This is an optimization exercise on Yosys and OpenROAD, whose aim is small area, a short achievable clock period and few clock cycles, not a production implementation. Where RTL was checked, it was by simulation tests only, not by an equivalence proof against the original. Not every run is shown, and edits may drop behaviour that the tests do not exercise. Function not checked in runs 1 to 3, 12 to 17, 19 to 21 and 23: the RTL went through the layout flow alone. Power is estimated from default activity; no workload was simulated.

File: design/flow/design.v
module ks_add32(input [31:0] a, input [31:0] b, input cin, output [31:0] s, output [31:0] p, output [31:0] g0);
	genvar i;
	generate for (i = 0; i < 32; i = i + 1) begin : pg
		g_ha h(.a(a[i]), .b(b[i]), .s(p[i]), .c(g0[i]));
	end endgenerate
	wire gc0;
	g_a21o c0(.a1(p[0]), .a2(cin), .b1(g0[0]), .y(gc0));
	wire G1_1;
	g_aoi21 uG1_1(.a1(p[1]), .a2(gc0), .b1(g0[1]), .y(G1_1));
	wire G1_2;
	g_aoi21 uG1_2(.a1(p[2]), .a2(g0[1]), .b1(g0[2]), .y(G1_2));
	wire P1_2;
	g_nand2 uP1_2(.a(p[2]), .b(p[1]), .y(P1_2));
	wire G1_3;
	g_aoi21 uG1_3(.a1(p[3]), .a2(g0[2]), .b1(g0[3]), .y(G1_3));
	wire P1_3;
	g_nand2 uP1_3(.a(p[3]), .b(p[2]), .y(P1_3));
	wire G1_4;
	g_aoi21 uG1_4(.a1(p[4]), .a2(g0[3]), .b1(g0[4]), .y(G1_4));
	wire P1_4;
	g_nand2 uP1_4(.a(p[4]), .b(p[3]), .y(P1_4));
	wire G1_5;
	g_aoi21 uG1_5(.a1(p[5]), .a2(g0[4]), .b1(g0[5]), .y(G1_5));
	wire P1_5;
	g_nand2 uP1_5(.a(p[5]), .b(p[4]), .y(P1_5));
	wire G1_6;
	g_aoi21 uG1_6(.a1(p[6]), .a2(g0[5]), .b1(g0[6]), .y(G1_6));
	wire P1_6;
	g_nand2 uP1_6(.a(p[6]), .b(p[5]), .y(P1_6));
	wire G1_7;
	g_aoi21 uG1_7(.a1(p[7]), .a2(g0[6]), .b1(g0[7]), .y(G1_7));
	wire P1_7;
	g_nand2 uP1_7(.a(p[7]), .b(p[6]), .y(P1_7));
	wire G1_8;
	g_aoi21 uG1_8(.a1(p[8]), .a2(g0[7]), .b1(g0[8]), .y(G1_8));
	wire P1_8;
	g_nand2 uP1_8(.a(p[8]), .b(p[7]), .y(P1_8));
	wire G1_9;
	g_aoi21 uG1_9(.a1(p[9]), .a2(g0[8]), .b1(g0[9]), .y(G1_9));
	wire P1_9;
	g_nand2 uP1_9(.a(p[9]), .b(p[8]), .y(P1_9));
	wire G1_10;
	g_aoi21 uG1_10(.a1(p[10]), .a2(g0[9]), .b1(g0[10]), .y(G1_10));
	wire P1_10;
	g_nand2 uP1_10(.a(p[10]), .b(p[9]), .y(P1_10));
	wire G1_11;
	g_aoi21 uG1_11(.a1(p[11]), .a2(g0[10]), .b1(g0[11]), .y(G1_11));
	wire P1_11;
	g_nand2 uP1_11(.a(p[11]), .b(p[10]), .y(P1_11));
	wire G1_12;
	g_aoi21 uG1_12(.a1(p[12]), .a2(g0[11]), .b1(g0[12]), .y(G1_12));
	wire P1_12;
	g_nand2 uP1_12(.a(p[12]), .b(p[11]), .y(P1_12));
	wire G1_13;
	g_aoi21 uG1_13(.a1(p[13]), .a2(g0[12]), .b1(g0[13]), .y(G1_13));
	wire P1_13;
	g_nand2 uP1_13(.a(p[13]), .b(p[12]), .y(P1_13));
	wire G1_14;
	g_aoi21 uG1_14(.a1(p[14]), .a2(g0[13]), .b1(g0[14]), .y(G1_14));
	wire P1_14;
	g_nand2 uP1_14(.a(p[14]), .b(p[13]), .y(P1_14));
	wire G1_15;
	g_aoi21 uG1_15(.a1(p[15]), .a2(g0[14]), .b1(g0[15]), .y(G1_15));
	wire P1_15;
	g_nand2 uP1_15(.a(p[15]), .b(p[14]), .y(P1_15));
	wire G1_16;
	g_aoi21 uG1_16(.a1(p[16]), .a2(g0[15]), .b1(g0[16]), .y(G1_16));
	wire P1_16;
	g_nand2 uP1_16(.a(p[16]), .b(p[15]), .y(P1_16));
	wire G1_17;
	g_aoi21 uG1_17(.a1(p[17]), .a2(g0[16]), .b1(g0[17]), .y(G1_17));
	wire P1_17;
	g_nand2 uP1_17(.a(p[17]), .b(p[16]), .y(P1_17));
	wire G1_18;
	g_aoi21 uG1_18(.a1(p[18]), .a2(g0[17]), .b1(g0[18]), .y(G1_18));
	wire P1_18;
	g_nand2 uP1_18(.a(p[18]), .b(p[17]), .y(P1_18));
	wire G1_19;
	g_aoi21 uG1_19(.a1(p[19]), .a2(g0[18]), .b1(g0[19]), .y(G1_19));
	wire P1_19;
	g_nand2 uP1_19(.a(p[19]), .b(p[18]), .y(P1_19));
	wire G1_20;
	g_aoi21 uG1_20(.a1(p[20]), .a2(g0[19]), .b1(g0[20]), .y(G1_20));
	wire P1_20;
	g_nand2 uP1_20(.a(p[20]), .b(p[19]), .y(P1_20));
	wire G1_21;
	g_aoi21 uG1_21(.a1(p[21]), .a2(g0[20]), .b1(g0[21]), .y(G1_21));
	wire P1_21;
	g_nand2 uP1_21(.a(p[21]), .b(p[20]), .y(P1_21));
	wire G1_22;
	g_aoi21 uG1_22(.a1(p[22]), .a2(g0[21]), .b1(g0[22]), .y(G1_22));
	wire P1_22;
	g_nand2 uP1_22(.a(p[22]), .b(p[21]), .y(P1_22));
	wire G1_23;
	g_aoi21 uG1_23(.a1(p[23]), .a2(g0[22]), .b1(g0[23]), .y(G1_23));
	wire P1_23;
	g_nand2 uP1_23(.a(p[23]), .b(p[22]), .y(P1_23));
	wire G1_24;
	g_aoi21 uG1_24(.a1(p[24]), .a2(g0[23]), .b1(g0[24]), .y(G1_24));
	wire P1_24;
	g_nand2 uP1_24(.a(p[24]), .b(p[23]), .y(P1_24));
	wire G1_25;
	g_aoi21 uG1_25(.a1(p[25]), .a2(g0[24]), .b1(g0[25]), .y(G1_25));
	wire P1_25;
	g_nand2 uP1_25(.a(p[25]), .b(p[24]), .y(P1_25));
	wire G1_26;
	g_aoi21 uG1_26(.a1(p[26]), .a2(g0[25]), .b1(g0[26]), .y(G1_26));
	wire P1_26;
	g_nand2 uP1_26(.a(p[26]), .b(p[25]), .y(P1_26));
	wire G1_27;
	g_aoi21 uG1_27(.a1(p[27]), .a2(g0[26]), .b1(g0[27]), .y(G1_27));
	wire P1_27;
	g_nand2 uP1_27(.a(p[27]), .b(p[26]), .y(P1_27));
	wire G1_28;
	g_aoi21 uG1_28(.a1(p[28]), .a2(g0[27]), .b1(g0[28]), .y(G1_28));
	wire P1_28;
	g_nand2 uP1_28(.a(p[28]), .b(p[27]), .y(P1_28));
	wire G1_29;
	g_aoi21 uG1_29(.a1(p[29]), .a2(g0[28]), .b1(g0[29]), .y(G1_29));
	wire P1_29;
	g_nand2 uP1_29(.a(p[29]), .b(p[28]), .y(P1_29));
	wire G1_30;
	g_aoi21 uG1_30(.a1(p[30]), .a2(g0[29]), .b1(g0[30]), .y(G1_30));
	wire P1_30;
	g_nand2 uP1_30(.a(p[30]), .b(p[29]), .y(P1_30));
	wire G1_31;
	g_aoi21 uG1_31(.a1(p[31]), .a2(g0[30]), .b1(g0[31]), .y(G1_31));
	wire P1_31;
	g_nand2 uP1_31(.a(p[31]), .b(p[30]), .y(P1_31));
	wire n_gc0; g_inv i_n_gc0(.a(gc0), .y(n_gc0));
	wire G2_2;
	g_oai21 uG2_2(.a1(P1_2), .a2(n_gc0), .b1(G1_2), .y(G2_2));
	wire G2_3;
	g_oai21 uG2_3(.a1(P1_3), .a2(G1_1), .b1(G1_3), .y(G2_3));
	wire G2_4;
	g_oai21 uG2_4(.a1(P1_4), .a2(G1_2), .b1(G1_4), .y(G2_4));
	wire P2_4;
	g_nor2 uP2_4(.a(P1_4), .b(P1_2), .y(P2_4));
	wire G2_5;
	g_oai21 uG2_5(.a1(P1_5), .a2(G1_3), .b1(G1_5), .y(G2_5));
	wire P2_5;
	g_nor2 uP2_5(.a(P1_5), .b(P1_3), .y(P2_5));
	wire G2_6;
	g_oai21 uG2_6(.a1(P1_6), .a2(G1_4), .b1(G1_6), .y(G2_6));
	wire P2_6;
	g_nor2 uP2_6(.a(P1_6), .b(P1_4), .y(P2_6));
	wire G2_7;
	g_oai21 uG2_7(.a1(P1_7), .a2(G1_5), .b1(G1_7), .y(G2_7));
	wire P2_7;
	g_nor2 uP2_7(.a(P1_7), .b(P1_5), .y(P2_7));
	wire G2_8;
	g_oai21 uG2_8(.a1(P1_8), .a2(G1_6), .b1(G1_8), .y(G2_8));
	wire P2_8;
	g_nor2 uP2_8(.a(P1_8), .b(P1_6), .y(P2_8));
	wire G2_9;
	g_oai21 uG2_9(.a1(P1_9), .a2(G1_7), .b1(G1_9), .y(G2_9));
	wire P2_9;
	g_nor2 uP2_9(.a(P1_9), .b(P1_7), .y(P2_9));
	wire G2_10;
	g_oai21 uG2_10(.a1(P1_10), .a2(G1_8), .b1(G1_10), .y(G2_10));
	wire P2_10;
	g_nor2 uP2_10(.a(P1_10), .b(P1_8), .y(P2_10));
	wire G2_11;
	g_oai21 uG2_11(.a1(P1_11), .a2(G1_9), .b1(G1_11), .y(G2_11));
	wire P2_11;
	g_nor2 uP2_11(.a(P1_11), .b(P1_9), .y(P2_11));
	wire G2_12;
	g_oai21 uG2_12(.a1(P1_12), .a2(G1_10), .b1(G1_12), .y(G2_12));
	wire P2_12;
	g_nor2 uP2_12(.a(P1_12), .b(P1_10), .y(P2_12));
	wire G2_13;
	g_oai21 uG2_13(.a1(P1_13), .a2(G1_11), .b1(G1_13), .y(G2_13));
	wire P2_13;
	g_nor2 uP2_13(.a(P1_13), .b(P1_11), .y(P2_13));
	wire G2_14;
	g_oai21 uG2_14(.a1(P1_14), .a2(G1_12), .b1(G1_14), .y(G2_14));
	wire P2_14;
	g_nor2 uP2_14(.a(P1_14), .b(P1_12), .y(P2_14));
	wire G2_15;
	g_oai21 uG2_15(.a1(P1_15), .a2(G1_13), .b1(G1_15), .y(G2_15));
	wire P2_15;
	g_nor2 uP2_15(.a(P1_15), .b(P1_13), .y(P2_15));
	wire G2_16;
	g_oai21 uG2_16(.a1(P1_16), .a2(G1_14), .b1(G1_16), .y(G2_16));
	wire P2_16;
	g_nor2 uP2_16(.a(P1_16), .b(P1_14), .y(P2_16));
	wire G2_17;
	g_oai21 uG2_17(.a1(P1_17), .a2(G1_15), .b1(G1_17), .y(G2_17));
	wire P2_17;
	g_nor2 uP2_17(.a(P1_17), .b(P1_15), .y(P2_17));
	wire G2_18;
	g_oai21 uG2_18(.a1(P1_18), .a2(G1_16), .b1(G1_18), .y(G2_18));
	wire P2_18;
	g_nor2 uP2_18(.a(P1_18), .b(P1_16), .y(P2_18));
	wire G2_19;
	g_oai21 uG2_19(.a1(P1_19), .a2(G1_17), .b1(G1_19), .y(G2_19));
	wire P2_19;
	g_nor2 uP2_19(.a(P1_19), .b(P1_17), .y(P2_19));
	wire G2_20;
	g_oai21 uG2_20(.a1(P1_20), .a2(G1_18), .b1(G1_20), .y(G2_20));
	wire P2_20;
	g_nor2 uP2_20(.a(P1_20), .b(P1_18), .y(P2_20));
	wire G2_21;
	g_oai21 uG2_21(.a1(P1_21), .a2(G1_19), .b1(G1_21), .y(G2_21));
	wire P2_21;
	g_nor2 uP2_21(.a(P1_21), .b(P1_19), .y(P2_21));
	wire G2_22;
	g_oai21 uG2_22(.a1(P1_22), .a2(G1_20), .b1(G1_22), .y(G2_22));
	wire P2_22;
	g_nor2 uP2_22(.a(P1_22), .b(P1_20), .y(P2_22));
	wire G2_23;
	g_oai21 uG2_23(.a1(P1_23), .a2(G1_21), .b1(G1_23), .y(G2_23));
	wire P2_23;
	g_nor2 uP2_23(.a(P1_23), .b(P1_21), .y(P2_23));
	wire G2_24;
	g_oai21 uG2_24(.a1(P1_24), .a2(G1_22), .b1(G1_24), .y(G2_24));
	wire P2_24;
	g_nor2 uP2_24(.a(P1_24), .b(P1_22), .y(P2_24));
	wire G2_25;
	g_oai21 uG2_25(.a1(P1_25), .a2(G1_23), .b1(G1_25), .y(G2_25));
	wire P2_25;
	g_nor2 uP2_25(.a(P1_25), .b(P1_23), .y(P2_25));
	wire G2_26;
	g_oai21 uG2_26(.a1(P1_26), .a2(G1_24), .b1(G1_26), .y(G2_26));
	wire P2_26;
	g_nor2 uP2_26(.a(P1_26), .b(P1_24), .y(P2_26));
	wire G2_27;
	g_oai21 uG2_27(.a1(P1_27), .a2(G1_25), .b1(G1_27), .y(G2_27));
	wire P2_27;
	g_nor2 uP2_27(.a(P1_27), .b(P1_25), .y(P2_27));
	wire G2_28;
	g_oai21 uG2_28(.a1(P1_28), .a2(G1_26), .b1(G1_28), .y(G2_28));
	wire P2_28;
	g_nor2 uP2_28(.a(P1_28), .b(P1_26), .y(P2_28));
	wire G2_29;
	g_oai21 uG2_29(.a1(P1_29), .a2(G1_27), .b1(G1_29), .y(G2_29));
	wire P2_29;
	g_nor2 uP2_29(.a(P1_29), .b(P1_27), .y(P2_29));
	wire G2_30;
	g_oai21 uG2_30(.a1(P1_30), .a2(G1_28), .b1(G1_30), .y(G2_30));
	wire P2_30;
	g_nor2 uP2_30(.a(P1_30), .b(P1_28), .y(P2_30));
	wire G2_31;
	g_oai21 uG2_31(.a1(P1_31), .a2(G1_29), .b1(G1_31), .y(G2_31));
	wire P2_31;
	g_nor2 uP2_31(.a(P1_31), .b(P1_29), .y(P2_31));
	wire G3_4;
	g_aoi21 uG3_4(.a1(P2_4), .a2(gc0), .b1(G2_4), .y(G3_4));
	wire n_G1_1; g_inv i_n_G1_1(.a(G1_1), .y(n_G1_1));
	wire G3_5;
	g_aoi21 uG3_5(.a1(P2_5), .a2(n_G1_1), .b1(G2_5), .y(G3_5));
	wire G3_6;
	g_aoi21 uG3_6(.a1(P2_6), .a2(G2_2), .b1(G2_6), .y(G3_6));
	wire G3_7;
	g_aoi21 uG3_7(.a1(P2_7), .a2(G2_3), .b1(G2_7), .y(G3_7));
	wire G3_8;
	g_aoi21 uG3_8(.a1(P2_8), .a2(G2_4), .b1(G2_8), .y(G3_8));
	wire P3_8;
	g_nand2 uP3_8(.a(P2_8), .b(P2_4), .y(P3_8));
	wire G3_9;
	g_aoi21 uG3_9(.a1(P2_9), .a2(G2_5), .b1(G2_9), .y(G3_9));
	wire P3_9;
	g_nand2 uP3_9(.a(P2_9), .b(P2_5), .y(P3_9));
	wire G3_10;
	g_aoi21 uG3_10(.a1(P2_10), .a2(G2_6), .b1(G2_10), .y(G3_10));
	wire P3_10;
	g_nand2 uP3_10(.a(P2_10), .b(P2_6), .y(P3_10));
	wire G3_11;
	g_aoi21 uG3_11(.a1(P2_11), .a2(G2_7), .b1(G2_11), .y(G3_11));
	wire P3_11;
	g_nand2 uP3_11(.a(P2_11), .b(P2_7), .y(P3_11));
	wire G3_12;
	g_aoi21 uG3_12(.a1(P2_12), .a2(G2_8), .b1(G2_12), .y(G3_12));
	wire P3_12;
	g_nand2 uP3_12(.a(P2_12), .b(P2_8), .y(P3_12));
	wire G3_13;
	g_aoi21 uG3_13(.a1(P2_13), .a2(G2_9), .b1(G2_13), .y(G3_13));
	wire P3_13;
	g_nand2 uP3_13(.a(P2_13), .b(P2_9), .y(P3_13));
	wire G3_14;
	g_aoi21 uG3_14(.a1(P2_14), .a2(G2_10), .b1(G2_14), .y(G3_14));
	wire P3_14;
	g_nand2 uP3_14(.a(P2_14), .b(P2_10), .y(P3_14));
	wire G3_15;
	g_aoi21 uG3_15(.a1(P2_15), .a2(G2_11), .b1(G2_15), .y(G3_15));
	wire P3_15;
	g_nand2 uP3_15(.a(P2_15), .b(P2_11), .y(P3_15));
	wire G3_16;
	g_aoi21 uG3_16(.a1(P2_16), .a2(G2_12), .b1(G2_16), .y(G3_16));
	wire P3_16;
	g_nand2 uP3_16(.a(P2_16), .b(P2_12), .y(P3_16));
	wire G3_17;
	g_aoi21 uG3_17(.a1(P2_17), .a2(G2_13), .b1(G2_17), .y(G3_17));
	wire P3_17;
	g_nand2 uP3_17(.a(P2_17), .b(P2_13), .y(P3_17));
	wire G3_18;
	g_aoi21 uG3_18(.a1(P2_18), .a2(G2_14), .b1(G2_18), .y(G3_18));
	wire P3_18;
	g_nand2 uP3_18(.a(P2_18), .b(P2_14), .y(P3_18));
	wire G3_19;
	g_aoi21 uG3_19(.a1(P2_19), .a2(G2_15), .b1(G2_19), .y(G3_19));
	wire P3_19;
	g_nand2 uP3_19(.a(P2_19), .b(P2_15), .y(P3_19));
	wire G3_20;
	g_aoi21 uG3_20(.a1(P2_20), .a2(G2_16), .b1(G2_20), .y(G3_20));
	wire P3_20;
	g_nand2 uP3_20(.a(P2_20), .b(P2_16), .y(P3_20));
	wire G3_21;
	g_aoi21 uG3_21(.a1(P2_21), .a2(G2_17), .b1(G2_21), .y(G3_21));
	wire P3_21;
	g_nand2 uP3_21(.a(P2_21), .b(P2_17), .y(P3_21));
	wire G3_22;
	g_aoi21 uG3_22(.a1(P2_22), .a2(G2_18), .b1(G2_22), .y(G3_22));
	wire P3_22;
	g_nand2 uP3_22(.a(P2_22), .b(P2_18), .y(P3_22));
	wire G3_23;
	g_aoi21 uG3_23(.a1(P2_23), .a2(G2_19), .b1(G2_23), .y(G3_23));
	wire P3_23;
	g_nand2 uP3_23(.a(P2_23), .b(P2_19), .y(P3_23));
	wire G3_24;
	g_aoi21 uG3_24(.a1(P2_24), .a2(G2_20), .b1(G2_24), .y(G3_24));
	wire P3_24;
	g_nand2 uP3_24(.a(P2_24), .b(P2_20), .y(P3_24));
	wire G3_25;
	g_aoi21 uG3_25(.a1(P2_25), .a2(G2_21), .b1(G2_25), .y(G3_25));
	wire P3_25;
	g_nand2 uP3_25(.a(P2_25), .b(P2_21), .y(P3_25));
	wire G3_26;
	g_aoi21 uG3_26(.a1(P2_26), .a2(G2_22), .b1(G2_26), .y(G3_26));
	wire P3_26;
	g_nand2 uP3_26(.a(P2_26), .b(P2_22), .y(P3_26));
	wire G3_27;
	g_aoi21 uG3_27(.a1(P2_27), .a2(G2_23), .b1(G2_27), .y(G3_27));
	wire P3_27;
	g_nand2 uP3_27(.a(P2_27), .b(P2_23), .y(P3_27));
	wire G3_28;
	g_aoi21 uG3_28(.a1(P2_28), .a2(G2_24), .b1(G2_28), .y(G3_28));
	wire P3_28;
	g_nand2 uP3_28(.a(P2_28), .b(P2_24), .y(P3_28));
	wire G3_29;
	g_aoi21 uG3_29(.a1(P2_29), .a2(G2_25), .b1(G2_29), .y(G3_29));
	wire P3_29;
	g_nand2 uP3_29(.a(P2_29), .b(P2_25), .y(P3_29));
	wire G3_30;
	g_aoi21 uG3_30(.a1(P2_30), .a2(G2_26), .b1(G2_30), .y(G3_30));
	wire P3_30;
	g_nand2 uP3_30(.a(P2_30), .b(P2_26), .y(P3_30));
	wire G3_31;
	g_aoi21 uG3_31(.a1(P2_31), .a2(G2_27), .b1(G2_31), .y(G3_31));
	wire P3_31;
	g_nand2 uP3_31(.a(P2_31), .b(P2_27), .y(P3_31));
	wire G4_8;
	g_oai21 uG4_8(.a1(P3_8), .a2(n_gc0), .b1(G3_8), .y(G4_8));
	wire G4_9;
	g_oai21 uG4_9(.a1(P3_9), .a2(G1_1), .b1(G3_9), .y(G4_9));
	wire n_G2_2; g_inv i_n_G2_2(.a(G2_2), .y(n_G2_2));
	wire G4_10;
	g_oai21 uG4_10(.a1(P3_10), .a2(n_G2_2), .b1(G3_10), .y(G4_10));
	wire n_G2_3; g_inv i_n_G2_3(.a(G2_3), .y(n_G2_3));
	wire G4_11;
	g_oai21 uG4_11(.a1(P3_11), .a2(n_G2_3), .b1(G3_11), .y(G4_11));
	wire G4_12;
	g_oai21 uG4_12(.a1(P3_12), .a2(G3_4), .b1(G3_12), .y(G4_12));
	wire G4_13;
	g_oai21 uG4_13(.a1(P3_13), .a2(G3_5), .b1(G3_13), .y(G4_13));
	wire G4_14;
	g_oai21 uG4_14(.a1(P3_14), .a2(G3_6), .b1(G3_14), .y(G4_14));
	wire G4_15;
	g_oai21 uG4_15(.a1(P3_15), .a2(G3_7), .b1(G3_15), .y(G4_15));
	wire G4_16;
	g_oai21 uG4_16(.a1(P3_16), .a2(G3_8), .b1(G3_16), .y(G4_16));
	wire P4_16;
	g_nor2 uP4_16(.a(P3_16), .b(P3_8), .y(P4_16));
	wire G4_17;
	g_oai21 uG4_17(.a1(P3_17), .a2(G3_9), .b1(G3_17), .y(G4_17));
	wire P4_17;
	g_nor2 uP4_17(.a(P3_17), .b(P3_9), .y(P4_17));
	wire G4_18;
	g_oai21 uG4_18(.a1(P3_18), .a2(G3_10), .b1(G3_18), .y(G4_18));
	wire P4_18;
	g_nor2 uP4_18(.a(P3_18), .b(P3_10), .y(P4_18));
	wire G4_19;
	g_oai21 uG4_19(.a1(P3_19), .a2(G3_11), .b1(G3_19), .y(G4_19));
	wire P4_19;
	g_nor2 uP4_19(.a(P3_19), .b(P3_11), .y(P4_19));
	wire G4_20;
	g_oai21 uG4_20(.a1(P3_20), .a2(G3_12), .b1(G3_20), .y(G4_20));
	wire P4_20;
	g_nor2 uP4_20(.a(P3_20), .b(P3_12), .y(P4_20));
	wire G4_21;
	g_oai21 uG4_21(.a1(P3_21), .a2(G3_13), .b1(G3_21), .y(G4_21));
	wire P4_21;
	g_nor2 uP4_21(.a(P3_21), .b(P3_13), .y(P4_21));
	wire G4_22;
	g_oai21 uG4_22(.a1(P3_22), .a2(G3_14), .b1(G3_22), .y(G4_22));
	wire P4_22;
	g_nor2 uP4_22(.a(P3_22), .b(P3_14), .y(P4_22));
	wire G4_23;
	g_oai21 uG4_23(.a1(P3_23), .a2(G3_15), .b1(G3_23), .y(G4_23));
	wire P4_23;
	g_nor2 uP4_23(.a(P3_23), .b(P3_15), .y(P4_23));
	wire G4_24;
	g_oai21 uG4_24(.a1(P3_24), .a2(G3_16), .b1(G3_24), .y(G4_24));
	wire P4_24;
	g_nor2 uP4_24(.a(P3_24), .b(P3_16), .y(P4_24));
	wire G4_25;
	g_oai21 uG4_25(.a1(P3_25), .a2(G3_17), .b1(G3_25), .y(G4_25));
	wire P4_25;
	g_nor2 uP4_25(.a(P3_25), .b(P3_17), .y(P4_25));
	wire G4_26;
	g_oai21 uG4_26(.a1(P3_26), .a2(G3_18), .b1(G3_26), .y(G4_26));
	wire P4_26;
	g_nor2 uP4_26(.a(P3_26), .b(P3_18), .y(P4_26));
	wire G4_27;
	g_oai21 uG4_27(.a1(P3_27), .a2(G3_19), .b1(G3_27), .y(G4_27));
	wire P4_27;
	g_nor2 uP4_27(.a(P3_27), .b(P3_19), .y(P4_27));
	wire G4_28;
	g_oai21 uG4_28(.a1(P3_28), .a2(G3_20), .b1(G3_28), .y(G4_28));
	wire P4_28;
	g_nor2 uP4_28(.a(P3_28), .b(P3_20), .y(P4_28));
	wire G4_29;
	g_oai21 uG4_29(.a1(P3_29), .a2(G3_21), .b1(G3_29), .y(G4_29));
	wire P4_29;
	g_nor2 uP4_29(.a(P3_29), .b(P3_21), .y(P4_29));
	wire G4_30;
	g_oai21 uG4_30(.a1(P3_30), .a2(G3_22), .b1(G3_30), .y(G4_30));
	wire P4_30;
	g_nor2 uP4_30(.a(P3_30), .b(P3_22), .y(P4_30));
	wire G4_31;
	g_oai21 uG4_31(.a1(P3_31), .a2(G3_23), .b1(G3_31), .y(G4_31));
	wire P4_31;
	g_nor2 uP4_31(.a(P3_31), .b(P3_23), .y(P4_31));
	wire G5_16;
	g_aoi21 uG5_16(.a1(P4_16), .a2(gc0), .b1(G4_16), .y(G5_16));
	wire G5_17;
	g_aoi21 uG5_17(.a1(P4_17), .a2(n_G1_1), .b1(G4_17), .y(G5_17));
	wire G5_18;
	g_aoi21 uG5_18(.a1(P4_18), .a2(G2_2), .b1(G4_18), .y(G5_18));
	wire G5_19;
	g_aoi21 uG5_19(.a1(P4_19), .a2(G2_3), .b1(G4_19), .y(G5_19));
	wire n_G3_4; g_inv i_n_G3_4(.a(G3_4), .y(n_G3_4));
	wire G5_20;
	g_aoi21 uG5_20(.a1(P4_20), .a2(n_G3_4), .b1(G4_20), .y(G5_20));
	wire n_G3_5; g_inv i_n_G3_5(.a(G3_5), .y(n_G3_5));
	wire G5_21;
	g_aoi21 uG5_21(.a1(P4_21), .a2(n_G3_5), .b1(G4_21), .y(G5_21));
	wire n_G3_6; g_inv i_n_G3_6(.a(G3_6), .y(n_G3_6));
	wire G5_22;
	g_aoi21 uG5_22(.a1(P4_22), .a2(n_G3_6), .b1(G4_22), .y(G5_22));
	wire n_G3_7; g_inv i_n_G3_7(.a(G3_7), .y(n_G3_7));
	wire G5_23;
	g_aoi21 uG5_23(.a1(P4_23), .a2(n_G3_7), .b1(G4_23), .y(G5_23));
	wire G5_24;
	g_aoi21 uG5_24(.a1(P4_24), .a2(G4_8), .b1(G4_24), .y(G5_24));
	wire G5_25;
	g_aoi21 uG5_25(.a1(P4_25), .a2(G4_9), .b1(G4_25), .y(G5_25));
	wire G5_26;
	g_aoi21 uG5_26(.a1(P4_26), .a2(G4_10), .b1(G4_26), .y(G5_26));
	wire G5_27;
	g_aoi21 uG5_27(.a1(P4_27), .a2(G4_11), .b1(G4_27), .y(G5_27));
	wire G5_28;
	g_aoi21 uG5_28(.a1(P4_28), .a2(G4_12), .b1(G4_28), .y(G5_28));
	wire G5_29;
	g_aoi21 uG5_29(.a1(P4_29), .a2(G4_13), .b1(G4_29), .y(G5_29));
	wire G5_30;
	g_aoi21 uG5_30(.a1(P4_30), .a2(G4_14), .b1(G4_30), .y(G5_30));
	wire G5_31;
	g_aoi21 uG5_31(.a1(P4_31), .a2(G4_15), .b1(G4_31), .y(G5_31));
	g_xor2 sx0(.a(p[0]), .b(cin), .y(s[0]));
	g_xor2 sx1(.a(p[1]), .b(gc0), .y(s[1]));
	g_xnor2 sx2(.a(p[2]), .b(G1_1), .y(s[2]));
	g_xor2 sx3(.a(p[3]), .b(G2_2), .y(s[3]));
	g_xor2 sx4(.a(p[4]), .b(G2_3), .y(s[4]));
	g_xnor2 sx5(.a(p[5]), .b(G3_4), .y(s[5]));
	g_xnor2 sx6(.a(p[6]), .b(G3_5), .y(s[6]));
	g_xnor2 sx7(.a(p[7]), .b(G3_6), .y(s[7]));
	g_xnor2 sx8(.a(p[8]), .b(G3_7), .y(s[8]));
	g_xor2 sx9(.a(p[9]), .b(G4_8), .y(s[9]));
	g_xor2 sx10(.a(p[10]), .b(G4_9), .y(s[10]));
	g_xor2 sx11(.a(p[11]), .b(G4_10), .y(s[11]));
	g_xor2 sx12(.a(p[12]), .b(G4_11), .y(s[12]));
	g_xor2 sx13(.a(p[13]), .b(G4_12), .y(s[13]));
	g_xor2 sx14(.a(p[14]), .b(G4_13), .y(s[14]));
	g_xor2 sx15(.a(p[15]), .b(G4_14), .y(s[15]));
	g_xor2 sx16(.a(p[16]), .b(G4_15), .y(s[16]));
	g_xnor2 sx17(.a(p[17]), .b(G5_16), .y(s[17]));
	g_xnor2 sx18(.a(p[18]), .b(G5_17), .y(s[18]));
	g_xnor2 sx19(.a(p[19]), .b(G5_18), .y(s[19]));
	g_xnor2 sx20(.a(p[20]), .b(G5_19), .y(s[20]));
	g_xnor2 sx21(.a(p[21]), .b(G5_20), .y(s[21]));
	g_xnor2 sx22(.a(p[22]), .b(G5_21), .y(s[22]));
	g_xnor2 sx23(.a(p[23]), .b(G5_22), .y(s[23]));
	g_xnor2 sx24(.a(p[24]), .b(G5_23), .y(s[24]));
	g_xnor2 sx25(.a(p[25]), .b(G5_24), .y(s[25]));
	g_xnor2 sx26(.a(p[26]), .b(G5_25), .y(s[26]));
	g_xnor2 sx27(.a(p[27]), .b(G5_26), .y(s[27]));
	g_xnor2 sx28(.a(p[28]), .b(G5_27), .y(s[28]));
	g_xnor2 sx29(.a(p[29]), .b(G5_28), .y(s[29]));
	g_xnor2 sx30(.a(p[30]), .b(G5_29), .y(s[30]));
	g_xnor2 sx31(.a(p[31]), .b(G5_30), .y(s[31]));
endmodule
module g_a222oi(input a1, a2, b1, b2, c1, c2, output y);
	assign y = ~((a1 & a2) | (b1 & b2) | (c1 & c2));
endmodule
module g_a22oi(input a1, a2, b1, b2, output y);
	assign y = ~((a1 & a2) | (b1 & b2));
endmodule
module g_a22o(input a1, a2, b1, b2, output y);
	assign y = (a1 & a2) | (b1 & b2);
endmodule
module g_a21o(input a1, a2, b1, output y);
	assign y = (a1 & a2) | b1;
endmodule
module g_aoi21(input a1, a2, b1, output y);
	assign y = ~((a1 & a2) | b1);
endmodule
module g_oai21(input a1, a2, b1, output y);
	assign y = ~((a1 | a2) & b1);
endmodule
module g_nand4(input a, b, c, d, output y);
	assign y = ~(a & b & c & d);
endmodule
module g_nand3(input a, b, c, output y);
	assign y = ~(a & b & c);
endmodule
module g_nand2(input a, b, output y);
	assign y = ~(a & b);
endmodule
module g_nor2(input a, b, output y);
	assign y = ~(a | b);
endmodule
module g_or3(input a, b, c, output y);
	assign y = a | b | c;
endmodule
module g_inv(input a, output y);
	assign y = ~a;
endmodule
module g_xor2(input a, b, output y);
	assign y = a ^ b;
endmodule
module g_xnor2(input a, b, output y);
	assign y = ~(a ^ b);
endmodule
module g_ha(input a, b, output s, c);
	assign s = a ^ b;
	assign c = a & b;
endmodule
module g_rd32(input [31:0] s, input [31:0] d, output q);
	wire [10:0] y;
	wire z0, z1, z2;
	genvar i;
	generate for (i = 0; i < 10; i = i + 1) begin : g
		g_a222oi u(.a1(s[3*i]), .a2(d[3*i]), .b1(s[3*i+1]), .b2(d[3*i+1]),
		           .c1(s[3*i+2]), .c2(d[3*i+2]), .y(y[i]));
	end endgenerate
	g_a22oi u10(.a1(s[30]), .a2(d[30]), .b1(s[31]), .b2(d[31]), .y(y[10]));
	g_nand4 n0(.a(y[0]), .b(y[1]), .c(y[2]), .d(y[3]), .y(z0));
	g_nand4 n1(.a(y[4]), .b(y[5]), .c(y[6]), .d(y[7]), .y(z1));
	g_nand3 n2(.a(y[8]), .b(y[9]), .c(y[10]), .y(z2));
	g_or3 o(.a(z0), .b(z1), .c(z2), .y(q));
endmodule
`timescale 1ns/1ns
module mips(
	input wire clk,
	input wire rst,
	output wire [31:0] INST_ADDR,
	input wire [31:0] INST_DATA,
	output wire [31:0] DMEM_ADDR,
	output wire DMEM_WE,
	output wire [31:0] DMEM_WDATA,
	input wire [31:0] DMEM_RDATA
	);
	reg  [31:0] pc;
	reg  [31:0] ras;
	reg         e_ld, e_st, e_br, e_bne, e_pred, e_jr;
	reg  [4:0]  e_rd;                    
	reg         e_fa, e_fb;              
	reg         x_b, x_bn, x_m, x_mn, x_i;
	reg         e_sub;                   
	reg         e_saf;                   
	reg         r_add, r_slt, r_and, r_or, r_xor, r_nor, r_srl, r_sll, r_b;
	reg         e_sra;
	reg  [4:0]  e_sa;
	reg  [31:0] e_a, e_b, e_imm, e_alt;
	reg         m_we, m_ld;
	reg  [4:0]  m_rd;
	reg  [31:0] m_res, m_wd;
	reg  [31:0] rf [1:31];
	reg  [31:1] rf_v;
	wire [31:0] a = e_fa ? m_res : e_a;
	wire [31:0] bf = e_fb ? m_res : e_b;             
	wire [31:0] bx = ({32{x_b}} & e_b) | ({32{x_bn}} & ~e_b)
	               | ({32{x_m}} & m_res) | ({32{x_mn}} & ~m_res)
	               | ({32{x_i}} & e_imm);
	wire [4:0]  sa = e_saf ? m_res[4:0] : e_sa;
	wire [31:0] sum, p, g;
	ks_add32 add(.a(a), .b(bx), .cin(e_sub), .s(sum), .p(p), .g0(g));
	wire [31:0] pg = p | g;                           
	function automatic [31:0] rev32(input [31:0] x);
		integer k;
		for (k = 0; k < 32; k = k + 1) rev32[k] = x[31-k];
	endfunction
	wire [31:0] sh_in = r_sll ? rev32(bx) : bx;
	wire        sh_fill = e_sra & bx[31];
	wire [32:0] sh_ext = $signed({sh_fill, sh_in}) >>> sa;
	wire [31:0] sr = sh_ext[31:0];
	wire [31:0] alu = ({32{r_add}} & sum)
	                | ({32{r_slt}} & {31'b0, sum[31]})
	                | ({32{r_and}} & g)
	                | ({32{r_or}}  & pg)
	                | ({32{r_xor}} & p)
	                | ({32{r_nor}} & ~pg)
	                | ({32{r_srl}} & sr)
	                | ({32{r_sll}} & rev32(sr))
	                | ({32{r_b}}   & bx);
	wire taken  = (a == bf) ^ e_bne;
	wire mis_br = e_br & (taken ^ e_pred);
	wire mis_jr = e_jr & (a != pc);
	wire mis    = mis_br | mis_jr;
	wire [31:0] redirect = e_jr ? a : e_alt;
	wire [31:0] m_val = m_ld ? DMEM_RDATA : m_res;
	wire m_w = (m_rd != 5'd0);
	assign DMEM_ADDR  = m_res;
	assign DMEM_WE    = m_we;
	assign DMEM_WDATA = m_wd;
	wire [31:0] ins = INST_DATA;
	assign INST_ADDR = pc;
	wire [5:0]  op  = ins[31:26];
	wire [4:0]  rs  = ins[25:21];
	wire [4:0]  rt  = ins[20:16];
	wire [4:0]  rdf = ins[15:11];
	wire [4:0]  shamt = ins[10:6];
	wire [5:0]  fn  = ins[5:0];
	wire [15:0] imm = ins[15:0];
	wire is_r    = (op == 6'd0);
	wire is_jr   = is_r & (fn == 6'b001000);
	wire is_jalr = is_r & (fn == 6'b001001);
	wire is_j    = (op == 6'd2);
	wire is_jal  = (op == 6'd3);
	wire is_beq  = (op == 6'd4);
	wire is_bne  = (op == 6'd5);
	wire is_br   = is_beq | is_bne;
	wire is_lw   = (op == 6'b100011);
	wire is_sw   = (op == 6'b101011);
	wire is_ia   = (op[5:3] == 3'b001);           
	wire is_lui  = (op == 6'b001111);
	wire sh_const = is_r & (fn == 6'd0 || fn == 6'd2 || fn == 6'd3);
	wire sh_var   = is_r & (fn == 6'd4 || fn == 6'd6 || fn == 6'd7);
	wire uses_rs = (is_r & ~sh_const) | (is_ia & ~is_lui) | is_lw | is_sw | is_br;
	wire uses_rt = (is_r & ~is_jalr) | is_sw | is_br;
	reg  [4:0] dst;
	always @(*) begin
		if (is_r) dst = is_jalr ? 5'd31 : rdf;
		else if (is_ia | is_lw) dst = rt;
		else if (is_jal) dst = 5'd31;
		else dst = 5'd0;
	end
	reg f_sub, f_add, f_slt, f_and, f_or, f_xor, f_nor, f_srl, f_sll, f_sra, f_b;
	always @(*) begin
		{f_sub, f_add, f_slt, f_and, f_or, f_xor, f_nor, f_srl, f_sll, f_sra, f_b} = 11'b0;
		if (is_r) begin
			case (fn)
				6'b100000, 6'b100001: f_add = 1'b1;
				6'b100010, 6'b100011: begin f_add = 1'b1; f_sub = 1'b1; end
				6'b101010, 6'b101011: begin f_slt = 1'b1; f_sub = 1'b1; end
				6'b100100: f_and = 1'b1;
				6'b100101: f_or = 1'b1;
				6'b100110: f_xor = 1'b1;
				6'b100111: f_nor = 1'b1;
				6'b000000, 6'b000100: f_sll = 1'b1;
				6'b000010, 6'b000110: f_srl = 1'b1;
				6'b000011, 6'b000111: begin f_srl = 1'b1; f_sra = 1'b1; end
				6'b001001: f_b = 1'b1;                  
				default: f_and = 1'b1;                  
			endcase
		end else begin
			case (op)
				6'b001000, 6'b001001, 6'b100011, 6'b101011: f_add = 1'b1;
				6'b001010, 6'b001011: begin f_slt = 1'b1; f_sub = 1'b1; end
				6'b001100: f_and = 1'b1;
				6'b001101: f_or = 1'b1;
				6'b001110: f_xor = 1'b1;
				default: f_b = 1'b1;                    
			endcase
		end
	end
	wire sext = (op == 6'b001000) | (op == 6'b001010) | is_lw | is_sw | is_br;
	wire [31:0] pc4 = pc + 32'd4;
	wire [31:0] immv = is_lui ? {imm, 16'b0} :
	                   (is_jal | is_jalr) ? pc4 :
	                   {{16{sext & imm[15]}}, imm};
	wire ui = ~((is_r & ~is_jalr) | is_br);
	wire rs_m = m_w & (rs == m_rd);
	wire rt_m = m_w & (rt == m_rd);
	wire [31:1] rf_en;
	genvar gk, gb;
	generate for (gk = 1; gk < 32; gk = gk + 1) begin : en
		assign rf_en[gk] = rf_v[gk] & (m_rd != gk);
	end endgenerate
	wire [31:0] sel_a, sel_b;
	generate for (gk = 1; gk < 32; gk = gk + 1) begin : sel
		assign sel_a[gk-1] = (rs == gk) & rf_en[gk];
		assign sel_b[gk-1] = (rt == gk) & rf_en[gk];
	end endgenerate
	assign sel_a[31] = rs_m;
	assign sel_b[31] = rt_m;
	wire [31:0] rs_val, rt_val;
	generate for (gb = 0; gb < 32; gb = gb + 1) begin : rdp
		wire [31:0] d;
		for (gk = 1; gk < 32; gk = gk + 1) begin : c
			assign d[gk-1] = rf[gk][gb];
		end
		assign d[31] = m_val[gb];
		g_rd32 ua(.s(sel_a), .d(d), .q(rs_val[gb]));
		g_rd32 ub(.s(sel_b), .d(d), .q(rt_val[gb]));
	end endgenerate
	wire e_w = (e_rd != 5'd0);
	wire rs_e = e_w & (rs == e_rd);
	wire rt_e = e_w & (rt == e_rd);
	wire stall = e_ld & ((uses_rs & rs_e) | (uses_rt & rt_e));
	wire adv = ~stall & ~mis;         
	wire pred_t = is_bne | (is_beq & imm[15]);
	wire [31:0] btgt = {pc[31:2] + {{14{imm[15]}}, imm} + 30'd1, pc[1:0]};
	reg [31:0] npc;
	always @(*) begin
		if (is_j | is_jal) npc = {pc4[31:28], ins[25:0], 2'b00};
		else if (is_br & pred_t) npc = btgt;
		else if (is_jr) npc = ras;
		else npc = pc4;
	end
	always @(posedge clk or posedge rst) begin
		if (rst) begin
			pc <= 32'b0;
			ras <= 32'b0;
		end else begin
			if (mis) pc <= redirect;
			else if (~stall) pc <= npc;
			if (is_jal | is_jalr) ras <= pc4;
		end
	end
	always @(posedge clk or posedge rst) begin
		if (rst) begin
			{e_ld, e_st, e_br, e_bne, e_pred, e_jr} <= 6'b0;
			e_rd <= 5'd0;
			m_we <= 1'b0;
			m_ld <= 1'b0;
			m_rd <= 5'd0;
		end else begin
			if (adv) begin
				e_ld <= is_lw;
				e_st <= is_sw;
				e_br <= is_br;
				e_bne <= is_bne;
				e_pred <= pred_t;
				e_jr <= is_jr | is_jalr;
				e_rd <= dst;
			end else begin
				{e_ld, e_st, e_br, e_bne, e_pred, e_jr} <= 6'b0;
				e_rd <= 5'd0;
			end
			m_we <= e_st;
			m_ld <= e_ld;
			m_rd <= e_rd;
		end
	end
	always @(posedge clk) begin
		e_fa  <= rs_e;
		e_fb  <= rt_e;
		x_b   <= ~ui & ~rt_e & ~f_sub;
		x_bn  <= ~ui & ~rt_e & f_sub;
		x_m   <= ~ui & rt_e & ~f_sub;
		x_mn  <= ~ui & rt_e & f_sub;
		x_i   <= ui;
		e_sub <= f_sub;
		e_saf <= sh_var & rs_e;
		e_sa  <= sh_var ? rs_val[4:0] : shamt;
		r_add <= f_add;
		r_slt <= f_slt;
		r_and <= f_and;
		r_or  <= f_or;
		r_xor <= f_xor;
		r_nor <= f_nor;
		r_srl <= f_srl;
		r_sll <= f_sll;
		e_sra <= f_sra;
		r_b   <= f_b;
		e_a   <= rs_val;
		e_b   <= rt_val;
		e_imm <= f_sub ? ~immv : immv;
		e_alt <= pred_t ? pc4 : btgt;
		m_res <= alu;
		m_wd  <= bf;
	end
	always @(posedge clk or posedge rst) begin
		if (rst) rf_v <= 31'b0;
		else if (m_w) rf_v[m_rd] <= 1'b1;
	end
	generate for (gk = 1; gk < 32; gk = gk + 1) begin : wr
		wire we = (m_rd == gk);
		wire wen = ~we;
		for (gb = 0; gb < 32; gb = gb + 1) begin : b
			wire nx;
			g_a22o m(.a1(we), .a2(m_val[gb]), .b1(wen), .b2(rf[gk][gb]), .y(nx));
			always @(posedge clk) rf[gk][gb] <= nx;
		end
	end endgenerate
endmodule
File: design/flow/run.sh
#!/bin/bash
# synth_recipe.tcl (not shown) runs the flow's synth.tcl, then flattens the netlist and writes it again
# the make line also repeats each setting of config.mk as NAME=value (left out here)
make -C /OpenROAD-flow-scripts/flow DESIGN_CONFIG=/design/flow/config.mk WORK_HOME=/design/flow/orfs CLKGATE_MAP_FILE= SYNTH_SCRIPT=/design/flow/synth_recipe.tcl finish
File: design/flow/config.mk
export PLATFORM = sky130hd
export DESIGN_NAME = mips
export DESIGN_NICKNAME = mips
export VERILOG_FILES = /design/flow/design.v
export SDC_FILE = /design/flow/constraint.sdc
export NUM_CORES = 8
export LEC_CHECK = 0
export CAP_MARGIN = 20
export CORE_MARGIN = 2
export CORE_UTILIZATION = 40
export SETUP_SLACK_MARGIN = 5
export SLEW_MARGIN = 20
export SYNTH_HIERARCHICAL = 1
export SYNTH_MINIMUM_KEEP_SIZE = 0
File: design/flow/constraint.sdc
create_clock -name core_clock -period 10.0 [get_ports {clk}]
set_input_delay 2.0000 -clock core_clock [delete_from_list [all_inputs] [get_ports {clk}]]
set_output_delay 2.0000 -clock core_clock [all_outputs]
set_load 0.01 [all_outputs]
Fig. 1: run 1, cell classes on the final placement
(1 px per um) Fill, decap, tap and diode cells in gray.
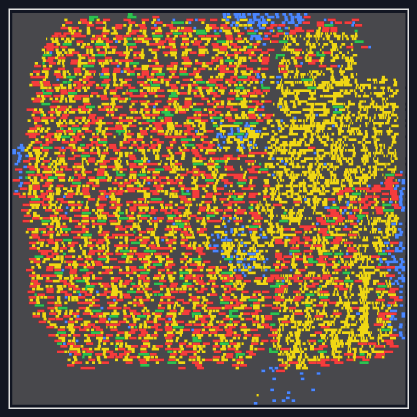
Green marks clock drivers and dummy loads, cells 250, share of their area 6.7%. Yellow marks remaining logic cells, cells 4476, share of their area 50%. Red marks sequential cells, cells 1321, share of their area 39%. Blue marks remaining buffers and delay cells, cells 370, share of their area 4.6%.
sequential cell area share: 0.373
post-route cell area: 72400 um2
area of the core: 154000 um2
Rows: 144
end-of-flow core utilization: 0.471

Fig. 2: run 1, sequential cells grouped by signal name
(1 px per um)
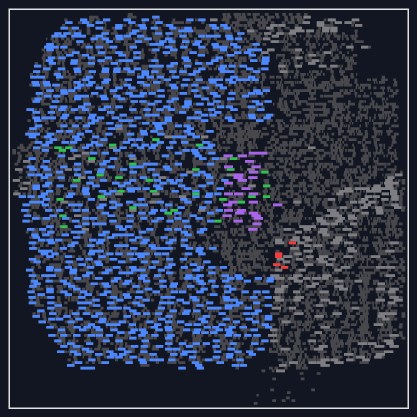
Blue marks rf, flops 992. Green marks e_b, flops 32. Red marks e_sa, flops 5. Purple marks rf_v, flops 31, where center.
Another 261 sequential cells are not colored.
register area: 27000 um2
Seq power: 6.45 mW

==> flow_summary_export.csv, run 1 <==
group,metric,value,unit
finish,design.seq.count,1321,
hold_path,hold_depth,0,
clock_network,cts_root_buf,"clkbuf_16",
power_and_ir_drop,totalPowerFinal,14.4,mW
critical_path,cp-start-kind,"flip-flop",
global_route,grt_remaining_overflow,0,
die,ios,163,
logic_synthesis,synth-compound-area-share,0.346,
route,drtIter0Drc,13500,
hold_path,holdPathEnd,"m_we$_DFF_PP0_",
die,chipWidth,397,um
die,nWellTaps,2044,
logic_synthesis,yosys_warnings,9,
finish,clkCellAreaFrac,0.0647,
clock_network,ctsHoldBuffers,0,
finish,drive_gt1_frac,0.129,
logic_synthesis,yosys-top-cells-area,"dfxtp_1 39%, a22o_1 14%, a222oi_1 10%",
logic_synthesis,synth_seq_cells,1321,
critical_path,path_delay_family,"compound AO/OA/AOI/OAI gates",
logic_synthesis,synth_xor_area_frac,0.0321,
power_and_ir_drop,p_comb,2.57,mW
critical_path,crit_type,"reg2reg",
finish,largest_register,"rf",
power_and_ir_drop,power_frac_clock,0.374,
hold_path,hold_start,"e_st$_DFF_PP0_",
timing,fin_tns_setup,0,ns
route,dr.pass1.iters,14,
finish,n_all_buffers,370,
timing,drv_slew,0,
logic_synthesis,yosysTopAreaCellShare,0.390,
status,status,"timing/DRC/antenna clean",
clock_network,cts_max_path_buffers,3,
finish,mostFrequentLayoutCell,"dfxtp_1",
critical_path,crit_slowest_cell,"dfxtp_1",
logic_synthesis,muxShareOfSynthArea,0.0463,
route,wl_per_cell,36.0,um
clock_network,cts_resized,18,
timing,timing.hold.ws,0.358,ns
global_route,grt_pass1_vias,57600,
place,dp_hpwl,192,mm
clock_network,path_clk_slew,0.06,ns
Fig. 3: run 1, signal wires on met1
(2 px per um) Supply wires on this layer in gray.
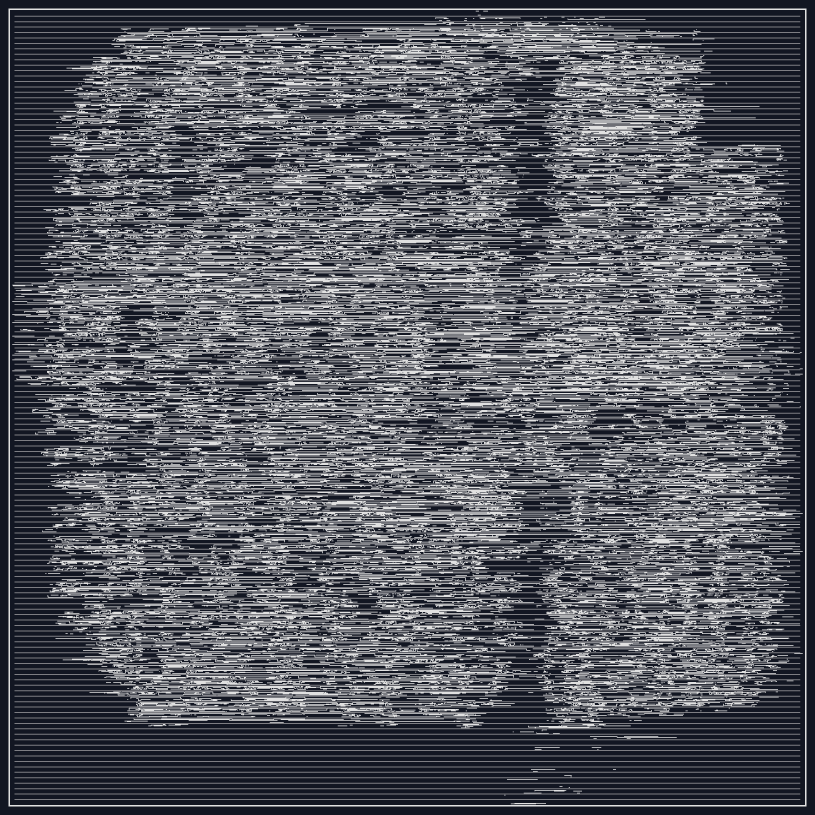
The layer carries 113 mm of wire. The wires run mostly horizontal. 6193 nets have wire on it. The longest straight run is 110 um. The layer holds 37% of the routed length.
met1 Track Usage GR: 0.470
WL final: 305 mm

Fig. 4: run 1, routing congestion map
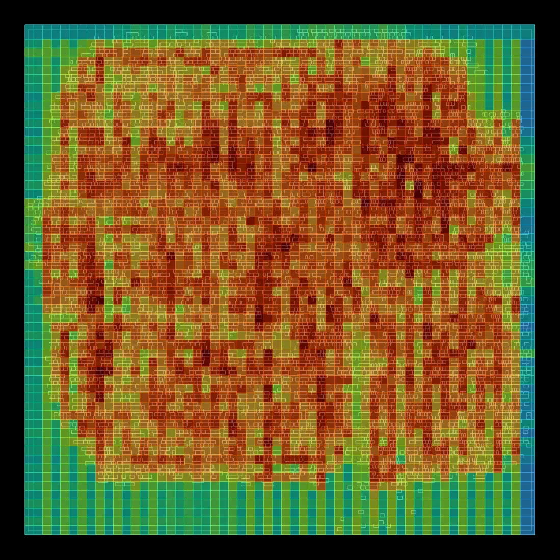

==> run 2, diff against run 1 <==
--- a/design/flow/design.v
+++ b/design/flow/design.v
@@ -502,2 +502,198 @@
 endmodule
+module ks_add16c(input [15:0] a, input [15:0] b, input cin, output [15:0] s, output co);
+	wire [15:0] p, g0;
+	genvar i;
+	generate for (i = 0; i < 16; i = i + 1) begin : pg
+		g_ha h(.a(a[i]), .b(b[i]), .s(p[i]), .c(g0[i]));
+	end endgenerate
+	wire gc0;
+	g_a21o c0(.a1(p[0]), .a2(cin), .b1(g0[0]), .y(gc0));
+	wire G1_1;
+	g_aoi21 uG1_1(.a1(p[1]), .a2(gc0), .b1(g0[1]), .y(G1_1));
+	wire G1_2;
+	g_aoi21 uG1_2(.a1(p[2]), .a2(g0[1]), .b1(g0[2]), .y(G1_2));
+	wire P1_2;
+	g_nand2 uP1_2(.a(p[2]), .b(p[1]), .y(P1_2));
+	wire G1_3;
+	g_aoi21 uG1_3(.a1(p[3]), .a2(g0[2]), .b1(g0[3]), .y(G1_3));
+	wire P1_3;
+	g_nand2 uP1_3(.a(p[3]), .b(p[2]), .y(P1_3));
+	wire G1_4;
+	g_aoi21 uG1_4(.a1(p[4]), .a2(g0[3]), .b1(g0[4]), .y(G1_4));
+	wire P1_4;
+	g_nand2 uP1_4(.a(p[4]), .b(p[3]), .y(P1_4));
+	wire G1_5;
+	g_aoi21 uG1_5(.a1(p[5]), .a2(g0[4]), .b1(g0[5]), .y(G1_5));
+	wire P1_5;
+	g_nand2 uP1_5(.a(p[5]), .b(p[4]), .y(P1_5));
+	wire G1_6;
+	g_aoi21 uG1_6(.a1(p[6]), .a2(g0[5]), .b1(g0[6]), .y(G1_6));
+	wire P1_6;
+	g_nand2 uP1_6(.a(p[6]), .b(p[5]), .y(P1_6));
+	wire G1_7;
+	g_aoi21 uG1_7(.a1(p[7]), .a2(g0[6]), .b1(g0[7]), .y(G1_7));
+	wire P1_7;
+	g_nand2 uP1_7(.a(p[7]), .b(p[6]), .y(P1_7));
+	wire G1_8;
+	g_aoi21 uG1_8(.a1(p[8]), .a2(g0[7]), .b1(g0[8]), .y(G1_8));
+	wire P1_8;
+	g_nand2 uP1_8(.a(p[8]), .b(p[7]), .y(P1_8));
+	wire G1_9;
+	g_aoi21 uG1_9(.a1(p[9]), .a2(g0[8]), .b1(g0[9]), .y(G1_9));
+	wire P1_9;
+	g_nand2 uP1_9(.a(p[9]), .b(p[8]), .y(P1_9));
+	wire G1_10;
+	g_aoi21 uG1_10(.a1(p[10]), .a2(g0[9]), .b1(g0[10]), .y(G1_10));
+	wire P1_10;
+	g_nand2 uP1_10(.a(p[10]), .b(p[9]), .y(P1_10));
+	wire G1_11;
+	g_aoi21 uG1_11(.a1(p[11]), .a2(g0[10]), .b1(g0[11]), .y(G1_11));
+	wire P1_11;
+	g_nand2 uP1_11(.a(p[11]), .b(p[10]), .y(P1_11));
+	wire G1_12;
+	g_aoi21 uG1_12(.a1(p[12]), .a2(g0[11]), .b1(g0[12]), .y(G1_12));
+	wire P1_12;
+	g_nand2 uP1_12(.a(p[12]), .b(p[11]), .y(P1_12));
+	wire G1_13;
+	g_aoi21 uG1_13(.a1(p[13]), .a2(g0[12]), .b1(g0[13]), .y(G1_13));
+	wire P1_13;
+	g_nand2 uP1_13(.a(p[13]), .b(p[12]), .y(P1_13));
+	wire G1_14;
+	g_aoi21 uG1_14(.a1(p[14]), .a2(g0[13]), .b1(g0[14]), .y(G1_14));
+	wire P1_14;
+	g_nand2 uP1_14(.a(p[14]), .b(p[13]), .y(P1_14));
+	wire G1_15;
+	g_aoi21 uG1_15(.a1(p[15]), .a2(g0[14]), .b1(g0[15]), .y(G1_15));
+	wire P1_15;
+	g_nand2 uP1_15(.a(p[15]), .b(p[14]), .y(P1_15));
+	wire n_gc0; g_inv i_n_gc0(.a(gc0), .y(n_gc0));
+	wire G2_2;
+	g_oai21 uG2_2(.a1(P1_2), .a2(n_gc0), .b1(G1_2), .y(G2_2));
+	wire G2_3;
+	g_oai21 uG2_3(.a1(P1_3), .a2(G1_1), .b1(G1_3), .y(G2_3));
+	wire G2_4;
+	g_oai21 uG2_4(.a1(P1_4), .a2(G1_2), .b1(G1_4), .y(G2_4));
+	wire P2_4;
+	g_nor2 uP2_4(.a(P1_4), .b(P1_2), .y(P2_4));
+	wire G2_5;
+	g_oai21 uG2_5(.a1(P1_5), .a2(G1_3), .b1(G1_5), .y(G2_5));
+	wire P2_5;
+	g_nor2 uP2_5(.a(P1_5), .b(P1_3), .y(P2_5));
+	wire G2_6;
+	g_oai21 uG2_6(.a1(P1_6), .a2(G1_4), .b1(G1_6), .y(G2_6));
+	wire P2_6;
+	g_nor2 uP2_6(.a(P1_6), .b(P1_4), .y(P2_6));
+	wire G2_7;
+	g_oai21 uG2_7(.a1(P1_7), .a2(G1_5), .b1(G1_7), .y(G2_7));
+	wire P2_7;
+	g_nor2 uP2_7(.a(P1_7), .b(P1_5), .y(P2_7));
+	wire G2_8;
+	g_oai21 uG2_8(.a1(P1_8), .a2(G1_6), .b1(G1_8), .y(G2_8));
+	wire P2_8;
+	g_nor2 uP2_8(.a(P1_8), .b(P1_6), .y(P2_8));
+	wire G2_9;
+	g_oai21 uG2_9(.a1(P1_9), .a2(G1_7), .b1(G1_9), .y(G2_9));
+	wire P2_9;
+	g_nor2 uP2_9(.a(P1_9), .b(P1_7), .y(P2_9));
+	wire G2_10;
+	g_oai21 uG2_10(.a1(P1_10), .a2(G1_8), .b1(G1_10), .y(G2_10));
+	wire P2_10;
+	g_nor2 uP2_10(.a(P1_10), .b(P1_8), .y(P2_10));
+	wire G2_11;
+	g_oai21 uG2_11(.a1(P1_11), .a2(G1_9), .b1(G1_11), .y(G2_11));
+	wire P2_11;
+	g_nor2 uP2_11(.a(P1_11), .b(P1_9), .y(P2_11));
+	wire G2_12;
+	g_oai21 uG2_12(.a1(P1_12), .a2(G1_10), .b1(G1_12), .y(G2_12));
+	wire P2_12;
+	g_nor2 uP2_12(.a(P1_12), .b(P1_10), .y(P2_12));
+	wire G2_13;
+	g_oai21 uG2_13(.a1(P1_13), .a2(G1_11), .b1(G1_13), .y(G2_13));
+	wire P2_13;
+	g_nor2 uP2_13(.a(P1_13), .b(P1_11), .y(P2_13));
+	wire G2_14;
+	g_oai21 uG2_14(.a1(P1_14), .a2(G1_12), .b1(G1_14), .y(G2_14));
+	wire P2_14;
+	g_nor2 uP2_14(.a(P1_14), .b(P1_12), .y(P2_14));
+	wire G2_15;
+	g_oai21 uG2_15(.a1(P1_15), .a2(G1_13), .b1(G1_15), .y(G2_15));
+	wire P2_15;
+	g_nor2 uP2_15(.a(P1_15), .b(P1_13), .y(P2_15));
+	wire G3_4;
+	g_aoi21 uG3_4(.a1(P2_4), .a2(gc0), .b1(G2_4), .y(G3_4));
+	wire n_G1_1; g_inv i_n_G1_1(.a(G1_1), .y(n_G1_1));
+	wire G3_5;
+	g_aoi21 uG3_5(.a1(P2_5), .a2(n_G1_1), .b1(G2_5), .y(G3_5));
+	wire G3_6;
+	g_aoi21 uG3_6(.a1(P2_6), .a2(G2_2), .b1(G2_6), .y(G3_6));
+	wire G3_7;
+	g_aoi21 uG3_7(.a1(P2_7), .a2(G2_3), .b1(G2_7), .y(G3_7));
+	wire G3_8;
+	g_aoi21 uG3_8(.a1(P2_8), .a2(G2_4), .b1(G2_8), .y(G3_8));
+	wire P3_8;
+	g_nand2 uP3_8(.a(P2_8), .b(P2_4), .y(P3_8));
+	wire G3_9;
+	g_aoi21 uG3_9(.a1(P2_9), .a2(G2_5), .b1(G2_9), .y(G3_9));
+	wire P3_9;
+	g_nand2 uP3_9(.a(P2_9), .b(P2_5), .y(P3_9));
+	wire G3_10;
+	g_aoi21 uG3_10(.a1(P2_10), .a2(G2_6), .b1(G2_10), .y(G3_10));
+	wire P3_10;
+	g_nand2 uP3_10(.a(P2_10), .b(P2_6), .y(P3_10));
+	wire G3_11;
+	g_aoi21 uG3_11(.a1(P2_11), .a2(G2_7), .b1(G2_11), .y(G3_11));
+	wire P3_11;
+	g_nand2 uP3_11(.a(P2_11), .b(P2_7), .y(P3_11));
+	wire G3_12;
+	g_aoi21 uG3_12(.a1(P2_12), .a2(G2_8), .b1(G2_12), .y(G3_12));
+	wire P3_12;
+	g_nand2 uP3_12(.a(P2_12), .b(P2_8), .y(P3_12));
+	wire G3_13;
+	g_aoi21 uG3_13(.a1(P2_13), .a2(G2_9), .b1(G2_13), .y(G3_13));
+	wire P3_13;
+	g_nand2 uP3_13(.a(P2_13), .b(P2_9), .y(P3_13));
+	wire G3_14;
+	g_aoi21 uG3_14(.a1(P2_14), .a2(G2_10), .b1(G2_14), .y(G3_14));
+	wire P3_14;
+	g_nand2 uP3_14(.a(P2_14), .b(P2_10), .y(P3_14));
+	wire G3_15;
+	g_aoi21 uG3_15(.a1(P2_15), .a2(G2_11), .b1(G2_15), .y(G3_15));
+	wire P3_15;
+	g_nand2 uP3_15(.a(P2_15), .b(P2_11), .y(P3_15));
+	wire G4_8;
+	g_oai21 uG4_8(.a1(P3_8), .a2(n_gc0), .b1(G3_8), .y(G4_8));
+	wire G4_9;
+	g_oai21 uG4_9(.a1(P3_9), .a2(G1_1), .b1(G3_9), .y(G4_9));
+	wire n_G2_2; g_inv i_n_G2_2(.a(G2_2), .y(n_G2_2));
+	wire G4_10;
+	g_oai21 uG4_10(.a1(P3_10), .a2(n_G2_2), .b1(G3_10), .y(G4_10));
+	wire n_G2_3; g_inv i_n_G2_3(.a(G2_3), .y(n_G2_3));
+	wire G4_11;
+	g_oai21 uG4_11(.a1(P3_11), .a2(n_G2_3), .b1(G3_11), .y(G4_11));
+	wire G4_12;
+	g_oai21 uG4_12(.a1(P3_12), .a2(G3_4), .b1(G3_12), .y(G4_12));
+	wire G4_13;
+	g_oai21 uG4_13(.a1(P3_13), .a2(G3_5), .b1(G3_13), .y(G4_13));
+	wire G4_14;
+	g_oai21 uG4_14(.a1(P3_14), .a2(G3_6), .b1(G3_14), .y(G4_14));
+	wire G4_15;
+	g_oai21 uG4_15(.a1(P3_15), .a2(G3_7), .b1(G3_15), .y(G4_15));
+	g_xor2 sx0(.a(p[0]), .b(cin), .y(s[0]));
+	g_xor2 sx1(.a(p[1]), .b(gc0), .y(s[1]));
+	g_xnor2 sx2(.a(p[2]), .b(G1_1), .y(s[2]));
+	g_xor2 sx3(.a(p[3]), .b(G2_2), .y(s[3]));
+	g_xor2 sx4(.a(p[4]), .b(G2_3), .y(s[4]));
+	g_xnor2 sx5(.a(p[5]), .b(G3_4), .y(s[5]));
+	g_xnor2 sx6(.a(p[6]), .b(G3_5), .y(s[6]));
+	g_xnor2 sx7(.a(p[7]), .b(G3_6), .y(s[7]));
+	g_xnor2 sx8(.a(p[8]), .b(G3_7), .y(s[8]));
+	g_xor2 sx9(.a(p[9]), .b(G4_8), .y(s[9]));
+	g_xor2 sx10(.a(p[10]), .b(G4_9), .y(s[10]));
+	g_xor2 sx11(.a(p[11]), .b(G4_10), .y(s[11]));
+	g_xor2 sx12(.a(p[12]), .b(G4_11), .y(s[12]));
+	g_xor2 sx13(.a(p[13]), .b(G4_12), .y(s[13]));
+	g_xor2 sx14(.a(p[14]), .b(G4_13), .y(s[14]));
+	g_xor2 sx15(.a(p[15]), .b(G4_14), .y(s[15]));
+	assign co = G4_15;
+endmodule
 module g_a222oi(input a1, a2, b1, b2, c1, c2, output y);
@@ -548,2 +744,20 @@
 endmodule
+module g_buf(input a, output y);
+	assign y = a;
+endmodule
+module g_rd32f(input [31:0] s, input [31:0] d, output q);
+	wire [15:0] y;
+	wire [3:0] z;
+	wire [1:0] u;
+	genvar i;
+	generate for (i = 0; i < 16; i = i + 1) begin : g
+		g_a22oi a(.a1(s[2*i]), .a2(d[2*i]), .b1(s[2*i+1]), .b2(d[2*i+1]), .y(y[i]));
+	end
+	for (i = 0; i < 4; i = i + 1) begin : h
+		g_nand4 n(.a(y[4*i]), .b(y[4*i+1]), .c(y[4*i+2]), .d(y[4*i+3]), .y(z[i]));
+	end endgenerate
+	g_nor2 o0(.a(z[0]), .b(z[1]), .y(u[0]));
+	g_nor2 o1(.a(z[2]), .b(z[3]), .y(u[1]));
+	g_nand2 o2(.a(u[0]), .b(u[1]), .y(q));
+endmodule
 module g_rd32(input [31:0] s, input [31:0] d, output q);
@@ -573,10 +787,14 @@
 	);
+	genvar gk, gb;
 	reg  [31:0] pc;
 	reg  [31:0] ras;
-	reg         e_ld, e_st, e_br, e_bne, e_pred, e_jr;
+	reg         e_ld, e_st, e_br, e_bx, e_jr;      
 	reg  [4:0]  e_rd;                    
-	reg         e_fa, e_fb;              
-	reg         x_b, x_bn, x_m, x_mn, x_i;
+	reg         e_fa_lo, e_fa_hi;
+	reg         c_ab, c_mb, c_am, c_mm;
+	reg         j_a, j_m;                
+	reg         e_fb;                    
+	reg         x_b, x_bn, x_m, x_mn, x_i, x_in;
 	reg         e_sub;                   
-	reg         e_saf;                   
+	reg         s_m, s_a, s_c;
 	reg         r_add, r_slt, r_and, r_or, r_xor, r_nor, r_srl, r_sll, r_b;
@@ -590,8 +808,8 @@
 	reg  [31:1] rf_v;
-	wire [31:0] a = e_fa ? m_res : e_a;
-	wire [31:0] bf = e_fb ? m_res : e_b;             
+	wire [31:0] fa = {{16{e_fa_hi}}, {16{e_fa_lo}}};
+	wire [31:0] a = (fa & m_res) | (~fa & e_a);
 	wire [31:0] bx = ({32{x_b}} & e_b) | ({32{x_bn}} & ~e_b)
 	               | ({32{x_m}} & m_res) | ({32{x_mn}} & ~m_res)
-	               | ({32{x_i}} & e_imm);
-	wire [4:0]  sa = e_saf ? m_res[4:0] : e_sa;
+	               | ({32{x_i}} & e_imm) | ({32{x_in}} & ~e_imm);
+	wire [4:0]  sa = ({5{s_m}} & m_res[4:0]) | ({5{s_a}} & e_a[4:0]) | ({5{s_c}} & e_sa);
 	wire [31:0] sum, p, g;
@@ -607,4 +825,3 @@
 	wire [31:0] sr = sh_ext[31:0];
-	wire [31:0] alu = ({32{r_add}} & sum)
-	                | ({32{r_slt}} & {31'b0, sum[31]})
+	wire [31:0] oth = ({32{r_slt}} & {31'b0, sum[31]})
 	                | ({32{r_and}} & g)
@@ -616,5 +833,10 @@
 	                | ({32{r_b}}   & bx);
-	wire taken  = (a == bf) ^ e_bne;
-	wire mis_br = e_br & (taken ^ e_pred);
-	wire mis_jr = e_jr & (a != pc);
+	wire [31:0] alu;
+	generate for (gb = 0; gb < 32; gb = gb + 1) begin : res
+		g_a21o r(.a1(r_add), .a2(sum[gb]), .b1(oth[gb]), .y(alu[gb]));
+	end endgenerate
+	wire eq = (c_ab & (e_a == e_b)) | (c_mb & (m_res == e_b))
+	        | (c_am & (e_a == m_res)) | c_mm;
+	wire mis_br = e_br & (eq ^ e_bx);
+	wire mis_jr = (j_a & (e_a != pc)) | (j_m & (m_res != pc));
 	wire mis    = mis_br | mis_jr;
@@ -696,3 +918,2 @@
 	wire [31:1] rf_en;
-	genvar gk, gb;
 	generate for (gk = 1; gk < 32; gk = gk + 1) begin : en
@@ -714,4 +935,4 @@
 		assign d[31] = m_val[gb];
-		g_rd32 ua(.s(sel_a), .d(d), .q(rs_val[gb]));
-		g_rd32 ub(.s(sel_b), .d(d), .q(rt_val[gb]));
+		g_rd32f ua(.s(sel_a), .d(d), .q(rs_val[gb]));
+		g_rd32f ub(.s(sel_b), .d(d), .q(rt_val[gb]));
 	end endgenerate
@@ -720,2 +941,4 @@
 	wire rt_e = e_w & (rt == e_rd);
+	wire rs_e2;
+	g_buf fab(.a(rs_e), .y(rs_e2));       
 	wire stall = e_ld & ((uses_rs & rs_e) | (uses_rt & rt_e));
@@ -723,3 +946,10 @@
 	wire pred_t = is_bne | (is_beq & imm[15]);
-	wire [31:0] btgt = {pc[31:2] + {{14{imm[15]}}, imm} + 30'd1, pc[1:0]};
+	wire [15:0] blo;
+	wire        bco;
+	ks_add16c badd(.a(pc[17:2]), .b(imm), .cin(1'b1), .s(blo), .co(bco));
+	wire [13:0] hi = pc[31:18];
+	wire [13:0] hi_p = hi + 14'd1;
+	wire [13:0] hi_m = hi - 14'd1;
+	wire [13:0] bhi = (bco == imm[15]) ? hi : bco ? hi_p : hi_m;
+	wire [31:0] btgt = {bhi, blo, pc[1:0]};
 	reg [31:0] npc;
@@ -743,3 +973,4 @@
 		if (rst) begin
-			{e_ld, e_st, e_br, e_bne, e_pred, e_jr} <= 6'b0;
+			{e_ld, e_st, e_br, e_bx, e_jr} <= 5'b0;
+			{j_a, j_m} <= 2'b0;
 			e_rd <= 5'd0;
@@ -753,8 +984,10 @@
 				e_br <= is_br;
-				e_bne <= is_bne;
-				e_pred <= pred_t;
+				e_bx <= is_bne ^ pred_t;
 				e_jr <= is_jr | is_jalr;
+				j_a <= (is_jr | is_jalr) & ~rs_e;
+				j_m <= (is_jr | is_jalr) & rs_e;
 				e_rd <= dst;
 			end else begin
-				{e_ld, e_st, e_br, e_bne, e_pred, e_jr} <= 6'b0;
+				{e_ld, e_st, e_br, e_bx, e_jr} <= 5'b0;
+				{j_a, j_m} <= 2'b0;
 				e_rd <= 5'd0;
@@ -767,3 +1000,8 @@
 	always @(posedge clk) begin
-		e_fa  <= rs_e;
+		e_fa_lo <= rs_e;
+		e_fa_hi <= rs_e2;
+		c_ab  <= ~rs_e & ~rt_e;
+		c_mb  <= rs_e & ~rt_e;
+		c_am  <= ~rs_e & rt_e;
+		c_mm  <= rs_e & rt_e;
 		e_fb  <= rt_e;
@@ -773,6 +1011,9 @@
 		x_mn  <= ~ui & rt_e & f_sub;
-		x_i   <= ui;
+		x_i   <= ui & ~f_sub;
+		x_in  <= ui & f_sub;
 		e_sub <= f_sub;
-		e_saf <= sh_var & rs_e;
-		e_sa  <= sh_var ? rs_val[4:0] : shamt;
+		s_m   <= sh_var & rs_e;
+		s_a   <= sh_var & ~rs_e;
+		s_c   <= ~sh_var;
+		e_sa  <= shamt;
 		r_add <= f_add;
@@ -789,6 +1030,6 @@
 		e_b   <= rt_val;
-		e_imm <= f_sub ? ~immv : immv;
+		e_imm <= immv;
 		e_alt <= pred_t ? pc4 : btgt;
 		m_res <= alu;
-		m_wd  <= bf;
+		m_wd  <= e_fb ? m_res : e_b;
 	end
==> design/flow/flow/run.sh (new file) <==
#!/bin/bash
set -euo pipefail
MARGIN=6.5
bash standard.sh synth > synth.log 2>&1
SYNTH_ODB=orfs/results/sky130hd/mips/base/1_synth.odb openroad -no_init -exit flow/downsize.tcl > downsize.log 2>&1
bash standard.sh SETUP_SLACK_MARGIN=$MARGIN finish > layout.log 2>&1
==> design/flow/flow/downsize.tcl (new file) <==
# Set every combinational cell that synthesis mapped to a larger drive
# strength back to its smallest variant; the timing repair later in the flow
# sizes up the cells that need it.
set odb $::env(SYNTH_ODB)
read_db $odb
set db [ord::get_db]
set n 0
foreach inst [[ord::get_db_block] getInsts] {
  set m [$inst getMaster]
  set name [$m getName]
  if {[regexp {^sky130_fd_sc_hd__(df|edf|sdf|dl|sdl|conb|tap|fill|decap|diode)} $name]} { continue }
  if {[regexp {^(sky130_fd_sc_hd__[a-z0-9]+)_([0-9]+)$} $name -> base size] && $size > 1} {
    foreach s {1 0} {
      set nm [$db findMaster ${base}_$s]
      if {$nm ne "NULL" && $nm ne ""} {
        $inst swapMaster $nm
        incr n
        break
      }
    }
  }
}
puts "downsized $n cells"
write_db $odb
==> design/flow/standard.sh (new file) <==
#!/bin/bash
# synth_recipe.tcl (not shown) runs the flow's synth.tcl, then flattens the netlist and writes it again
# the make line also repeats each setting of config.mk as NAME=value (left out here)
make -C /OpenROAD-flow-scripts/flow DESIGN_CONFIG=/design/flow/config.mk WORK_HOME=/design/flow/orfs CLKGATE_MAP_FILE= SYNTH_SCRIPT=/design/flow/synth_recipe.tcl "${@:-finish}"
--- a/design/flow/config.mk
+++ b/design/flow/config.mk
@@ -10,3 +10,2 @@
 export CORE_UTILIZATION = 40
-export SETUP_SLACK_MARGIN = 5
 export SLEW_MARGIN = 20
removed: design/flow/run.sh
Fig. 5: run 2, routing congestion map
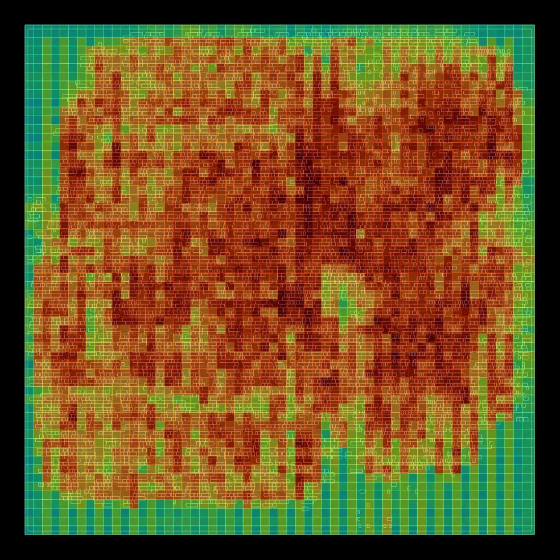
met2 Use GR: 0.579
met3 Usage GRT: 0.127

Fig. 6: run 2, cell classes on the final placement
(1 px per um) Fill, decap, tap and diode cells in gray.
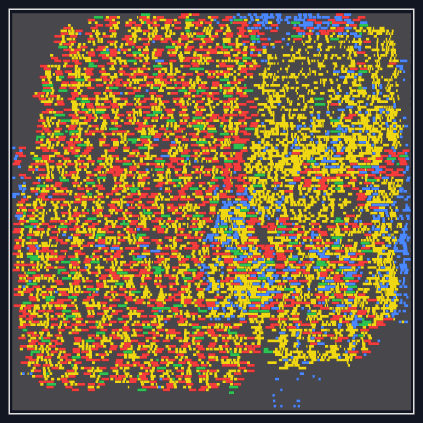
Green marks clock drivers and dummy loads, cells 264, share of their area 6.6%. Red marks sequential cells, cells 1330, share of their area 34%. Yellow marks remaining logic cells, cells 4986, share of their area 50%. Blue marks remaining buffers and delay cells, cells 707, share of their area 9.1%.
post-route cell area: 82100 um2
area of the core: 158000 um2
end-of-flow core utilization: 0.519
sequential cell area share: 0.333
Rows: 146

==> run 2 against run 1 <==
  * First-iteration DRC count decreased by 12%
  * Die area increased by 2.8%
  * Sequential power fell by 2%
  * Via count up 9.2%
  * Critical endpoint is now pc[31]$_DFFE_PP0P_
  * Highest routed layer unchanged
  * Largest power group unchanged
  * Sequential share of layout area down 4.0 points
==> flow_summary_export.csv, run 2 <==
group,metric,value,unit
status,status,"timing/DRC/antenna clean",
clock_network,cts_root_buf,"clkbuf_16",
die,ios,163,
route,drt_wl_total,346,mm
clock_network,cts_max_path_buffers,3,
finish,syn2layout_area_growth,28.9,%
critical_path,worstSetupStartpoint,"INST_DATA[0]",
critical_path,crit_type,"in2reg",
finish,design.seq.count,1330,
logic_synthesis,synthCells,6552,
route,met1_length,126,mm
timing,fmax,219,MHz
critical_path,cp-start-kind,"input port",
timing,period_needed,4.56,ns
global_route,track_usage,0.398,
place,place_worst_setup_slack,3.62,ns
clock_network,htreeDepth,4,
hold_path,hold_depth,0,
power_and_ir_drop,power_leakage,32.1,nW
die,chipWidth,403,um
finish,drive_gt1_frac,0.213,
global_route,grt_remaining_overflow,0,
finish,mostFrequentLayoutCell,"dfxtp_1",
finish,seq_area,27400,um2
power_and_ir_drop,p_comb,4.59,mW
finish,final_cell_mix,"1162 x dfxtp_1, 1060 x a22oi_1, 1007 x a22o_1",
route,dr.pass1.iters,9,
power_and_ir_drop,pg_seq,6.31,mW
place,dp_hpwl,212,mm
route,drtIter0Drc,11900,
hold_path,hold_start,"e_st$_DFF_PP0_",
power_and_ir_drop,power_frac_clock,0.350,
critical_path,regToRegStartpoint,"pc[5]$_DFFE_PP0P_",
critical_path,crit_slowest_cell,"or3b_4",
route,num_vias,68100,
critical_path,cp_max_fo,5,
finish,bufAreaShareNonClock,0.0884,
die,dieHeight,403,um
place,gp_congestion,1.04,
timing,drv_slew,0,
logic_synthesis,yosys_warnings,9,
timing,setup-violations-final,0,
power_and_ir_drop,p_seq_frac,0.376,
die,die_area,162000,um2
finish,largest_register,"rf",
timing,timing.hold.ws,0.358,ns
finish,clkCellAreaFrac,0.0635,
clock_network,ctsHoldBuffers,0,
critical_path,reg2reg_depth,17,
finish,largest_cell_class,"multi-input combinational cells",
power_and_ir_drop,peakVddDrop,0.000179,V
power_and_ir_drop,powerDensity,204,nW/um2
global_route,gr-usage-met1,0.498,
timing,fin_crit_sh,0.456,
route,wl_per_cell,36.9,um
die,nWellTaps,2072,
finish,final_nets,7310,
power_and_ir_drop,p_clk,5.87,mW
finish,n_all_buffers,707,
power_and_ir_drop,power_leader,"sequential cells",
clock_network,cts_resized,932,
critical_path,path_delay_family,"compound AO/OA/AOI/OAI gates",
timing,worstMarginPinSlew,1.21,ns
critical_path,rr_endpoint,"pc[31]$_DFFE_PP0P_",
finish,clkbuf_count,207,
route,drc_errors,0,
global_route,grt_pass1_vias,61900,
clock_network,path_clk_slew,0.06,ns
critical_path,end_kind,"flip-flop",
route,wl_met3,45.5,mm
timing,fin_tns_setup,0,ns
power_and_ir_drop,p_sw,5.53,mW
hold_path,holdPathEnd,"m_we$_DFF_PP0_",
route,avgViaCountPerCell,7.27,
power_and_ir_drop,totalPowerFinal,16.8,mW
timing,worst_slack,5.44,ns
Fig. 7: run 2, signal wires on met1
(2 px per um) Supply wires on this layer in gray.
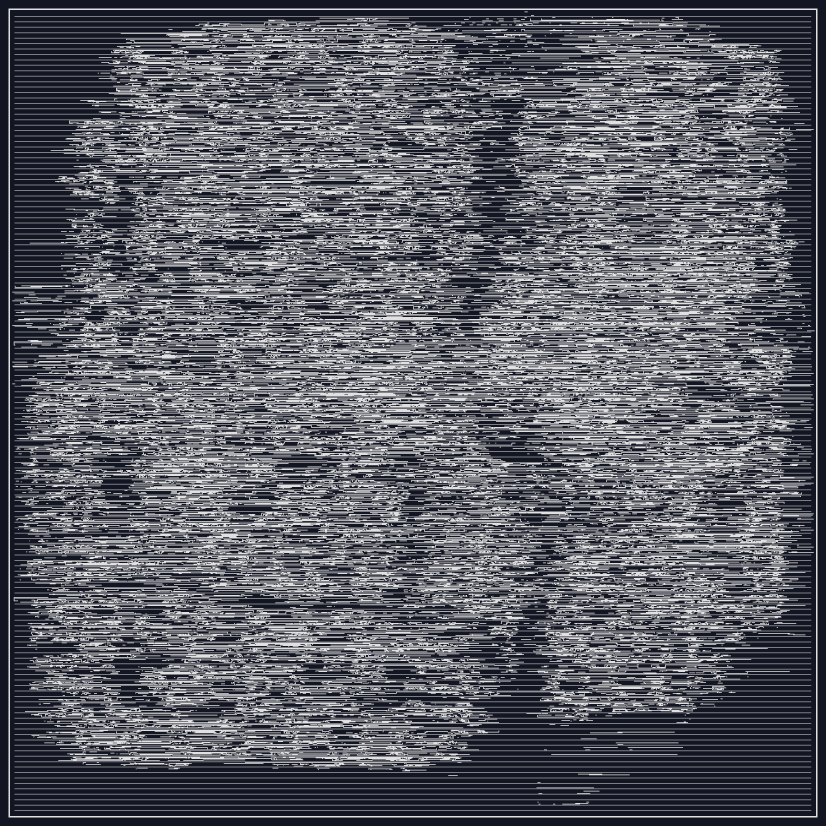

==> run 3, diff against run 2 <==
--- a/design/flow/flow/run.sh
+++ b/design/flow/flow/run.sh
@@ -2,3 +2,3 @@
 set -euo pipefail
-MARGIN=6.5
+MARGIN=7
 bash standard.sh synth > synth.log 2>&1
Fig. 8: run 3, signal wires on met1
(2 px per um) Supply wires on this layer in gray.
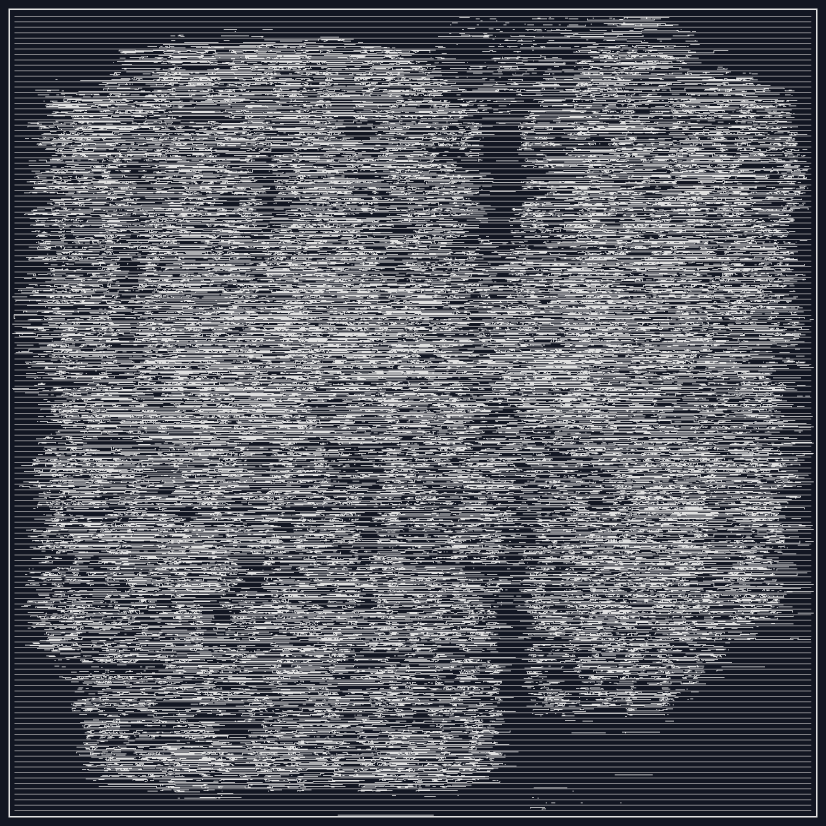
The wires run mostly horizontal. The layer holds 35% of the routed length. The longest straight run is 123 um. The layer carries 130 mm of wire. 7360 nets have wire on it.
met1 Track Usage GR: 0.515
via count: 72100
WL final: 374 mm

Fig. 9: run 3, routing congestion map
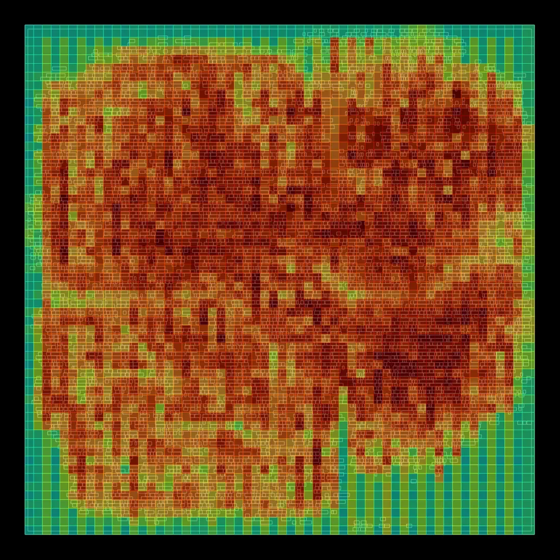
met3 Usage GRT: 0.159
GRT Util Overall: 0.424
per-cell routed wire length: 38.4 um

==> run 3 against run 2 <==
  * Clock skew fell by 0.024 ns
  * Maximum frequency rose by 1.5%
  * Worst setup slack better by 0.067 ns
  * Count of clock-buffer cells in the layout rose by 17
  * Synthesized cell count stayed put
  * Cell area is 11% higher
==> flow_summary_export.csv, run 3 <==
group,metric,value,unit
status,status,"timing/DRC/antenna clean",
power_and_ir_drop,totalPowerFinal,17.6,mW
die,die_area,162000,um2
power_and_ir_drop,pg_seq,6.38,mW
finish,drive_gt1_frac,0.339,
critical_path,cp-start-kind,"input port",
route,dr.pass1.iters,11,
place,place_worst_setup_slack,3.60,ns
timing,period_needed,4.49,ns
finish,largest_register,"rf",
logic_synthesis,synthCells,6552,
timing,worst_slack,5.51,ns
route,drc_errors,0,
finish,n_all_buffers,1072,
clock_network,cts_root_buf,"clkbuf_16",
hold_path,holdPathEnd,"m_we$_DFF_PP0_",
clock_network,path_clk_slew,0.07,ns
die,chipWidth,403,um
hold_path,hold_depth,0,
finish,post-route-cell-area,91100,um2
timing,fin_crit_sh,0.449,
power_and_ir_drop,power_frac_clock,0.332,
timing,timing.hold.ws,0.366,ns
finish,final_cell_mix,"1113 x dfxtp_1, 1006 x a22o_1, 868 x a22oi_1",
power_and_ir_drop,peakVddDrop,0.000174,V
power_and_ir_drop,powerDensity,193,nW/um2
clock_network,htreeDepth,4,
hold_path,hold_start,"e_st$_DFF_PP0_",
finish,clkCellAreaFrac,0.0566,
power_and_ir_drop,power_leader,"sequential cells",
timing,setup-violations-final,0,
critical_path,crit_type,"in2reg",
timing,fin_tns_setup,0,ns
finish,design.seq.count,1330,
critical_path,cp_max_fo,5,
clock_network,cts_resized,2014,
die,core_region_area,158000,um2
critical_path,path_delay_family,"compound AO/OA/AOI/OAI gates",
route,wl_met3,54.9,mm
critical_path,reg2reg_depth,17,
logic_synthesis,yosys_warnings,9,
power_and_ir_drop,p_comb,5.36,mW
finish,mostFrequentLayoutCell,"dfxtp_1",
finish,fin_util,0.576,
route,avgViaCountPerCell,7.40,
Fig. 10: run 3, cell classes on the final placement
(1 px per um) Fill, decap, tap and diode cells in gray.
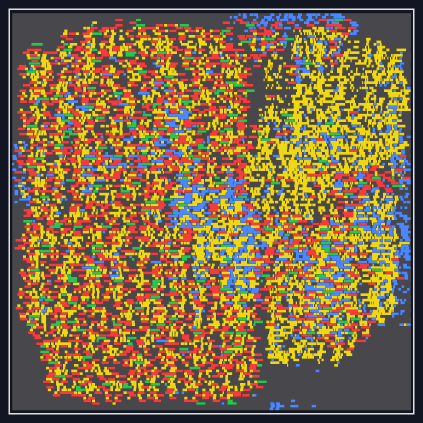

==> run 4, diff against run 3 <==
--- a/design/flow/design.v
+++ b/design/flow/design.v
@@ -744,2 +744,8 @@
 endmodule
+module g_and3(input a, b, c, output y);
+	assign y = a & b & c;
+endmodule
+module g_mux2(input a0, a1, s, output y);
+	assign y = s ? a1 : a0;
+endmodule
 module g_buf(input a, output y);
@@ -797,2 +803,3 @@
 	reg         x_b, x_bn, x_m, x_mn, x_i, x_in;
+	reg         h_b, h_br, h_m, h_mr;
 	reg         e_sub;                   
@@ -821,3 +828,4 @@
 	endfunction
-	wire [31:0] sh_in = r_sll ? rev32(bx) : bx;
+	wire [31:0] sh_in = ({32{h_b}} & e_b) | ({32{h_br}} & rev32(e_b))
+	                  | ({32{h_m}} & m_res) | ({32{h_mr}} & rev32(m_res));
 	wire        sh_fill = e_sra & bx[31];
@@ -921,6 +929,8 @@
 	end endgenerate
+	wire [3:0] rs_h = 4'b1 << rs[4:3], rt_h = 4'b1 << rt[4:3];
+	wire [7:0] rs_l = 8'b1 << rs[2:0], rt_l = 8'b1 << rt[2:0];
 	wire [31:0] sel_a, sel_b;
 	generate for (gk = 1; gk < 32; gk = gk + 1) begin : sel
-		assign sel_a[gk-1] = (rs == gk) & rf_en[gk];
-		assign sel_b[gk-1] = (rt == gk) & rf_en[gk];
+		g_and3 da(.a(rs_h[gk/8]), .b(rs_l[gk%8]), .c(rf_en[gk]), .y(sel_a[gk-1]));
+		g_and3 db(.a(rt_h[gk/8]), .b(rt_l[gk%8]), .c(rf_en[gk]), .y(sel_b[gk-1]));
 	end endgenerate
@@ -952,3 +962,8 @@
 	wire [13:0] hi_m = hi - 14'd1;
-	wire [13:0] bhi = (bco == imm[15]) ? hi : bco ? hi_p : hi_m;
+	wire [13:0] bx0 = imm[15] ? hi : hi_p;        
+	wire [13:0] bx1 = imm[15] ? hi_m : hi;        
+	wire [13:0] bhi;
+	generate for (gb = 0; gb < 14; gb = gb + 1) begin : bsel
+		g_mux2 m(.a0(bx1[gb]), .a1(bx0[gb]), .s(bco), .y(bhi[gb]));
+	end endgenerate
 	wire [31:0] btgt = {bhi, blo, pc[1:0]};
@@ -1013,2 +1028,6 @@
 		x_in  <= ui & f_sub;
+		h_b   <= ~rt_e & ~f_sll;
+		h_br  <= ~rt_e & f_sll;
+		h_m   <= rt_e & ~f_sll;
+		h_mr  <= rt_e & f_sll;
 		e_sub <= f_sub;
--- a/design/flow/flow/run.sh
+++ b/design/flow/flow/run.sh
@@ -2,3 +2,3 @@
 set -euo pipefail
-MARGIN=7
+MARGIN=6
 bash standard.sh synth > synth.log 2>&1
Fig. 11: run 4, cell classes on the final placement
(1 px per um) Fill, decap, tap and diode cells in gray.
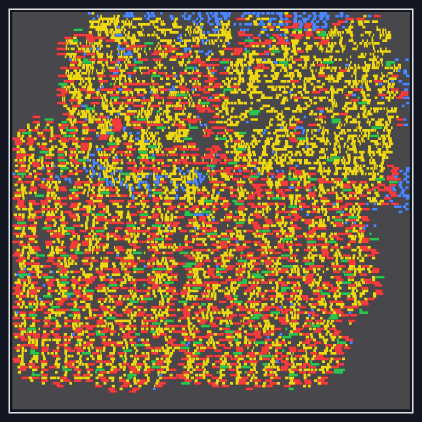
Blue marks remaining buffers and delay cells, cells 415, share of their area 5.0%. Red marks sequential cells, cells 1334, share of their area 38%. Green marks clock drivers and dummy loads, cells 276, share of their area 7.0%. Yellow marks remaining logic cells, cells 4894, share of their area 50%.
sequential cell area share: 0.368
post-route cell area: 74700 um2
end-of-flow core utilization: 0.473
area of the core: 158000 um2

Fig. 12: run 4, routing congestion map
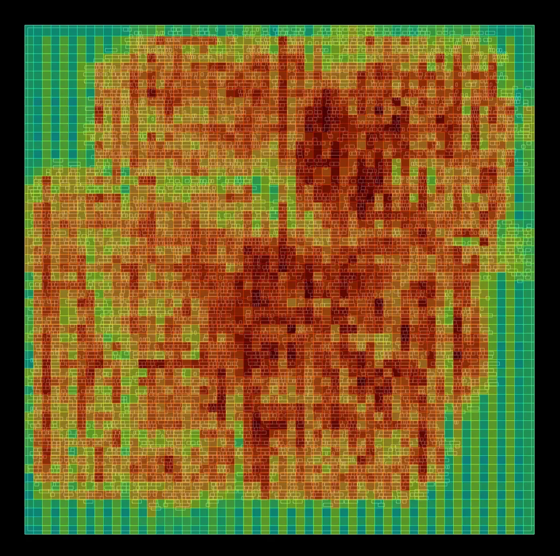
met2 Use GR: 0.524
GRT Util Overall: 0.381
gr busiest metal: met2
per-cell routed wire length: 36.1 um
met1 Track Usage GR: 0.517

==> run 4 against run 3 <==
  * Sequential power is 4.9% higher
  * Worst setup slack better by 0.33 ns
  * Routed wire length fell by 13%
  * Hold slack improved by 0.021 ns
  * Sequential share of layout area rose by 6.6 points
  * Largest power group unchanged
  * Highest routed layer unchanged
==> flow_summary_export.csv, run 4 <==
group,metric,value,unit
finish,syn2layout_area_growth,17.9,%
timing,fin_tns_setup,0,ns
power_and_ir_drop,power_frac_clock,0.371,
power_and_ir_drop,power_leader,"sequential cells",
finish,bufAreaShareNonClock,0.0485,
route,avgViaCountPerCell,7.24,
timing,timing.hold.ws,0.387,ns
power_and_ir_drop,peakVddDrop,0.000177,V
critical_path,path_delay_family,"simple AND/OR/NAND/NOR gates",
finish,clkCellAreaFrac,0.0680,
status,status,"timing/DRC/antenna clean",
global_route,grt_pass1_vias,59100,
clock_network,cts_root_buf,"clkbuf_16",
finish,clkbuf_count,225,
die,die_area,162000,um2
clock_network,path_clk_slew,0.06,ns
timing,fin_crit_sh,0.417,
place,gp_congestion,1.04,
clock_network,cts_resized,198,
timing,worstMarginPinSlew,1.07,ns
timing,worst_slack,5.83,ns
route,drc_errors,0,
die,dieHeight,402,um
finish,drive_gt1_frac,0.104,
route,drtIter0Drc,12000,
clock_network,cts_max_path_buffers,3,
timing,period_needed,4.17,ns
place,dp_hpwl,202,mm
die,chipWidth,402,um
logic_synthesis,synthCells,6490,
critical_path,end_kind,"flip-flop",
hold_path,holdPathEnd,"m_we$_DFF_PP0_",
die,ios,163,
finish,largest_register,"rf",
critical_path,cp_max_fo,32,
finish,largest_cell_class,"multi-input combinational cells",
power_and_ir_drop,pg_seq,6.69,mW
route,met1_length,129,mm
timing,fmax,240,MHz
finish,n_all_buffers,415,
finish,final_cell_mix,"1181 x dfxtp_1, 1123 x a22oi_1, 1006 x a22o_1",
route,wl_met3,47.8,mm
power_and_ir_drop,totalPowerFinal,15.5,mW
power_and_ir_drop,p_sw,4.91,mW
logic_synthesis,yosys_warnings,9,
timing,setup-violations-final,0,
critical_path,worstSetupStartpoint,"INST_DATA[25]",
finish,final_nets,6924,
finish,mostFrequentLayoutCell,"dfxtp_1",
power_and_ir_drop,p_seq_frac,0.432,
Testbench counts for the RTL of run 4, summed over its fixed seeds: cycles 75,343.
Fig. 13: run 4, signal wires on met1
(2 px per um) Supply wires on this layer in gray.
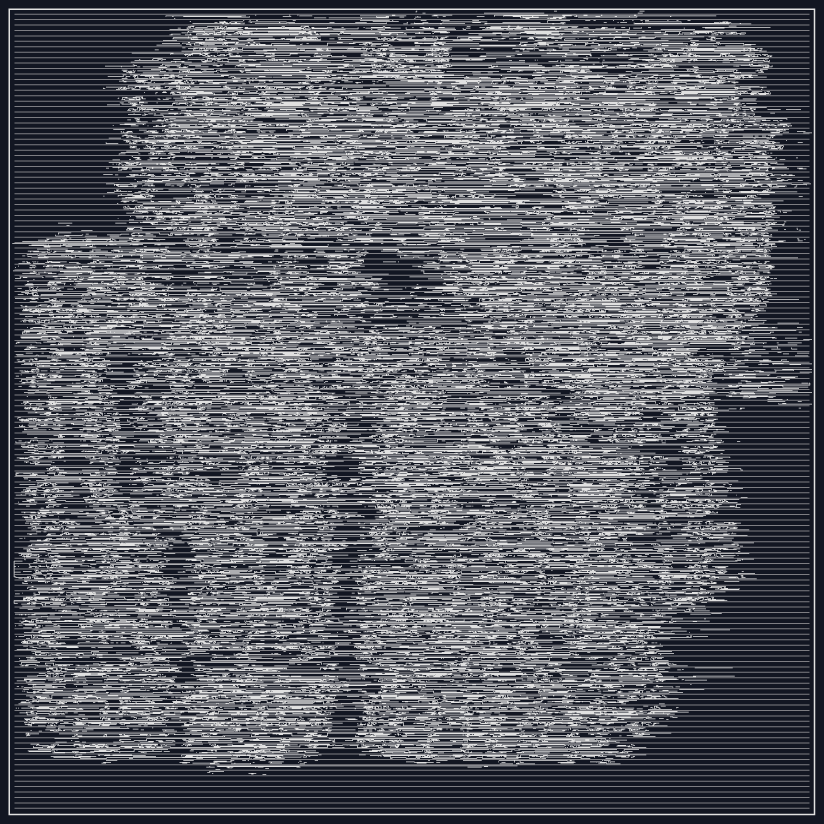

==> run 5, diff against run 4 <==
--- a/design/flow/flow/run.sh
+++ b/design/flow/flow/run.sh
@@ -2,3 +2,3 @@
 set -euo pipefail
-MARGIN=6
+MARGIN=6.5
 bash standard.sh synth > synth.log 2>&1
Fig. 14: run 5, signal wires on met1
(2 px per um) Supply wires on this layer in gray.
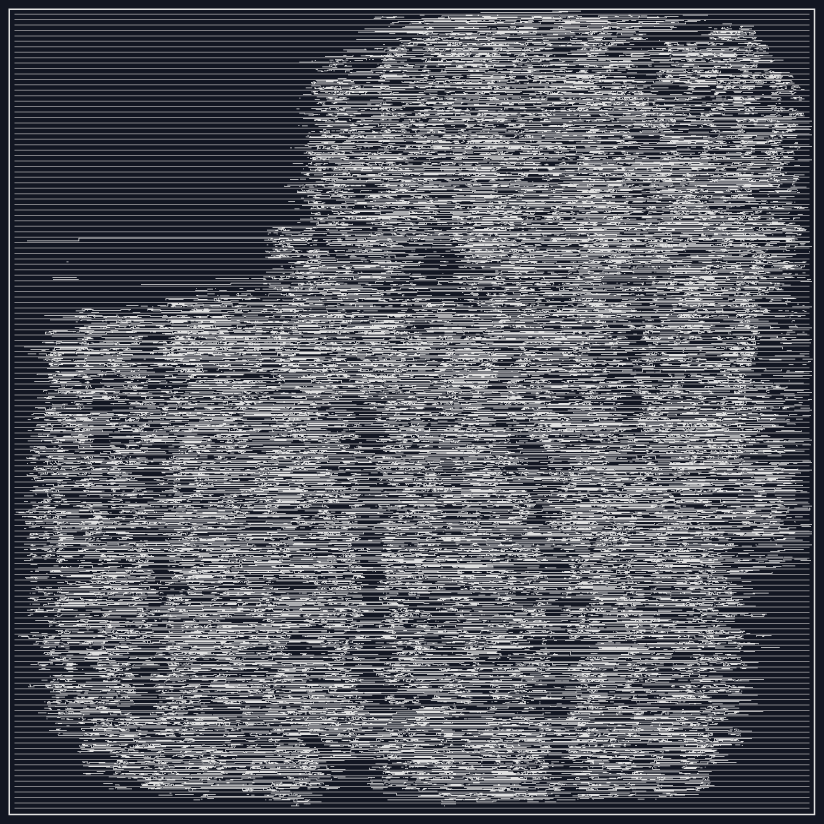
The longest straight run is 128 um. The wires run mostly horizontal. The layer carries 122 mm of wire.
met1 Track Usage GR: 0.502
via count: 66000
WL final: 324 mm

Fig. 15: run 5, sequential cells grouped by signal name
(1 px per um)
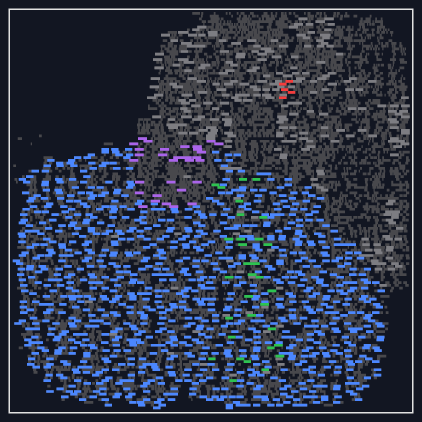
Purple marks rf_v, flops 31. Green marks e_b, flops 32. Blue marks rf, flops 992. Red marks e_sa, flops 5.
register area: 27500 um2
Seq power: 6.50 mW
end-of-flow core utilization: 0.484
sequential cell area share: 0.361

==> run 5 against run 4 <==
  * Still clean
  * Cell area increased by 2.3%
  * Hold slack got worse by 0.029 ns
  * Sequential power decreased by 3%
  * Register-to-register slack improved by 0.44 ns
  * Clock power about the same
  * Die area unchanged
  * First-iteration DRC count increased by 4.5%
  * Routed wire length decreased by 0.52%
  * Sequential share of layout area decreased by 0.69 points
  * Critical path depth increased by 4
  * Final cell count increased by 0.67%
  * Sequential cell count unchanged
==> flow_summary_export.csv, run 5 <==
group,metric,value,unit
timing,worstMarginPinSlew,1.08,ns
die,chipWidth,402,um
finish,final_nets,6991,
die,dieHeight,402,um
finish,nNonClkInverters,66,
clock_network,ctsHoldBuffers,0,
critical_path,cp-start-kind,"input port",
finish,largest_register,"rf",
finish,design.seq.count,1334,
route,routed.top_layer,"met5",
global_route,track_usage,0.378,
route,wl_per_cell,35.7,um
clock_network,numCtsBuffers,148,
power_and_ir_drop,p_clk,5.74,mW
place,dp.cells,8645,
critical_path,crit_type,"in2reg",
hold_path,hold_start,"e_st$_DFF_PP0_",
critical_path,worstSetupStartpoint,"INST_DATA[2]",
critical_path,reg2reg_depth,9,
timing,timing.hold.ws,0.358,ns
finish,post-route-cell-area,76400,um2
place,dp_hpwl,193,mm
power_and_ir_drop,power_frac_clock,0.366,
global_route,grtUsageMet3,0.128,
die,die_area,162000,um2
timing,drv_slew,0,
global_route,grt_remaining_overflow,0,
die,nWellTaps,2072,
critical_path,cp_max_fo,9,
finish,mostFrequentLayoutCell,"dfxtp_1",
route,dr.pass1.iters,7,
hold_path,holdPathEnd,"m_we$_DFF_PP0_",
clock_network,clk_latency,0.82,ns
route,wl_met3,48.8,mm
power_and_ir_drop,p_comb,3.44,mW
timing,period_needed,3.70,ns
route,drtIter0Drc,12500,
route,avgViaCountPerCell,7.28,
finish,multi_input_area_share,0.479,
power_and_ir_drop,totalPowerFinal,15.7,mW
finish,largest_cell_class,"multi-input combinational cells",
clock_network,cts_resized,676,
power_and_ir_drop,p_sw,4.95,mW
power_and_ir_drop,p_seq_frac,0.414,
finish,clkbuf_count,222,
logic_synthesis,synthCells,6490,
clock_network,cts_max_path_buffers,3,
clock_network,path_clk_slew,0.06,ns
place,place_worst_setup_slack,4.29,ns
route,drc_errors,0,
global_route,antenna_found_initial,20,
finish,bufAreaShareNonClock,0.0561,
critical_path,end_kind,"flip-flop",
die,rows,146,
global_route,grt_pass1_vias,60100,
finish,syn2layout_area_growth,20.6,%
route,met1_length,122,mm
critical_path,crit_slowest_cell,"a222oi_1",
global_route,met2_usage,0.535,
status,status,"timing/DRC/antenna clean",
clock_network,cts_root_buf,"clkbuf_16",
place,gp_congestion,1.01,
finish,n_all_buffers,484,
timing,fin_tns_setup,0,ns
timing,fin_crit_sh,0.370,
power_and_ir_drop,peakVddDrop,0.000180,V
critical_path,path_delay_family,"compound AO/OA/AOI/OAI gates",
timing,setup-violations-final,0,
global_route,busiest_layer,"met2",
critical_path,worst-path-buf-inv,2,
timing,worst_slack,6.30,ns
critical_path,rr_endpoint,"e_a[16]$_DFF_P_",
power_and_ir_drop,power_leader,"sequential cells",
logic_synthesis,yosys_warnings,9,
power_and_ir_drop,power_leakage,30.0,nW
timing,fmax,271,MHz
finish,final_cell_mix,"1151 x dfxtp_1, 1118 x a22oi_1, 1006 x a22o_1",
clock_network,htreeDepth,4,
finish,antennaDiodeCount,9,
critical_path,regToRegStartpoint,"m_rd[3]$_DFF_PP0_",
hold_path,hold_depth,0,
Fig. 16: run 5, gate families picked out
(1.5 px per um)
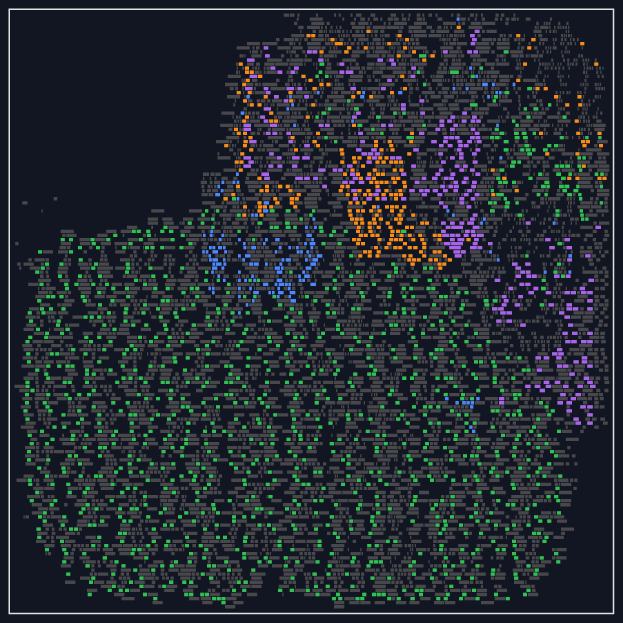

==> run 6, diff against run 5 <==
==> design/flow/flow/run.sh (replaced) <==
#!/bin/bash
set -euo pipefail
MARGIN=6.5
bash standard.sh synth > synth.log 2>&1
SYNTH_ODB=orfs/results/sky130hd/mips/base/1_synth.odb openroad -no_init -exit flow/downsize.tcl > downsize.log 2>&1
bash standard.sh SETUP_SLACK_MARGIN=$MARGIN "CTS_ARGS=-sink_clustering_enable -repair_clock_nets -dont_use_dummy_load" finish > layout.log 2>&1
Fig. 17: run 6, gate families picked out
(1.5 px per um)
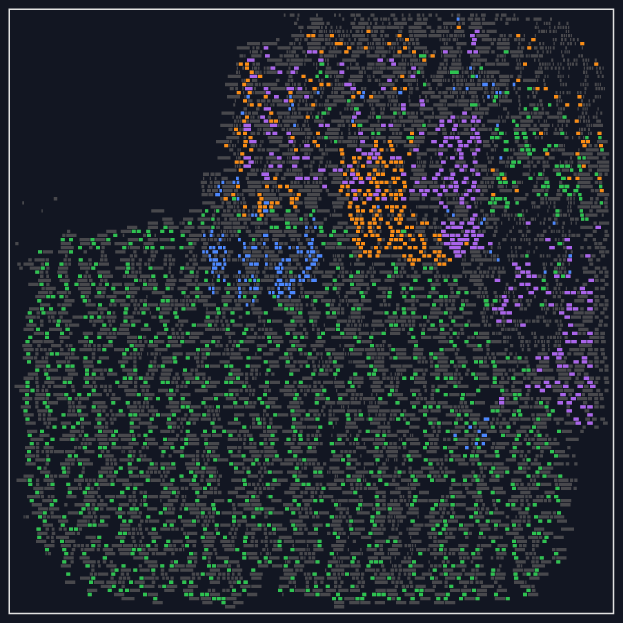
Green marks non-inverting ao/oa cells, cells 1149, most used a22o_1. Blue marks and/or cells, cells 156, most used and3_1. Purple marks mux cells, cells 311, most used mux2i_1. Orange marks xor and xnor cells, cells 287, most used xor2_1.
commonest non-fill, non-tap cell in the layout: dfxtp_1
multi-input gate share of total cell area: 0.488
Finished Layout Cells: 8942

==> run 6 against run 5 <==
  * Hold slack better by 0.0013 ns
  * Cell area is 1.8% lower
  * First-iteration DRC count is 1.3% higher
  * Utilization is 0.87 points lower
  * Worst setup slack better by 0.025 ns
  * Combinational power hardly changed
  * Sequential cell count stayed put
  * Global-route usage is 0.18 points lower
  * Critical path depth is 1 higher
  * Synthesized cell count stayed put
  * Maximum frequency is 0.69% higher
==> flow_summary_export.csv, run 6 <==
group,metric,value,unit
power_and_ir_drop,power_frac_clock,0.321,
finish,bufAreaShareNonClock,0.0573,
power_and_ir_drop,peakVddDrop,0.000184,V
clock_network,path_clk_slew,0.06,ns
timing,period_needed,3.67,ns
finish,clkbuf_count,148,
critical_path,regToRegStartpoint,"m_rd[0]$_DFF_PP0_",
die,nWellTaps,2072,
timing,timing.hold.ws,0.359,ns
timing,drv_slew,0,
finish,drive_gt1_frac,0.139,
route,avgViaCountPerCell,7.36,
finish,final_nets,6994,
route,dr.pass1.iters,8,
timing,setup-violations-final,0,
global_route,antenna_found_initial,20,
status,status,"timing/DRC/antenna clean",
timing,fin_tns_setup,0,ns
power_and_ir_drop,pg_seq,6.50,mW
power_and_ir_drop,p_sw,4.67,mW
finish,clkCellAreaFrac,0.0494,
finish,seq_area,27600,um2
die,rows,146,
critical_path,rr_endpoint,"e_b[19]$_DFF_P_",
finish,n_all_buffers,488,
finish,post-route-cell-area,75000,um2
route,routed.top_layer,"met5",
power_and_ir_drop,power_leader,"sequential cells",
clock_network,numCtsBuffers,148,
route,wl_met3,47.4,mm
route,drc_errors,0,
finish,design.seq.count,1334,
finish,largest_register,"rf",
timing,fmax,272,MHz
finish,nNonClkInverters,66,
hold_path,hold_start,"e_st$_DFF_PP0_",
critical_path,crit_type,"in2reg",
clock_network,cts_max_path_buffers,3,
clock_network,cts_root_buf,"clkbuf_16",
hold_path,hold_depth,0,
timing,fin_crit_sh,0.367,
logic_synthesis,synthCells,6490,
critical_path,cp_max_fo,6,
critical_path,worst-path-buf-inv,3,
place,dp.cells,8645,
critical_path,end_kind,"flip-flop",
Fig. 18: run 6, routing congestion map
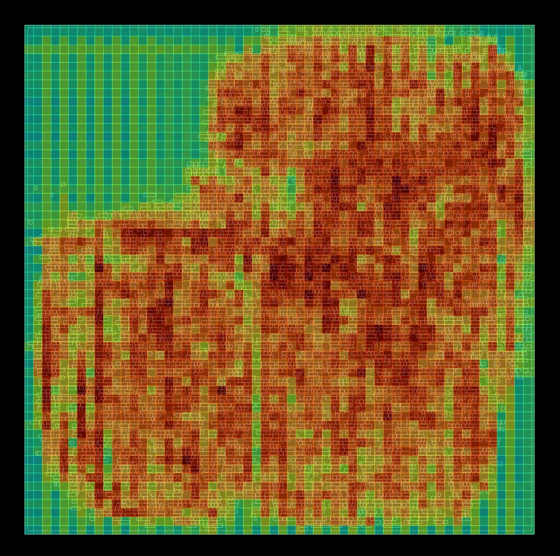
met2 Use GR: 0.536
per-cell routed wire length: 36.2 um
end-of-flow core utilization: 0.475
met1 Track Usage GR: 0.498
met3 Usage GRT: 0.124

Fig. 19: run 6, cell classes on the final placement
(1 px per um) Fill, decap, tap and diode cells in gray.
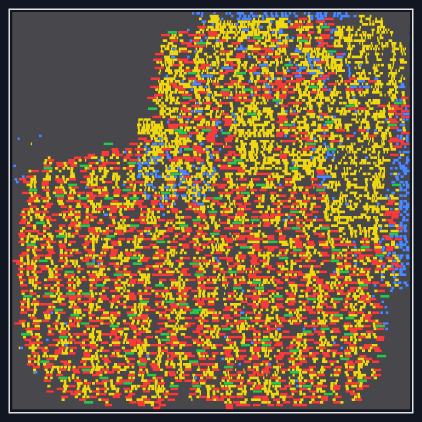

==> run 7, diff against run 6 <==
==> design/flow/flow/run.sh (replaced) <==
#!/bin/bash
set -euo pipefail
MARGIN=6.5
bash standard.sh synth > synth.log 2>&1
SYNTH_ODB=orfs/results/sky130hd/mips/base/1_synth.odb openroad -no_init -exit flow/downsize.tcl > downsize.log 2>&1
bash standard.sh SETUP_SLACK_MARGIN=$MARGIN "CTS_ARGS=-sink_clustering_enable -repair_clock_nets -dont_use_dummy_load -buf_list {sky130_fd_sc_hd__clkbuf_4 sky130_fd_sc_hd__clkbuf_8} -sink_clustering_size 30" finish > layout.log 2>&1
Fig. 20: run 7, cell classes on the final placement
(1 px per um) Fill, decap, tap and diode cells in gray.
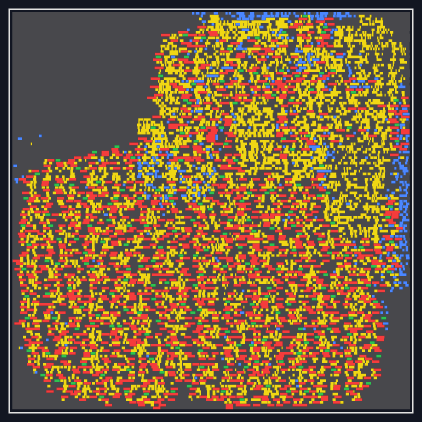
Green marks clock-net drivers, cells 219, share of their area 4.2%. Red marks sequential cells, cells 1334, share of their area 39%. Yellow marks remaining logic cells, cells 4886, share of their area 51%. Blue marks remaining buffers and delay cells, cells 482, share of their area 5.8%.
sequential cell area share: 0.372
end-of-flow core utilization: 0.470

==> run 7 against run 6 <==
  * Still clean on timing, DRC and antenna
  * First-iteration DRC count down 6.3%
  * Combinational power about the same
  * Die area unchanged
  * Area after synthesis unchanged
  * Sequential share of layout area up 0.45 points
  * Worst setup slack better by 0.038 ns
  * Global-route usage down 0.58 points
  * Register-to-register slack about the same
  * Utilization down 0.56 points
  * Largest cell class unchanged
==> flow_summary_export.csv, run 7 <==
group,metric,value,unit
power_and_ir_drop,power_leader,"sequential cells",
critical_path,cp_max_fo,32,
route,drc_errors,0,
global_route,grtUsageMet3,0.123,
global_route,grt_pass1_vias,59500,
power_and_ir_drop,p_seq_frac,0.466,
global_route,track_usage,0.371,
critical_path,worstSetupStartpoint,"INST_DATA[25]",
die,dieHeight,402,um
hold_path,hold_depth,0,
finish,design.seq.count,1334,
critical_path,regToRegStartpoint,"m_rd[2]$_DFF_PP0_",
die,nWellTaps,2072,
finish,mostFrequentLayoutCell,"dfxtp_1",
critical_path,end_kind,"flip-flop",
die,ios,163,
finish,largest_register,"rf",
route,dr.pass1.iters,10,
global_route,met2_usage,0.531,
die,die_area,162000,um2
power_and_ir_drop,powerDensity,188,nW/um2
route,avgViaCountPerCell,7.26,
timing,worst_slack,6.37,ns
power_and_ir_drop,pg_seq,6.51,mW
timing,timing.hold.ws,0.359,ns
route,met1_length,122,mm
clock_network,clk_latency,1.00,ns
finish,final_nets,7052,
hold_path,hold_start,"e_st$_DFF_PP0_",
finish,drive_gt1_frac,0.155,
critical_path,crit_slowest_cell,"and3_4",
power_and_ir_drop,totalPowerFinal,14.0,mW
finish,n_all_buffers,482,
timing,setup-violations-final,0,
finish,syn2layout_area_growth,17.0,%
clock_network,path_clk_slew,0.06,ns
finish,bufAreaShareNonClock,0.0561,
logic_synthesis,synthCells,6490,
die,rows,146,
power_and_ir_drop,peakVddDrop,0.000134,V
power_and_ir_drop,p_sw,4.62,mW
critical_path,crit_type,"in2reg",
status,status,"timing/DRC/antenna clean",
timing,drv_slew,0,
place,dp.cells,8645,
power_and_ir_drop,p_clk,3.99,mW
finish,fin_cells,9003,
finish,antennaDiodeCount,10,
power_and_ir_drop,power_leakage,28.9,nW
finish,post-route-cell-area,74100,um2
power_and_ir_drop,power_frac_clock,0.286,
finish,clkCellAreaFrac,0.0407,
global_route,antenna_found_initial,13,
place,dp_hpwl,193,mm
place,place_worst_setup_slack,4.29,ns
timing,worstMarginPinSlew,1.09,ns
finish,final_cell_mix,"1144 x dfxtp_1, 1119 x a22oi_1, 1006 x a22o_1",
finish,multi_input_area_share,0.493,
clock_network,cts_resized,835,
timing,fin_tns_setup,0,ns
Fig. 21: run 7, signal wires on met1
(2 px per um) Supply wires on this layer in gray.
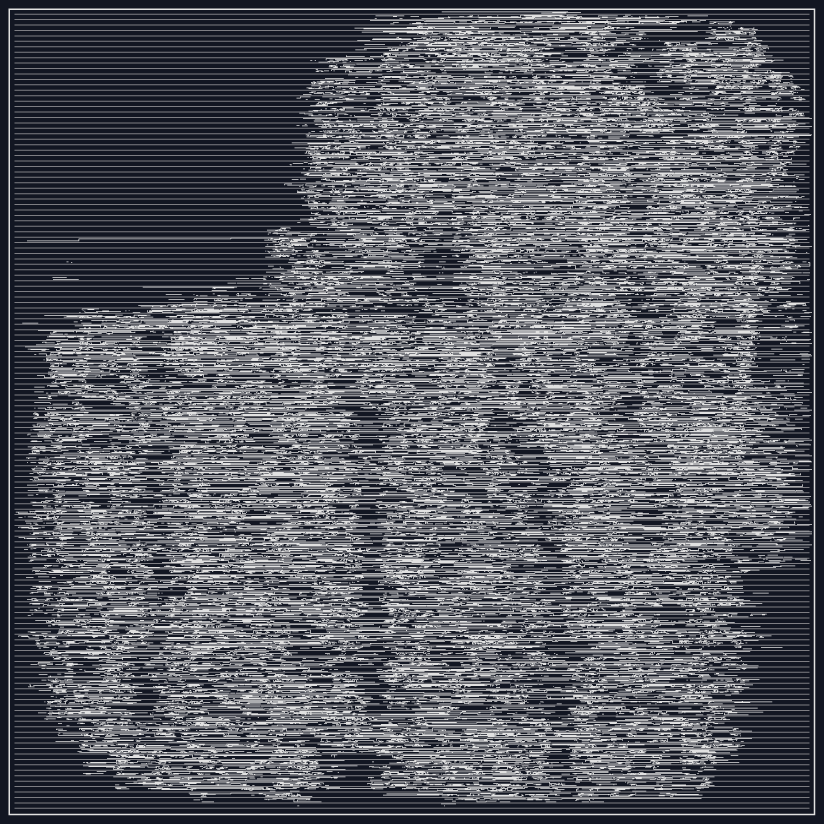
6753 nets have wire on it. The layer holds 38% of the routed length. The longest straight run is 114 um.
met1 Track Usage GR: 0.495
via count: 65400
WL final: 318 mm

Fig. 22: run 7, sequential cells grouped by signal name
(1 px per um)
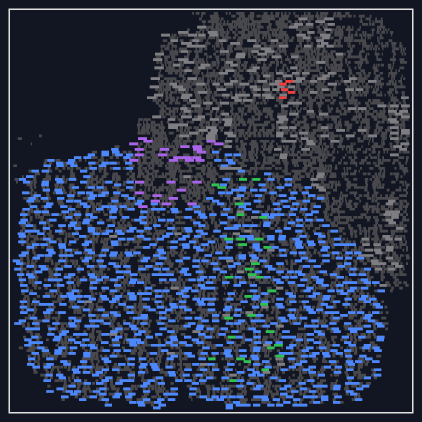

==> run 8, diff against run 7 <==
==> design/flow/flow/run.sh (replaced) <==
#!/bin/bash
set -euo pipefail
MARGIN=6.5
bash standard.sh synth > synth.log 2>&1
SYNTH_ODB=orfs/results/sky130hd/mips/base/1_synth.odb openroad -no_init -exit flow/downsize.tcl > downsize.log 2>&1
bash standard.sh SETUP_SLACK_MARGIN=$MARGIN MATCH_CELL_FOOTPRINT=0 "CTS_ARGS=-sink_clustering_enable -repair_clock_nets -dont_use_dummy_load -buf_list sky130_fd_sc_hd__clkbuf_8 -sink_clustering_size 20" finish > layout.log 2>&1
Fig. 23: run 8, sequential cells grouped by signal name
(1 px per um)
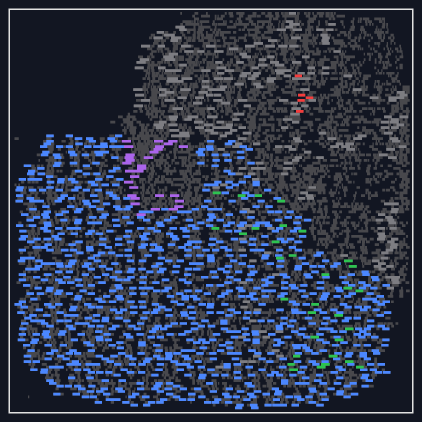
Green marks e_b, flops 32. Red marks e_sa, flops 5, where north-east. Purple marks rf_v, flops 31. Blue marks rf, flops 992.
register area: 27500 um2
end-of-flow core utilization: 0.471
sequential cell area share: 0.371
Seq power: 6.53 mW

Fig. 24: run 8, routing congestion map
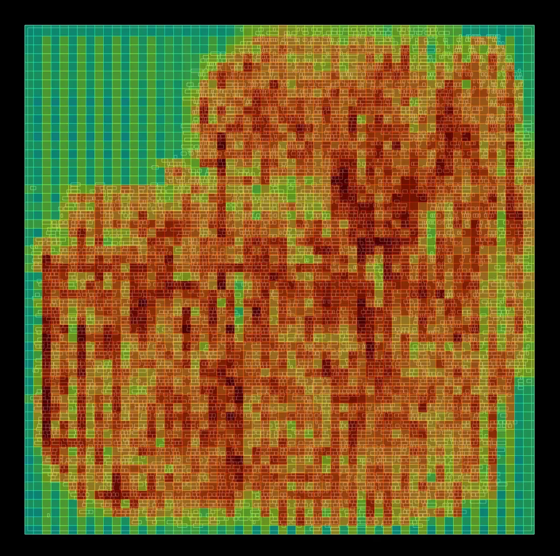
per-cell routed wire length: 36.2 um
GRT Util Overall: 0.382
met1 Track Usage GR: 0.500
met3 Usage GRT: 0.137

==> run 8 against run 7 <==
  * Still clean
  * Count of clock-buffer cells in the layout did not move
  * Synthesized cell count did not move
  * Final cell count rose by 0.12%
  * Maximum frequency fell by 0.41%
  * Routed wire length rose by 2.7%
  * First-iteration DRC count fell by 2.0%
  * Clock skew fell by 0.022 ns
  * Area after synthesis did not move
  * Critical path depth rose by 6
  * Sequential share of layout area fell by 0.12 points
  * Global-route usage rose by 1.1 points
==> flow_summary_export.csv, run 8 <==
group,metric,value,unit
die,nWellTaps,2072,
power_and_ir_drop,p_comb,3.51,mW
die,dieHeight,402,um
critical_path,end_kind,"flip-flop",
finish,mostFrequentLayoutCell,"dfxtp_1",
die,ios,163,
route,wl_met3,46.6,mm
finish,post-route-cell-area,74300,um2
critical_path,crit_slowest_cell,"dfxtp_2",
clock_network,cts_max_path_buffers,3,
die,core_region_area,158000,um2
status,status,"timing/DRC/antenna clean",
finish,n_all_buffers,496,
critical_path,crit_type,"reg2reg",
finish,clkCellAreaFrac,0.0406,
place,dp.cells,8653,
finish,design.seq.count,1334,
clock_network,path_clk_slew,0.06,ns
hold_path,hold_depth,0,
power_and_ir_drop,peakVddDrop,0.000138,V
place,dp_hpwl,202,mm
critical_path,cp_max_fo,6,
route,drc_errors,0,
power_and_ir_drop,power_leakage,29.3,nW
timing,worstMarginPinSlew,1.24,ns
finish,largest_register,"rf",
route,drtIter0Drc,11600,
finish,final_cell_mix,"1143 x dfxtp_1, 1118 x a22oi_1, 1006 x a22o_1",
route,dr.pass1.iters,11,
finish,bufAreaShareNonClock,0.0601,
hold_path,holdPathEnd,"m_we$_DFF_PP0_",
timing,timing.hold.ws,0.348,ns
power_and_ir_drop,p_seq_frac,0.465,
finish,nNonClkInverters,66,
timing,fmax,274,MHz
global_route,grt_remaining_overflow,0,
clock_network,numCtsBuffers,219,
route,num_vias,65700,
clock_network,ctsHoldBuffers,0,
critical_path,worstSetupStartpoint,"e_b[20]$_DFF_P_",
logic_synthesis,yosys_warnings,9,
logic_synthesis,synthCells,6490,
route,avgViaCountPerCell,7.29,
timing,setup-violations-final,0,
finish,final_nets,7065,
critical_path,cp-start-kind,"flip-flop",
global_route,grt_pass1_vias,59900,
finish,multi_input_area_share,0.490,
route,drt_wl_total,327,mm
power_and_ir_drop,p_clk,4.00,mW
die,rows,146,
die,die_area,162000,um2
route,routed.top_layer,"met5",
timing,fin_tns_setup,0,ns
timing,worst_slack,6.35,ns
critical_path,rr_endpoint,"m_res[0]$_DFF_P_",
global_route,met2_usage,0.550,
power_and_ir_drop,totalPowerFinal,14.0,mW
Fig. 25: run 8, gate families picked out
(1.5 px per um)
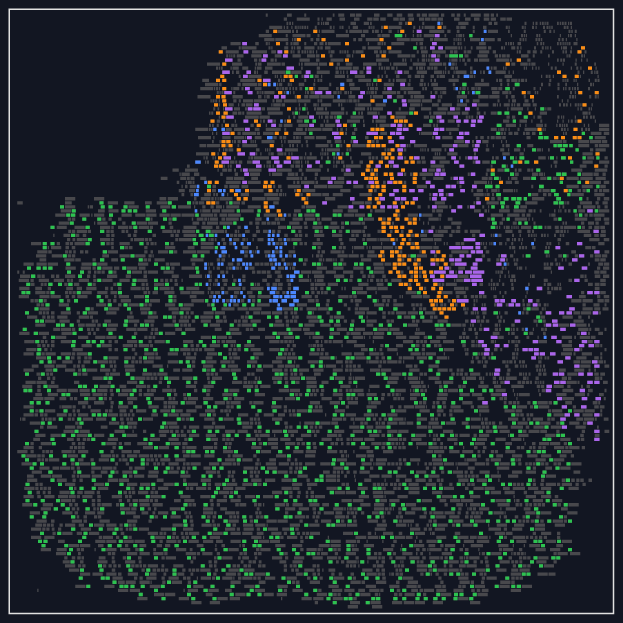

==> run 9, diff against run 8 <==
==> design/flow/flow/run.sh (replaced) <==
#!/bin/bash
set -euo pipefail
MARGIN=6.5
bash standard.sh synth > synth.log 2>&1
SYNTH_ODB=orfs/results/sky130hd/mips/base/1_synth.odb openroad -no_init -exit flow/downsize.tcl > downsize.log 2>&1
bash standard.sh SETUP_SLACK_MARGIN=$MARGIN "CTS_ARGS=-sink_clustering_enable -repair_clock_nets -dont_use_dummy_load -buf_list sky130_fd_sc_hd__clkbuf_8 -sink_clustering_size 20" finish > layout.log 2>&1
Fig. 26: run 9, gate families picked out
(1.5 px per um)
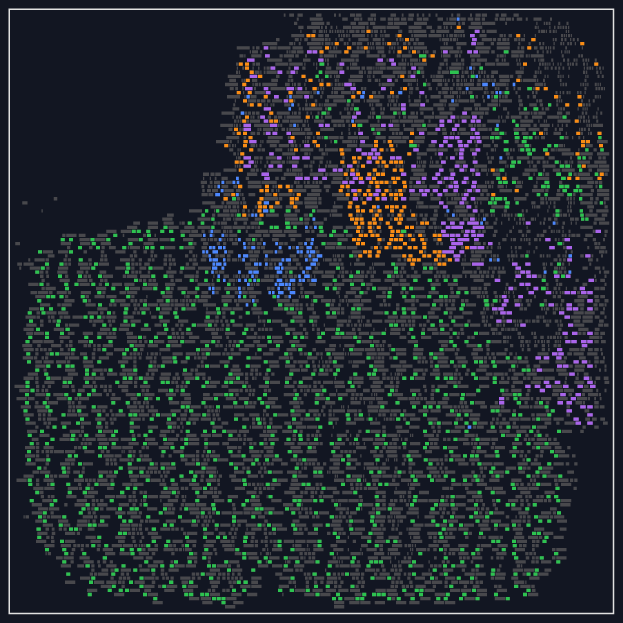
Purple marks mux cells, cells 311, most used mux2i_1. Orange marks xor and xnor cells, cells 287, most used xor2_1. Green marks non-inverting ao/oa cells, cells 1149, most used a22o_1. Blue marks and/or cells, cells 149, most used and3_1.
multi-input gate share of total cell area: 0.493
Finished Layout Cells: 9003

Fig. 27: run 9, routing congestion map
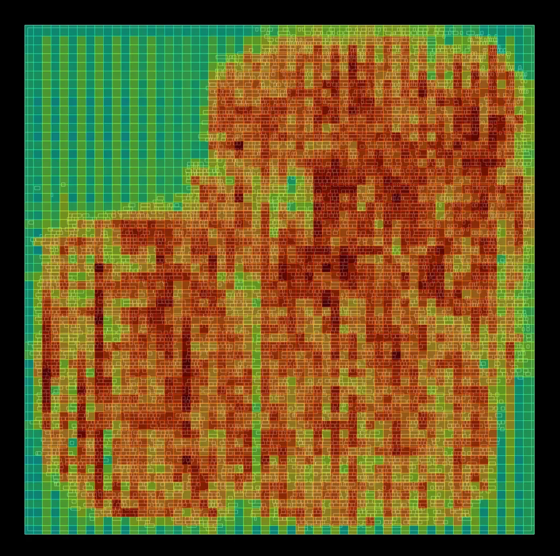
end-of-flow core utilization: 0.470
per-cell routed wire length: 35.3 um
met3 Usage GRT: 0.123
met1 Track Usage GR: 0.495

==> run 9 against run 8 <==
  * Largest power group unchanged
  * Highest routed layer unchanged
  * Routed wire length decreased by 2.7%
  * Combinational power is 1% lower
  * Hold slack improved by 0.012 ns
  * Die area unchanged
  * Clock power hardly changed
==> flow_summary_export.csv, run 9 <==
group,metric,value,unit
finish,design.seq.count,1334,
finish,fillers,15000,
route,drt_wl_total,318,mm
timing,fin_tns_setup,0,ns
route,met1_length,122,mm
global_route,met2_usage,0.531,
critical_path,cp-start-kind,"input port",
power_and_ir_drop,peakVddDrop,0.000134,V
route,drtIter0Drc,11900,
route,routed.top_layer,"met5",
route,drc_errors,0,
power_and_ir_drop,totalPowerFinal,14.0,mW
status,status,"timing/DRC/antenna clean",
timing,worstMarginPinSlew,1.09,ns
finish,seq_share,0.372,
place,dp.cells,8645,
clock_network,numCtsBuffers,219,
critical_path,crit_slowest_cell,"and3_4",
logic_synthesis,synthCells,6490,
route,avgViaCountPerCell,7.26,
finish,largest_cell_class,"multi-input combinational cells",
die,nWellTaps,2072,
clock_network,cts_max_path_buffers,3,
timing,setup-violations-final,0,
power_and_ir_drop,power_leakage,28.9,nW
clock_network,cts_resized,835,
global_route,antenna_found_initial,13,
place,gp_congestion,1.01,
timing,drv_slew,0,
critical_path,crit_type,"in2reg",
power_and_ir_drop,power_frac_clock,0.286,
global_route,busiest_layer,"met2",
finish,final_nets,7052,
critical_path,path_delay_family,"simple AND/OR/NAND/NOR gates",
global_route,grt_pass1_vias,59500,
place,dp_hpwl,193,mm
critical_path,end_kind,"flip-flop",
finish,drive_gt1_frac,0.155,
die,core_region_area,158000,um2
die,ios,163,
timing,fmax,275,MHz
route,wl_met3,46.0,mm
power_and_ir_drop,power_leader,"sequential cells",
finish,bufAreaShareNonClock,0.0561,
critical_path,reg2reg_depth,9,
critical_path,worstSetupStartpoint,"INST_DATA[25]",
hold_path,hold_depth,0,
timing,fin_crit_sh,0.363,
place,place_worst_setup_slack,4.29,ns
critical_path,rr_endpoint,"e_a[24]$_DFF_P_",
clock_network,ctsHoldBuffers,0,
finish,seq_area,27600,um2
power_and_ir_drop,p_seq_frac,0.466,
global_route,grt_remaining_overflow,0,
power_and_ir_drop,pg_seq,6.51,mW
finish,final_cell_mix,"1144 x dfxtp_1, 1119 x a22oi_1, 1006 x a22o_1",
clock_network,clk_latency,1.00,ns
finish,antennaDiodeCount,10,
logic_synthesis,yosys_warnings,9,
finish,syn2layout_area_growth,17.0,%
die,die_area,162000,um2
hold_path,holdPathEnd,"m_we$_DFF_PP0_",
finish,nNonClkInverters,66,
route,num_vias,65400,
power_and_ir_drop,p_sw,4.62,mW
power_and_ir_drop,p_clk,3.99,mW
clock_network,cts_root_buf,"clkbuf_8",
finish,mostFrequentLayoutCell,"dfxtp_1",
clock_network,path_clk_slew,0.06,ns
finish,largest_register,"rf",
clock_network,htreeDepth,4,
timing,worst_slack,6.37,ns
finish,post-route-cell-area,74100,um2
critical_path,worst-path-buf-inv,1,
power_and_ir_drop,powerDensity,188,nW/um2
die,chipWidth,402,um
critical_path,regToRegStartpoint,"m_rd[2]$_DFF_PP0_",
power_and_ir_drop,p_comb,3.46,mW
hold_path,hold_start,"e_st$_DFF_PP0_",
die,rows,146,
route,dr.pass1.iters,10,
finish,clkbuf_count,219,
finish,n_all_buffers,482,
die,dieHeight,402,um
timing,timing.hold.ws,0.359,ns
global_route,track_usage,0.371,
finish,clkCellAreaFrac,0.0407,
critical_path,cp_max_fo,32,
timing,period_needed,3.63,ns
==> run 10, diff against run 9 <==
--- a/design/flow/design.v
+++ b/design/flow/design.v
@@ -809,3 +809,4 @@
 	reg  [4:0]  e_sa;
-	reg  [31:0] e_a, e_b, e_imm, e_alt;
+	reg  [31:0] e_a, e_b;
+	reg  [31:0] e_x;
 	reg         m_we, m_ld;
@@ -819,3 +820,3 @@
 	               | ({32{x_m}} & m_res) | ({32{x_mn}} & ~m_res)
-	               | ({32{x_i}} & e_imm) | ({32{x_in}} & ~e_imm);
+	               | ({32{x_i}} & e_x) | ({32{x_in}} & ~e_x);
 	wire [4:0]  sa = ({5{s_m}} & m_res[4:0]) | ({5{s_a}} & e_a[4:0]) | ({5{s_c}} & e_sa);
@@ -850,3 +851,3 @@
 	wire mis    = mis_br | mis_jr;
-	wire [31:0] redirect = e_jr ? a : e_alt;
+	wire [31:0] redirect = e_jr ? a : e_x;
 	wire [31:0] m_val = m_ld ? DMEM_RDATA : m_res;
@@ -1049,4 +1050,3 @@
 		e_b   <= rt_val;
-		e_imm <= immv;
-		e_alt <= pred_t ? pc4 : btgt;
+		e_x   <= is_br ? (pred_t ? pc4 : btgt) : immv;
 		m_res <= alu;
Fig. 28: run 10, gate families picked out
(1.5 px per um)
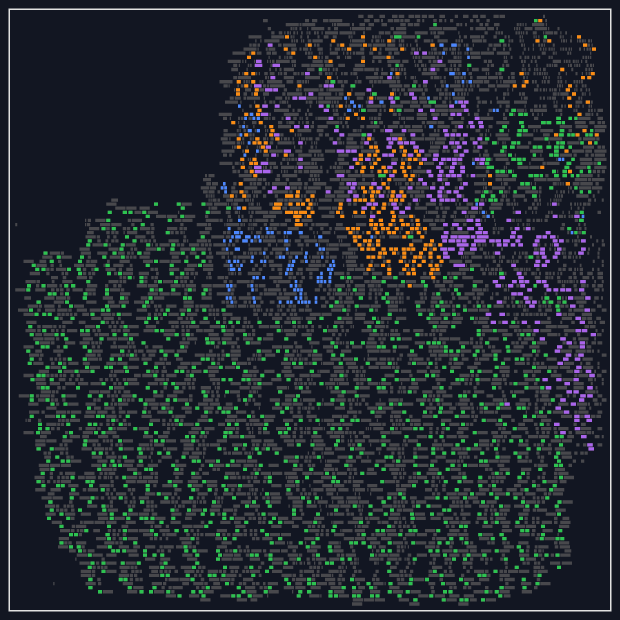
Green marks non-inverting ao/oa cells, cells 1125, most used a22o_1. Blue marks and/or cells, cells 147, most used and3_1. Purple marks mux cells, cells 339, most used mux2i_1. Orange marks xor and xnor cells, cells 286, most used xor2_1.
Finished Layout Cells: 8921
multi-input gate share of total cell area: 0.501

==> run 10 against run 9 <==
  * Clock skew increased by 0.046 ns
  * Count of clock-buffer cells in the layout is 6 lower
  * Total power decreased by 3.7%
  * Largest power group unchanged
==> flow_summary_export.csv, run 10 <==
group,metric,value,unit
route,drc_errors,0,
power_and_ir_drop,p_comb,3.24,mW
critical_path,end_kind,"output port",
clock_network,clk_latency,1.03,ns
hold_path,holdPathEnd,"m_we$_DFF_PP0_",
finish,clkCellAreaFrac,0.0399,
finish,largest_cell_class,"multi-input combinational cells",
power_and_ir_drop,peakVddDrop,0.000125,V
die,ios,163,
timing,period_needed,3.66,ns
finish,syn2layout_area_growth,17.2,%
route,avgViaCountPerCell,7.29,
timing,worstMarginPinSlew,1.14,ns
power_and_ir_drop,pg_seq,6.30,mW
die,rows,145,
status,status,"timing/DRC/antenna clean",
global_route,grt_pass1_vias,59100,
hold_path,hold_depth,0,
finish,nNonClkInverters,61,
critical_path,path_delay_family,"flip-flops",
die,die_area,160000,um2
finish,design.seq.count,1302,
place,place_worst_setup_slack,4.30,ns
global_route,grtUsageMet3,0.135,
clock_network,cts_max_path_buffers,3,
finish,bufAreaShareNonClock,0.0546,
clock_network,htreeDepth,4,
finish,fillers,14800,
timing,fmax,274,MHz
place,dp_hpwl,193,mm
power_and_ir_drop,p_sw,4.49,mW
route,wl_per_cell,35.8,um
timing,timing.hold.ws,0.348,ns
global_route,busiest_layer,"met2",
timing,fin_crit_sh,0.366,
critical_path,cp-start-kind,"flip-flop",
power_and_ir_drop,power_leakage,28.5,nW
route,routed.top_layer,"met5",
critical_path,regToRegStartpoint,"m_res[0]$_DFF_P_",
clock_network,path_clk_slew,0.06,ns
logic_synthesis,synthCells,6435,
global_route,track_usage,0.378,
clock_network,ctsHoldBuffers,0,
critical_path,cp_max_fo,2,
logic_synthesis,yosys_warnings,9,
critical_path,crit_slowest_cell,"dfrtp_4",
critical_path,crit_type,"reg2out",
route,dr.pass1.iters,12,
timing,worst_slack,6.34,ns
power_and_ir_drop,power_leader,"sequential cells",
finish,drive_gt1_frac,0.161,
finish,seq_area,26900,um2
power_and_ir_drop,totalPowerFinal,13.4,mW
die,dieHeight,400,um
hold_path,hold_start,"e_st$_DFF_PP0_",
route,met1_length,122,mm
place,dp.cells,8579,
finish,fin_util,0.471,
critical_path,reg2reg_depth,12,
route,wl_met3,46.9,mm
finish,final_cell_mix,"1113 x dfxtp_1, 1105 x a22oi_1, 1016 x a22o_1",
timing,setup-violations-final,0,
global_route,grt_remaining_overflow,0,
place,gp_congestion,1.00,
power_and_ir_drop,p_seq_frac,0.468,
power_and_ir_drop,p_clk,3.91,mW
finish,post-route-cell-area,73500,um2
Testbench counts for the RTL of run 10, summed over its fixed seeds: cycles 75,343.
Fig. 29: run 10, signal wires on met1
(2 px per um) Supply wires on this layer in gray.
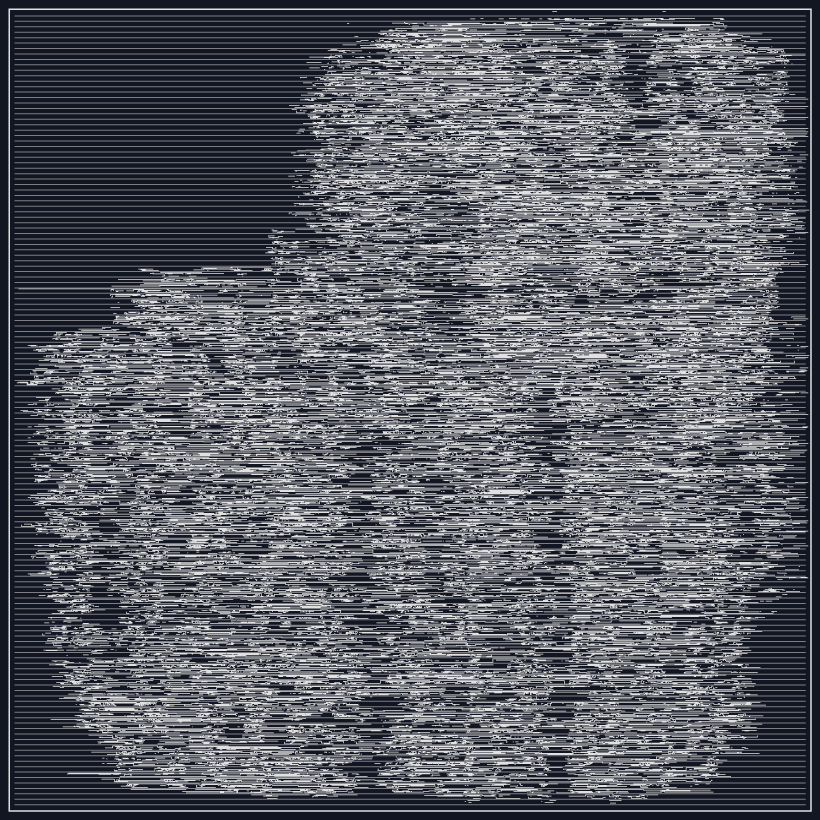
The longest straight run is 149 um. The layer carries 122 mm of wire. The layer holds 38% of the routed length. The wires run mostly horizontal. 6678 nets have wire on it.
met1 Track Usage GR: 0.501
via count: 65100
WL final: 319 mm

Fig. 30: run 10, sequential cells grouped by signal name
(1 px per um)
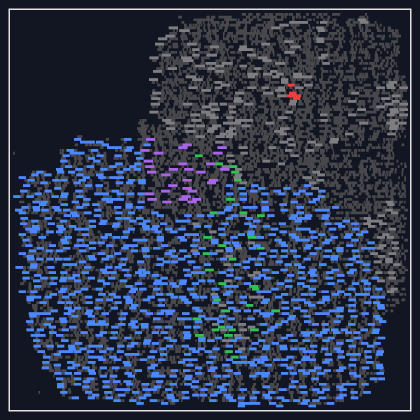

==> run 11, diff against run 10 <==
--- a/design/flow/flow/run.sh
+++ b/design/flow/flow/run.sh
@@ -2,3 +2,3 @@
 set -euo pipefail
-MARGIN=6.5
+MARGIN=6.75
 bash standard.sh synth > synth.log 2>&1
Fig. 31: run 11, sequential cells grouped by signal name
(1 px per um)
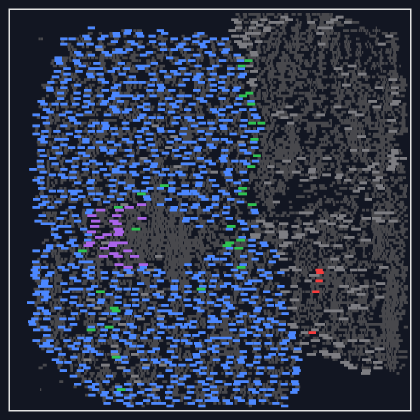
Red marks e_sa, flops 5. Blue marks rf, flops 992. Purple marks rf_v, flops 31, where west. Green marks e_b, flops 32.
Another 242 sequential cells are not colored.
sequential cell area share: 0.339
Seq power: 6.29 mW
end-of-flow core utilization: 0.510

Fig. 32: run 11, cell classes on the final placement
(1 px per um) Fill, decap, tap and diode cells in gray.
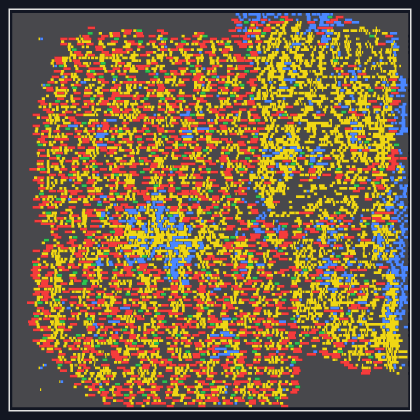
Yellow marks remaining logic cells, cells 4871, share of their area 51%. Blue marks remaining buffers and delay cells, cells 697, share of their area 10%. Red marks sequential cells, cells 1302, share of their area 35%. Green marks clock-net drivers, cells 217, share of their area 3.9%.
Rows: 145
area of the core: 156000 um2
post-route cell area: 79600 um2

==> run 11 against run 10 <==
  * Final cell count rose by 2.6%
  * Routed wire length rose by 12%
  * Register-to-register slack improved by 0.18 ns
  * Largest power group unchanged
  * Still clean on timing, DRC and antenna
==> flow_summary_export.csv, run 11 <==
group,metric,value,unit
route,met1_length,127,mm
timing,worst_slack,6.38,ns
critical_path,end_kind,"output port",
critical_path,worst-path-buf-inv,1,
power_and_ir_drop,power_leader,"sequential cells",
power_and_ir_drop,peakVddDrop,0.000162,V
place,dp.cells,8596,
route,drc_errors,0,
global_route,grt_pass1_vias,61000,
clock_network,clk_latency,0.99,ns
finish,largest_register,"rf",
critical_path,crit_slowest_cell,"dfrtp_4",
finish,multi_input_area_share,0.488,
timing,fmax,276,MHz
logic_synthesis,synthCells,6435,
power_and_ir_drop,p_sw,4.78,mW
hold_path,hold_start,"e_st$_DFF_PP0_",
die,nWellTaps,2058,
timing,fin_crit_sh,0.362,
finish,antennaDiodeCount,5,
route,drtIter0Drc,12200,
finish,drive_gt1_frac,0.241,
clock_network,htreeDepth,4,
critical_path,cp-start-kind,"flip-flop",
critical_path,reg2reg_depth,15,
finish,final_nets,7218,
critical_path,path_delay_family,"flip-flops",
power_and_ir_drop,powerDensity,176,nW/um2
place,gp_congestion,1.04,
status,status,"timing/DRC/antenna clean",
place,place_worst_setup_slack,4.33,ns
timing,period_needed,3.62,ns
global_route,met2_usage,0.591,
global_route,gr-usage-met1,0.512,
timing,drv_slew,0,
power_and_ir_drop,power_leakage,30.8,nW
global_route,busiest_layer,"met2",
global_route,grtUsageMet3,0.160,
finish,n_all_buffers,697,
clock_network,cts_root_buf,"clkbuf_8",
finish,mostFrequentLayoutCell,"dfxtp_1",
die,die_area,160000,um2
power_and_ir_drop,p_comb,3.73,mW
critical_path,crit_type,"reg2out",
hold_path,holdPathEnd,"m_we$_DFF_PP0_",
clock_network,cts_max_path_buffers,3,
global_route,track_usage,0.418,
logic_synthesis,yosys_warnings,9,
route,routed.top_layer,"met5",
critical_path,rr_endpoint,"m_res[0]$_DFF_P_",
route,dr.pass1.iters,10,
die,dieHeight,400,um
hold_path,hold_depth,0,
route,avgViaCountPerCell,7.32,
critical_path,worstSetupStartpoint,"pc[11]$_DFFE_PP0P_",
finish,clkCellAreaFrac,0.0375,
global_route,antenna_found_initial,11,
finish,final_cell_mix,"1063 x dfxtp_1, 1053 x a22oi_1, 1016 x a22o_1",
clock_network,numCtsBuffers,217,
route,drt_wl_total,356,mm
route,wl_met3,52.0,mm
power_and_ir_drop,p_clk,3.97,mW
finish,bufAreaShareNonClock,0.0992,
timing,fin_tns_setup,0,ns
finish,design.seq.count,1302,
power_and_ir_drop,p_seq_frac,0.450,
finish,fin_cells,9150,
critical_path,cp_max_fo,2,
die,chipWidth,400,um
Fig. 33: run 11, gate families picked out
(1.5 px per um)
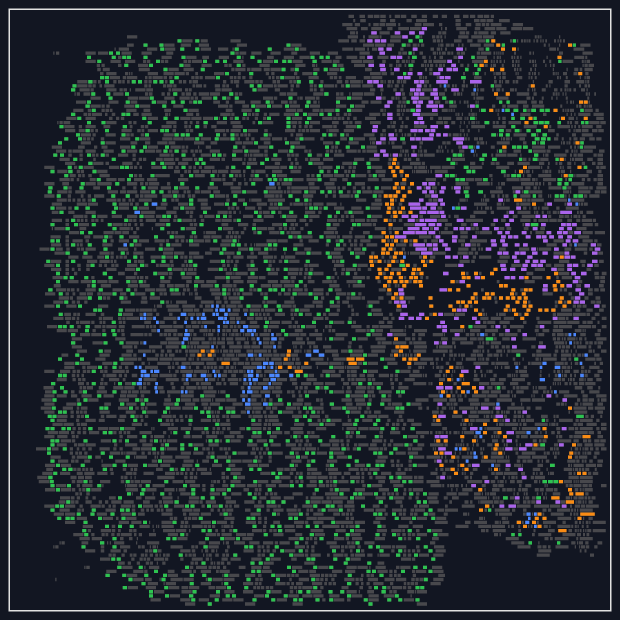

==> run 12, diff against run 11 <==
--- a/design/flow/design.v
+++ b/design/flow/design.v
@@ -797,2 +797,3 @@
 	reg         e_ld, e_st, e_br, e_bx, e_jr;      
+	reg         e_cst;                   
 	reg  [4:0]  e_rd;                    
@@ -918,2 +919,4 @@
 	end
+	wire f_cst = is_lui | (((op == 6'b001000) | (op == 6'b001001) | (op == 6'b001101) |
+	                        (op == 6'b001110)) & (rs == 5'd0));
 	wire sext = (op == 6'b001000) | (op == 6'b001010) | is_lw | is_sw | is_br;
@@ -970,2 +973,3 @@
 	wire [31:0] btgt = {bhi, blo, pc[1:0]};
+	wire cst_hit = rs_e & e_cst;
 	reg [31:0] npc;
@@ -974,2 +978,3 @@
 		else if (is_br & pred_t) npc = btgt;
+		else if ((is_jr | is_jalr) & cst_hit) npc = e_x;
 		else if (is_jr) npc = ras;
@@ -989,3 +994,3 @@
 		if (rst) begin
-			{e_ld, e_st, e_br, e_bx, e_jr} <= 5'b0;
+			{e_ld, e_st, e_br, e_bx, e_jr, e_cst} <= 6'b0;
 			{j_a, j_m} <= 2'b0;
@@ -1005,3 +1010,5 @@
 				e_rd <= dst;
+				e_cst <= f_cst;
 			end else begin
+				e_cst <= 1'b0;
 				{e_ld, e_st, e_br, e_bx, e_jr} <= 5'b0;
--- a/design/flow/flow/run.sh
+++ b/design/flow/flow/run.sh
@@ -2,3 +2,3 @@
 set -euo pipefail
-MARGIN=6.75
+MARGIN=6.5
 bash standard.sh synth > synth.log 2>&1
Fig. 34: run 12, gate families picked out
(1.5 px per um)
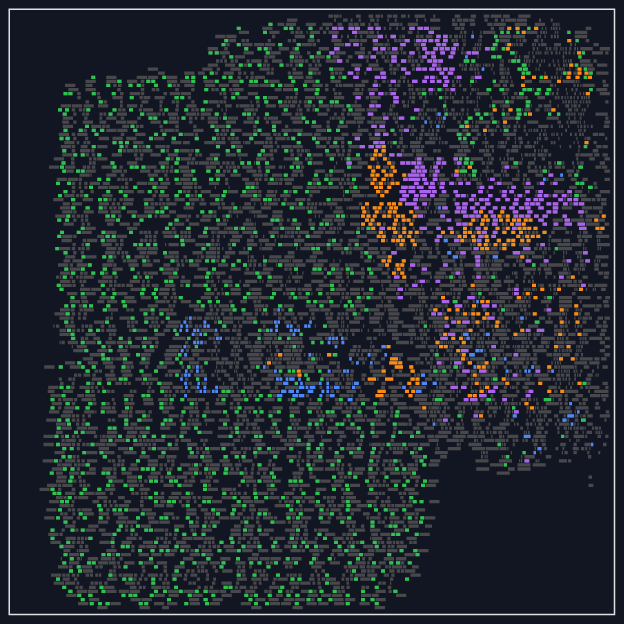
Orange marks xor and xnor cells, cells 287, most used xor2_1. Purple marks mux cells, cells 350, most used mux2i_1. Blue marks and/or cells, cells 147, most used and3_1. Green marks non-inverting ao/oa cells, cells 1144, most used a22o_1.
Finished Layout Cells: 9138
multi-input gate share of total cell area: 0.499

Fig. 35: run 12, cell classes on the final placement
(1 px per um) Fill, decap, tap and diode cells in gray.
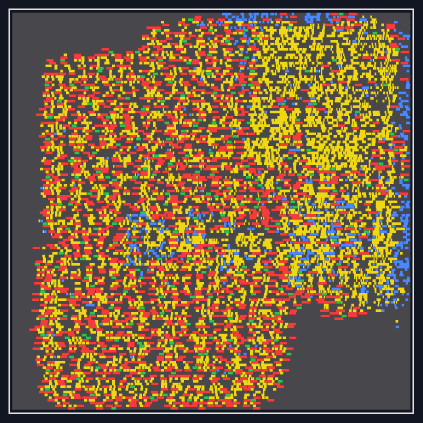
Blue marks remaining buffers and delay cells, cells 534, share of their area 6.8%. Red marks sequential cells, cells 1303, share of their area 37%. Yellow marks remaining logic cells, cells 5004, share of their area 52%. Green marks clock-net drivers, cells 218, share of their area 4.1%.
area of the core: 158000 um2
post-route cell area: 75300 um2
sequential cell area share: 0.357

==> run 12 against run 11 <==
  * Count of clock-buffer cells in the layout rose by 1
  * Clock skew fell by 0.036 ns
  * Combinational power fell by 5.9%
  * Worst setup slack got worse by 0.053 ns
==> flow_summary_export.csv, run 12 <==
group,metric,value,unit
logic_synthesis,yosys_warnings,9,
critical_path,path_delay_family,"flip-flops",
route,drt_wl_total,333,mm
global_route,track_usage,0.386,
global_route,busiest_layer,"met2",
route,wl_met3,47.2,mm
finish,clkCellAreaFrac,0.0398,
power_and_ir_drop,power_leader,"sequential cells",
route,drc_errors,0,
global_route,grt_pass1_vias,60900,
critical_path,reg2reg_depth,13,
finish,final_nets,7190,
clock_network,numCtsBuffers,218,
finish,seq_area,26900,um2
route,met1_length,122,mm
timing,setup-violations-final,0,
finish,n_all_buffers,534,
critical_path,rr_endpoint,"m_res[0]$_DFF_P_",
global_route,grtUsageMet3,0.138,
power_and_ir_drop,p_sw,4.67,mW
timing,timing.hold.ws,0.367,ns
clock_network,cts_root_buf,"clkbuf_8",
timing,fmax,272,MHz
clock_network,path_clk_slew,0.06,ns
power_and_ir_drop,powerDensity,183,nW/um2
hold_path,holdPathEnd,"m_we$_DFF_PP0_",
die,chipWidth,403,um
critical_path,end_kind,"output port",
hold_path,hold_depth,0,
status,status,"timing/DRC/antenna clean",
die,dieHeight,403,um
finish,mostFrequentLayoutCell,"a22oi_1",
power_and_ir_drop,p_clk,3.97,mW
route,num_vias,66900,
place,place_worst_setup_slack,4.02,ns
timing,drv_slew,0,
power_and_ir_drop,p_seq_frac,0.458,
global_route,antenna_found_initial,14,
timing,worst_slack,6.32,ns
critical_path,worstSetupStartpoint,"pc[20]$_DFFE_PP0P_",
power_and_ir_drop,totalPowerFinal,13.8,mW
finish,final_cell_mix,"1118 x a22oi_1, 1111 x dfxtp_1, 1010 x a22o_1",
finish,antennaDiodeCount,7,
power_and_ir_drop,p_comb,3.51,mW
critical_path,cp_max_fo,2,
critical_path,worst-path-buf-inv,2,
power_and_ir_drop,power_frac_clock,0.288,
place,gp_congestion,1.06,
global_route,grt_remaining_overflow,0,
power_and_ir_drop,peakVddDrop,0.000140,V
critical_path,cp-start-kind,"flip-flop",
finish,syn2layout_area_growth,18.6,%
critical_path,regToRegStartpoint,"e_b[9]$_DFF_P_",
timing,fin_tns_setup,0,ns
die,rows,146,
logic_synthesis,synthCells,6585,
die,die_area,162000,um2
finish,nNonClkInverters,72,
clock_network,cts_resized,959,
finish,largest_register,"rf",
finish,fin_util,0.477,
Fig. 36: run 12, routing congestion map
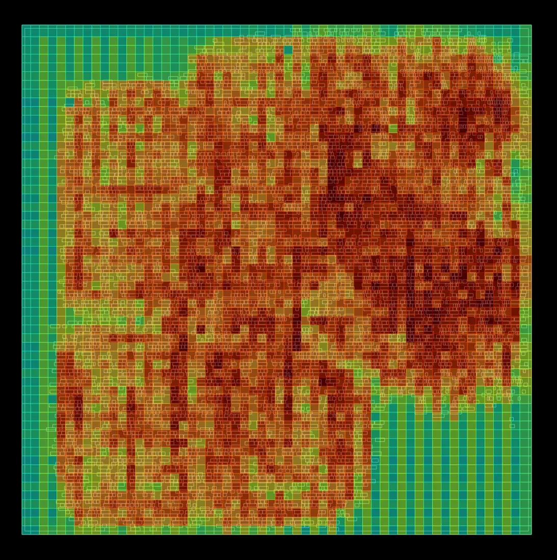

==> run 13, diff against run 12 <==
--- a/design/flow/flow/run.sh
+++ b/design/flow/flow/run.sh
@@ -2,3 +2,3 @@
 set -euo pipefail
-MARGIN=6.5
+MARGIN=6.6
 bash standard.sh synth > synth.log 2>&1
Fig. 37: run 13, routing congestion map
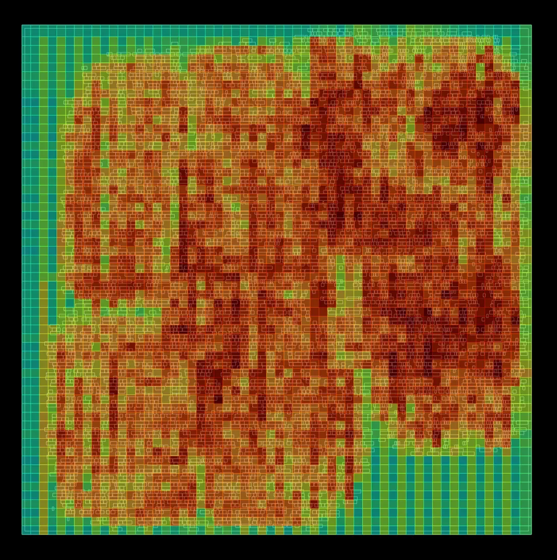
end-of-flow core utilization: 0.486
GRT Util Overall: 0.399
met3 Usage GRT: 0.136
met2 Use GR: 0.574

Fig. 38: run 13, gate families picked out
(1.5 px per um)
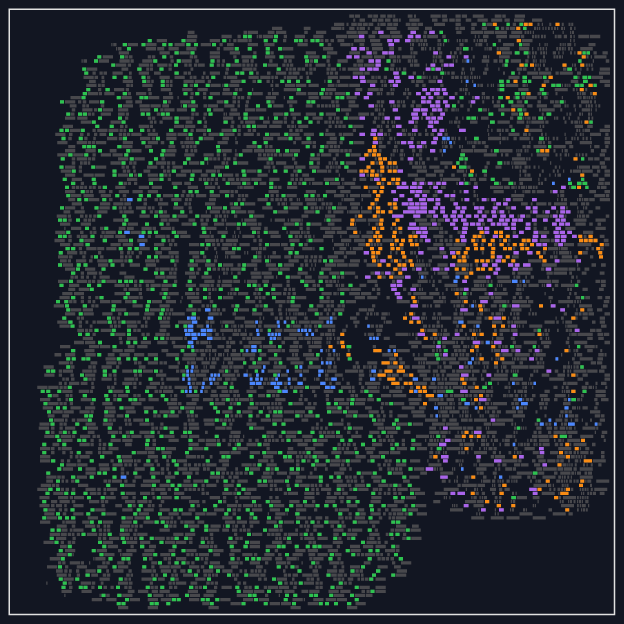
Orange marks xor and xnor cells, cells 287, most used xor2_1. Purple marks mux cells, cells 350, most used mux2i_1. Blue marks and/or cells, cells 152, most used and3_1. Green marks non-inverting ao/oa cells, cells 1144, most used a22o_1.
multi-input gate share of total cell area: 0.498
commonest non-fill, non-tap cell in the layout: a22oi_1
Finished Layout Cells: 9192

==> run 13 against run 12 <==
  * Hold slack improved by 0.079 ns
  * Clock power about the same
  * Count of clock-buffer cells in the layout unchanged
  * Synthesized cell count unchanged
  * Worst setup slack lost 0.032 ns
  * Combinational power is 5.7% higher
  * Critical path depth unchanged
  * Maximum frequency fell by 0.85%
  * Critical path type unchanged
  * Critical endpoint is now INST_ADDR[21]
==> flow_summary_export.csv, run 13 <==
group,metric,value,unit
global_route,busiest_layer,"met2",
place,gp_congestion,1.07,
timing,drv_slew,0,
power_and_ir_drop,power_leader,"sequential cells",
die,rows,146,
finish,largest_reg_flops,992,
power_and_ir_drop,p_clk,3.98,mW
timing,worst_slack,6.29,ns
critical_path,crit_cells,2,
route,drt_wl_total,343,mm
die,die_area,162000,um2
global_route,antenna_found_initial,19,
power_and_ir_drop,internal-power,9.22,mW
finish,clkbuf_count,218,
timing,worstMarginPinSlew,1.13,ns
timing,setup-violations-final,0,
finish,clkCellAreaFrac,0.0391,
finish,antennaDiodeCount,8,
hold_path,hold_depth,1,
finish,drive_gt1_frac,0.189,
die,ios,163,
critical_path,crit_slowest_cell,"dfrtp_2",
clock_network,numCtsBuffers,218,
route,avgViaCountPerCell,7.29,
route,dr.pass1.iters,8,
route,wl_per_cell,37.3,um
route,wl_met3,47.7,mm
critical_path,crit_type,"reg2out",
critical_path,worst-path-buf-inv,2,
critical_path,regToRegStartpoint,"m_rd[4]$_DFF_PP0_",
clock_network,ctsHoldBuffers,0,
hold_path,hold_start,"rf_v[20]$_DFFE_PP0P_",
finish,nNonClkInverters,72,
global_route,grt_remaining_overflow,0,
clock_network,path_clk_slew,0.07,ns
power_and_ir_drop,p_seq_frac,0.451,
critical_path,cp_max_fo,2,
power_and_ir_drop,power_frac_clock,0.284,
timing,fin_crit_sh,0.371,
finish,n_all_buffers,582,
finish,syn2layout_area_growth,20.8,%
hold_path,holdPathEnd,"rf_v[20]$_DFFE_PP0P_",
power_and_ir_drop,pg_seq,6.32,mW
power_and_ir_drop,p_comb,3.71,mW
power_and_ir_drop,totalPowerFinal,14.0,mW
route,num_vias,67000,
power_and_ir_drop,peakVddDrop,0.000153,V
critical_path,path_delay_family,"flip-flops",
logic_synthesis,synthCells,6585,
route,drc_errors,0,
finish,design.seq.count,1303,
clock_network,clk_latency,1.01,ns
critical_path,rr_endpoint,"e_a[23]$_DFF_P_",
finish,final_cell_mix,"1114 x a22oi_1, 1101 x dfxtp_1, 1010 x a22o_1",
power_and_ir_drop,power_leakage,30.7,nW
timing,fmax,270,MHz
clock_network,cts_root_buf,"clkbuf_8",
finish,largest_register,"rf",
place,dp.cells,8749,
logic_synthesis,synth_area,63500,um2
finish,final_nets,7243,
global_route,gr-usage-met1,0.507,
clock_network,cts_max_path_buffers,3,
finish,largest_cell_class,"multi-input combinational cells",
power_and_ir_drop,powerDensity,183,nW/um2
place,dp_hpwl,207,mm
die,core_region_area,158000,um2
critical_path,end_kind,"output port",
critical_path,reg2reg_depth,12,
timing,fin_tns_setup,0,ns
critical_path,cp-start-kind,"flip-flop",
route,met1_length,127,mm
finish,fillers,14800,
finish,seq_share,0.351,
clock_network,cts_resized,1154,
timing,finClkSkew,0.0947,ns
die,dieHeight,403,um
finish,seq_area,26900,um2
route,routed.top_layer,"met5",
die,chipWidth,403,um
finish,post-route-cell-area,76700,um2
timing,timing.hold.ws,0.445,ns
global_route,grt_pass1_vias,61300,
timing,hold_viol_final,0,
route,drtIter0Drc,11400,
status,status,"timing/DRC/antenna clean",
Fig. 39: run 13, signal wires on met1
(2 px per um) Supply wires on this layer in gray.
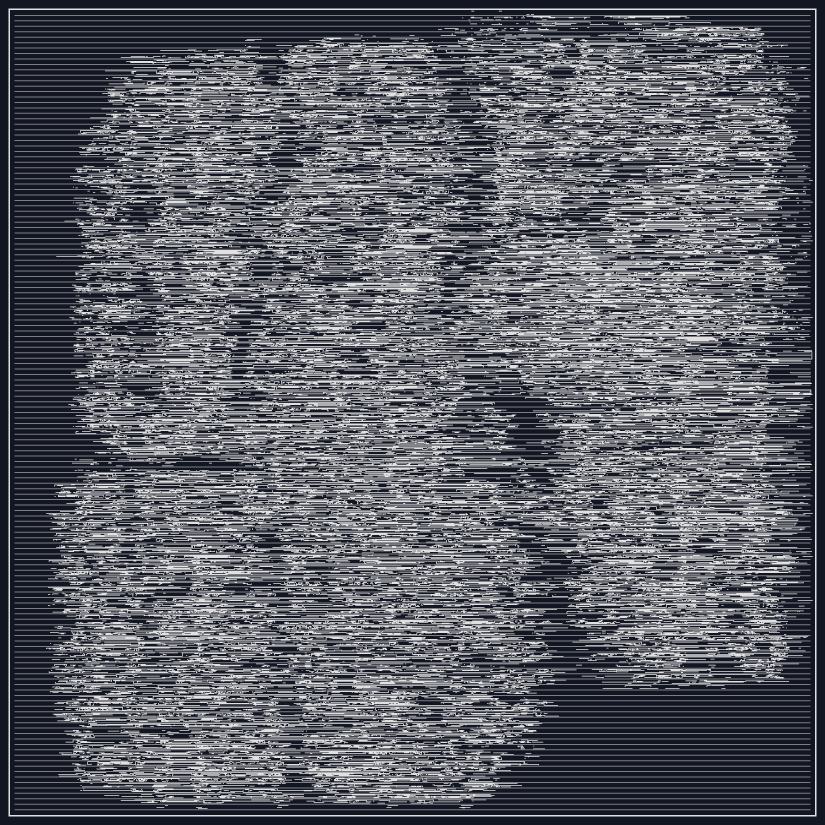

==> run 14, diff against run 13 <==
--- a/design/flow/design.v
+++ b/design/flow/design.v
@@ -750,2 +750,5 @@
 endmodule
+module g_a221o(input a1, a2, b1, b2, c1, output y);
+	assign y = (a1 & a2) | (b1 & b2) | c1;
+endmodule
 module g_buf(input a, output y);
@@ -835,4 +838,3 @@
 	wire [31:0] sr = sh_ext[31:0];
-	wire [31:0] oth = ({32{r_slt}} & {31'b0, sum[31]})
-	                | ({32{r_and}} & g)
+	wire [31:0] oth = ({32{r_and}} & g)
 	                | ({32{r_or}}  & pg)
@@ -844,3 +846,4 @@
 	wire [31:0] alu;
-	generate for (gb = 0; gb < 32; gb = gb + 1) begin : res
+	g_a221o r0(.a1(r_add), .a2(sum[0]), .b1(r_slt), .b2(sum[31]), .c1(oth[0]), .y(alu[0]));
+	generate for (gb = 1; gb < 32; gb = gb + 1) begin : res
 		g_a21o r(.a1(r_add), .a2(sum[gb]), .b1(oth[gb]), .y(alu[gb]));
--- a/design/flow/flow/run.sh
+++ b/design/flow/flow/run.sh
@@ -2,3 +2,3 @@
 set -euo pipefail
-MARGIN=6.6
+MARGIN=6.5
 bash standard.sh synth > synth.log 2>&1
Fig. 40: run 14, signal wires on met1
(2 px per um) Supply wires on this layer in gray.
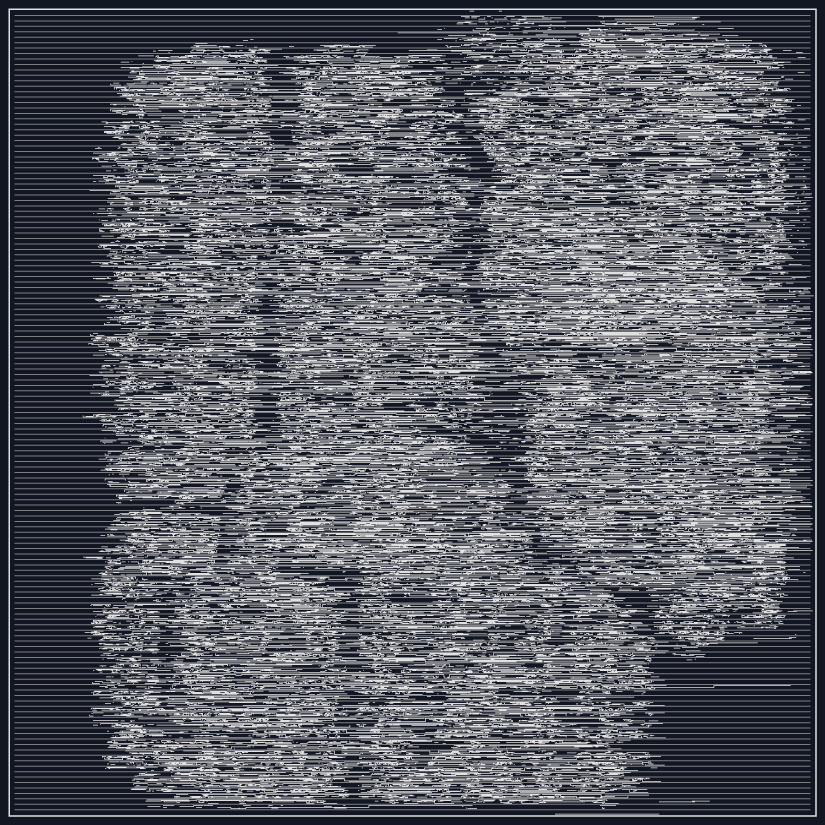
The wires run mostly horizontal. The layer carries 125 mm of wire. 6852 nets have wire on it. The longest straight run is 145 um. The layer holds 37% of the routed length.
met1 Track Usage GR: 0.505
WL final: 339 mm
via count: 66600

Fig. 41: run 14, cell classes on the final placement
(1 px per um) Fill, decap, tap and diode cells in gray.
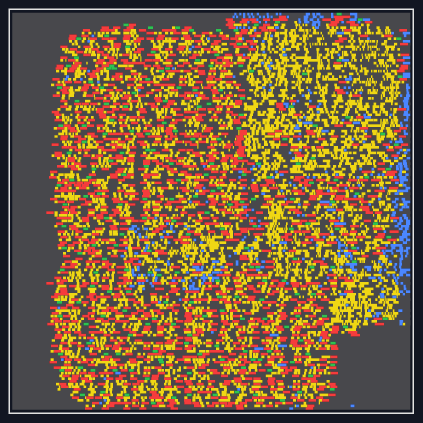
Blue marks remaining buffers and delay cells, cells 511, share of their area 6.5%. Green marks clock-net drivers, cells 215, share of their area 4.1%. Yellow marks remaining logic cells, cells 5025, share of their area 52%. Red marks sequential cells, cells 1303, share of their area 37%.
sequential cell area share: 0.359
post-route cell area: 74800 um2
Rows: 146

==> run 14 against run 13 <==
  * Clock power down 1%
  * Count of clock-buffer cells in the layout is 3 lower
  * Register-to-register slack got worse by 0.03 ns
  * Total power increased by 0.40%
  * Hold slack worse by 0.094 ns
  * Sequential power up 2%
  * Cell area is 2.5% lower
  * Area after synthesis about the same
  * Worst setup slack improved by 0.034 ns
  * Combinational power about the same
  * Sequential share of layout area increased by 0.86 points
  * Sequential cell count did not move
  * Critical path type is now in2reg
==> flow_summary_export.csv, run 14 <==
group,metric,value,unit
status,status,"timing/DRC/antenna clean",
power_and_ir_drop,p_sw,4.90,mW
finish,largest_reg_flops,992,
finish,clkbuf_count,215,
finish,bufAreaShareNonClock,0.0623,
timing,fin_tns_setup,0,ns
finish,syn2layout_area_growth,17.7,%
route,drc_errors,0,
finish,fin_util,0.473,
critical_path,worst-path-buf-inv,1,
timing,setup-violations-final,0,
power_and_ir_drop,power_leader,"sequential cells",
clock_network,numCtsBuffers,215,
critical_path,regToRegStartpoint,"e_b[7]$_DFF_P_",
critical_path,crit_type,"in2reg",
global_route,grtUsageMet3,0.137,
clock_network,cts_root_buf,"clkbuf_8",
timing,hold_viol_final,0,
logic_synthesis,yosys_warnings,9,
clock_network,htreeDepth,4,
clock_network,ctsHoldBuffers,0,
hold_path,holdPathEnd,"m_we$_DFF_PP0_",
timing,finClkSkew,0.0753,ns
critical_path,cp-start-kind,"input port",
global_route,grt_remaining_overflow,0,
critical_path,crit_slowest_cell,"mux2_1",
place,dp_hpwl,211,mm
route,wl_per_cell,37.2,um
critical_path,reg2reg_depth,10,
finish,n_all_buffers,511,
global_route,track_usage,0.396,
critical_path,crit_cells,6,
timing,fmax,272,MHz
finish,fillers,14900,
route,routed.top_layer,"met5",
finish,largest_register,"rf",
finish,clkCellAreaFrac,0.0396,
power_and_ir_drop,internal-power,9.17,mW
power_and_ir_drop,p_comb,3.69,mW
critical_path,cp_max_fo,6,
clock_network,path_clk_slew,0.05,ns
place,dp.cells,8769,
critical_path,rr_endpoint,"m_res[30]$_DFF_P_",
finish,final_cell_mix,"1132 x dfxtp_1, 1121 x a22oi_1, 998 x a22o_1",
finish,nNonClkInverters,74,
timing,worst_slack,6.33,ns
Fig. 42: run 14, routing congestion map
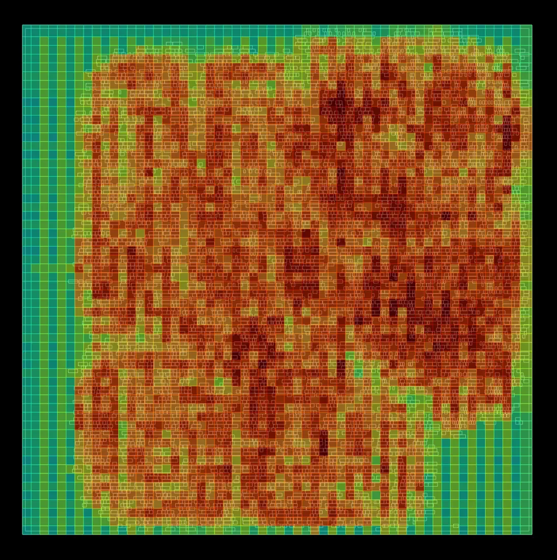

==> run 15, diff against run 14 <==
--- a/design/flow/design.v
+++ b/design/flow/design.v
@@ -800,3 +800,2 @@
 	reg         e_ld, e_st, e_br, e_bx, e_jr;      
-	reg         e_cst;                   
 	reg  [4:0]  e_rd;                    
@@ -922,4 +921,2 @@
 	end
-	wire f_cst = is_lui | (((op == 6'b001000) | (op == 6'b001001) | (op == 6'b001101) |
-	                        (op == 6'b001110)) & (rs == 5'd0));
 	wire sext = (op == 6'b001000) | (op == 6'b001010) | is_lw | is_sw | is_br;
@@ -976,3 +973,2 @@
 	wire [31:0] btgt = {bhi, blo, pc[1:0]};
-	wire cst_hit = rs_e & e_cst;
 	reg [31:0] npc;
@@ -981,3 +977,2 @@
 		else if (is_br & pred_t) npc = btgt;
-		else if ((is_jr | is_jalr) & cst_hit) npc = e_x;
 		else if (is_jr) npc = ras;
@@ -997,3 +992,3 @@
 		if (rst) begin
-			{e_ld, e_st, e_br, e_bx, e_jr, e_cst} <= 6'b0;
+			{e_ld, e_st, e_br, e_bx, e_jr} <= 5'b0;
 			{j_a, j_m} <= 2'b0;
@@ -1013,5 +1008,3 @@
 				e_rd <= dst;
-				e_cst <= f_cst;
 			end else begin
-				e_cst <= 1'b0;
 				{e_ld, e_st, e_br, e_bx, e_jr} <= 5'b0;
Fig. 43: run 15, routing congestion map
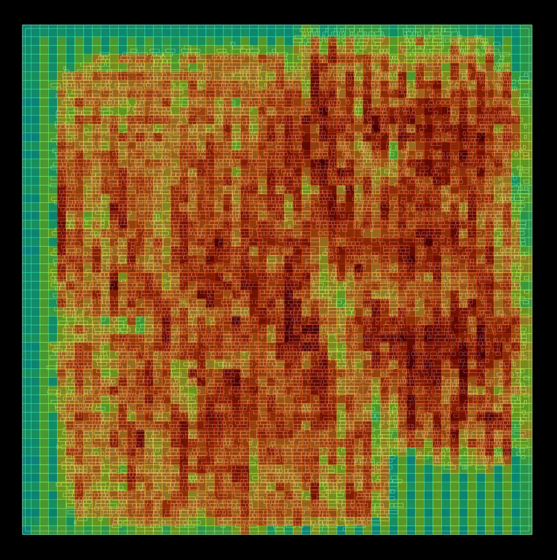
per-cell routed wire length: 38.1 um
end-of-flow core utilization: 0.473
met2 Use GR: 0.575
met1 Track Usage GR: 0.526

==> run 15 against run 14 <==
  * Sequential cell count decreased by 1
  * Still clean
  * Sequential share of layout area about the same
  * Synthesized cell count decreased by 0.67%
  * Via count decreased by 0.13%
  * Global-route usage increased by 0.82 points
  * Sequential power decreased by 3%
  * Largest cell class unchanged
  * Cell area decreased by 0.16%
==> flow_summary_export.csv, run 15 <==
group,metric,value,unit
clock_network,numCtsBuffers,218,
power_and_ir_drop,internal-power,9.01,mW
global_route,grtUsageMet3,0.116,
route,routed.top_layer,"met5",
finish,clkbuf_count,218,
status,status,"timing/DRC/antenna clean",
hold_path,hold_start,"rf_v[19]$_DFFE_PP0P_",
die,chipWidth,403,um
power_and_ir_drop,p_comb,3.45,mW
finish,bufAreaShareNonClock,0.0586,
place,gp_congestion,1.06,
die,core_region_area,158000,um2
die,ios,163,
timing,finClkSkew,0.103,ns
power_and_ir_drop,peakVddDrop,0.000154,V
clock_network,cts_max_path_buffers,3,
global_route,grt_remaining_overflow,0,
clock_network,ctsHoldBuffers,0,
route,num_vias,66500,
logic_synthesis,yosys_warnings,9,
global_route,track_usage,0.404,
finish,fin_cells,9083,
die,nWellTaps,2072,
hold_path,holdPathEnd,"rf_v[19]$_DFFE_PP0P_",
power_and_ir_drop,powerDensity,183,nW/um2
critical_path,crit_slowest_cell,"dfrtp_2",
critical_path,end_kind,"output port",
power_and_ir_drop,pg_seq,6.25,mW
timing,worst_slack,6.36,ns
finish,largest_register,"rf",
critical_path,worst-path-buf-inv,2,
place,dp.cells,8715,
critical_path,worstSetupStartpoint,"pc[15]$_DFFE_PP0P_",
finish,final_nets,7138,
finish,seq_area,26800,um2
finish,design.seq.count,1302,
timing,fmax,274,MHz
critical_path,crit_cells,2,
logic_synthesis,synth_area,63500,um2
place,dp_hpwl,215,mm
critical_path,reg2reg_depth,10,
finish,multi_input_area_share,0.503,
clock_network,cts_resized,949,
finish,largest_cell_class,"multi-input combinational cells",
Fig. 44: run 15, cell classes on the final placement
(1 px per um) Fill, decap, tap and diode cells in gray.
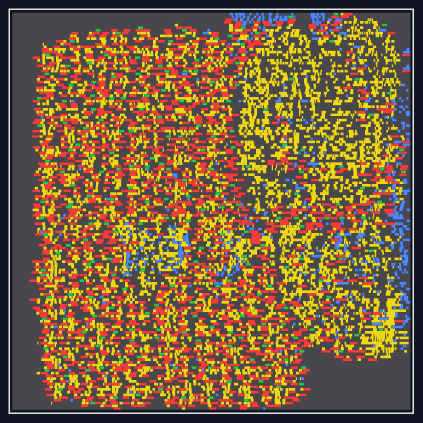
Blue marks remaining buffers and delay cells, cells 505, share of their area 6.1%. Yellow marks remaining logic cells, cells 4982, share of their area 53%. Red marks sequential cells, cells 1302, share of their area 37%. Green marks clock-net drivers, cells 218, share of their area 4.2%.
sequential cell area share: 0.359
post-route cell area: 74700 um2

Fig. 45: run 15, signal wires on met1
(2 px per um) Supply wires on this layer in gray.
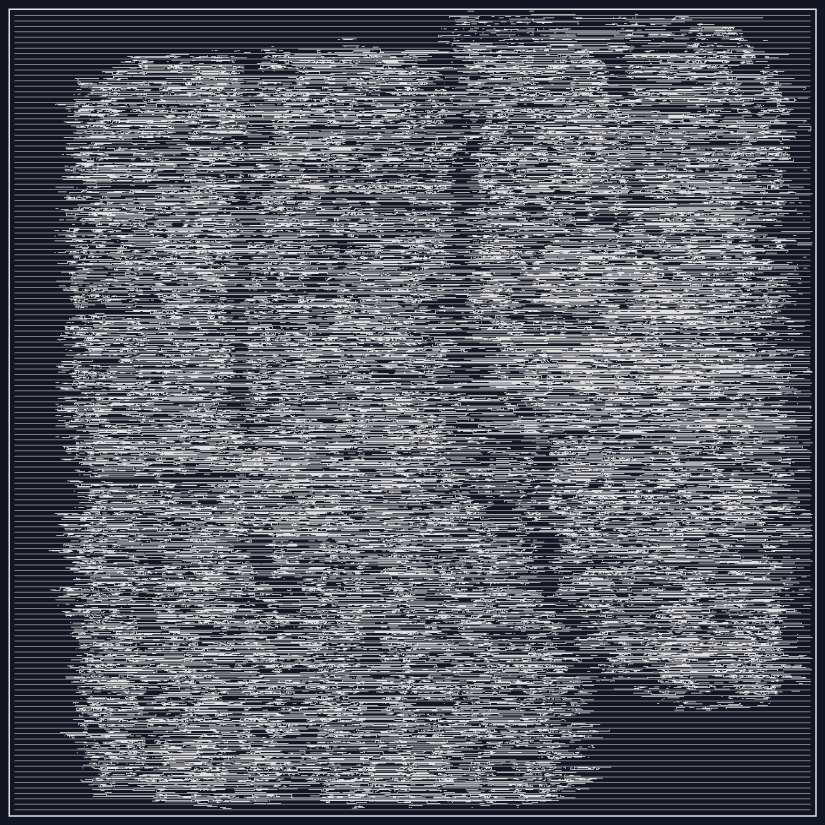

==> run 16, diff against run 15 <==
--- a/design/flow/flow/run.sh
+++ b/design/flow/flow/run.sh
@@ -2,3 +2,3 @@
 set -euo pipefail
-MARGIN=6.5
+MARGIN=6.3
 bash standard.sh synth > synth.log 2>&1
Fig. 46: run 16, signal wires on met1
(2 px per um) Supply wires on this layer in gray.
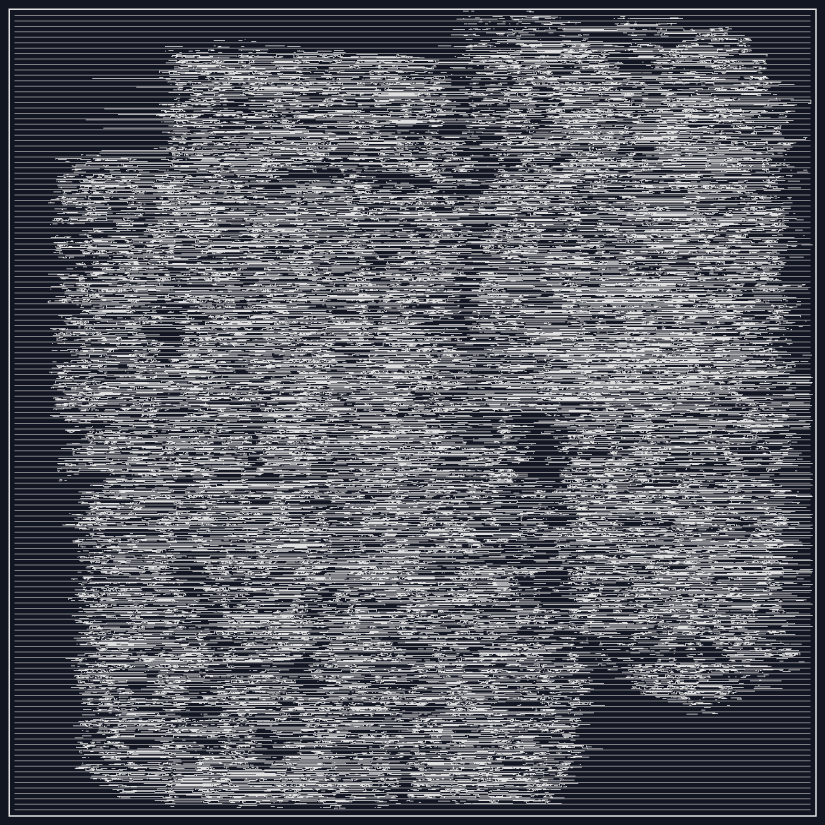
The longest straight run is 152 um. The layer holds 36% of the routed length. 6803 nets have wire on it.
WL final: 345 mm
via count: 67200
met1 Track Usage GR: 0.503

==> run 16 against run 15 <==
  * Hold slack worse by 0.087 ns
  * Utilization is 0.69 points lower
  * Global-route usage hardly changed
  * Critical path depth is 10 higher
  * Via count is 1.1% higher
==> flow_summary_export.csv, run 16 <==
group,metric,value,unit
status,status,"timing/DRC/antenna clean",
clock_network,cts_max_path_buffers,3,
critical_path,worst-path-buf-inv,3,
critical_path,cp-start-kind,"flip-flop",
finish,final_cell_mix,"1152 x dfxtp_1, 1121 x a22oi_1, 1025 x a22o_1",
critical_path,crit_type,"reg2reg",
power_and_ir_drop,p_comb,3.18,mW
finish,clkbuf_count,218,
finish,syn2layout_area_growth,15.8,%
power_and_ir_drop,p_sw,4.55,mW
route,drc_errors,0,
finish,mostFrequentLayoutCell,"dfxtp_1",
timing,drv_slew,0,
route,routed.top_layer,"met5",
timing,fin_tns_setup,0,ns
power_and_ir_drop,power_leakage,29.3,nW
critical_path,regToRegStartpoint,"m_rd[0]$_DFF_PP0_",
die,core_region_area,158000,um2
timing,setup-violations-final,0,
timing,fin_crit_sh,0.379,
route,met1_length,126,mm
die,chipWidth,403,um
critical_path,crit_end,"e_a[22]$_DFF_P_",
die,dieHeight,403,um
critical_path,crit_cells,12,
global_route,grt_pass1_vias,61600,
route,dr.pass1.iters,7,
logic_synthesis,synth_area,63500,um2
finish,multi_input_area_share,0.501,
critical_path,cp_max_fo,34,
finish,largest_reg_flops,992,
power_and_ir_drop,peakVddDrop,0.000175,V
global_route,grt_remaining_overflow,0,
timing,timing.hold.ws,0.359,ns
timing,period_needed,3.79,ns
die,nWellTaps,2072,
finish,bufAreaShareNonClock,0.0542,
place,place_worst_setup_slack,4.27,ns
critical_path,path_delay_family,"simple AND/OR/NAND/NOR gates",
finish,n_all_buffers,472,
finish,final_nets,7104,
global_route,track_usage,0.404,
finish,nNonClkInverters,71,
die,die_area,162000,um2
route,wl_per_cell,38.1,um
critical_path,end_kind,"flip-flop",
global_route,grtUsageMet3,0.132,
timing,worstMarginPinSlew,1.18,ns
power_and_ir_drop,internal-power,8.88,mW
finish,antennaDiodeCount,10,
clock_network,cts_root_buf,"clkbuf_8",
clock_network,post_cts.repair.setup_buffers,81,
finish,fin_cells,9055,
finish,clkCellAreaFrac,0.0408,
finish,seq_area,26800,um2
critical_path,worstSetupStartpoint,"m_rd[0]$_DFF_PP0_",
critical_path,reg2reg_depth,12,
route,avgViaCountPerCell,7.42,
power_and_ir_drop,power_leader,"sequential cells",
global_route,antenna_found_initial,23,
route,drtIter0Drc,12000,
timing,finClkSkew,0.120,ns
global_route,busiest_layer,"met2",
finish,drive_gt1_frac,0.128,
logic_synthesis,synthCells,6557,
clock_network,numCtsBuffers,218,
hold_path,hold_start,"e_st$_DFF_PP0_",
critical_path,rr_endpoint,"e_a[22]$_DFF_P_",
timing,worst_slack,6.21,ns
finish,largest_register,"rf",
power_and_ir_drop,p_seq_frac,0.465,
place,gp_congestion,1.06,
hold_path,holdPathEnd,"m_we$_DFF_PP0_",
power_and_ir_drop,totalPowerFinal,13.4,mW
power_and_ir_drop,p_clk,4.00,mW
clock_network,ctsHoldBuffers,0,
clock_network,cts_resized,542,
power_and_ir_drop,powerDensity,183,nW/um2
global_route,met2_usage,0.581,
die,rows,146,
clock_network,htreeDepth,4,
power_and_ir_drop,power_frac_clock,0.298,
timing,hold_viol_final,0,
Fig. 47: run 16, cell classes on the final placement
(1 px per um) Fill, decap, tap and diode cells in gray.
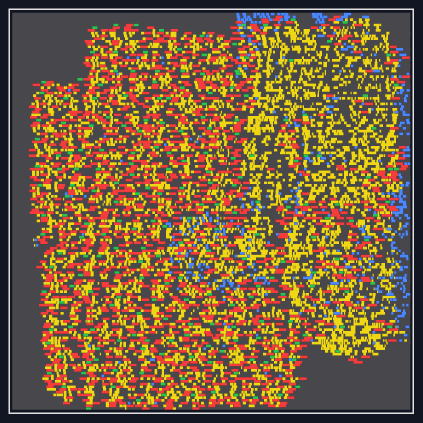
Blue marks remaining buffers and delay cells, cells 472, share of their area 5.6%. Green marks clock-net drivers, cells 218, share of their area 4.2%. Yellow marks remaining logic cells, cells 4981, share of their area 52%. Red marks sequential cells, cells 1302, share of their area 38%.
post-route cell area: 73600 um2
end-of-flow core utilization: 0.466
sequential cell area share: 0.364

Fig. 48: run 16, routing congestion map
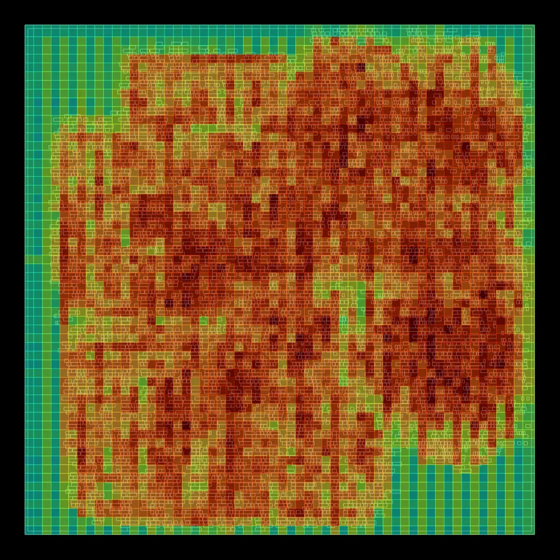

==> run 17, diff against run 16 <==
==> design/flow/flow/run.sh (replaced) <==
#!/bin/bash
set -euo pipefail
MARGIN=6.5
bash standard.sh synth > synth.log 2>&1
SYNTH_ODB=orfs/results/sky130hd/mips/base/1_synth.odb openroad -no_init -exit flow/downsize.tcl > downsize.log 2>&1
bash standard.sh SETUP_SLACK_MARGIN=$MARGIN "CTS_ARGS=-sink_clustering_enable -repair_clock_nets -dont_use_dummy_load -buf_list sky130_fd_sc_hd__clkbuf_8 -sink_clustering_size 20" "BUFFER_PORTS_ARGS=-buffer_cell sky130_fd_sc_hd__buf_4" finish > layout.log 2>&1
Fig. 49: run 17, routing congestion map
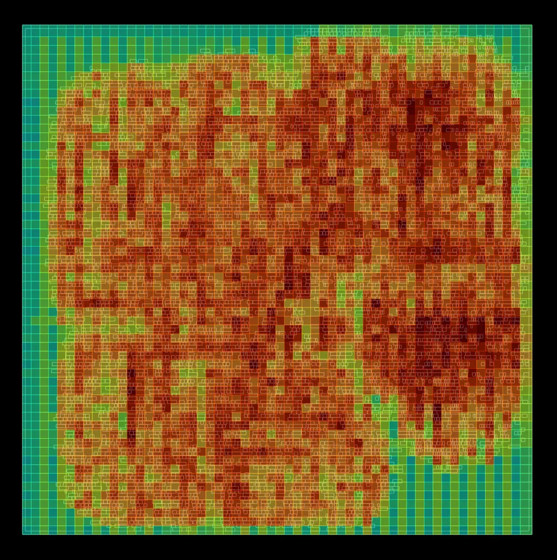
met2 Use GR: 0.584
end-of-flow core utilization: 0.471
per-cell routed wire length: 37.9 um
GRT Util Overall: 0.403
met3 Usage GRT: 0.127

Fig. 50: run 17, gate families picked out
(1.5 px per um)
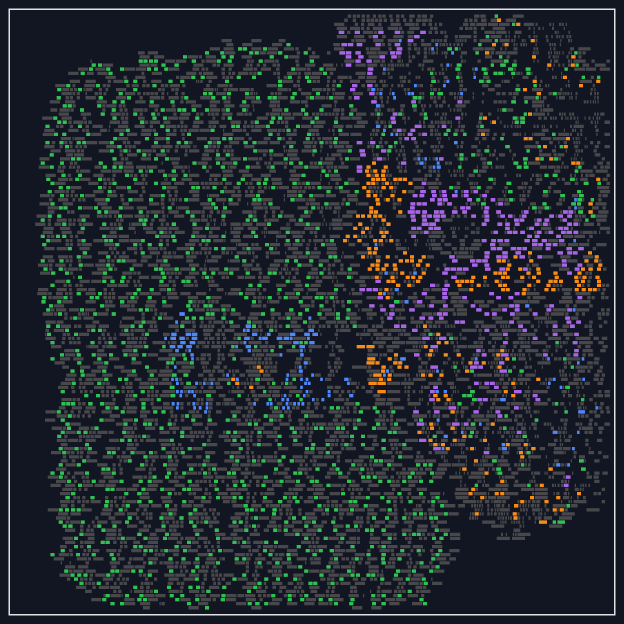
Blue marks and/or cells, cells 174, most used and3_1. Green marks non-inverting ao/oa cells, cells 1180, most used a22o_1, where all over the die. Purple marks mux cells, cells 313, most used mux2i_1. Orange marks xor and xnor cells, cells 286, most used xor2_1.
multi-input gate share of total cell area: 0.503
commonest non-fill, non-tap cell in the layout: dfxtp_1

==> run 17 against run 16 <==
  * Critical path type is now reg2out
  * Via count decreased by 1.5%
  * Total power increased by 1.5%
  * Utilization increased by 0.52 points
  * Final cell count about the same
==> flow_summary_export.csv, run 17 <==
group,metric,value,unit
status,status,"timing/DRC/antenna clean",
hold_path,hold_start,"rf_v[8]$_DFFE_PP0P_",
power_and_ir_drop,powerDensity,183,nW/um2
power_and_ir_drop,totalPowerFinal,13.6,mW
route,wl_met3,45.3,mm
power_and_ir_drop,power_frac_clock,0.293,
route,dr.pass1.iters,7,
finish,clkbuf_count,219,
power_and_ir_drop,p_comb,3.37,mW
critical_path,crit_slowest_cell,"dfrtp_4",
critical_path,rr_endpoint,"e_b[21]$_DFF_P_",
clock_network,post_cts.repair.setup_buffers,97,
critical_path,cp_max_fo,2,
timing,timing.hold.ws,0.449,ns
critical_path,worst-path-buf-inv,1,
hold_path,holdPathEnd,"rf_v[8]$_DFFE_PP0P_",
clock_network,cts_max_path_buffers,3,
finish,largest_reg_flops,992,
route,drtIter0Drc,11500,
critical_path,crit_end,"INST_ADDR[30]",
finish,syn2layout_area_growth,17.1,%
clock_network,htreeDepth,4,
finish,drive_gt1_frac,0.157,
power_and_ir_drop,p_sw,4.64,mW
timing,worst_slack,6.32,ns
power_and_ir_drop,p_seq_frac,0.460,
finish,clkCellAreaFrac,0.0405,
route,met1_length,128,mm
clock_network,numCtsBuffers,219,
route,routed.top_layer,"met5",
hold_path,hold_depth,1,
die,nWellTaps,2072,
place,place_worst_setup_slack,4.92,ns
finish,largest_cell_class,"multi-input combinational cells",
die,core_region_area,158000,um2
power_and_ir_drop,pg_seq,6.27,mW
finish,seq_area,26900,um2
route,avgViaCountPerCell,7.31,
logic_synthesis,synthCells,6557,
clock_network,cts_resized,420,
finish,n_all_buffers,482,
finish,post-route-cell-area,74400,um2
timing,fmax,272,MHz
finish,final_cell_mix,"1128 x dfxtp_1, 1117 x a22oi_1, 1025 x a22o_1",
finish,bufAreaShareNonClock,0.0572,
finish,design.seq.count,1302,
power_and_ir_drop,power_leader,"sequential cells",
finish,antennaDiodeCount,5,
timing,setup-violations-final,0,
die,chipWidth,403,um
route,drc_errors,0,
critical_path,path_delay_family,"flip-flops",
power_and_ir_drop,peakVddDrop,0.000172,V
global_route,grt_pass1_vias,60900,
logic_synthesis,yosys_warnings,9,
route,num_vias,66200,
place,gp_congestion,1.03,
global_route,gr-usage-met1,0.512,
die,ios,163,
critical_path,crit_type,"reg2out",
timing,fin_crit_sh,0.368,
timing,drv_slew,0,
power_and_ir_drop,internal-power,9.00,mW
logic_synthesis,synth_area,63500,um2
finish,nNonClkInverters,71,
finish,seq_share,0.361,
critical_path,regToRegStartpoint,"m_rd[1]$_DFF_PP0_",
die,die_area,162000,um2
timing,hold_viol_final,0,
clock_network,ctsHoldBuffers,0,
clock_network,clk_latency,0.99,ns
critical_path,end_kind,"output port",
timing,fin_tns_setup,0,ns
power_and_ir_drop,power_leakage,29.5,nW
critical_path,cp-start-kind,"flip-flop",
finish,fillers,14900,
Fig. 51: run 17, sequential cells grouped by signal name
(1 px per um)
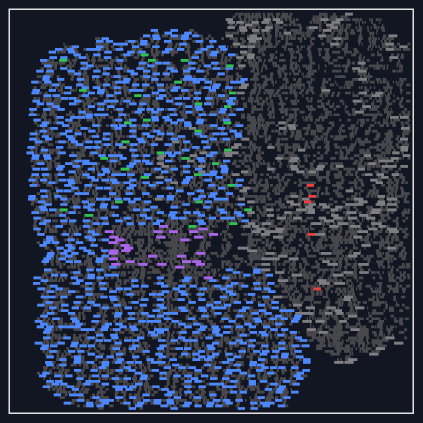

==> run 18, diff against run 17 <==
--- a/design/flow/design.v
+++ b/design/flow/design.v
@@ -750,5 +750,2 @@
 endmodule
-module g_a221o(input a1, a2, b1, b2, c1, output y);
-	assign y = (a1 & a2) | (b1 & b2) | c1;
-endmodule
 module g_buf(input a, output y);
@@ -837,3 +834,4 @@
 	wire [31:0] sr = sh_ext[31:0];
-	wire [31:0] oth = ({32{r_and}} & g)
+	wire [31:0] oth = ({32{r_slt}} & {31'b0, sum[31]})
+	                | ({32{r_and}} & g)
 	                | ({32{r_or}}  & pg)
@@ -845,4 +843,3 @@
 	wire [31:0] alu;
-	g_a221o r0(.a1(r_add), .a2(sum[0]), .b1(r_slt), .b2(sum[31]), .c1(oth[0]), .y(alu[0]));
-	generate for (gb = 1; gb < 32; gb = gb + 1) begin : res
+	generate for (gb = 0; gb < 32; gb = gb + 1) begin : res
 		g_a21o r(.a1(r_add), .a2(sum[gb]), .b1(oth[gb]), .y(alu[gb]));
Fig. 52: run 18, sequential cells grouped by signal name
(1 px per um)
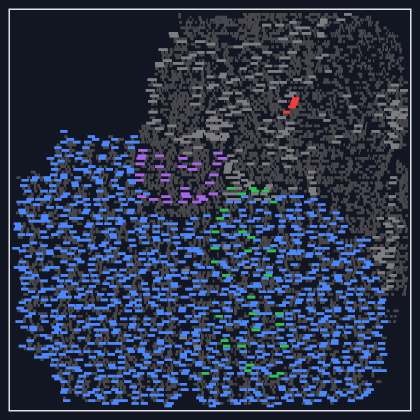
Green marks e_b, flops 32. Purple marks rf_v, flops 31, where center. Blue marks rf, flops 992. Red marks e_sa, flops 5.
sequential cell area share: 0.369
register area: 26900 um2
end-of-flow core utilization: 0.468

Fig. 53: run 18, routing congestion map
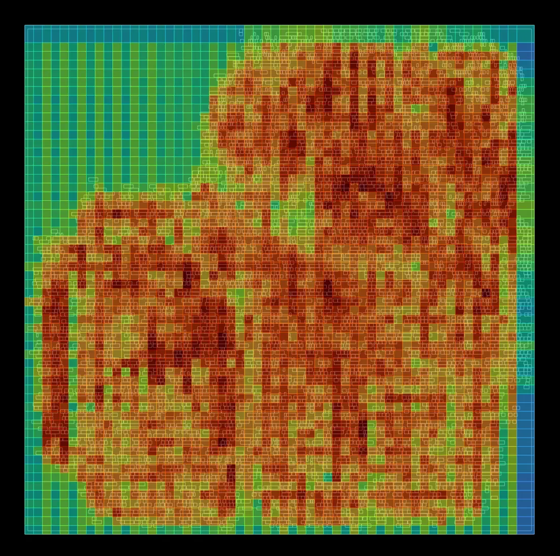
GRT Util Overall: 0.379
met1 Track Usage GR: 0.505

==> run 18 against run 17 <==
  * Combinational power decreased by 5%
  * Global-route usage fell by 2.5 points
  * First-iteration DRC count is 7.4% higher
  * Final cell count down 1.4%
  * Clock skew rose by 0.061 ns
  * Critical path type is now in2reg
  * Critical endpoint is now e_b[7]$_DFF_P_
==> flow_summary_export.csv, run 18 <==
group,metric,value,unit
status,status,"timing/DRC/antenna clean",
route,num_vias,64700,
finish,final_cell_mix,"1125 x dfxtp_1, 1107 x a22oi_1, 1016 x a22o_1",
critical_path,cp_max_fo,32,
critical_path,end_kind,"flip-flop",
critical_path,crit_slowest_cell,"and3_2",
route,wl_per_cell,35.7,um
route,drtIter0Drc,12400,
power_and_ir_drop,power_frac_clock,0.291,
finish,fillers,14800,
global_route,grt_remaining_overflow,0,
timing,fmax,271,MHz
finish,fin_cells,8932,
clock_network,post_cts.repair.setup_buffers,103,
power_and_ir_drop,p_sw,4.46,mW
power_and_ir_drop,internal-power,8.96,mW
clock_network,cts_root_buf,"clkbuf_8",
clock_network,cts_max_path_buffers,3,
global_route,busiest_layer,"met2",
critical_path,crit_cells,7,
clock_network,clk_latency,1.02,ns
hold_path,hold_depth,0,
finish,post-route-cell-area,73000,um2
power_and_ir_drop,powerDensity,184,nW/um2
place,place_worst_setup_slack,4.87,ns
global_route,antenna_found_initial,11,
critical_path,path_delay_family,"simple AND/OR/NAND/NOR gates",
hold_path,hold_start,"e_st$_DFF_PP0_",
timing,worst_slack,6.31,ns
route,dr.pass1.iters,12,
critical_path,regToRegStartpoint,"e_b[0]$_DFF_P_",
clock_network,ctsHoldBuffers,0,
place,dp.cells,8585,
hold_path,holdPathEnd,"m_we$_DFF_PP0_",
die,die_area,160000,um2
die,nWellTaps,2058,
finish,largest_reg_flops,992,
finish,multi_input_area_share,0.496,
power_and_ir_drop,totalPowerFinal,13.4,mW
timing,worstMarginPinSlew,1.16,ns
timing,drv_slew,0,
power_and_ir_drop,peakVddDrop,0.000134,V
timing,timing.hold.ws,0.353,ns
logic_synthesis,synth_area,62800,um2
critical_path,crit_type,"in2reg",
critical_path,worstSetupStartpoint,"INST_DATA[19]",
route,avgViaCountPerCell,7.24,
finish,syn2layout_area_growth,16.3,%
route,drc_errors,0,
power_and_ir_drop,p_comb,3.21,mW
power_and_ir_drop,p_clk,3.91,mW
place,dp_hpwl,194,mm
global_route,met2_usage,0.539,
route,drt_wl_total,319,mm
logic_synthesis,synthCells,6435,
die,rows,145,
finish,largest_register,"rf",
power_and_ir_drop,pg_seq,6.31,mW
finish,nNonClkInverters,61,
timing,fin_tns_setup,0,ns
route,met1_length,123,mm
logic_synthesis,yosys_warnings,9,
timing,setup-violations-final,0,
place,gp_congestion,0.982,
finish,clkCellAreaFrac,0.0402,
finish,largest_cell_class,"multi-input combinational cells",
Testbench counts for the RTL of run 18, summed over its fixed seeds: cycles 75,343.
Fig. 54: run 18, cell classes on the final placement
(1 px per um) Fill, decap, tap and diode cells in gray.
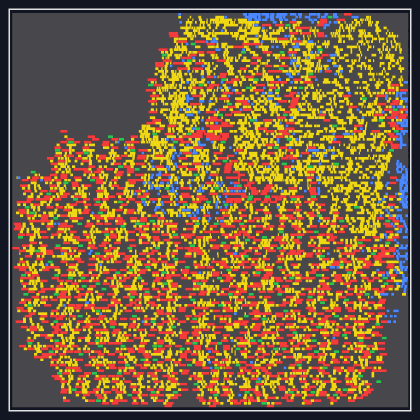

==> run 19, diff against run 18 <==
--- a/design/flow/design.v
+++ b/design/flow/design.v
@@ -797,2 +797,3 @@
 	reg         e_ld, e_st, e_br, e_bx, e_jr;      
+	reg         e_cst;                   
 	reg  [4:0]  e_rd;                    
@@ -918,2 +919,4 @@
 	end
+	wire f_cst = is_lui | (((op == 6'b001000) | (op == 6'b001001) | (op == 6'b001101) |
+	                        (op == 6'b001110)) & (rs == 5'd0));
 	wire sext = (op == 6'b001000) | (op == 6'b001010) | is_lw | is_sw | is_br;
@@ -970,2 +973,3 @@
 	wire [31:0] btgt = {bhi, blo, pc[1:0]};
+	wire cst_hit = rs_e & e_cst;
 	reg [31:0] npc;
@@ -974,2 +978,3 @@
 		else if (is_br & pred_t) npc = btgt;
+		else if ((is_jr | is_jalr) & cst_hit) npc = e_x;
 		else if (is_jr) npc = ras;
@@ -989,3 +994,3 @@
 		if (rst) begin
-			{e_ld, e_st, e_br, e_bx, e_jr} <= 5'b0;
+			{e_ld, e_st, e_br, e_bx, e_jr, e_cst} <= 6'b0;
 			{j_a, j_m} <= 2'b0;
@@ -1005,3 +1010,5 @@
 				e_rd <= dst;
+				e_cst <= f_cst;
 			end else begin
+				e_cst <= 1'b0;
 				{e_ld, e_st, e_br, e_bx, e_jr} <= 5'b0;
Fig. 55: run 19, cell classes on the final placement
(1 px per um) Fill, decap, tap and diode cells in gray.
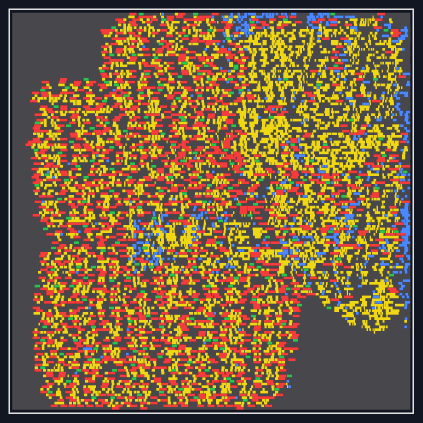
Blue marks remaining buffers and delay cells, cells 538, share of their area 6.9%. Green marks clock-net drivers, cells 215, share of their area 4.1%. Red marks sequential cells, cells 1303, share of their area 37%. Yellow marks remaining logic cells, cells 5005, share of their area 52%.
sequential cell area share: 0.359
post-route cell area: 74900 um2
end-of-flow core utilization: 0.474

Fig. 56: run 19, signal wires on met1
(2 px per um) Supply wires on this layer in gray.
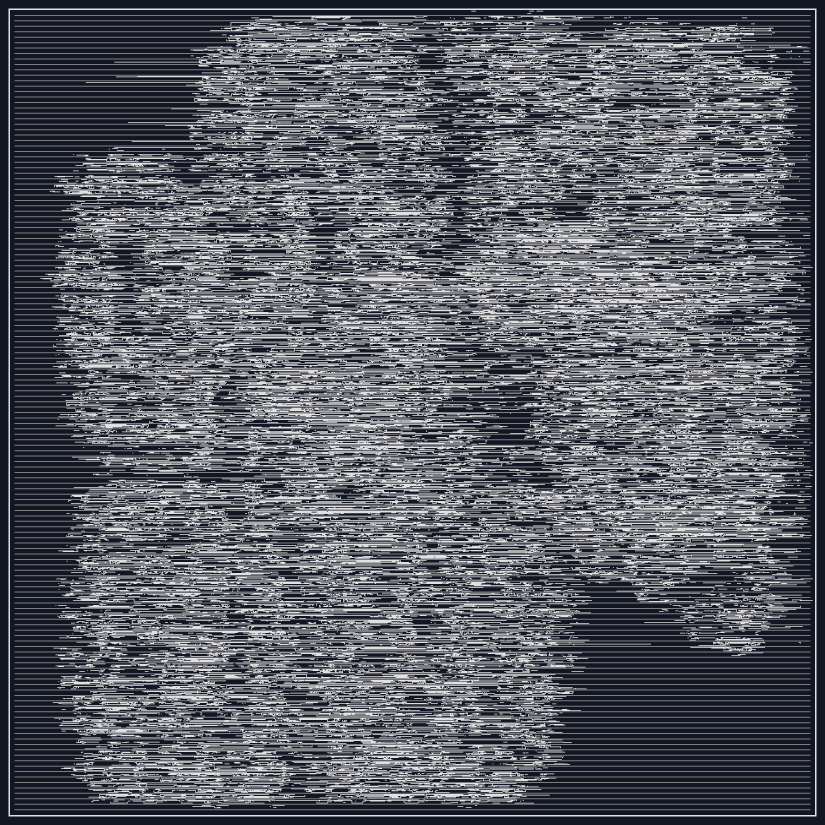
The layer carries 124 mm of wire. 6847 nets have wire on it. The longest straight run is 135 um.
met1 Track Usage GR: 0.491
via count: 65800
WL final: 329 mm

==> run 19 against run 18 <==
  * Area after synthesis up 1.3%
  * Non-clock buffer count is 49 higher
  * Sequential share of layout area is 1.0 points lower
==> flow_summary_export.csv, run 19 <==
group,metric,value,unit
finish,fillers,14800,
route,dr.pass1.iters,9,
critical_path,worst-path-buf-inv,2,
critical_path,critPathMaxStageDelay,0.45,ns
timing,drv_slew,0,
clock_network,cts_resized,423,
clock_network,path_clk_slew,0.06,ns
die,nWellTaps,2072,
die,dieHeight,403,um
status,status,"timing/DRC/antenna clean",
global_route,grtUsageMet3,0.120,
timing,hold_viol_final,0,
finish,final_cell_mix,"1121 x a22oi_1, 1121 x dfxtp_1, 1010 x a22o_1",
timing,timing.hold.ws,0.448,ns
power_and_ir_drop,p_clk,3.93,mW
global_route,track_usage,0.384,
clock_network,cts_max_path_buffers,3,
critical_path,crit_slowest_cell,"dfrtp_2",
power_and_ir_drop,p_sw,4.67,mW
power_and_ir_drop,power_frac_clock,0.285,
critical_path,end_kind,"output port",
finish,clkbuf_count,215,
route,routed.top_layer,"met5",
route,drc_errors,0,
route,avgViaCountPerCell,7.21,
global_route,busiest_layer,"met2",
critical_path,cp_max_fo,2,
power_and_ir_drop,powerDensity,184,nW/um2
critical_path,rr_endpoint,"m_res[0]$_DFF_P_",
critical_path,worstSetupStartpoint,"pc[22]$_DFFE_PP0P_",
die,chipWidth,403,um
critical_path,crit_cells,2,
finish,bufAreaShareNonClock,0.0664,
power_and_ir_drop,peakVddDrop,0.000154,V
timing,fmax,273,MHz
power_and_ir_drop,p_seq_frac,0.457,
place,dp.cells,8753,
finish,seq_area,26900,um2
route,met1_length,124,mm
critical_path,path_delay_family,"flip-flops",
place,dp_hpwl,204,mm
power_and_ir_drop,p_comb,3.57,mW
clock_network,htreeDepth,4,
power_and_ir_drop,power_leader,"sequential cells",
finish,antennaDiodeCount,3,
logic_synthesis,yosys_warnings,9,
die,die_area,162000,um2
critical_path,reg2reg_depth,14,
finish,syn2layout_area_growth,18.0,%
finish,fin_cells,9136,
power_and_ir_drop,internal-power,9.14,mW
global_route,grt_remaining_overflow,0,
finish,design.seq.count,1303,
route,wl_met3,43.6,mm
timing,fin_tns_setup,0,ns
clock_network,cts_root_buf,"clkbuf_8",
die,rows,146,
timing,finClkSkew,0.0770,ns
place,gp_congestion,1.04,
die,ios,163,
critical_path,crit_arrival,1.67,ns
clock_network,clk_latency,1.00,ns
global_route,grt_max_degree,65,
hold_path,hold_depth,1,
global_route,grt_pass1_vias,60100,
finish,n_all_buffers,538,
timing,period_needed,3.67,ns
finish,largest_cell_class,"multi-input combinational cells",
logic_synthesis,synthCells,6585,
place,place_worst_setup_slack,4.50,ns
finish,clkCellAreaFrac,0.0395,
finish,nNonClkInverters,72,
route,wl_per_cell,36.0,um
clock_network,ctsHoldBuffers,0,
finish,multi_input_gates,4933,
timing,fin_crit_sh,0.367,
finish,largest_reg_flops,992,
critical_path,crit_type,"reg2out",
die,core_region_area,158000,um2
timing,worst_slack,6.33,ns
power_and_ir_drop,power_leakage,30.3,nW
route,drtIter0Drc,11500,
timing,worstMarginPinSlew,1.18,ns
power_and_ir_drop,totalPowerFinal,13.8,mW
critical_path,crit_end,"INST_ADDR[22]",
global_route,met2_usage,0.553,
finish,multi_input_area_share,0.497,
power_and_ir_drop,pg_seq,6.30,mW
hold_path,holdPathEnd,"rf_v[21]$_DFFE_PP0P_",
finish,final_nets,7192,
critical_path,regToRegStartpoint,"x_b$_DFF_P_",
Fig. 57: run 19, gate families picked out
(1.5 px per um)
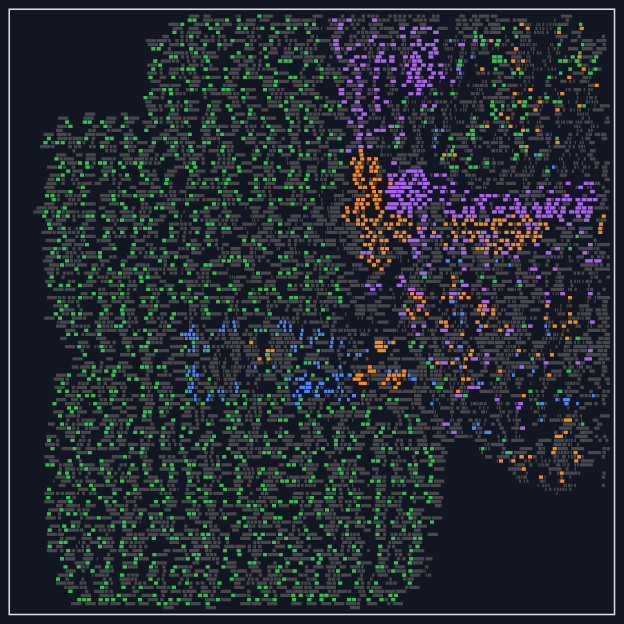

==> run 20, diff against run 19 <==
--- a/design/flow/design.v
+++ b/design/flow/design.v
@@ -859,3 +859,3 @@
 	wire [31:0] ins = INST_DATA;
-	assign INST_ADDR = pc;
+	assign INST_ADDR = pc_o;
 	wire [5:0]  op  = ins[31:26];
@@ -982,2 +982,8 @@
 	end
+	wire [31:0] pc_d = mis ? redirect : stall ? pc : npc;
+	reg  [31:0] pc_o;
+	wire [31:0] pc_od;
+	generate for (gb = 0; gb < 32; gb = gb + 1) begin : pob
+		g_buf b(.a(pc_d[gb]), .y(pc_od[gb]));
+	end endgenerate
 	always @(posedge clk or posedge rst) begin
@@ -985,6 +991,7 @@
 			pc <= 32'b0;
+			pc_o <= 32'b0;
 			ras <= 32'b0;
 		end else begin
-			if (mis) pc <= redirect;
-			else if (~stall) pc <= npc;
+			pc <= pc_d;
+			pc_o <= pc_od;
 			if (is_jal | is_jalr) ras <= pc4;
Fig. 58: run 20, gate families picked out
(1.5 px per um)
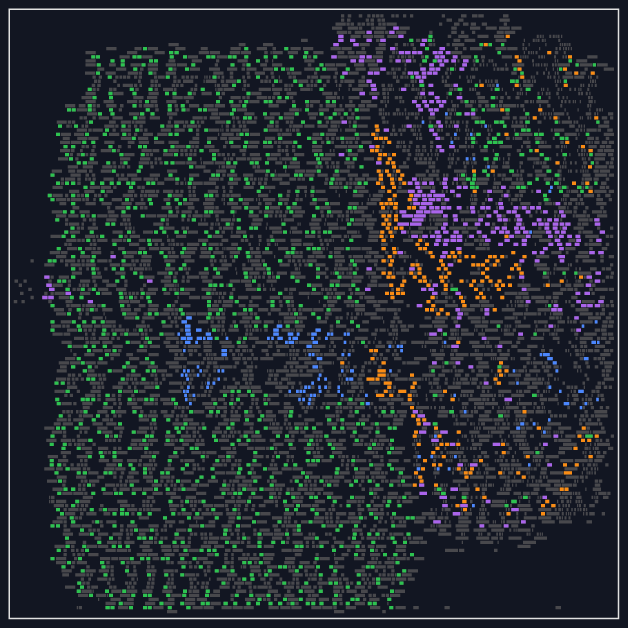
Blue marks and/or cells, cells 151, most used and3_1. Orange marks xor and xnor cells, cells 287, most used xor2_1. Purple marks mux cells, cells 341, most used mux2i_1. Green marks non-inverting ao/oa cells, cells 1120, most used a22o_1.
Finished Layout Cells: 9201
multi-input gate share of total cell area: 0.496

Fig. 59: run 20, routing congestion map
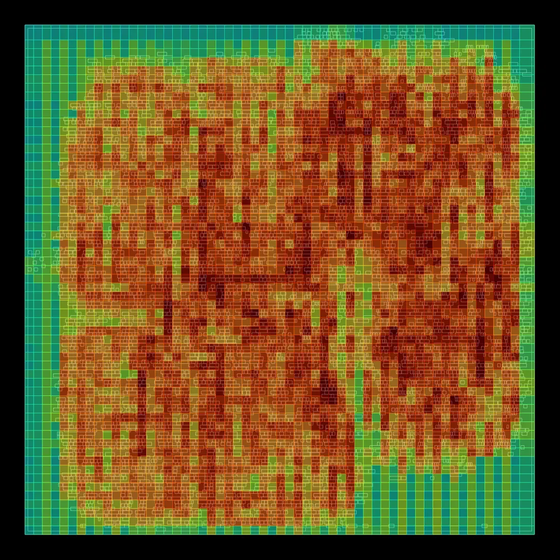
met2 Use GR: 0.566
end-of-flow core utilization: 0.474

==> run 20 against run 19 <==
  * Sequential share of layout area grew 0.57 points
  * Highest routed layer unchanged
  * Largest cell class unchanged
  * Register-to-register slack better by 0.05 ns
  * Non-clock buffer count decreased by 45
  * Utilization barely moved
  * Area after synthesis is 1.3% higher
==> flow_summary_export.csv, run 20 <==
group,metric,value,unit
status,status,"timing/DRC/antenna clean",
logic_synthesis,yosys_warnings,9,
finish,largest_register,"rf",
timing,finClkSkew,0.127,ns
power_and_ir_drop,p_sw,4.81,mW
power_and_ir_drop,totalPowerFinal,14.0,mW
clock_network,clk_latency,1.00,ns
finish,final_cell_mix,"1109 x dfxtp_1, 1106 x a22oi_1, 1013 x a22o_1",
hold_path,holdPathEnd,"m_we$_DFF_PP0_",
power_and_ir_drop,p_seq_frac,0.481,
finish,clkbuf_count,220,
critical_path,rr_endpoint,"e_b[5]$_DFF_P_",
timing,worst_slack,6.27,ns
power_and_ir_drop,power_leader,"sequential cells",
critical_path,cp-start-kind,"input port",
global_route,busiest_layer,"met2",
finish,multi_input_gates,4920,
power_and_ir_drop,peakVddDrop,0.000139,V
power_and_ir_drop,p_comb,3.22,mW
critical_path,critPathMaxStageDelay,0.57,ns
power_and_ir_drop,power_frac_clock,0.289,
clock_network,ctsHoldBuffers,0,
critical_path,reg2reg_depth,13,
hold_path,hold_depth,0,
timing,drv_slew,0,
die,nWellTaps,2160,
die,core_region_area,160000,um2
clock_network,numCtsBuffers,220,
global_route,gr-usage-met1,0.498,
critical_path,crit_cells,11,
power_and_ir_drop,pg_seq,6.74,mW
place,dp.cells,8842,
timing,fmax,268,MHz
clock_network,cts_max_path_buffers,3,
timing,grt_setup_unrepaired,"yes",
finish,n_all_buffers,493,
die,die_area,164000,um2
finish,largest_reg_flops,992,
finish,antennaDiodeCount,8,
critical_path,regToRegStartpoint,"m_rd[0]$_DFF_PP0_",
place,dp_hpwl,213,mm
clock_network,cts_root_buf,"clkbuf_8",
finish,mostFrequentLayoutCell,"dfxtp_1",
route,drtIter0Drc,12000,
power_and_ir_drop,p_clk,4.06,mW
power_and_ir_drop,powerDensity,185,nW/um2
finish,fillers,15100,
finish,largest_cell_class,"multi-input combinational cells",
critical_path,end_kind,"flip-flop",
timing,hold_viol_final,0,
route,wl_met3,46.6,mm
hold_path,hold_start,"e_st$_DFF_PP0_",
critical_path,crit_arrival,4.51,ns
critical_path,crit_slowest_cell,"or4_4",
finish,bufAreaShareNonClock,0.0611,
power_and_ir_drop,power_leakage,29.8,nW
finish,seq_share,0.364,
die,chipWidth,405,um
finish,final_nets,7164,
finish,nNonClkInverters,65,
route,met1_length,127,mm
route,avgViaCountPerCell,7.16,
finish,design.seq.count,1335,
die,rows,147,
power_and_ir_drop,internal-power,9.21,mW
critical_path,cp_max_fo,9,
critical_path,crit_type,"in2reg",
route,drc_errors,0,
route,dr.pass1.iters,7,
finish,drive_gt1_frac,0.167,
global_route,grtUsageMet3,0.135,
critical_path,path_delay_family,"simple AND/OR/NAND/NOR gates",
global_route,antenna_found_initial,15,
global_route,grt_remaining_overflow,0,
die,ios,163,
global_route,grt_pass1_vias,60600,
clock_network,htreeDepth,4,
timing,setup-violations-final,0,
finish,clkCellAreaFrac,0.0399,
timing,timing.hold.ws,0.310,ns
die,dieHeight,405,um
timing,period_needed,3.73,ns
timing,fin_tns_setup,0,ns
timing,worstMarginPinSlew,1.16,ns
Fig. 60: run 20, signal wires on met1
(2 px per um) Supply wires on this layer in gray.
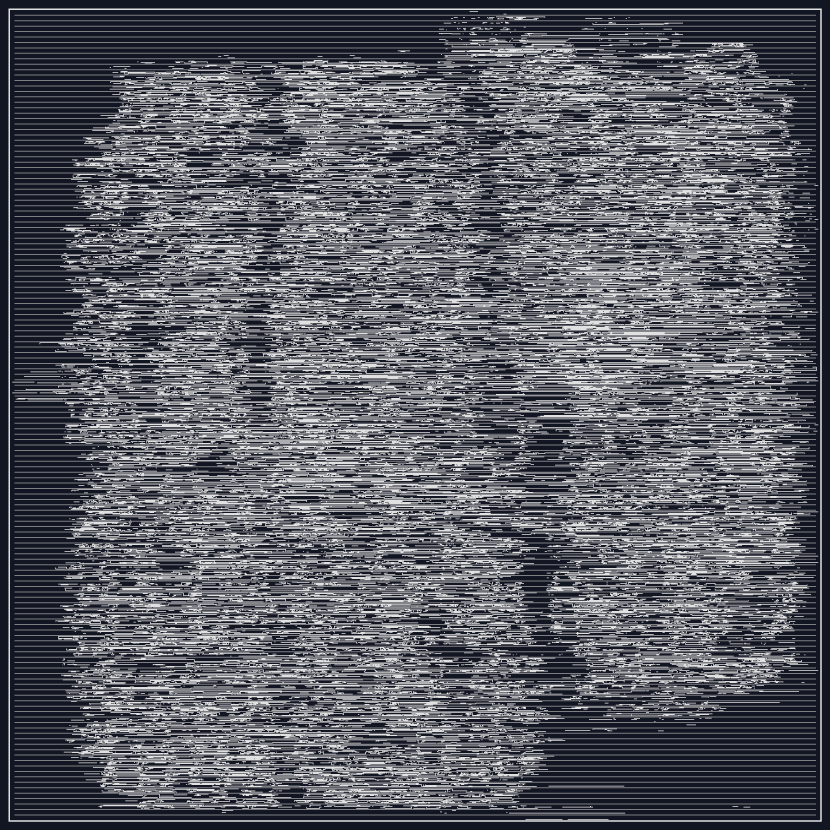

==> run 21, diff against run 20 <==
--- a/design/flow/design.v
+++ b/design/flow/design.v
@@ -859,3 +859,3 @@
 	wire [31:0] ins = INST_DATA;
-	assign INST_ADDR = pc_o;
+	assign INST_ADDR = pc;
 	wire [5:0]  op  = ins[31:26];
@@ -982,8 +982,2 @@
 	end
-	wire [31:0] pc_d = mis ? redirect : stall ? pc : npc;
-	reg  [31:0] pc_o;
-	wire [31:0] pc_od;
-	generate for (gb = 0; gb < 32; gb = gb + 1) begin : pob
-		g_buf b(.a(pc_d[gb]), .y(pc_od[gb]));
-	end endgenerate
 	always @(posedge clk or posedge rst) begin
@@ -991,7 +985,6 @@
 			pc <= 32'b0;
-			pc_o <= 32'b0;
 			ras <= 32'b0;
 		end else begin
-			pc <= pc_d;
-			pc_o <= pc_od;
+			if (mis) pc <= redirect;
+			else if (~stall) pc <= npc;
 			if (is_jal | is_jalr) ras <= pc4;
==> design/flow/flow/run.sh (replaced) <==
#!/bin/bash
set -euo pipefail
MARGIN=6.5
bash standard.sh synth > synth.log 2>&1
SYNTH_ODB=orfs/results/sky130hd/mips/base/1_synth.odb openroad -no_init -exit flow/downsize.tcl > downsize.log 2>&1
bash standard.sh SETUP_SLACK_MARGIN=$MARGIN "CTS_ARGS=-sink_clustering_enable -repair_clock_nets -dont_use_dummy_load -buf_list sky130_fd_sc_hd__clkbuf_8 -sink_clustering_size 20" "BUFFER_PORTS_ARGS=-buffer_cell sky130_fd_sc_hd__buf_2" finish > layout.log 2>&1
Fig. 61: run 21, signal wires on met1
(2 px per um) Supply wires on this layer in gray.
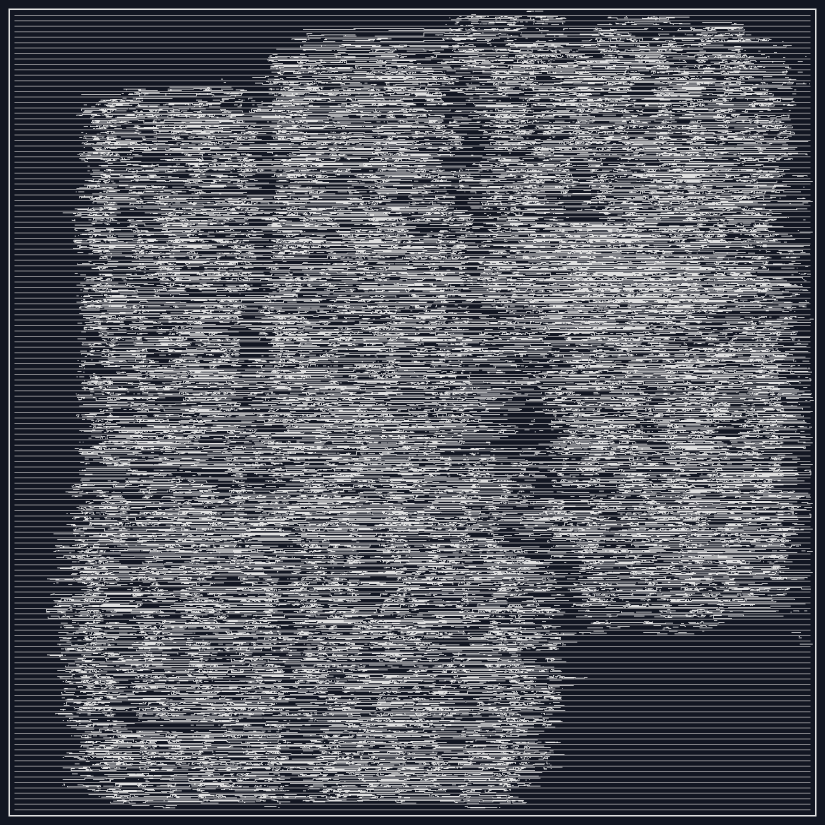
The wires run mostly horizontal. The layer carries 123 mm of wire. The longest straight run is 157 um. 6901 nets have wire on it. The layer holds 37% of the routed length.
via count: 67000
met1 Track Usage GR: 0.501
WL final: 335 mm

==> run 21 against run 20 <==
  * Clock skew fell by 0.00054 ns
  * Still clean on timing, DRC and antenna
  * Total power decreased by 1.7%
  * Worst setup slack better by 0.049 ns
  * Critical path depth fell by 9
  * Critical endpoint is now INST_ADDR[22]
  * Die area is 1.3% lower
  * First-iteration DRC count is 3.6% higher
  * Global-route usage shrank 0.53 points
==> flow_summary_export.csv, run 21 <==
group,metric,value,unit
die,chipWidth,403,um
place,place_worst_setup_slack,4.47,ns
clock_network,path_clk_slew,0.06,ns
timing,period_needed,3.68,ns
critical_path,cp-start-kind,"flip-flop",
finish,multi_input_area_share,0.501,
clock_network,htreeDepth,4,
global_route,grt_pass1_vias,60500,
finish,fillers,14800,
critical_path,reg2reg_depth,12,
power_and_ir_drop,internal-power,9.10,mW
critical_path,crit_cells,2,
timing,fin_tns_setup,0,ns
finish,clkCellAreaFrac,0.0401,
finish,drive_gt1_frac,0.172,
finish,antennaDiodeCount,8,
finish,final_cell_mix,"1124 x a22oi_1, 1114 x dfxtp_1, 1010 x a22o_1",
die,die_area,162000,um2
critical_path,crit_arrival,1.68,ns
route,wl_met3,48.8,mm
power_and_ir_drop,power_leakage,30.3,nW
finish,fin_cells,9151,
die,dieHeight,403,um
finish,bufAreaShareNonClock,0.0614,
finish,largest_cell_class,"multi-input combinational cells",
hold_path,hold_depth,0,
logic_synthesis,synthCells,6585,
hold_path,holdPathEnd,"m_we$_DFF_PP0_",
die,nWellTaps,2072,
clock_network,cts_resized,432,
critical_path,critPathMaxStageDelay,0.44,ns
finish,final_nets,7202,
power_and_ir_drop,p_comb,3.50,mW
status,status,"timing/DRC/antenna clean",
timing,grt_setup_unrepaired,"yes",
timing,worstMarginPinSlew,1.22,ns
route,routed.top_layer,"met5",
power_and_ir_drop,p_seq_frac,0.458,
finish,clkbuf_count,218,
power_and_ir_drop,p_sw,4.68,mW
power_and_ir_drop,power_leader,"sequential cells",
power_and_ir_drop,powerDensity,184,nW/um2
timing,hold_viol_final,0,
global_route,grt_max_degree,65,
Fig. 62: run 21, cell classes on the final placement
(1 px per um) Fill, decap, tap and diode cells in gray.
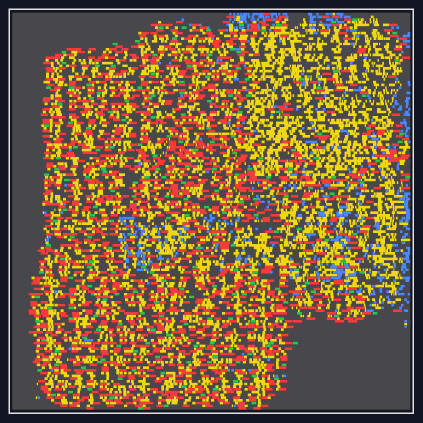
Yellow marks remaining logic cells, cells 5007, share of their area 52%. Blue marks remaining buffers and delay cells, cells 543, share of their area 6.4%. Green marks clock-net drivers, cells 218, share of their area 4.2%. Red marks sequential cells, cells 1303, share of their area 37%.
post-route cell area: 74900 um2
end-of-flow core utilization: 0.474
sequential cell area share: 0.359

Fig. 63: run 21, sequential cells grouped by signal name
(1 px per um)
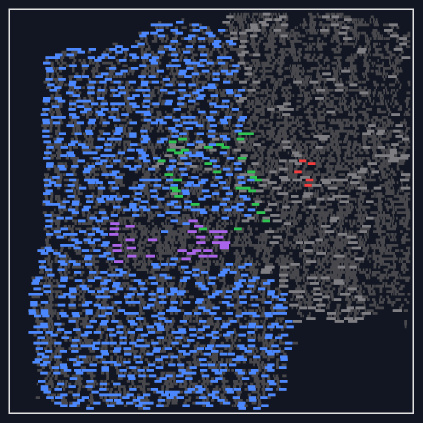

==> run 22, diff against run 21 <==
--- a/design/flow/design.v
+++ b/design/flow/design.v
@@ -797,3 +797,2 @@
 	reg         e_ld, e_st, e_br, e_bx, e_jr;      
-	reg         e_cst;                   
 	reg  [4:0]  e_rd;                    
@@ -919,4 +918,2 @@
 	end
-	wire f_cst = is_lui | (((op == 6'b001000) | (op == 6'b001001) | (op == 6'b001101) |
-	                        (op == 6'b001110)) & (rs == 5'd0));
 	wire sext = (op == 6'b001000) | (op == 6'b001010) | is_lw | is_sw | is_br;
@@ -973,3 +970,2 @@
 	wire [31:0] btgt = {bhi, blo, pc[1:0]};
-	wire cst_hit = rs_e & e_cst;
 	reg [31:0] npc;
@@ -978,3 +974,2 @@
 		else if (is_br & pred_t) npc = btgt;
-		else if ((is_jr | is_jalr) & cst_hit) npc = e_x;
 		else if (is_jr) npc = ras;
@@ -994,3 +989,3 @@
 		if (rst) begin
-			{e_ld, e_st, e_br, e_bx, e_jr, e_cst} <= 6'b0;
+			{e_ld, e_st, e_br, e_bx, e_jr} <= 5'b0;
 			{j_a, j_m} <= 2'b0;
@@ -1010,5 +1005,3 @@
 				e_rd <= dst;
-				e_cst <= f_cst;
 			end else begin
-				e_cst <= 1'b0;
 				{e_ld, e_st, e_br, e_bx, e_jr} <= 5'b0;
Fig. 64: run 22, sequential cells grouped by signal name
(1 px per um)
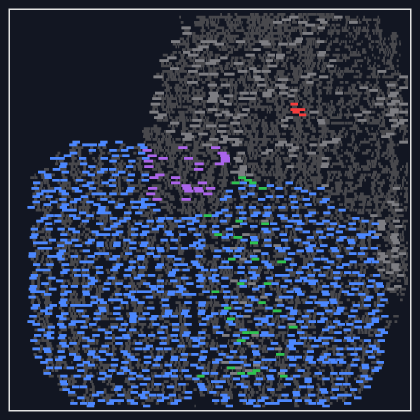
Red marks e_sa, flops 5. Green marks e_b, flops 32. Blue marks rf, flops 992. Purple marks rf_v, flops 31, where center.
sequential cell area share: 0.371
register area: 26900 um2
end-of-flow core utilization: 0.464

==> run 22 against run 21 <==
  * Still clean
  * Synthesized cell count fell by 2.3%
  * Maximum frequency fell by 1.2%
  * Cell area fell by 3.3%
  * Critical path depth rose by 11
  * Area after synthesis fell by 1.2%
  * Routed wire length fell by 5.7%
  * First-iteration DRC count fell by 2.1%
  * Clock skew rose by 0.034 ns
  * Clock power fell by 1%
  * Global-route usage fell by 1.6 points
  * Non-clock buffer count fell by 88
  * Sequential share of layout area rose by 1.2 points
  * Largest power group unchanged
==> flow_summary_export.csv, run 22 <==
group,metric,value,unit
status,status,"timing/DRC/antenna clean",
finish,largest_register,"rf",
route,num_vias,65000,
timing,period_needed,3.73,ns
clock_network,ctsHoldBuffers,0,
power_and_ir_drop,p_clk,3.92,mW
clock_network,cts_max_path_buffers,3,
critical_path,crit_arrival,4.51,ns
finish,nNonClkInverters,61,
power_and_ir_drop,peakVddDrop,0.000137,V
power_and_ir_drop,internal-power,8.93,mW
finish,fin_cells,8903,
route,wl_met3,46.7,mm
global_route,antenna_found_initial,20,
hold_path,holdPathEnd,"m_we$_DFF_PP0_",
timing,fin_tns_setup,0,ns
place,gp_congestion,0.986,
place,place_worst_setup_slack,4.84,ns
finish,antennaDiodeCount,9,
critical_path,regToRegStartpoint,"e_b[19]$_DFF_P_",
critical_path,crit_slowest_cell,"dfxtp_1",
finish,fillers,14800,
route,routed.top_layer,"met5",
finish,drive_gt1_frac,0.151,
clock_network,cts_resized,262,
route,avgViaCountPerCell,7.30,
finish,multi_input_area_share,0.501,
logic_synthesis,syn_area_per_cell,9.75,um2
place,dp.cells,8561,
hold_path,hold_start,"e_st$_DFF_PP0_",
finish,n_all_buffers,455,
route,drtIter0Drc,12200,
power_and_ir_drop,totalPowerFinal,13.4,mW
critical_path,crit_type,"reg2reg",
timing,timing.hold.ws,0.356,ns
timing,drv_slew,0,
timing,hold_viol_final,0,
finish,multi_input_gates,4804,
timing,worstMarginPinSlew,1.15,ns
logic_synthesis,yosys_warnings,9,
finish,clkCellAreaFrac,0.0407,
global_route,grt_remaining_overflow,0,
finish,final_cell_mix,"1124 x dfxtp_1, 1104 x a22oi_1, 1016 x a22o_1",
timing,fin_crit_sh,0.373,
hold_path,hold_depth,0,
finish,final_nets,6967,
critical_path,reg2reg_depth,13,
finish,syn2layout_area_growth,15.4,%
die,dieHeight,400,um
finish,mostFrequentLayoutCell,"dfxtp_1",
power_and_ir_drop,powerDensity,185,nW/um2
power_and_ir_drop,p_comb,3.17,mW
critical_path,worst-path-buf-inv,0,
global_route,grt_max_degree,73,
die,die_area,160000,um2
power_and_ir_drop,power_leakage,28.2,nW
route,met1_length,121,mm
power_and_ir_drop,power_frac_clock,0.293,
power_and_ir_drop,power_leader,"sequential cells",
die,ios,163,
die,rows,145,
route,dr.pass1.iters,9,
global_route,busiest_layer,"met2",
route,drc_errors,0,
global_route,grtUsageMet3,0.131,
logic_synthesis,synthCells,6435,
route,drt_wl_total,315,mm
timing,setup-violations-final,0,
clock_network,htreeDepth,4,
critical_path,end_kind,"flip-flop",
place,dp_hpwl,189,mm
power_and_ir_drop,pg_seq,6.29,mW
critical_path,crit_cells,13,
critical_path,worstSetupStartpoint,"e_b[19]$_DFF_P_",
timing,worst_slack,6.27,ns
finish,post-route-cell-area,72400,um2
finish,design.seq.count,1302,
finish,bufAreaShareNonClock,0.0478,
finish,largest_reg_flops,992,
clock_network,path_clk_slew,0.05,ns
clock_network,numCtsBuffers,214,
critical_path,crit_end,"m_res[0]$_DFF_P_",
global_route,met2_usage,0.527,
clock_network,post_cts.repair.setup_buffers,96,
power_and_ir_drop,p_sw,4.46,mW
finish,clkbuf_count,214,
critical_path,rr_endpoint,"m_res[0]$_DFF_P_",
global_route,grt_pass1_wl,436,mm
power_and_ir_drop,p_seq_frac,0.470,
critical_path,path_delay_family,"simple AND/OR/NAND/NOR gates",
die,core_region_area,156000,um2
die,chipWidth,400,um
critical_path,cp-start-kind,"flip-flop",
clock_network,clk_latency,1.00,ns
die,nWellTaps,2058,
critical_path,critPathMaxStageDelay,0.70,ns
Testbench counts for the RTL of run 22, summed over its fixed seeds: cycles 75,343.
Fig. 65: run 22, routing congestion map
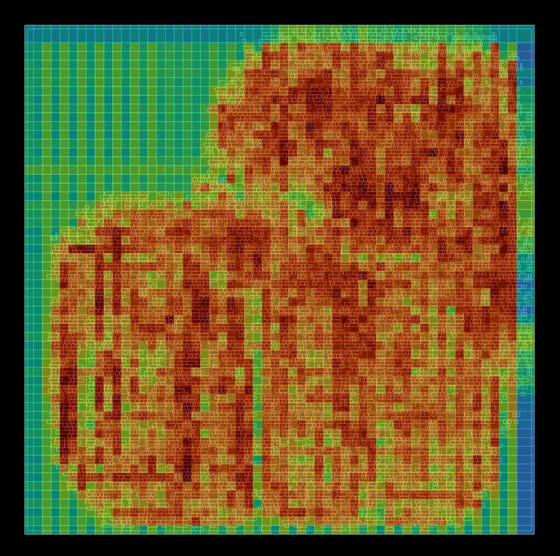
met1 Track Usage GR: 0.495
per-cell routed wire length: 35.4 um
GRT Util Overall: 0.374

Fig. 66: run 22, signal wires on met1
(2 px per um) Supply wires on this layer in gray.
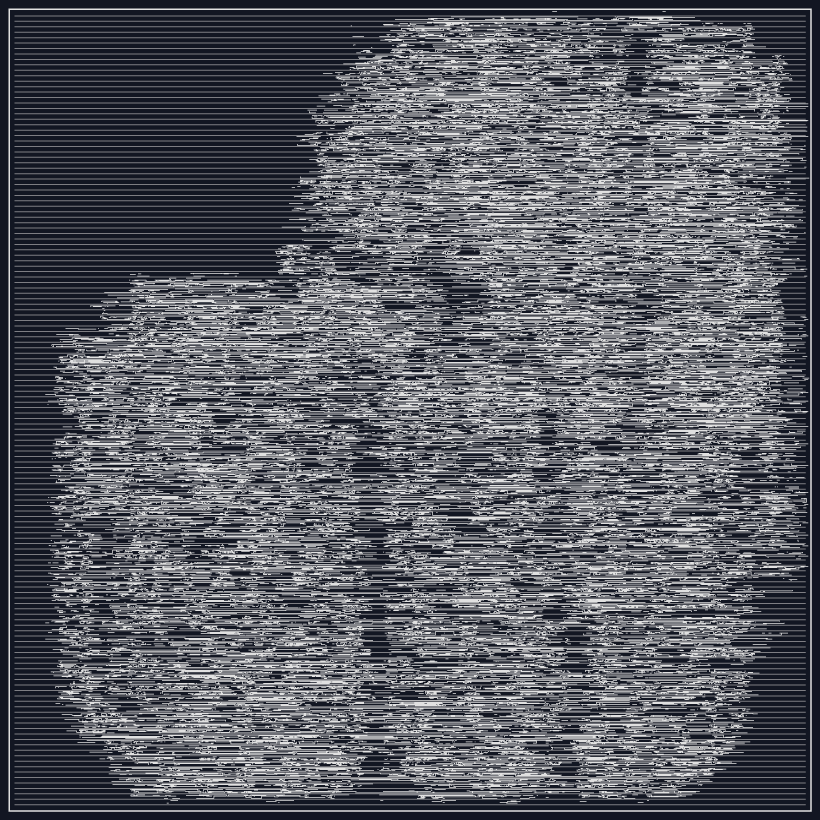

==> run 23, diff against run 22 <==
--- a/design/flow/design.v
+++ b/design/flow/design.v
@@ -750,2 +750,5 @@
 endmodule
+module g_a221o(input a1, a2, b1, b2, c1, output y);
+	assign y = (a1 & a2) | (b1 & b2) | c1;
+endmodule
 module g_buf(input a, output y);
@@ -797,2 +800,3 @@
 	reg         e_ld, e_st, e_br, e_bx, e_jr;      
+	reg         e_cst;                   
 	reg  [4:0]  e_rd;                    
@@ -834,4 +838,3 @@
 	wire [31:0] sr = sh_ext[31:0];
-	wire [31:0] oth = ({32{r_slt}} & {31'b0, sum[31]})
-	                | ({32{r_and}} & g)
+	wire [31:0] oth = ({32{r_and}} & g)
 	                | ({32{r_or}}  & pg)
@@ -843,3 +846,4 @@
 	wire [31:0] alu;
-	generate for (gb = 0; gb < 32; gb = gb + 1) begin : res
+	g_a221o r0(.a1(r_add), .a2(sum[0]), .b1(r_slt), .b2(sum[31]), .c1(oth[0]), .y(alu[0]));
+	generate for (gb = 1; gb < 32; gb = gb + 1) begin : res
 		g_a21o r(.a1(r_add), .a2(sum[gb]), .b1(oth[gb]), .y(alu[gb]));
@@ -918,2 +922,4 @@
 	end
+	wire f_cst = is_lui | (((op == 6'b001000) | (op == 6'b001001) | (op == 6'b001101) |
+	                        (op == 6'b001110)) & (rs == 5'd0));
 	wire sext = (op == 6'b001000) | (op == 6'b001010) | is_lw | is_sw | is_br;
@@ -970,2 +976,3 @@
 	wire [31:0] btgt = {bhi, blo, pc[1:0]};
+	wire cst_hit = rs_e & e_cst;
 	reg [31:0] npc;
@@ -974,2 +981,3 @@
 		else if (is_br & pred_t) npc = btgt;
+		else if ((is_jr | is_jalr) & cst_hit) npc = e_x;
 		else if (is_jr) npc = ras;
@@ -989,3 +997,3 @@
 		if (rst) begin
-			{e_ld, e_st, e_br, e_bx, e_jr} <= 5'b0;
+			{e_ld, e_st, e_br, e_bx, e_jr, e_cst} <= 6'b0;
 			{j_a, j_m} <= 2'b0;
@@ -1005,3 +1013,5 @@
 				e_rd <= dst;
+				e_cst <= f_cst;
 			end else begin
+				e_cst <= 1'b0;
 				{e_ld, e_st, e_br, e_bx, e_jr} <= 5'b0;
Fig. 67: run 23, signal wires on met1
(2 px per um) Supply wires on this layer in gray.
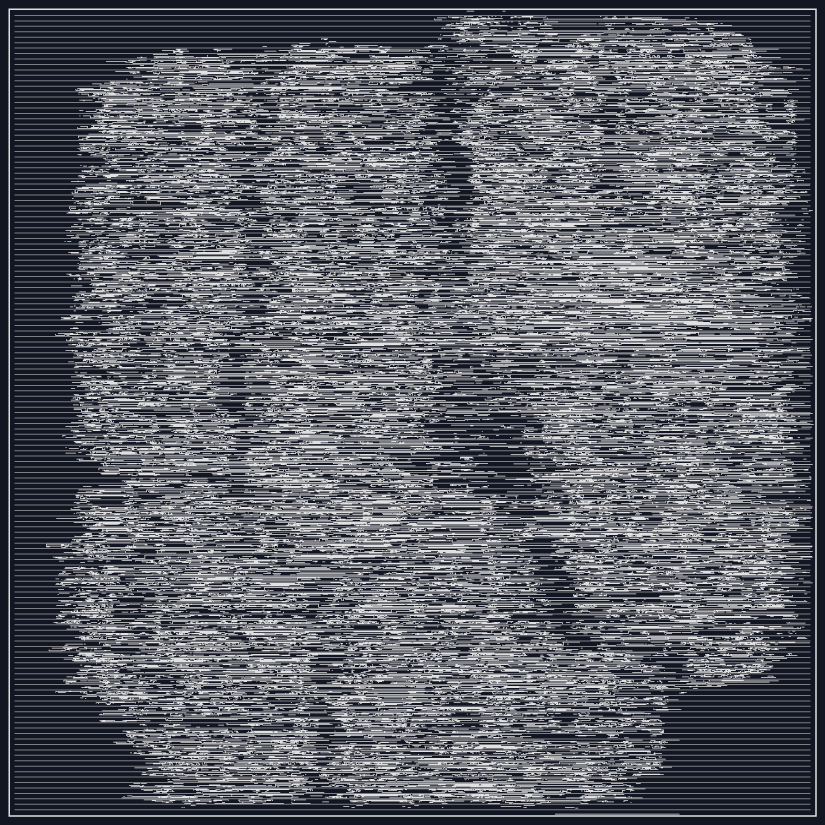
The layer carries 131 mm of wire. 6871 nets have wire on it. The layer holds 37% of the routed length. The wires run mostly horizontal.
via count: 66700
WL final: 350 mm
met1 Track Usage GR: 0.522

Fig. 68: run 23, sequential cells grouped by signal name
(1 px per um)
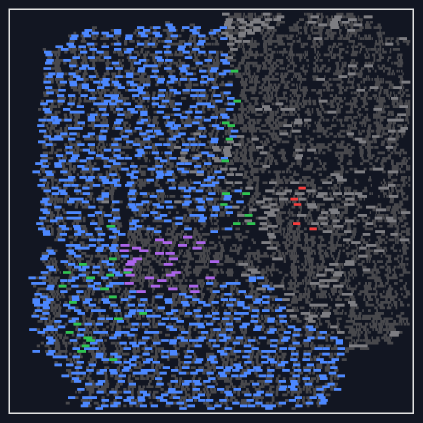
Blue marks rf, flops 992. Green marks e_b, flops 32. Purple marks rf_v, flops 31. Red marks e_sa, flops 5.
Another 243 sequential cells are not colored.
sequential cell area share: 0.363
end-of-flow core utilization: 0.470

==> run 23 against run 22 <==
  * Clock skew decreased by 0.053 ns
  * First-iteration DRC count increased by 4.7%
  * Critical path depth decreased by 12
  * Via count increased by 2.6%
  * Critical path type is now reg2out
  * Sequential power increased by 3%
  * Final cell count increased by 2.5%
  * Combinational power increased by 19%
  * Critical endpoint is now INST_ADDR[31]
  * Hold slack got worse by 0.054 ns
  * Still clean
  * Area after synthesis increased by 1.3%
==> flow_summary_export.csv, run 23 <==
group,metric,value,unit
power_and_ir_drop,p_seq_frac,0.455,
clock_network,post_cts.repair.setup_buffers,93,
clock_network,cts_root_buf,"clkbuf_8",
finish,largest_cell_class,"multi-input combinational cells",
finish,clkbuf_count,215,
finish,final_nets,7176,
critical_path,end_kind,"output port",
finish,largest_register,"rf",
route,drc_errors,0,
hold_path,holdPathEnd,"m_we$_DFF_PP0_",
finish,seq_area,26900,um2
logic_synthesis,syn_area_per_cell,9.63,um2
power_and_ir_drop,internal-power,9.16,mW
finish,clkCellAreaFrac,0.0399,
timing,fin_crit_sh,0.370,
power_and_ir_drop,power_leakage,28.9,nW
finish,final_cell_mix,"1131 x a22oi_1, 1120 x dfxtp_1, 998 x a22o_1",
timing,worst_slack,6.30,ns
die,ios,163,
route,wl_met3,47.9,mm
critical_path,crit_slowest_cell,"dfrtp_4",
die,nWellTaps,2072,
clock_network,cts_resized,411,
die,die_area,162000,um2
clock_network,cts_max_path_buffers,3,
critical_path,cp-start-kind,"flip-flop",
critical_path,rr_endpoint,"e_cst$_DFF_PP0_",
global_route,grt_pass1_vias,60500,
clock_network,path_clk_slew,0.06,ns
logic_synthesis,yosys_warnings,9,
timing,finClkSkew,0.108,ns
finish,antennaDiodeCount,9,
finish,design.seq.count,1303,
die,chipWidth,403,um
power_and_ir_drop,p_comb,3.76,mW
critical_path,worstSetupStartpoint,"pc[31]$_DFFE_PP0P_",
finish,drive_gt1_frac,0.160,
clock_network,numCtsBuffers,215,
global_route,busiest_layer,"met2",
finish,n_all_buffers,502,
global_route,met2_usage,0.581,
finish,multi_input_gates,4951,
logic_synthesis,synthCells,6601,
finish,multi_input_area_share,0.502,
power_and_ir_drop,p_clk,3.96,mW
place,dp.cells,8763,
timing,hold_viol_final,0,
critical_path,worst-path-buf-inv,1,
finish,fin_cells,9126,
critical_path,crit_type,"reg2out",
power_and_ir_drop,pg_seq,6.45,mW
route,met1_length,131,mm
place,place_worst_setup_slack,4.58,ns
timing,timing.hold.ws,0.302,ns
die,rows,146,
critical_path,crit_cells,1,
critical_path,crit_arrival,1.70,ns
timing,fin_tns_setup,0,ns
power_and_ir_drop,p_sw,5.01,mW
status,status,"timing/DRC/antenna clean",
finish,fillers,14900,
hold_path,hold_depth,0,
global_route,antenna_found_initial,23,
route,wl_per_cell,38.4,um
critical_path,critPathMaxStageDelay,0.54,ns
route,routed.top_layer,"met5",
power_and_ir_drop,peakVddDrop,0.000170,V
route,avgViaCountPerCell,7.31,
global_route,track_usage,0.410,
clock_network,htreeDepth,4,
timing,worstMarginPinSlew,1.01,ns
hold_path,hold_start,"e_st$_DFF_PP0_",
finish,largest_reg_flops,992,
power_and_ir_drop,totalPowerFinal,14.2,mW
place,gp_congestion,1.04,
global_route,grt_remaining_overflow,0,
route,drtIter0Drc,12800,
finish,bufAreaShareNonClock,0.0559,
finish,syn2layout_area_growth,16.8,%
critical_path,reg2reg_depth,9,
finish,mostFrequentLayoutCell,"a22oi_1",
power_and_ir_drop,power_leader,"sequential cells",
global_route,grt_pass1_wl,478,mm
timing,period_needed,3.70,ns
Fig. 69: run 23, routing congestion map
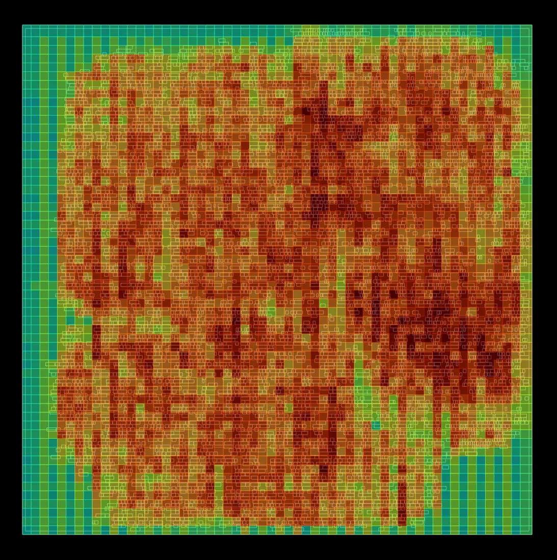

==> run 24, diff against run 23 <==
--- a/design/flow/design.v
+++ b/design/flow/design.v
@@ -825,3 +825,10 @@
 	               | ({32{x_i}} & e_x) | ({32{x_in}} & ~e_x);
-	wire [4:0]  sa = ({5{s_m}} & m_res[4:0]) | ({5{s_a}} & e_a[4:0]) | ({5{s_c}} & e_sa);
+	wire [4:0]  sa;
+	generate for (gb = 0; gb < 5; gb = gb + 1) begin : sam
+		wire n0, n1, n2;
+		g_nand2 u0(.a(s_m), .b(m_res[gb]), .y(n0));
+		g_nand2 u1(.a(s_a), .b(e_a[gb]), .y(n1));
+		g_nand2 u2(.a(s_c), .b(e_sa[gb]), .y(n2));
+		g_nand3 u3(.a(n0), .b(n1), .c(n2), .y(sa[gb]));
+	end endgenerate
 	wire [31:0] sum, p, g;
@@ -853,3 +860,3 @@
 	wire mis_br = e_br & (eq ^ e_bx);
-	wire mis_jr = (j_a & (e_a != pc)) | (j_m & (m_res != pc));
+	wire mis_jr = e_jr & ((j_a & (e_a != pc)) | (j_m & (m_res != pc)));
 	wire mis    = mis_br | mis_jr;
@@ -997,4 +1004,3 @@
 		if (rst) begin
-			{e_ld, e_st, e_br, e_bx, e_jr, e_cst} <= 6'b0;
-			{j_a, j_m} <= 2'b0;
+			{e_ld, e_st, e_br, e_bx, e_jr} <= 5'b0;
 			e_rd <= 5'd0;
@@ -1010,10 +1016,5 @@
 				e_jr <= is_jr | is_jalr;
-				j_a <= (is_jr | is_jalr) & ~rs_e;
-				j_m <= (is_jr | is_jalr) & rs_e;
 				e_rd <= dst;
-				e_cst <= f_cst;
 			end else begin
-				e_cst <= 1'b0;
 				{e_ld, e_st, e_br, e_bx, e_jr} <= 5'b0;
-				{j_a, j_m} <= 2'b0;
 				e_rd <= 5'd0;
@@ -1028,2 +1029,5 @@
 		e_fa_hi <= rs_e2;
+		j_a   <= ~rs_e;
+		j_m   <= rs_e;
+		e_cst <= f_cst;
 		c_ab  <= ~rs_e & ~rt_e;
Fig. 70: run 24, routing congestion map
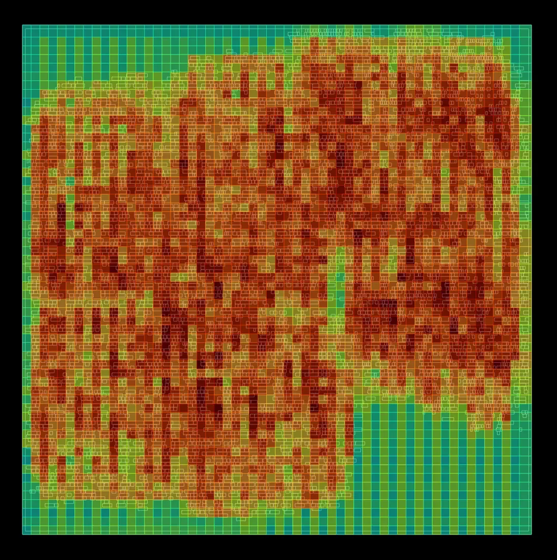
per-cell routed wire length: 36.9 um
end-of-flow core utilization: 0.467
met1 Track Usage GR: 0.486
met3 Usage GRT: 0.113
GRT Util Overall: 0.391

Fig. 71: run 24, gate families picked out
(1.5 px per um)
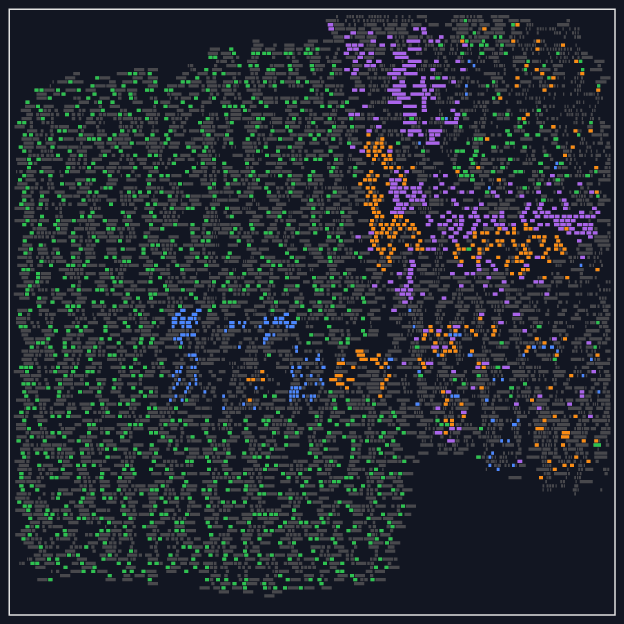
Blue marks and/or cells, cells 146, most used and3_1. Green marks non-inverting ao/oa cells, cells 1108, most used a22o_1. Orange marks xor and xnor cells, cells 287, most used xor2_1. Purple marks mux cells, cells 334, most used mux2i_1.
multi-input gate share of total cell area: 0.505
Finished Layout Cells: 9057

==> run 24 against run 23 <==
  * First-iteration DRC count fell by 12%
  * Maximum frequency grew 0.15%
  * Critical path depth increased by 7
  * Still clean
  * Sequential cell count down 1
  * Largest cell class unchanged
  * Combinational power decreased by 8.8%
  * Cell area decreased by 0.46%
  * Largest power group unchanged
  * Clock power about the same
  * Worst setup slack gained 0.0054 ns
  * Utilization decreased by 0.27 points
  * Highest routed layer unchanged
  * Critical path type is now in2reg
  * Area after synthesis increased by 0.15%
  * Sequential power shrank 2%
==> flow_summary_export.csv, run 24 <==
group,metric,value,unit
status,status,"timing/DRC/antenna clean",
finish,syn2layout_area_growth,16.1,%
logic_synthesis,synthCells,6564,
route,drt_wl_total,334,mm
logic_synthesis,synth_area,63600,um2
power_and_ir_drop,internal-power,9.07,mW
critical_path,rr_endpoint,"m_res[0]$_DFF_P_",
timing,grt_setup_unrepaired,"yes",
clock_network,path_clk_slew,0.06,ns
power_and_ir_drop,totalPowerFinal,13.7,mW
critical_path,critPathMaxStageDelay,0.68,ns
critical_path,crit_end,"e_b[30]$_DFF_P_",
critical_path,reg2reg_depth,10,
finish,post-route-cell-area,73900,um2
critical_path,crit_cells,8,
global_route,antenna_found_initial,20,
global_route,met2_usage,0.568,
power_and_ir_drop,powerDensity,186,nW/um2
clock_network,htreeDepth,4,
die,core_region_area,158000,um2
place,dp.cells,8700,
finish,n_all_buffers,466,
power_and_ir_drop,power_frac_clock,0.291,
timing,fin_crit_sh,0.369,
timing,setup-violations-final,0,
route,routed.top_layer,"met5",
hold_path,holdPathEnd,"m_we$_DFF_PP0_",
critical_path,worstSetupStartpoint,"INST_DATA[17]",
timing,worst_slack,6.31,ns
route,avgViaCountPerCell,7.22,
timing,worstMarginPinSlew,1.22,ns
die,ios,163,
critical_path,cp_max_fo,32,
die,dieHeight,403,um
power_and_ir_drop,p_comb,3.43,mW
power_and_ir_drop,power_leakage,28.9,nW
timing,finClkSkew,0.165,ns
finish,antennaDiodeCount,16,
route,num_vias,65400,
clock_network,cts_max_path_buffers,3,
finish,seq_share,0.363,
place,gp_congestion,1.02,
die,die_area,162000,um2
route,wl_met3,41.2,mm
finish,clkbuf_count,219,
power_and_ir_drop,power_leader,"sequential cells",
logic_synthesis,syn_area_per_cell,9.70,um2
place,placed_area,68100,um2
die,chipWidth,403,um
finish,nNonClkInverters,71,
finish,largest_reg_flops,992,
finish,final_nets,7100,
power_and_ir_drop,p_clk,3.99,mW
die,nWellTaps,2072,
clock_network,post_cts.repair.setup_buffers,87,
global_route,grt_max_degree,63,
finish,fillers,15000,
hold_path,hold_depth,0,
clock_network,numCtsBuffers,219,
route,drc_errors,0,
finish,design.seq.count,1302,
hold_path,hold_start,"e_st$_DFF_PP0_",
place,dp_hpwl,208,mm
critical_path,end_kind,"flip-flop",
clock_network,ctsHoldBuffers,0,
critical_path,crit_arrival,4.52,ns
critical_path,crit_type,"in2reg",
clock_network,clk_latency,1.02,ns
critical_path,path_delay_family,"simple AND/OR/NAND/NOR gates",
timing,drv_slew,0,
finish,largest_cell_class,"multi-input combinational cells",
route,drtIter0Drc,11300,
timing,hold_viol_final,0,
timing,fmax,271,MHz
finish,clkCellAreaFrac,0.0408,
route,dr.pass1.iters,7,
finish,bufAreaShareNonClock,0.0514,
global_route,grt_pass1_wl,460,mm
global_route,busiest_layer,"met2",
timing,fin_tns_setup,0,ns
logic_synthesis,yosys_warnings,9,
clock_network,cts_root_buf,"clkbuf_8",
route,met1_length,123,mm
finish,multi_input_gates,4911,
global_route,grt_remaining_overflow,0,
critical_path,regToRegStartpoint,"e_b[4]$_DFF_P_",
finish,mostFrequentLayoutCell,"dfxtp_1",
place,place_worst_setup_slack,4.84,ns
Testbench counts for the RTL of run 24, summed over its fixed seeds: cycles 74,576.
Fig. 72: run 24, sequential cells grouped by signal name
(1 px per um)
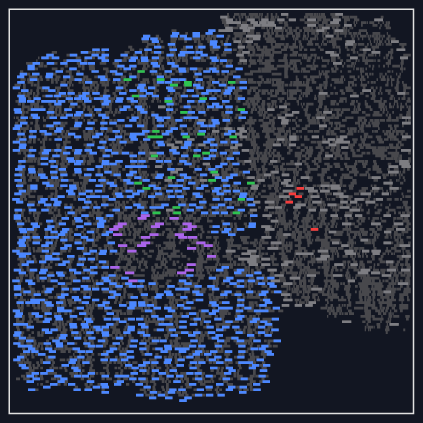

==> run 25, diff against run 24 <==
==> design/flow/flow/run.sh (replaced) <==
#!/bin/bash
set -euo pipefail
MARGIN=6.5
bash standard.sh synth > synth.log 2>&1
SYNTH_ODB=orfs/results/sky130hd/mips/base/1_synth.odb openroad -no_init -exit flow/downsize.tcl > downsize.log 2>&1
bash standard.sh SETUP_SLACK_MARGIN=$MARGIN "CTS_ARGS=-sink_clustering_enable -repair_clock_nets -dont_use_dummy_load -buf_list sky130_fd_sc_hd__clkbuf_8 -sink_clustering_size 20" finish > layout.log 2>&1
Fig. 73: run 25, sequential cells grouped by signal name
(1 px per um)
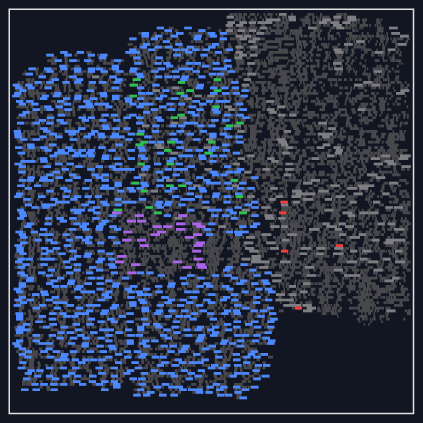
Red marks e_sa, flops 5. Green marks e_b, flops 32. Blue marks rf, flops 992. Purple marks rf_v, flops 31, where center.
Another 242 sequential cells are not colored.
Seq power: 6.32 mW
sequential cell area share: 0.362

==> run 25 against run 24 <==
  * Utilization increased by 0.19 points
  * Critical path type unchanged
  * Clock skew decreased by 0.020 ns
  * Register-to-register slack improved by 0.08 ns
  * Sequential power about the same
  * Cell area increased by 0.41%
  * Sequential share of layout area decreased by 0.11 points
  * Combinational power decreased by 2%
  * Final cell count about the same
  * Still clean on timing, DRC and antenna
  * Synthesized cell count unchanged
  * Worst setup slack improved by 0.070 ns
==> flow_summary_export.csv, run 25 <==
group,metric,value,unit
status,status,"timing/DRC/antenna clean",
route,met1_length,123,mm
critical_path,crit_cells,7,
logic_synthesis,synth_area,63600,um2
finish,seq_area,26900,um2
finish,design.seq.count,1302,
run,maxCapViolCount,0,
finish,fin_cells,9064,
finish,drive_gt1_frac,0.153,
place,dp_hpwl,207,mm
global_route,grt_pass1_vias,59500,
finish,post-route-cell-area,74200,um2
finish,multi_input_area_share,0.504,
critical_path,crit_end,"e_b[26]$_DFF_P_",
place,place_worst_setup_slack,4.33,ns
global_route,grt_remaining_overflow,0,
critical_path,end_kind,"flip-flop",
hold_path,holdPathEnd,"m_we$_DFF_PP0_",
finish,clkbuf_count,218,
timing,fin_crit_sh,0.362,
finish,bufAreaShareNonClock,0.0545,
hold_path,hold_depth,0,
route,dr.pass1.iters,10,
global_route,grt_pass1_wl,461,mm
finish,multi_input_gates,4911,
clock_network,numCtsBuffers,218,
route,wl_met3,43.3,mm
finish,largest_cell_class,"multi-input combinational cells",
die,core_region_area,158000,um2
critical_path,critPathMaxStageDelay,0.58,ns
power_and_ir_drop,power_leakage,29.0,nW
clock_network,post_cts.repair.setup_buffers,104,
global_route,grt_max_degree,60,
route,wl_per_cell,37.0,um
finish,fin_util,0.469,
finish,n_all_buffers,481,
finish,mostFrequentLayoutCell,"dfxtp_1",
die,dieHeight,403,um
finish,fillers,15000,
finish,largest_register,"rf",
finish,clkCellAreaFrac,0.0404,
clock_network,ctsHoldBuffers,0,
die,rows,146,
power_and_ir_drop,totalPowerFinal,13.7,mW
place,placed_area,68900,um2
critical_path,crit_type,"in2reg",
route,drc_errors,0,
finish,nNonClkInverters,72,
logic_synthesis,yosys_warnings,9,
critical_path,regToRegStartpoint,"e_b[16]$_DFF_P_",
timing,finClkSkew,0.145,ns
clock_network,htreeDepth,4,
die,die_area,162000,um2
global_route,track_usage,0.391,
power_and_ir_drop,power_frac_clock,0.291,
global_route,grtUsageMet3,0.109,
clock_network,cts_resized,902,
timing,drv_slew,0,
timing,worstMarginPinSlew,1.11,ns
die,chipWidth,403,um
critical_path,worstSetupStartpoint,"DMEM_RDATA[26]",
critical_path,crit_arrival,4.39,ns
timing,grt_setup_unrepaired,"yes",
die,ios,163,
hold_path,hold_start,"e_st$_DFF_PP0_",
place,gp_congestion,1.04,
die,nWellTaps,2072,
power_and_ir_drop,powerDensity,184,nW/um2
finish,largest_reg_flops,992,
logic_synthesis,synthCells,6564,
finish,syn2layout_area_growth,16.6,%
critical_path,cp_max_fo,33,
global_route,met2_usage,0.569,
timing,setup-violations-final,0,
clock_network,cts_max_path_buffers,3,
timing,timing.hold.ws,0.459,ns
finish,antennaDiodeCount,8,
timing,fin_tns_setup,0,ns
critical_path,rr_endpoint,"m_res[0]$_DFF_P_",
critical_path,cp-start-kind,"input port",
power_and_ir_drop,power_leader,"sequential cells",
place,dp.cells,8694,
power_and_ir_drop,p_clk,3.98,mW
route,drtIter0Drc,12200,
clock_network,cts_root_buf,"clkbuf_8",
clock_network,path_clk_slew,0.05,ns
route,avgViaCountPerCell,7.29,
finish,final_nets,7115,
route,routed.top_layer,"met5",
clock_network,clk_latency,0.99,ns
critical_path,reg2reg_depth,10,
power_and_ir_drop,internal-power,9.04,mW
global_route,antenna_found_initial,19,
critical_path,path_delay_family,"buffers and inverters",
Fig. 74: run 25, signal wires on met1
(2 px per um) Supply wires on this layer in gray.
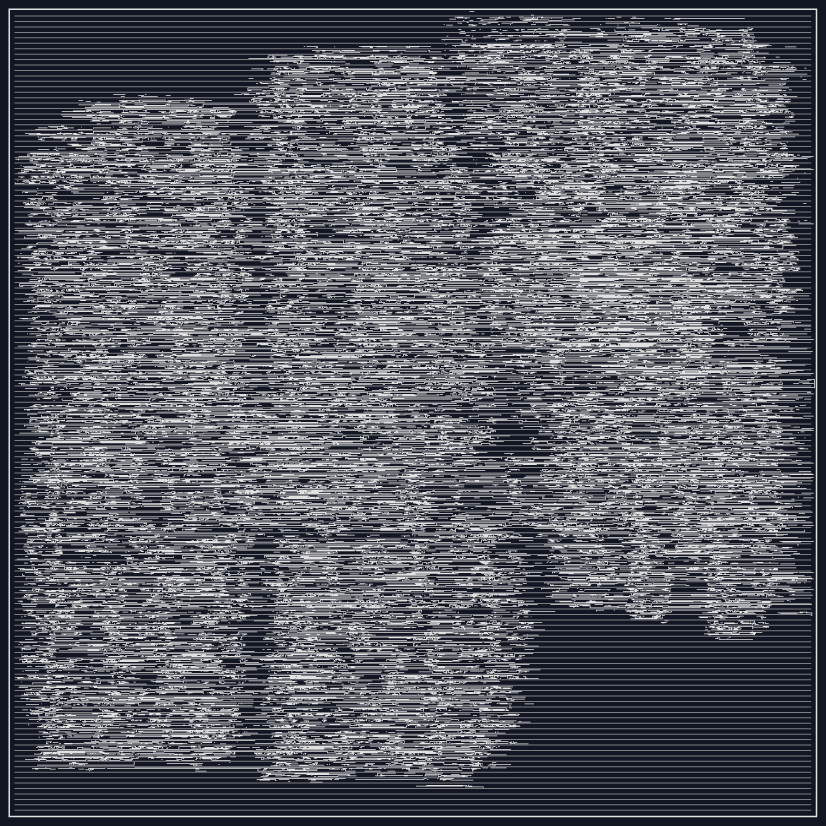
The longest straight run is 109 um. The layer holds 37% of the routed length. 6803 nets have wire on it. The layer carries 123 mm of wire.
met1 Track Usage GR: 0.493
WL final: 336 mm
via count: 66100

Fig. 75: run 25, routing congestion map
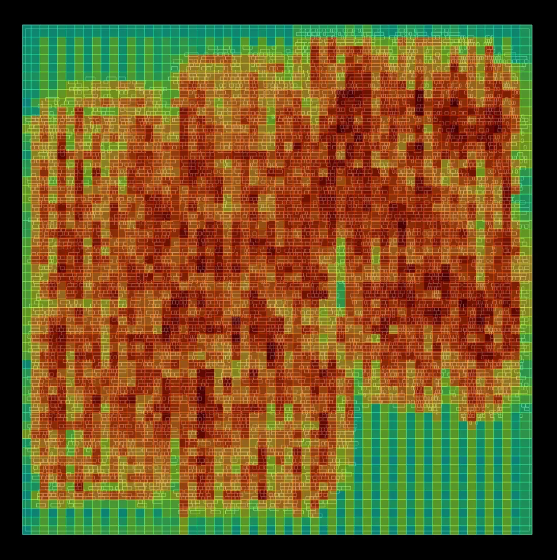

==> run 26, diff against run 25 <==
--- a/design/flow/config.mk
+++ b/design/flow/config.mk
@@ -10,2 +10,3 @@
 export CORE_UTILIZATION = 40
+export PLACE_DENSITY = 0.8
 export SLEW_MARGIN = 20
Fig. 76: run 26, routing congestion map
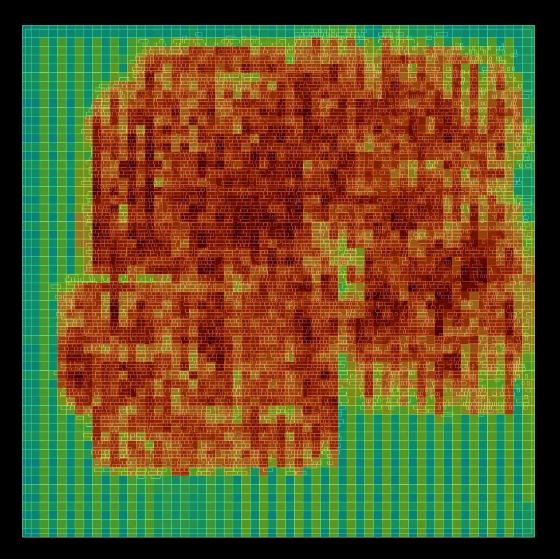
end-of-flow core utilization: 0.467
met3 Usage GRT: 0.151
per-cell routed wire length: 35.2 um
GRT Util Overall: 0.371
met2 Use GR: 0.524

Fig. 77: run 26, gate families picked out
(1.5 px per um)
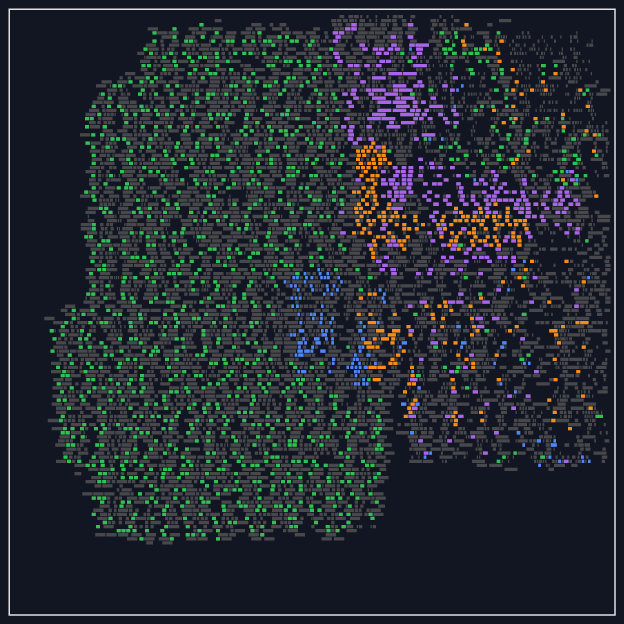
Orange marks xor and xnor cells, cells 287, most used xor2_1. Green marks non-inverting ao/oa cells, cells 1108, most used a22o_1. Blue marks and/or cells, cells 145, most used and3_1. Purple marks mux cells, cells 334, most used mux2i_1.
multi-input gate share of total cell area: 0.503
Finished Layout Cells: 9051

==> run 26 against run 25 <==
  * Still clean on timing, DRC and antenna
  * Routed wire length down 5.0%
  * Count of clock-buffer cells in the layout decreased by 12
  * Sequential cell count stayed put
  * Via count increased by 3.2%
  * Sequential power about the same
  * Critical path depth is 1 higher
  * Non-clock buffer count grew 1
  * Combinational power grew 1%
  * Maximum frequency decreased by 1.5%
  * First-iteration DRC count up 11%
  * Highest routed layer unchanged
==> flow_summary_export.csv, run 26 <==
group,metric,value,unit
power_and_ir_drop,p_seq_frac,0.466,
timing,timing.hold.ws,0.353,ns
timing,finClkSkew,0.113,ns
die,rows,146,
power_and_ir_drop,peakVddDrop,0.000119,V
finish,mostFrequentLayoutCell,"dfxtp_1",
global_route,grt_remaining_overflow,0,
power_and_ir_drop,p_comb,3.41,mW
finish,syn2layout_area_growth,16.2,%
global_route,antenna_found_initial,16,
critical_path,path_delay_family,"simple AND/OR/NAND/NOR gates",
clock_network,ctsHoldBuffers,0,
power_and_ir_drop,power_leader,"sequential cells",
critical_path,crit_type,"in2reg",
route,met1_length,109,mm
finish,n_all_buffers,482,
die,nWellTaps,2072,
global_route,grt_pass1_wl,448,mm
timing,setup-violations-final,0,
timing,worst_slack,6.32,ns
global_route,grt_max_degree,69,
finish,antennaDiodeCount,7,
power_and_ir_drop,totalPowerFinal,13.5,mW
clock_network,htreeDepth,4,
hold_path,hold_depth,0,
finish,nNonClkInverters,72,
die,dieHeight,403,um
critical_path,regToRegStartpoint,"e_b[6]$_DFF_P_",
die,die_area,162000,um2
timing,fin_tns_setup,0,ns
route,drt_wl_total,319,mm
route,drc_errors,0,
finish,bufAreaShareNonClock,0.0560,
finish,final_cell_mix,"1127 x dfxtp_1, 1102 x a22oi_1, 1008 x a22o_1",
finish,largest_register,"rf",
critical_path,worst-path-buf-inv,2,
timing,drv_slew,0,
timing,worstMarginPinSlew,1.22,ns
clock_network,post_cts.repair.setup_buffers,93,
timing,grt_setup_unrepaired,"yes",
finish,multi_input_gates,4910,
clock_network,cts_resized,753,
power_and_ir_drop,p_clk,3.81,mW
critical_path,crit_end,"e_a[9]$_DFF_P_",
critical_path,reg2reg_depth,10,
critical_path,worstSetupStartpoint,"INST_DATA[23]",
finish,post-route-cell-area,73900,um2
global_route,grt_pass1_vias,63300,
route,drtIter0Drc,13500,
place,placed_area,68900,um2
timing,fin_crit_sh,0.368,
die,chipWidth,403,um
finish,clkCellAreaFrac,0.0384,
finish,seq_share,0.363,
timing,period_needed,3.68,ns
power_and_ir_drop,internal-power,8.98,mW
finish,seq_area,26800,um2
finish,drive_gt1_frac,0.145,
critical_path,critPathMaxStageDelay,0.59,ns
power_and_ir_drop,powerDensity,183,nW/um2
logic_synthesis,synthCells,6564,
run,maxCapViolCount,0,
route,wl_met3,49.2,mm
finish,largest_reg_flops,992,
timing,hold_viol_final,0,
hold_path,hold_start,"e_st$_DFF_PP0_",
logic_synthesis,syn_area_per_cell,9.70,um2
critical_path,rr_endpoint,"m_res[0]$_DFF_P_",
power_and_ir_drop,pg_seq,6.31,mW
status,status,"timing/DRC/antenna clean",
route,num_vias,68200,
critical_path,cp-start-kind,"input port",
clock_network,clk_latency,0.98,ns
global_route,busiest_layer,"met2",
clock_network,path_clk_slew,0.06,ns
hold_path,holdPathEnd,"m_we$_DFF_PP0_",
place,gp_congestion,1.05,
power_and_ir_drop,power_leakage,28.9,nW
critical_path,crit_slowest_cell,"nor2_1",
critical_path,crit_cells,8,
place,dp_hpwl,192,mm
finish,fillers,14800,
route,routed.top_layer,"met5",
clock_network,cts_root_buf,"clkbuf_8",
global_route,gr-usage-met1,0.440,
route,avgViaCountPerCell,7.53,
place,dp.cells,8707,
critical_path,cp_max_fo,32,
power_and_ir_drop,power_frac_clock,0.281,
power_and_ir_drop,p_sw,4.55,mW
die,ios,163,
finish,clkbuf_count,206,
critical_path,crit_arrival,4.58,ns
finish,final_nets,7103,
clock_network,cts_max_path_buffers,3,
finish,design.seq.count,1302,
timing,fmax,272,MHz

==> notes/layouts.md <==
Pictures saved along the way, in no particular order.

Cell classes on the final placement.
(1 px per um) Fill, decap, tap and diode cells in gray.
panel A
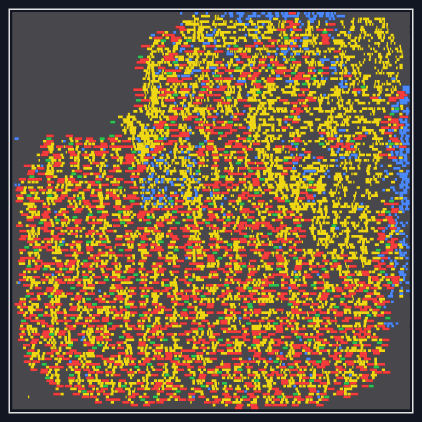
panel B
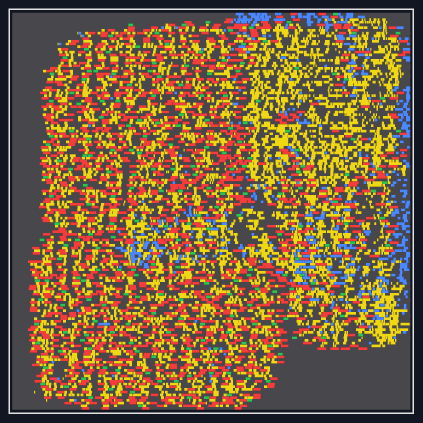
panel C
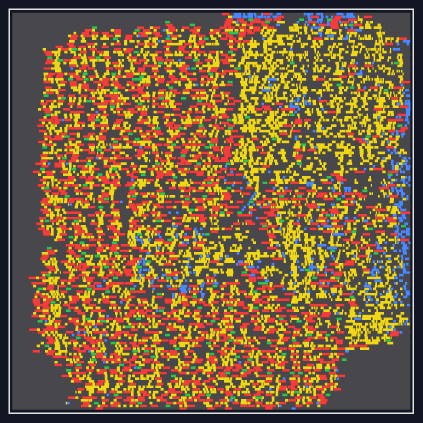
panel D
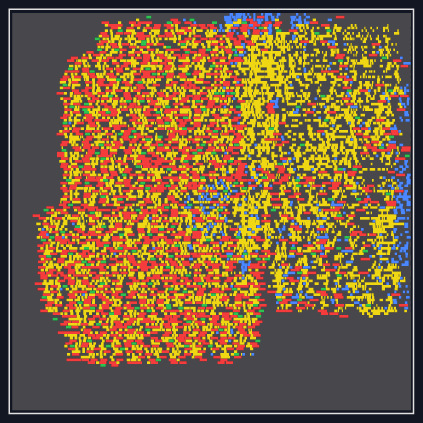
Panel C comes from run 23.
Panel B comes from run 13.
Panel A comes from run 8.
Panel D comes from run 26.

Key to panel D:
Yellow marks remaining logic cells, cells 4982, share of their area 53%. Blue marks remaining buffers and delay cells, cells 482, share of their area 5.8%. Red marks sequential cells, cells 1302, share of their area 38%. Green marks clock-net drivers, cells 206, share of their area 4.0%.

## static timing again, ports no longer ideal
In the flow no input, the clock included, has a driving cell. The finished layouts below were timed again as built, in two steps. Step 1, drivers: a clkbuf_16 drives clk and a buf_2 each remaining input, both assumed. Step 2 times the ports against the registers' clock, not the clock port: input delays grow and output delays shrink by t, the midpoint of the rising clock arrivals with the driver on. Slacks: ideal ports / drivers / drivers and shift; pairs: ideal ports / drivers.
run | t, ns | slack for setup (ns) | latest minus earliest clock arrival (ns) | worst slew at a driven data input, ns | cell pins on the clock port's net
run 1 | 0.873 | 4.932 / 4.932 / 4.116 | 0.044 / 0.044 | 0.08 | 1
run 2 | 0.885 | 5.438 / 5.482 / 4.597 | 0.064 / 0.064 | 0.14 | 1
run 3 | 0.875 | 5.505 / 5.548 / 4.673 | 0.050 / 0.050 | 0.20 | 1
run 4 | 0.875 | 5.834 / 5.877 / 5.002 | 0.055 / 0.054 | 0.09 | 1
run 5 | 0.876 | 6.305 / 6.329 / 5.453 | 0.052 / 0.052 | 0.17 | 1
run 6 | 0.856 | 6.330 / 6.336 / 5.481 | 0.091 / 0.091 | 0.15 | 1
run 7 | 0.996 | 6.368 / 6.294 / 5.298 | 0.158 / 0.158 | 0.18 | 1
run 8 | 1.009 | 6.353 / 6.318 / 5.382 | 0.148 / 0.147 | 0.17 | 1
run 9 | 0.996 | 6.368 / 6.294 / 5.298 | 0.158 / 0.158 | 0.18 | 1
run 10 | 1.011 | 6.344 / 6.265 / 5.360 | 0.202 / 0.202 | 0.19 | 1
run 11 | 1.006 | 6.378 / 6.303 / 5.552 | 0.118 / 0.118 | 0.06 | 1
run 12 | 1.038 | 6.325 / 6.250 / 5.367 | 0.077 / 0.077 | 0.14 | 1
run 13 | 1.031 | 6.293 / 6.218 / 5.404 | 0.101 / 0.100 | 0.15 | 1
run 14 | 1.046 | 6.327 / 6.267 / 5.333 | 0.076 / 0.075 | 0.09 | 1
run 15 | 1.026 | 6.356 / 6.273 / 5.387 | 0.113 / 0.113 | 0.12 | 1
run 16 | 1.061 | 6.207 / 6.206 / 5.192 | 0.126 / 0.126 | 0.14 | 1
run 17 | 1.023 | 6.322 / 6.246 / 5.385 | 0.104 / 0.103 | 0.13 | 1
run 18 | 1.019 | 6.305 / 6.297 / 5.286 | 0.165 / 0.164 | 0.19 | 1
run 19 | 1.038 | 6.331 / 6.243 / 5.324 | 0.103 / 0.103 | 0.17 | 1
run 20 | 1.021 | 6.267 / 6.304 / 5.283 | 0.130 / 0.130 | 0.08 | 1
run 21 | 1.028 | 6.316 / 6.241 / 5.324 | 0.164 / 0.164 | 0.14 | 1
run 22 | 0.994 | 6.270 / 6.270 / 5.323 | 0.165 / 0.166 | 0.21 | 1
run 23 | 1.044 | 6.304 / 6.234 / 5.263 | 0.109 / 0.109 | 0.21 | 1
run 24 | 1.012 | 6.309 / 6.248 / 5.236 | 0.165 / 0.165 | 0.17 | 1
run 25 | 1.012 | 6.379 / 6.307 / 5.330 | 0.145 / 0.145 | 0.19 | 1
run 26 | 1.010 | 6.325 / 6.304 / 5.295 | 0.131 / 0.131 | 0.16 | 1
After both steps every run listed still meets setup and hold. For run 24, which loses most, drivers alone change the setup slack by -0.061 ns; drivers and shift together by -1.073 ns.
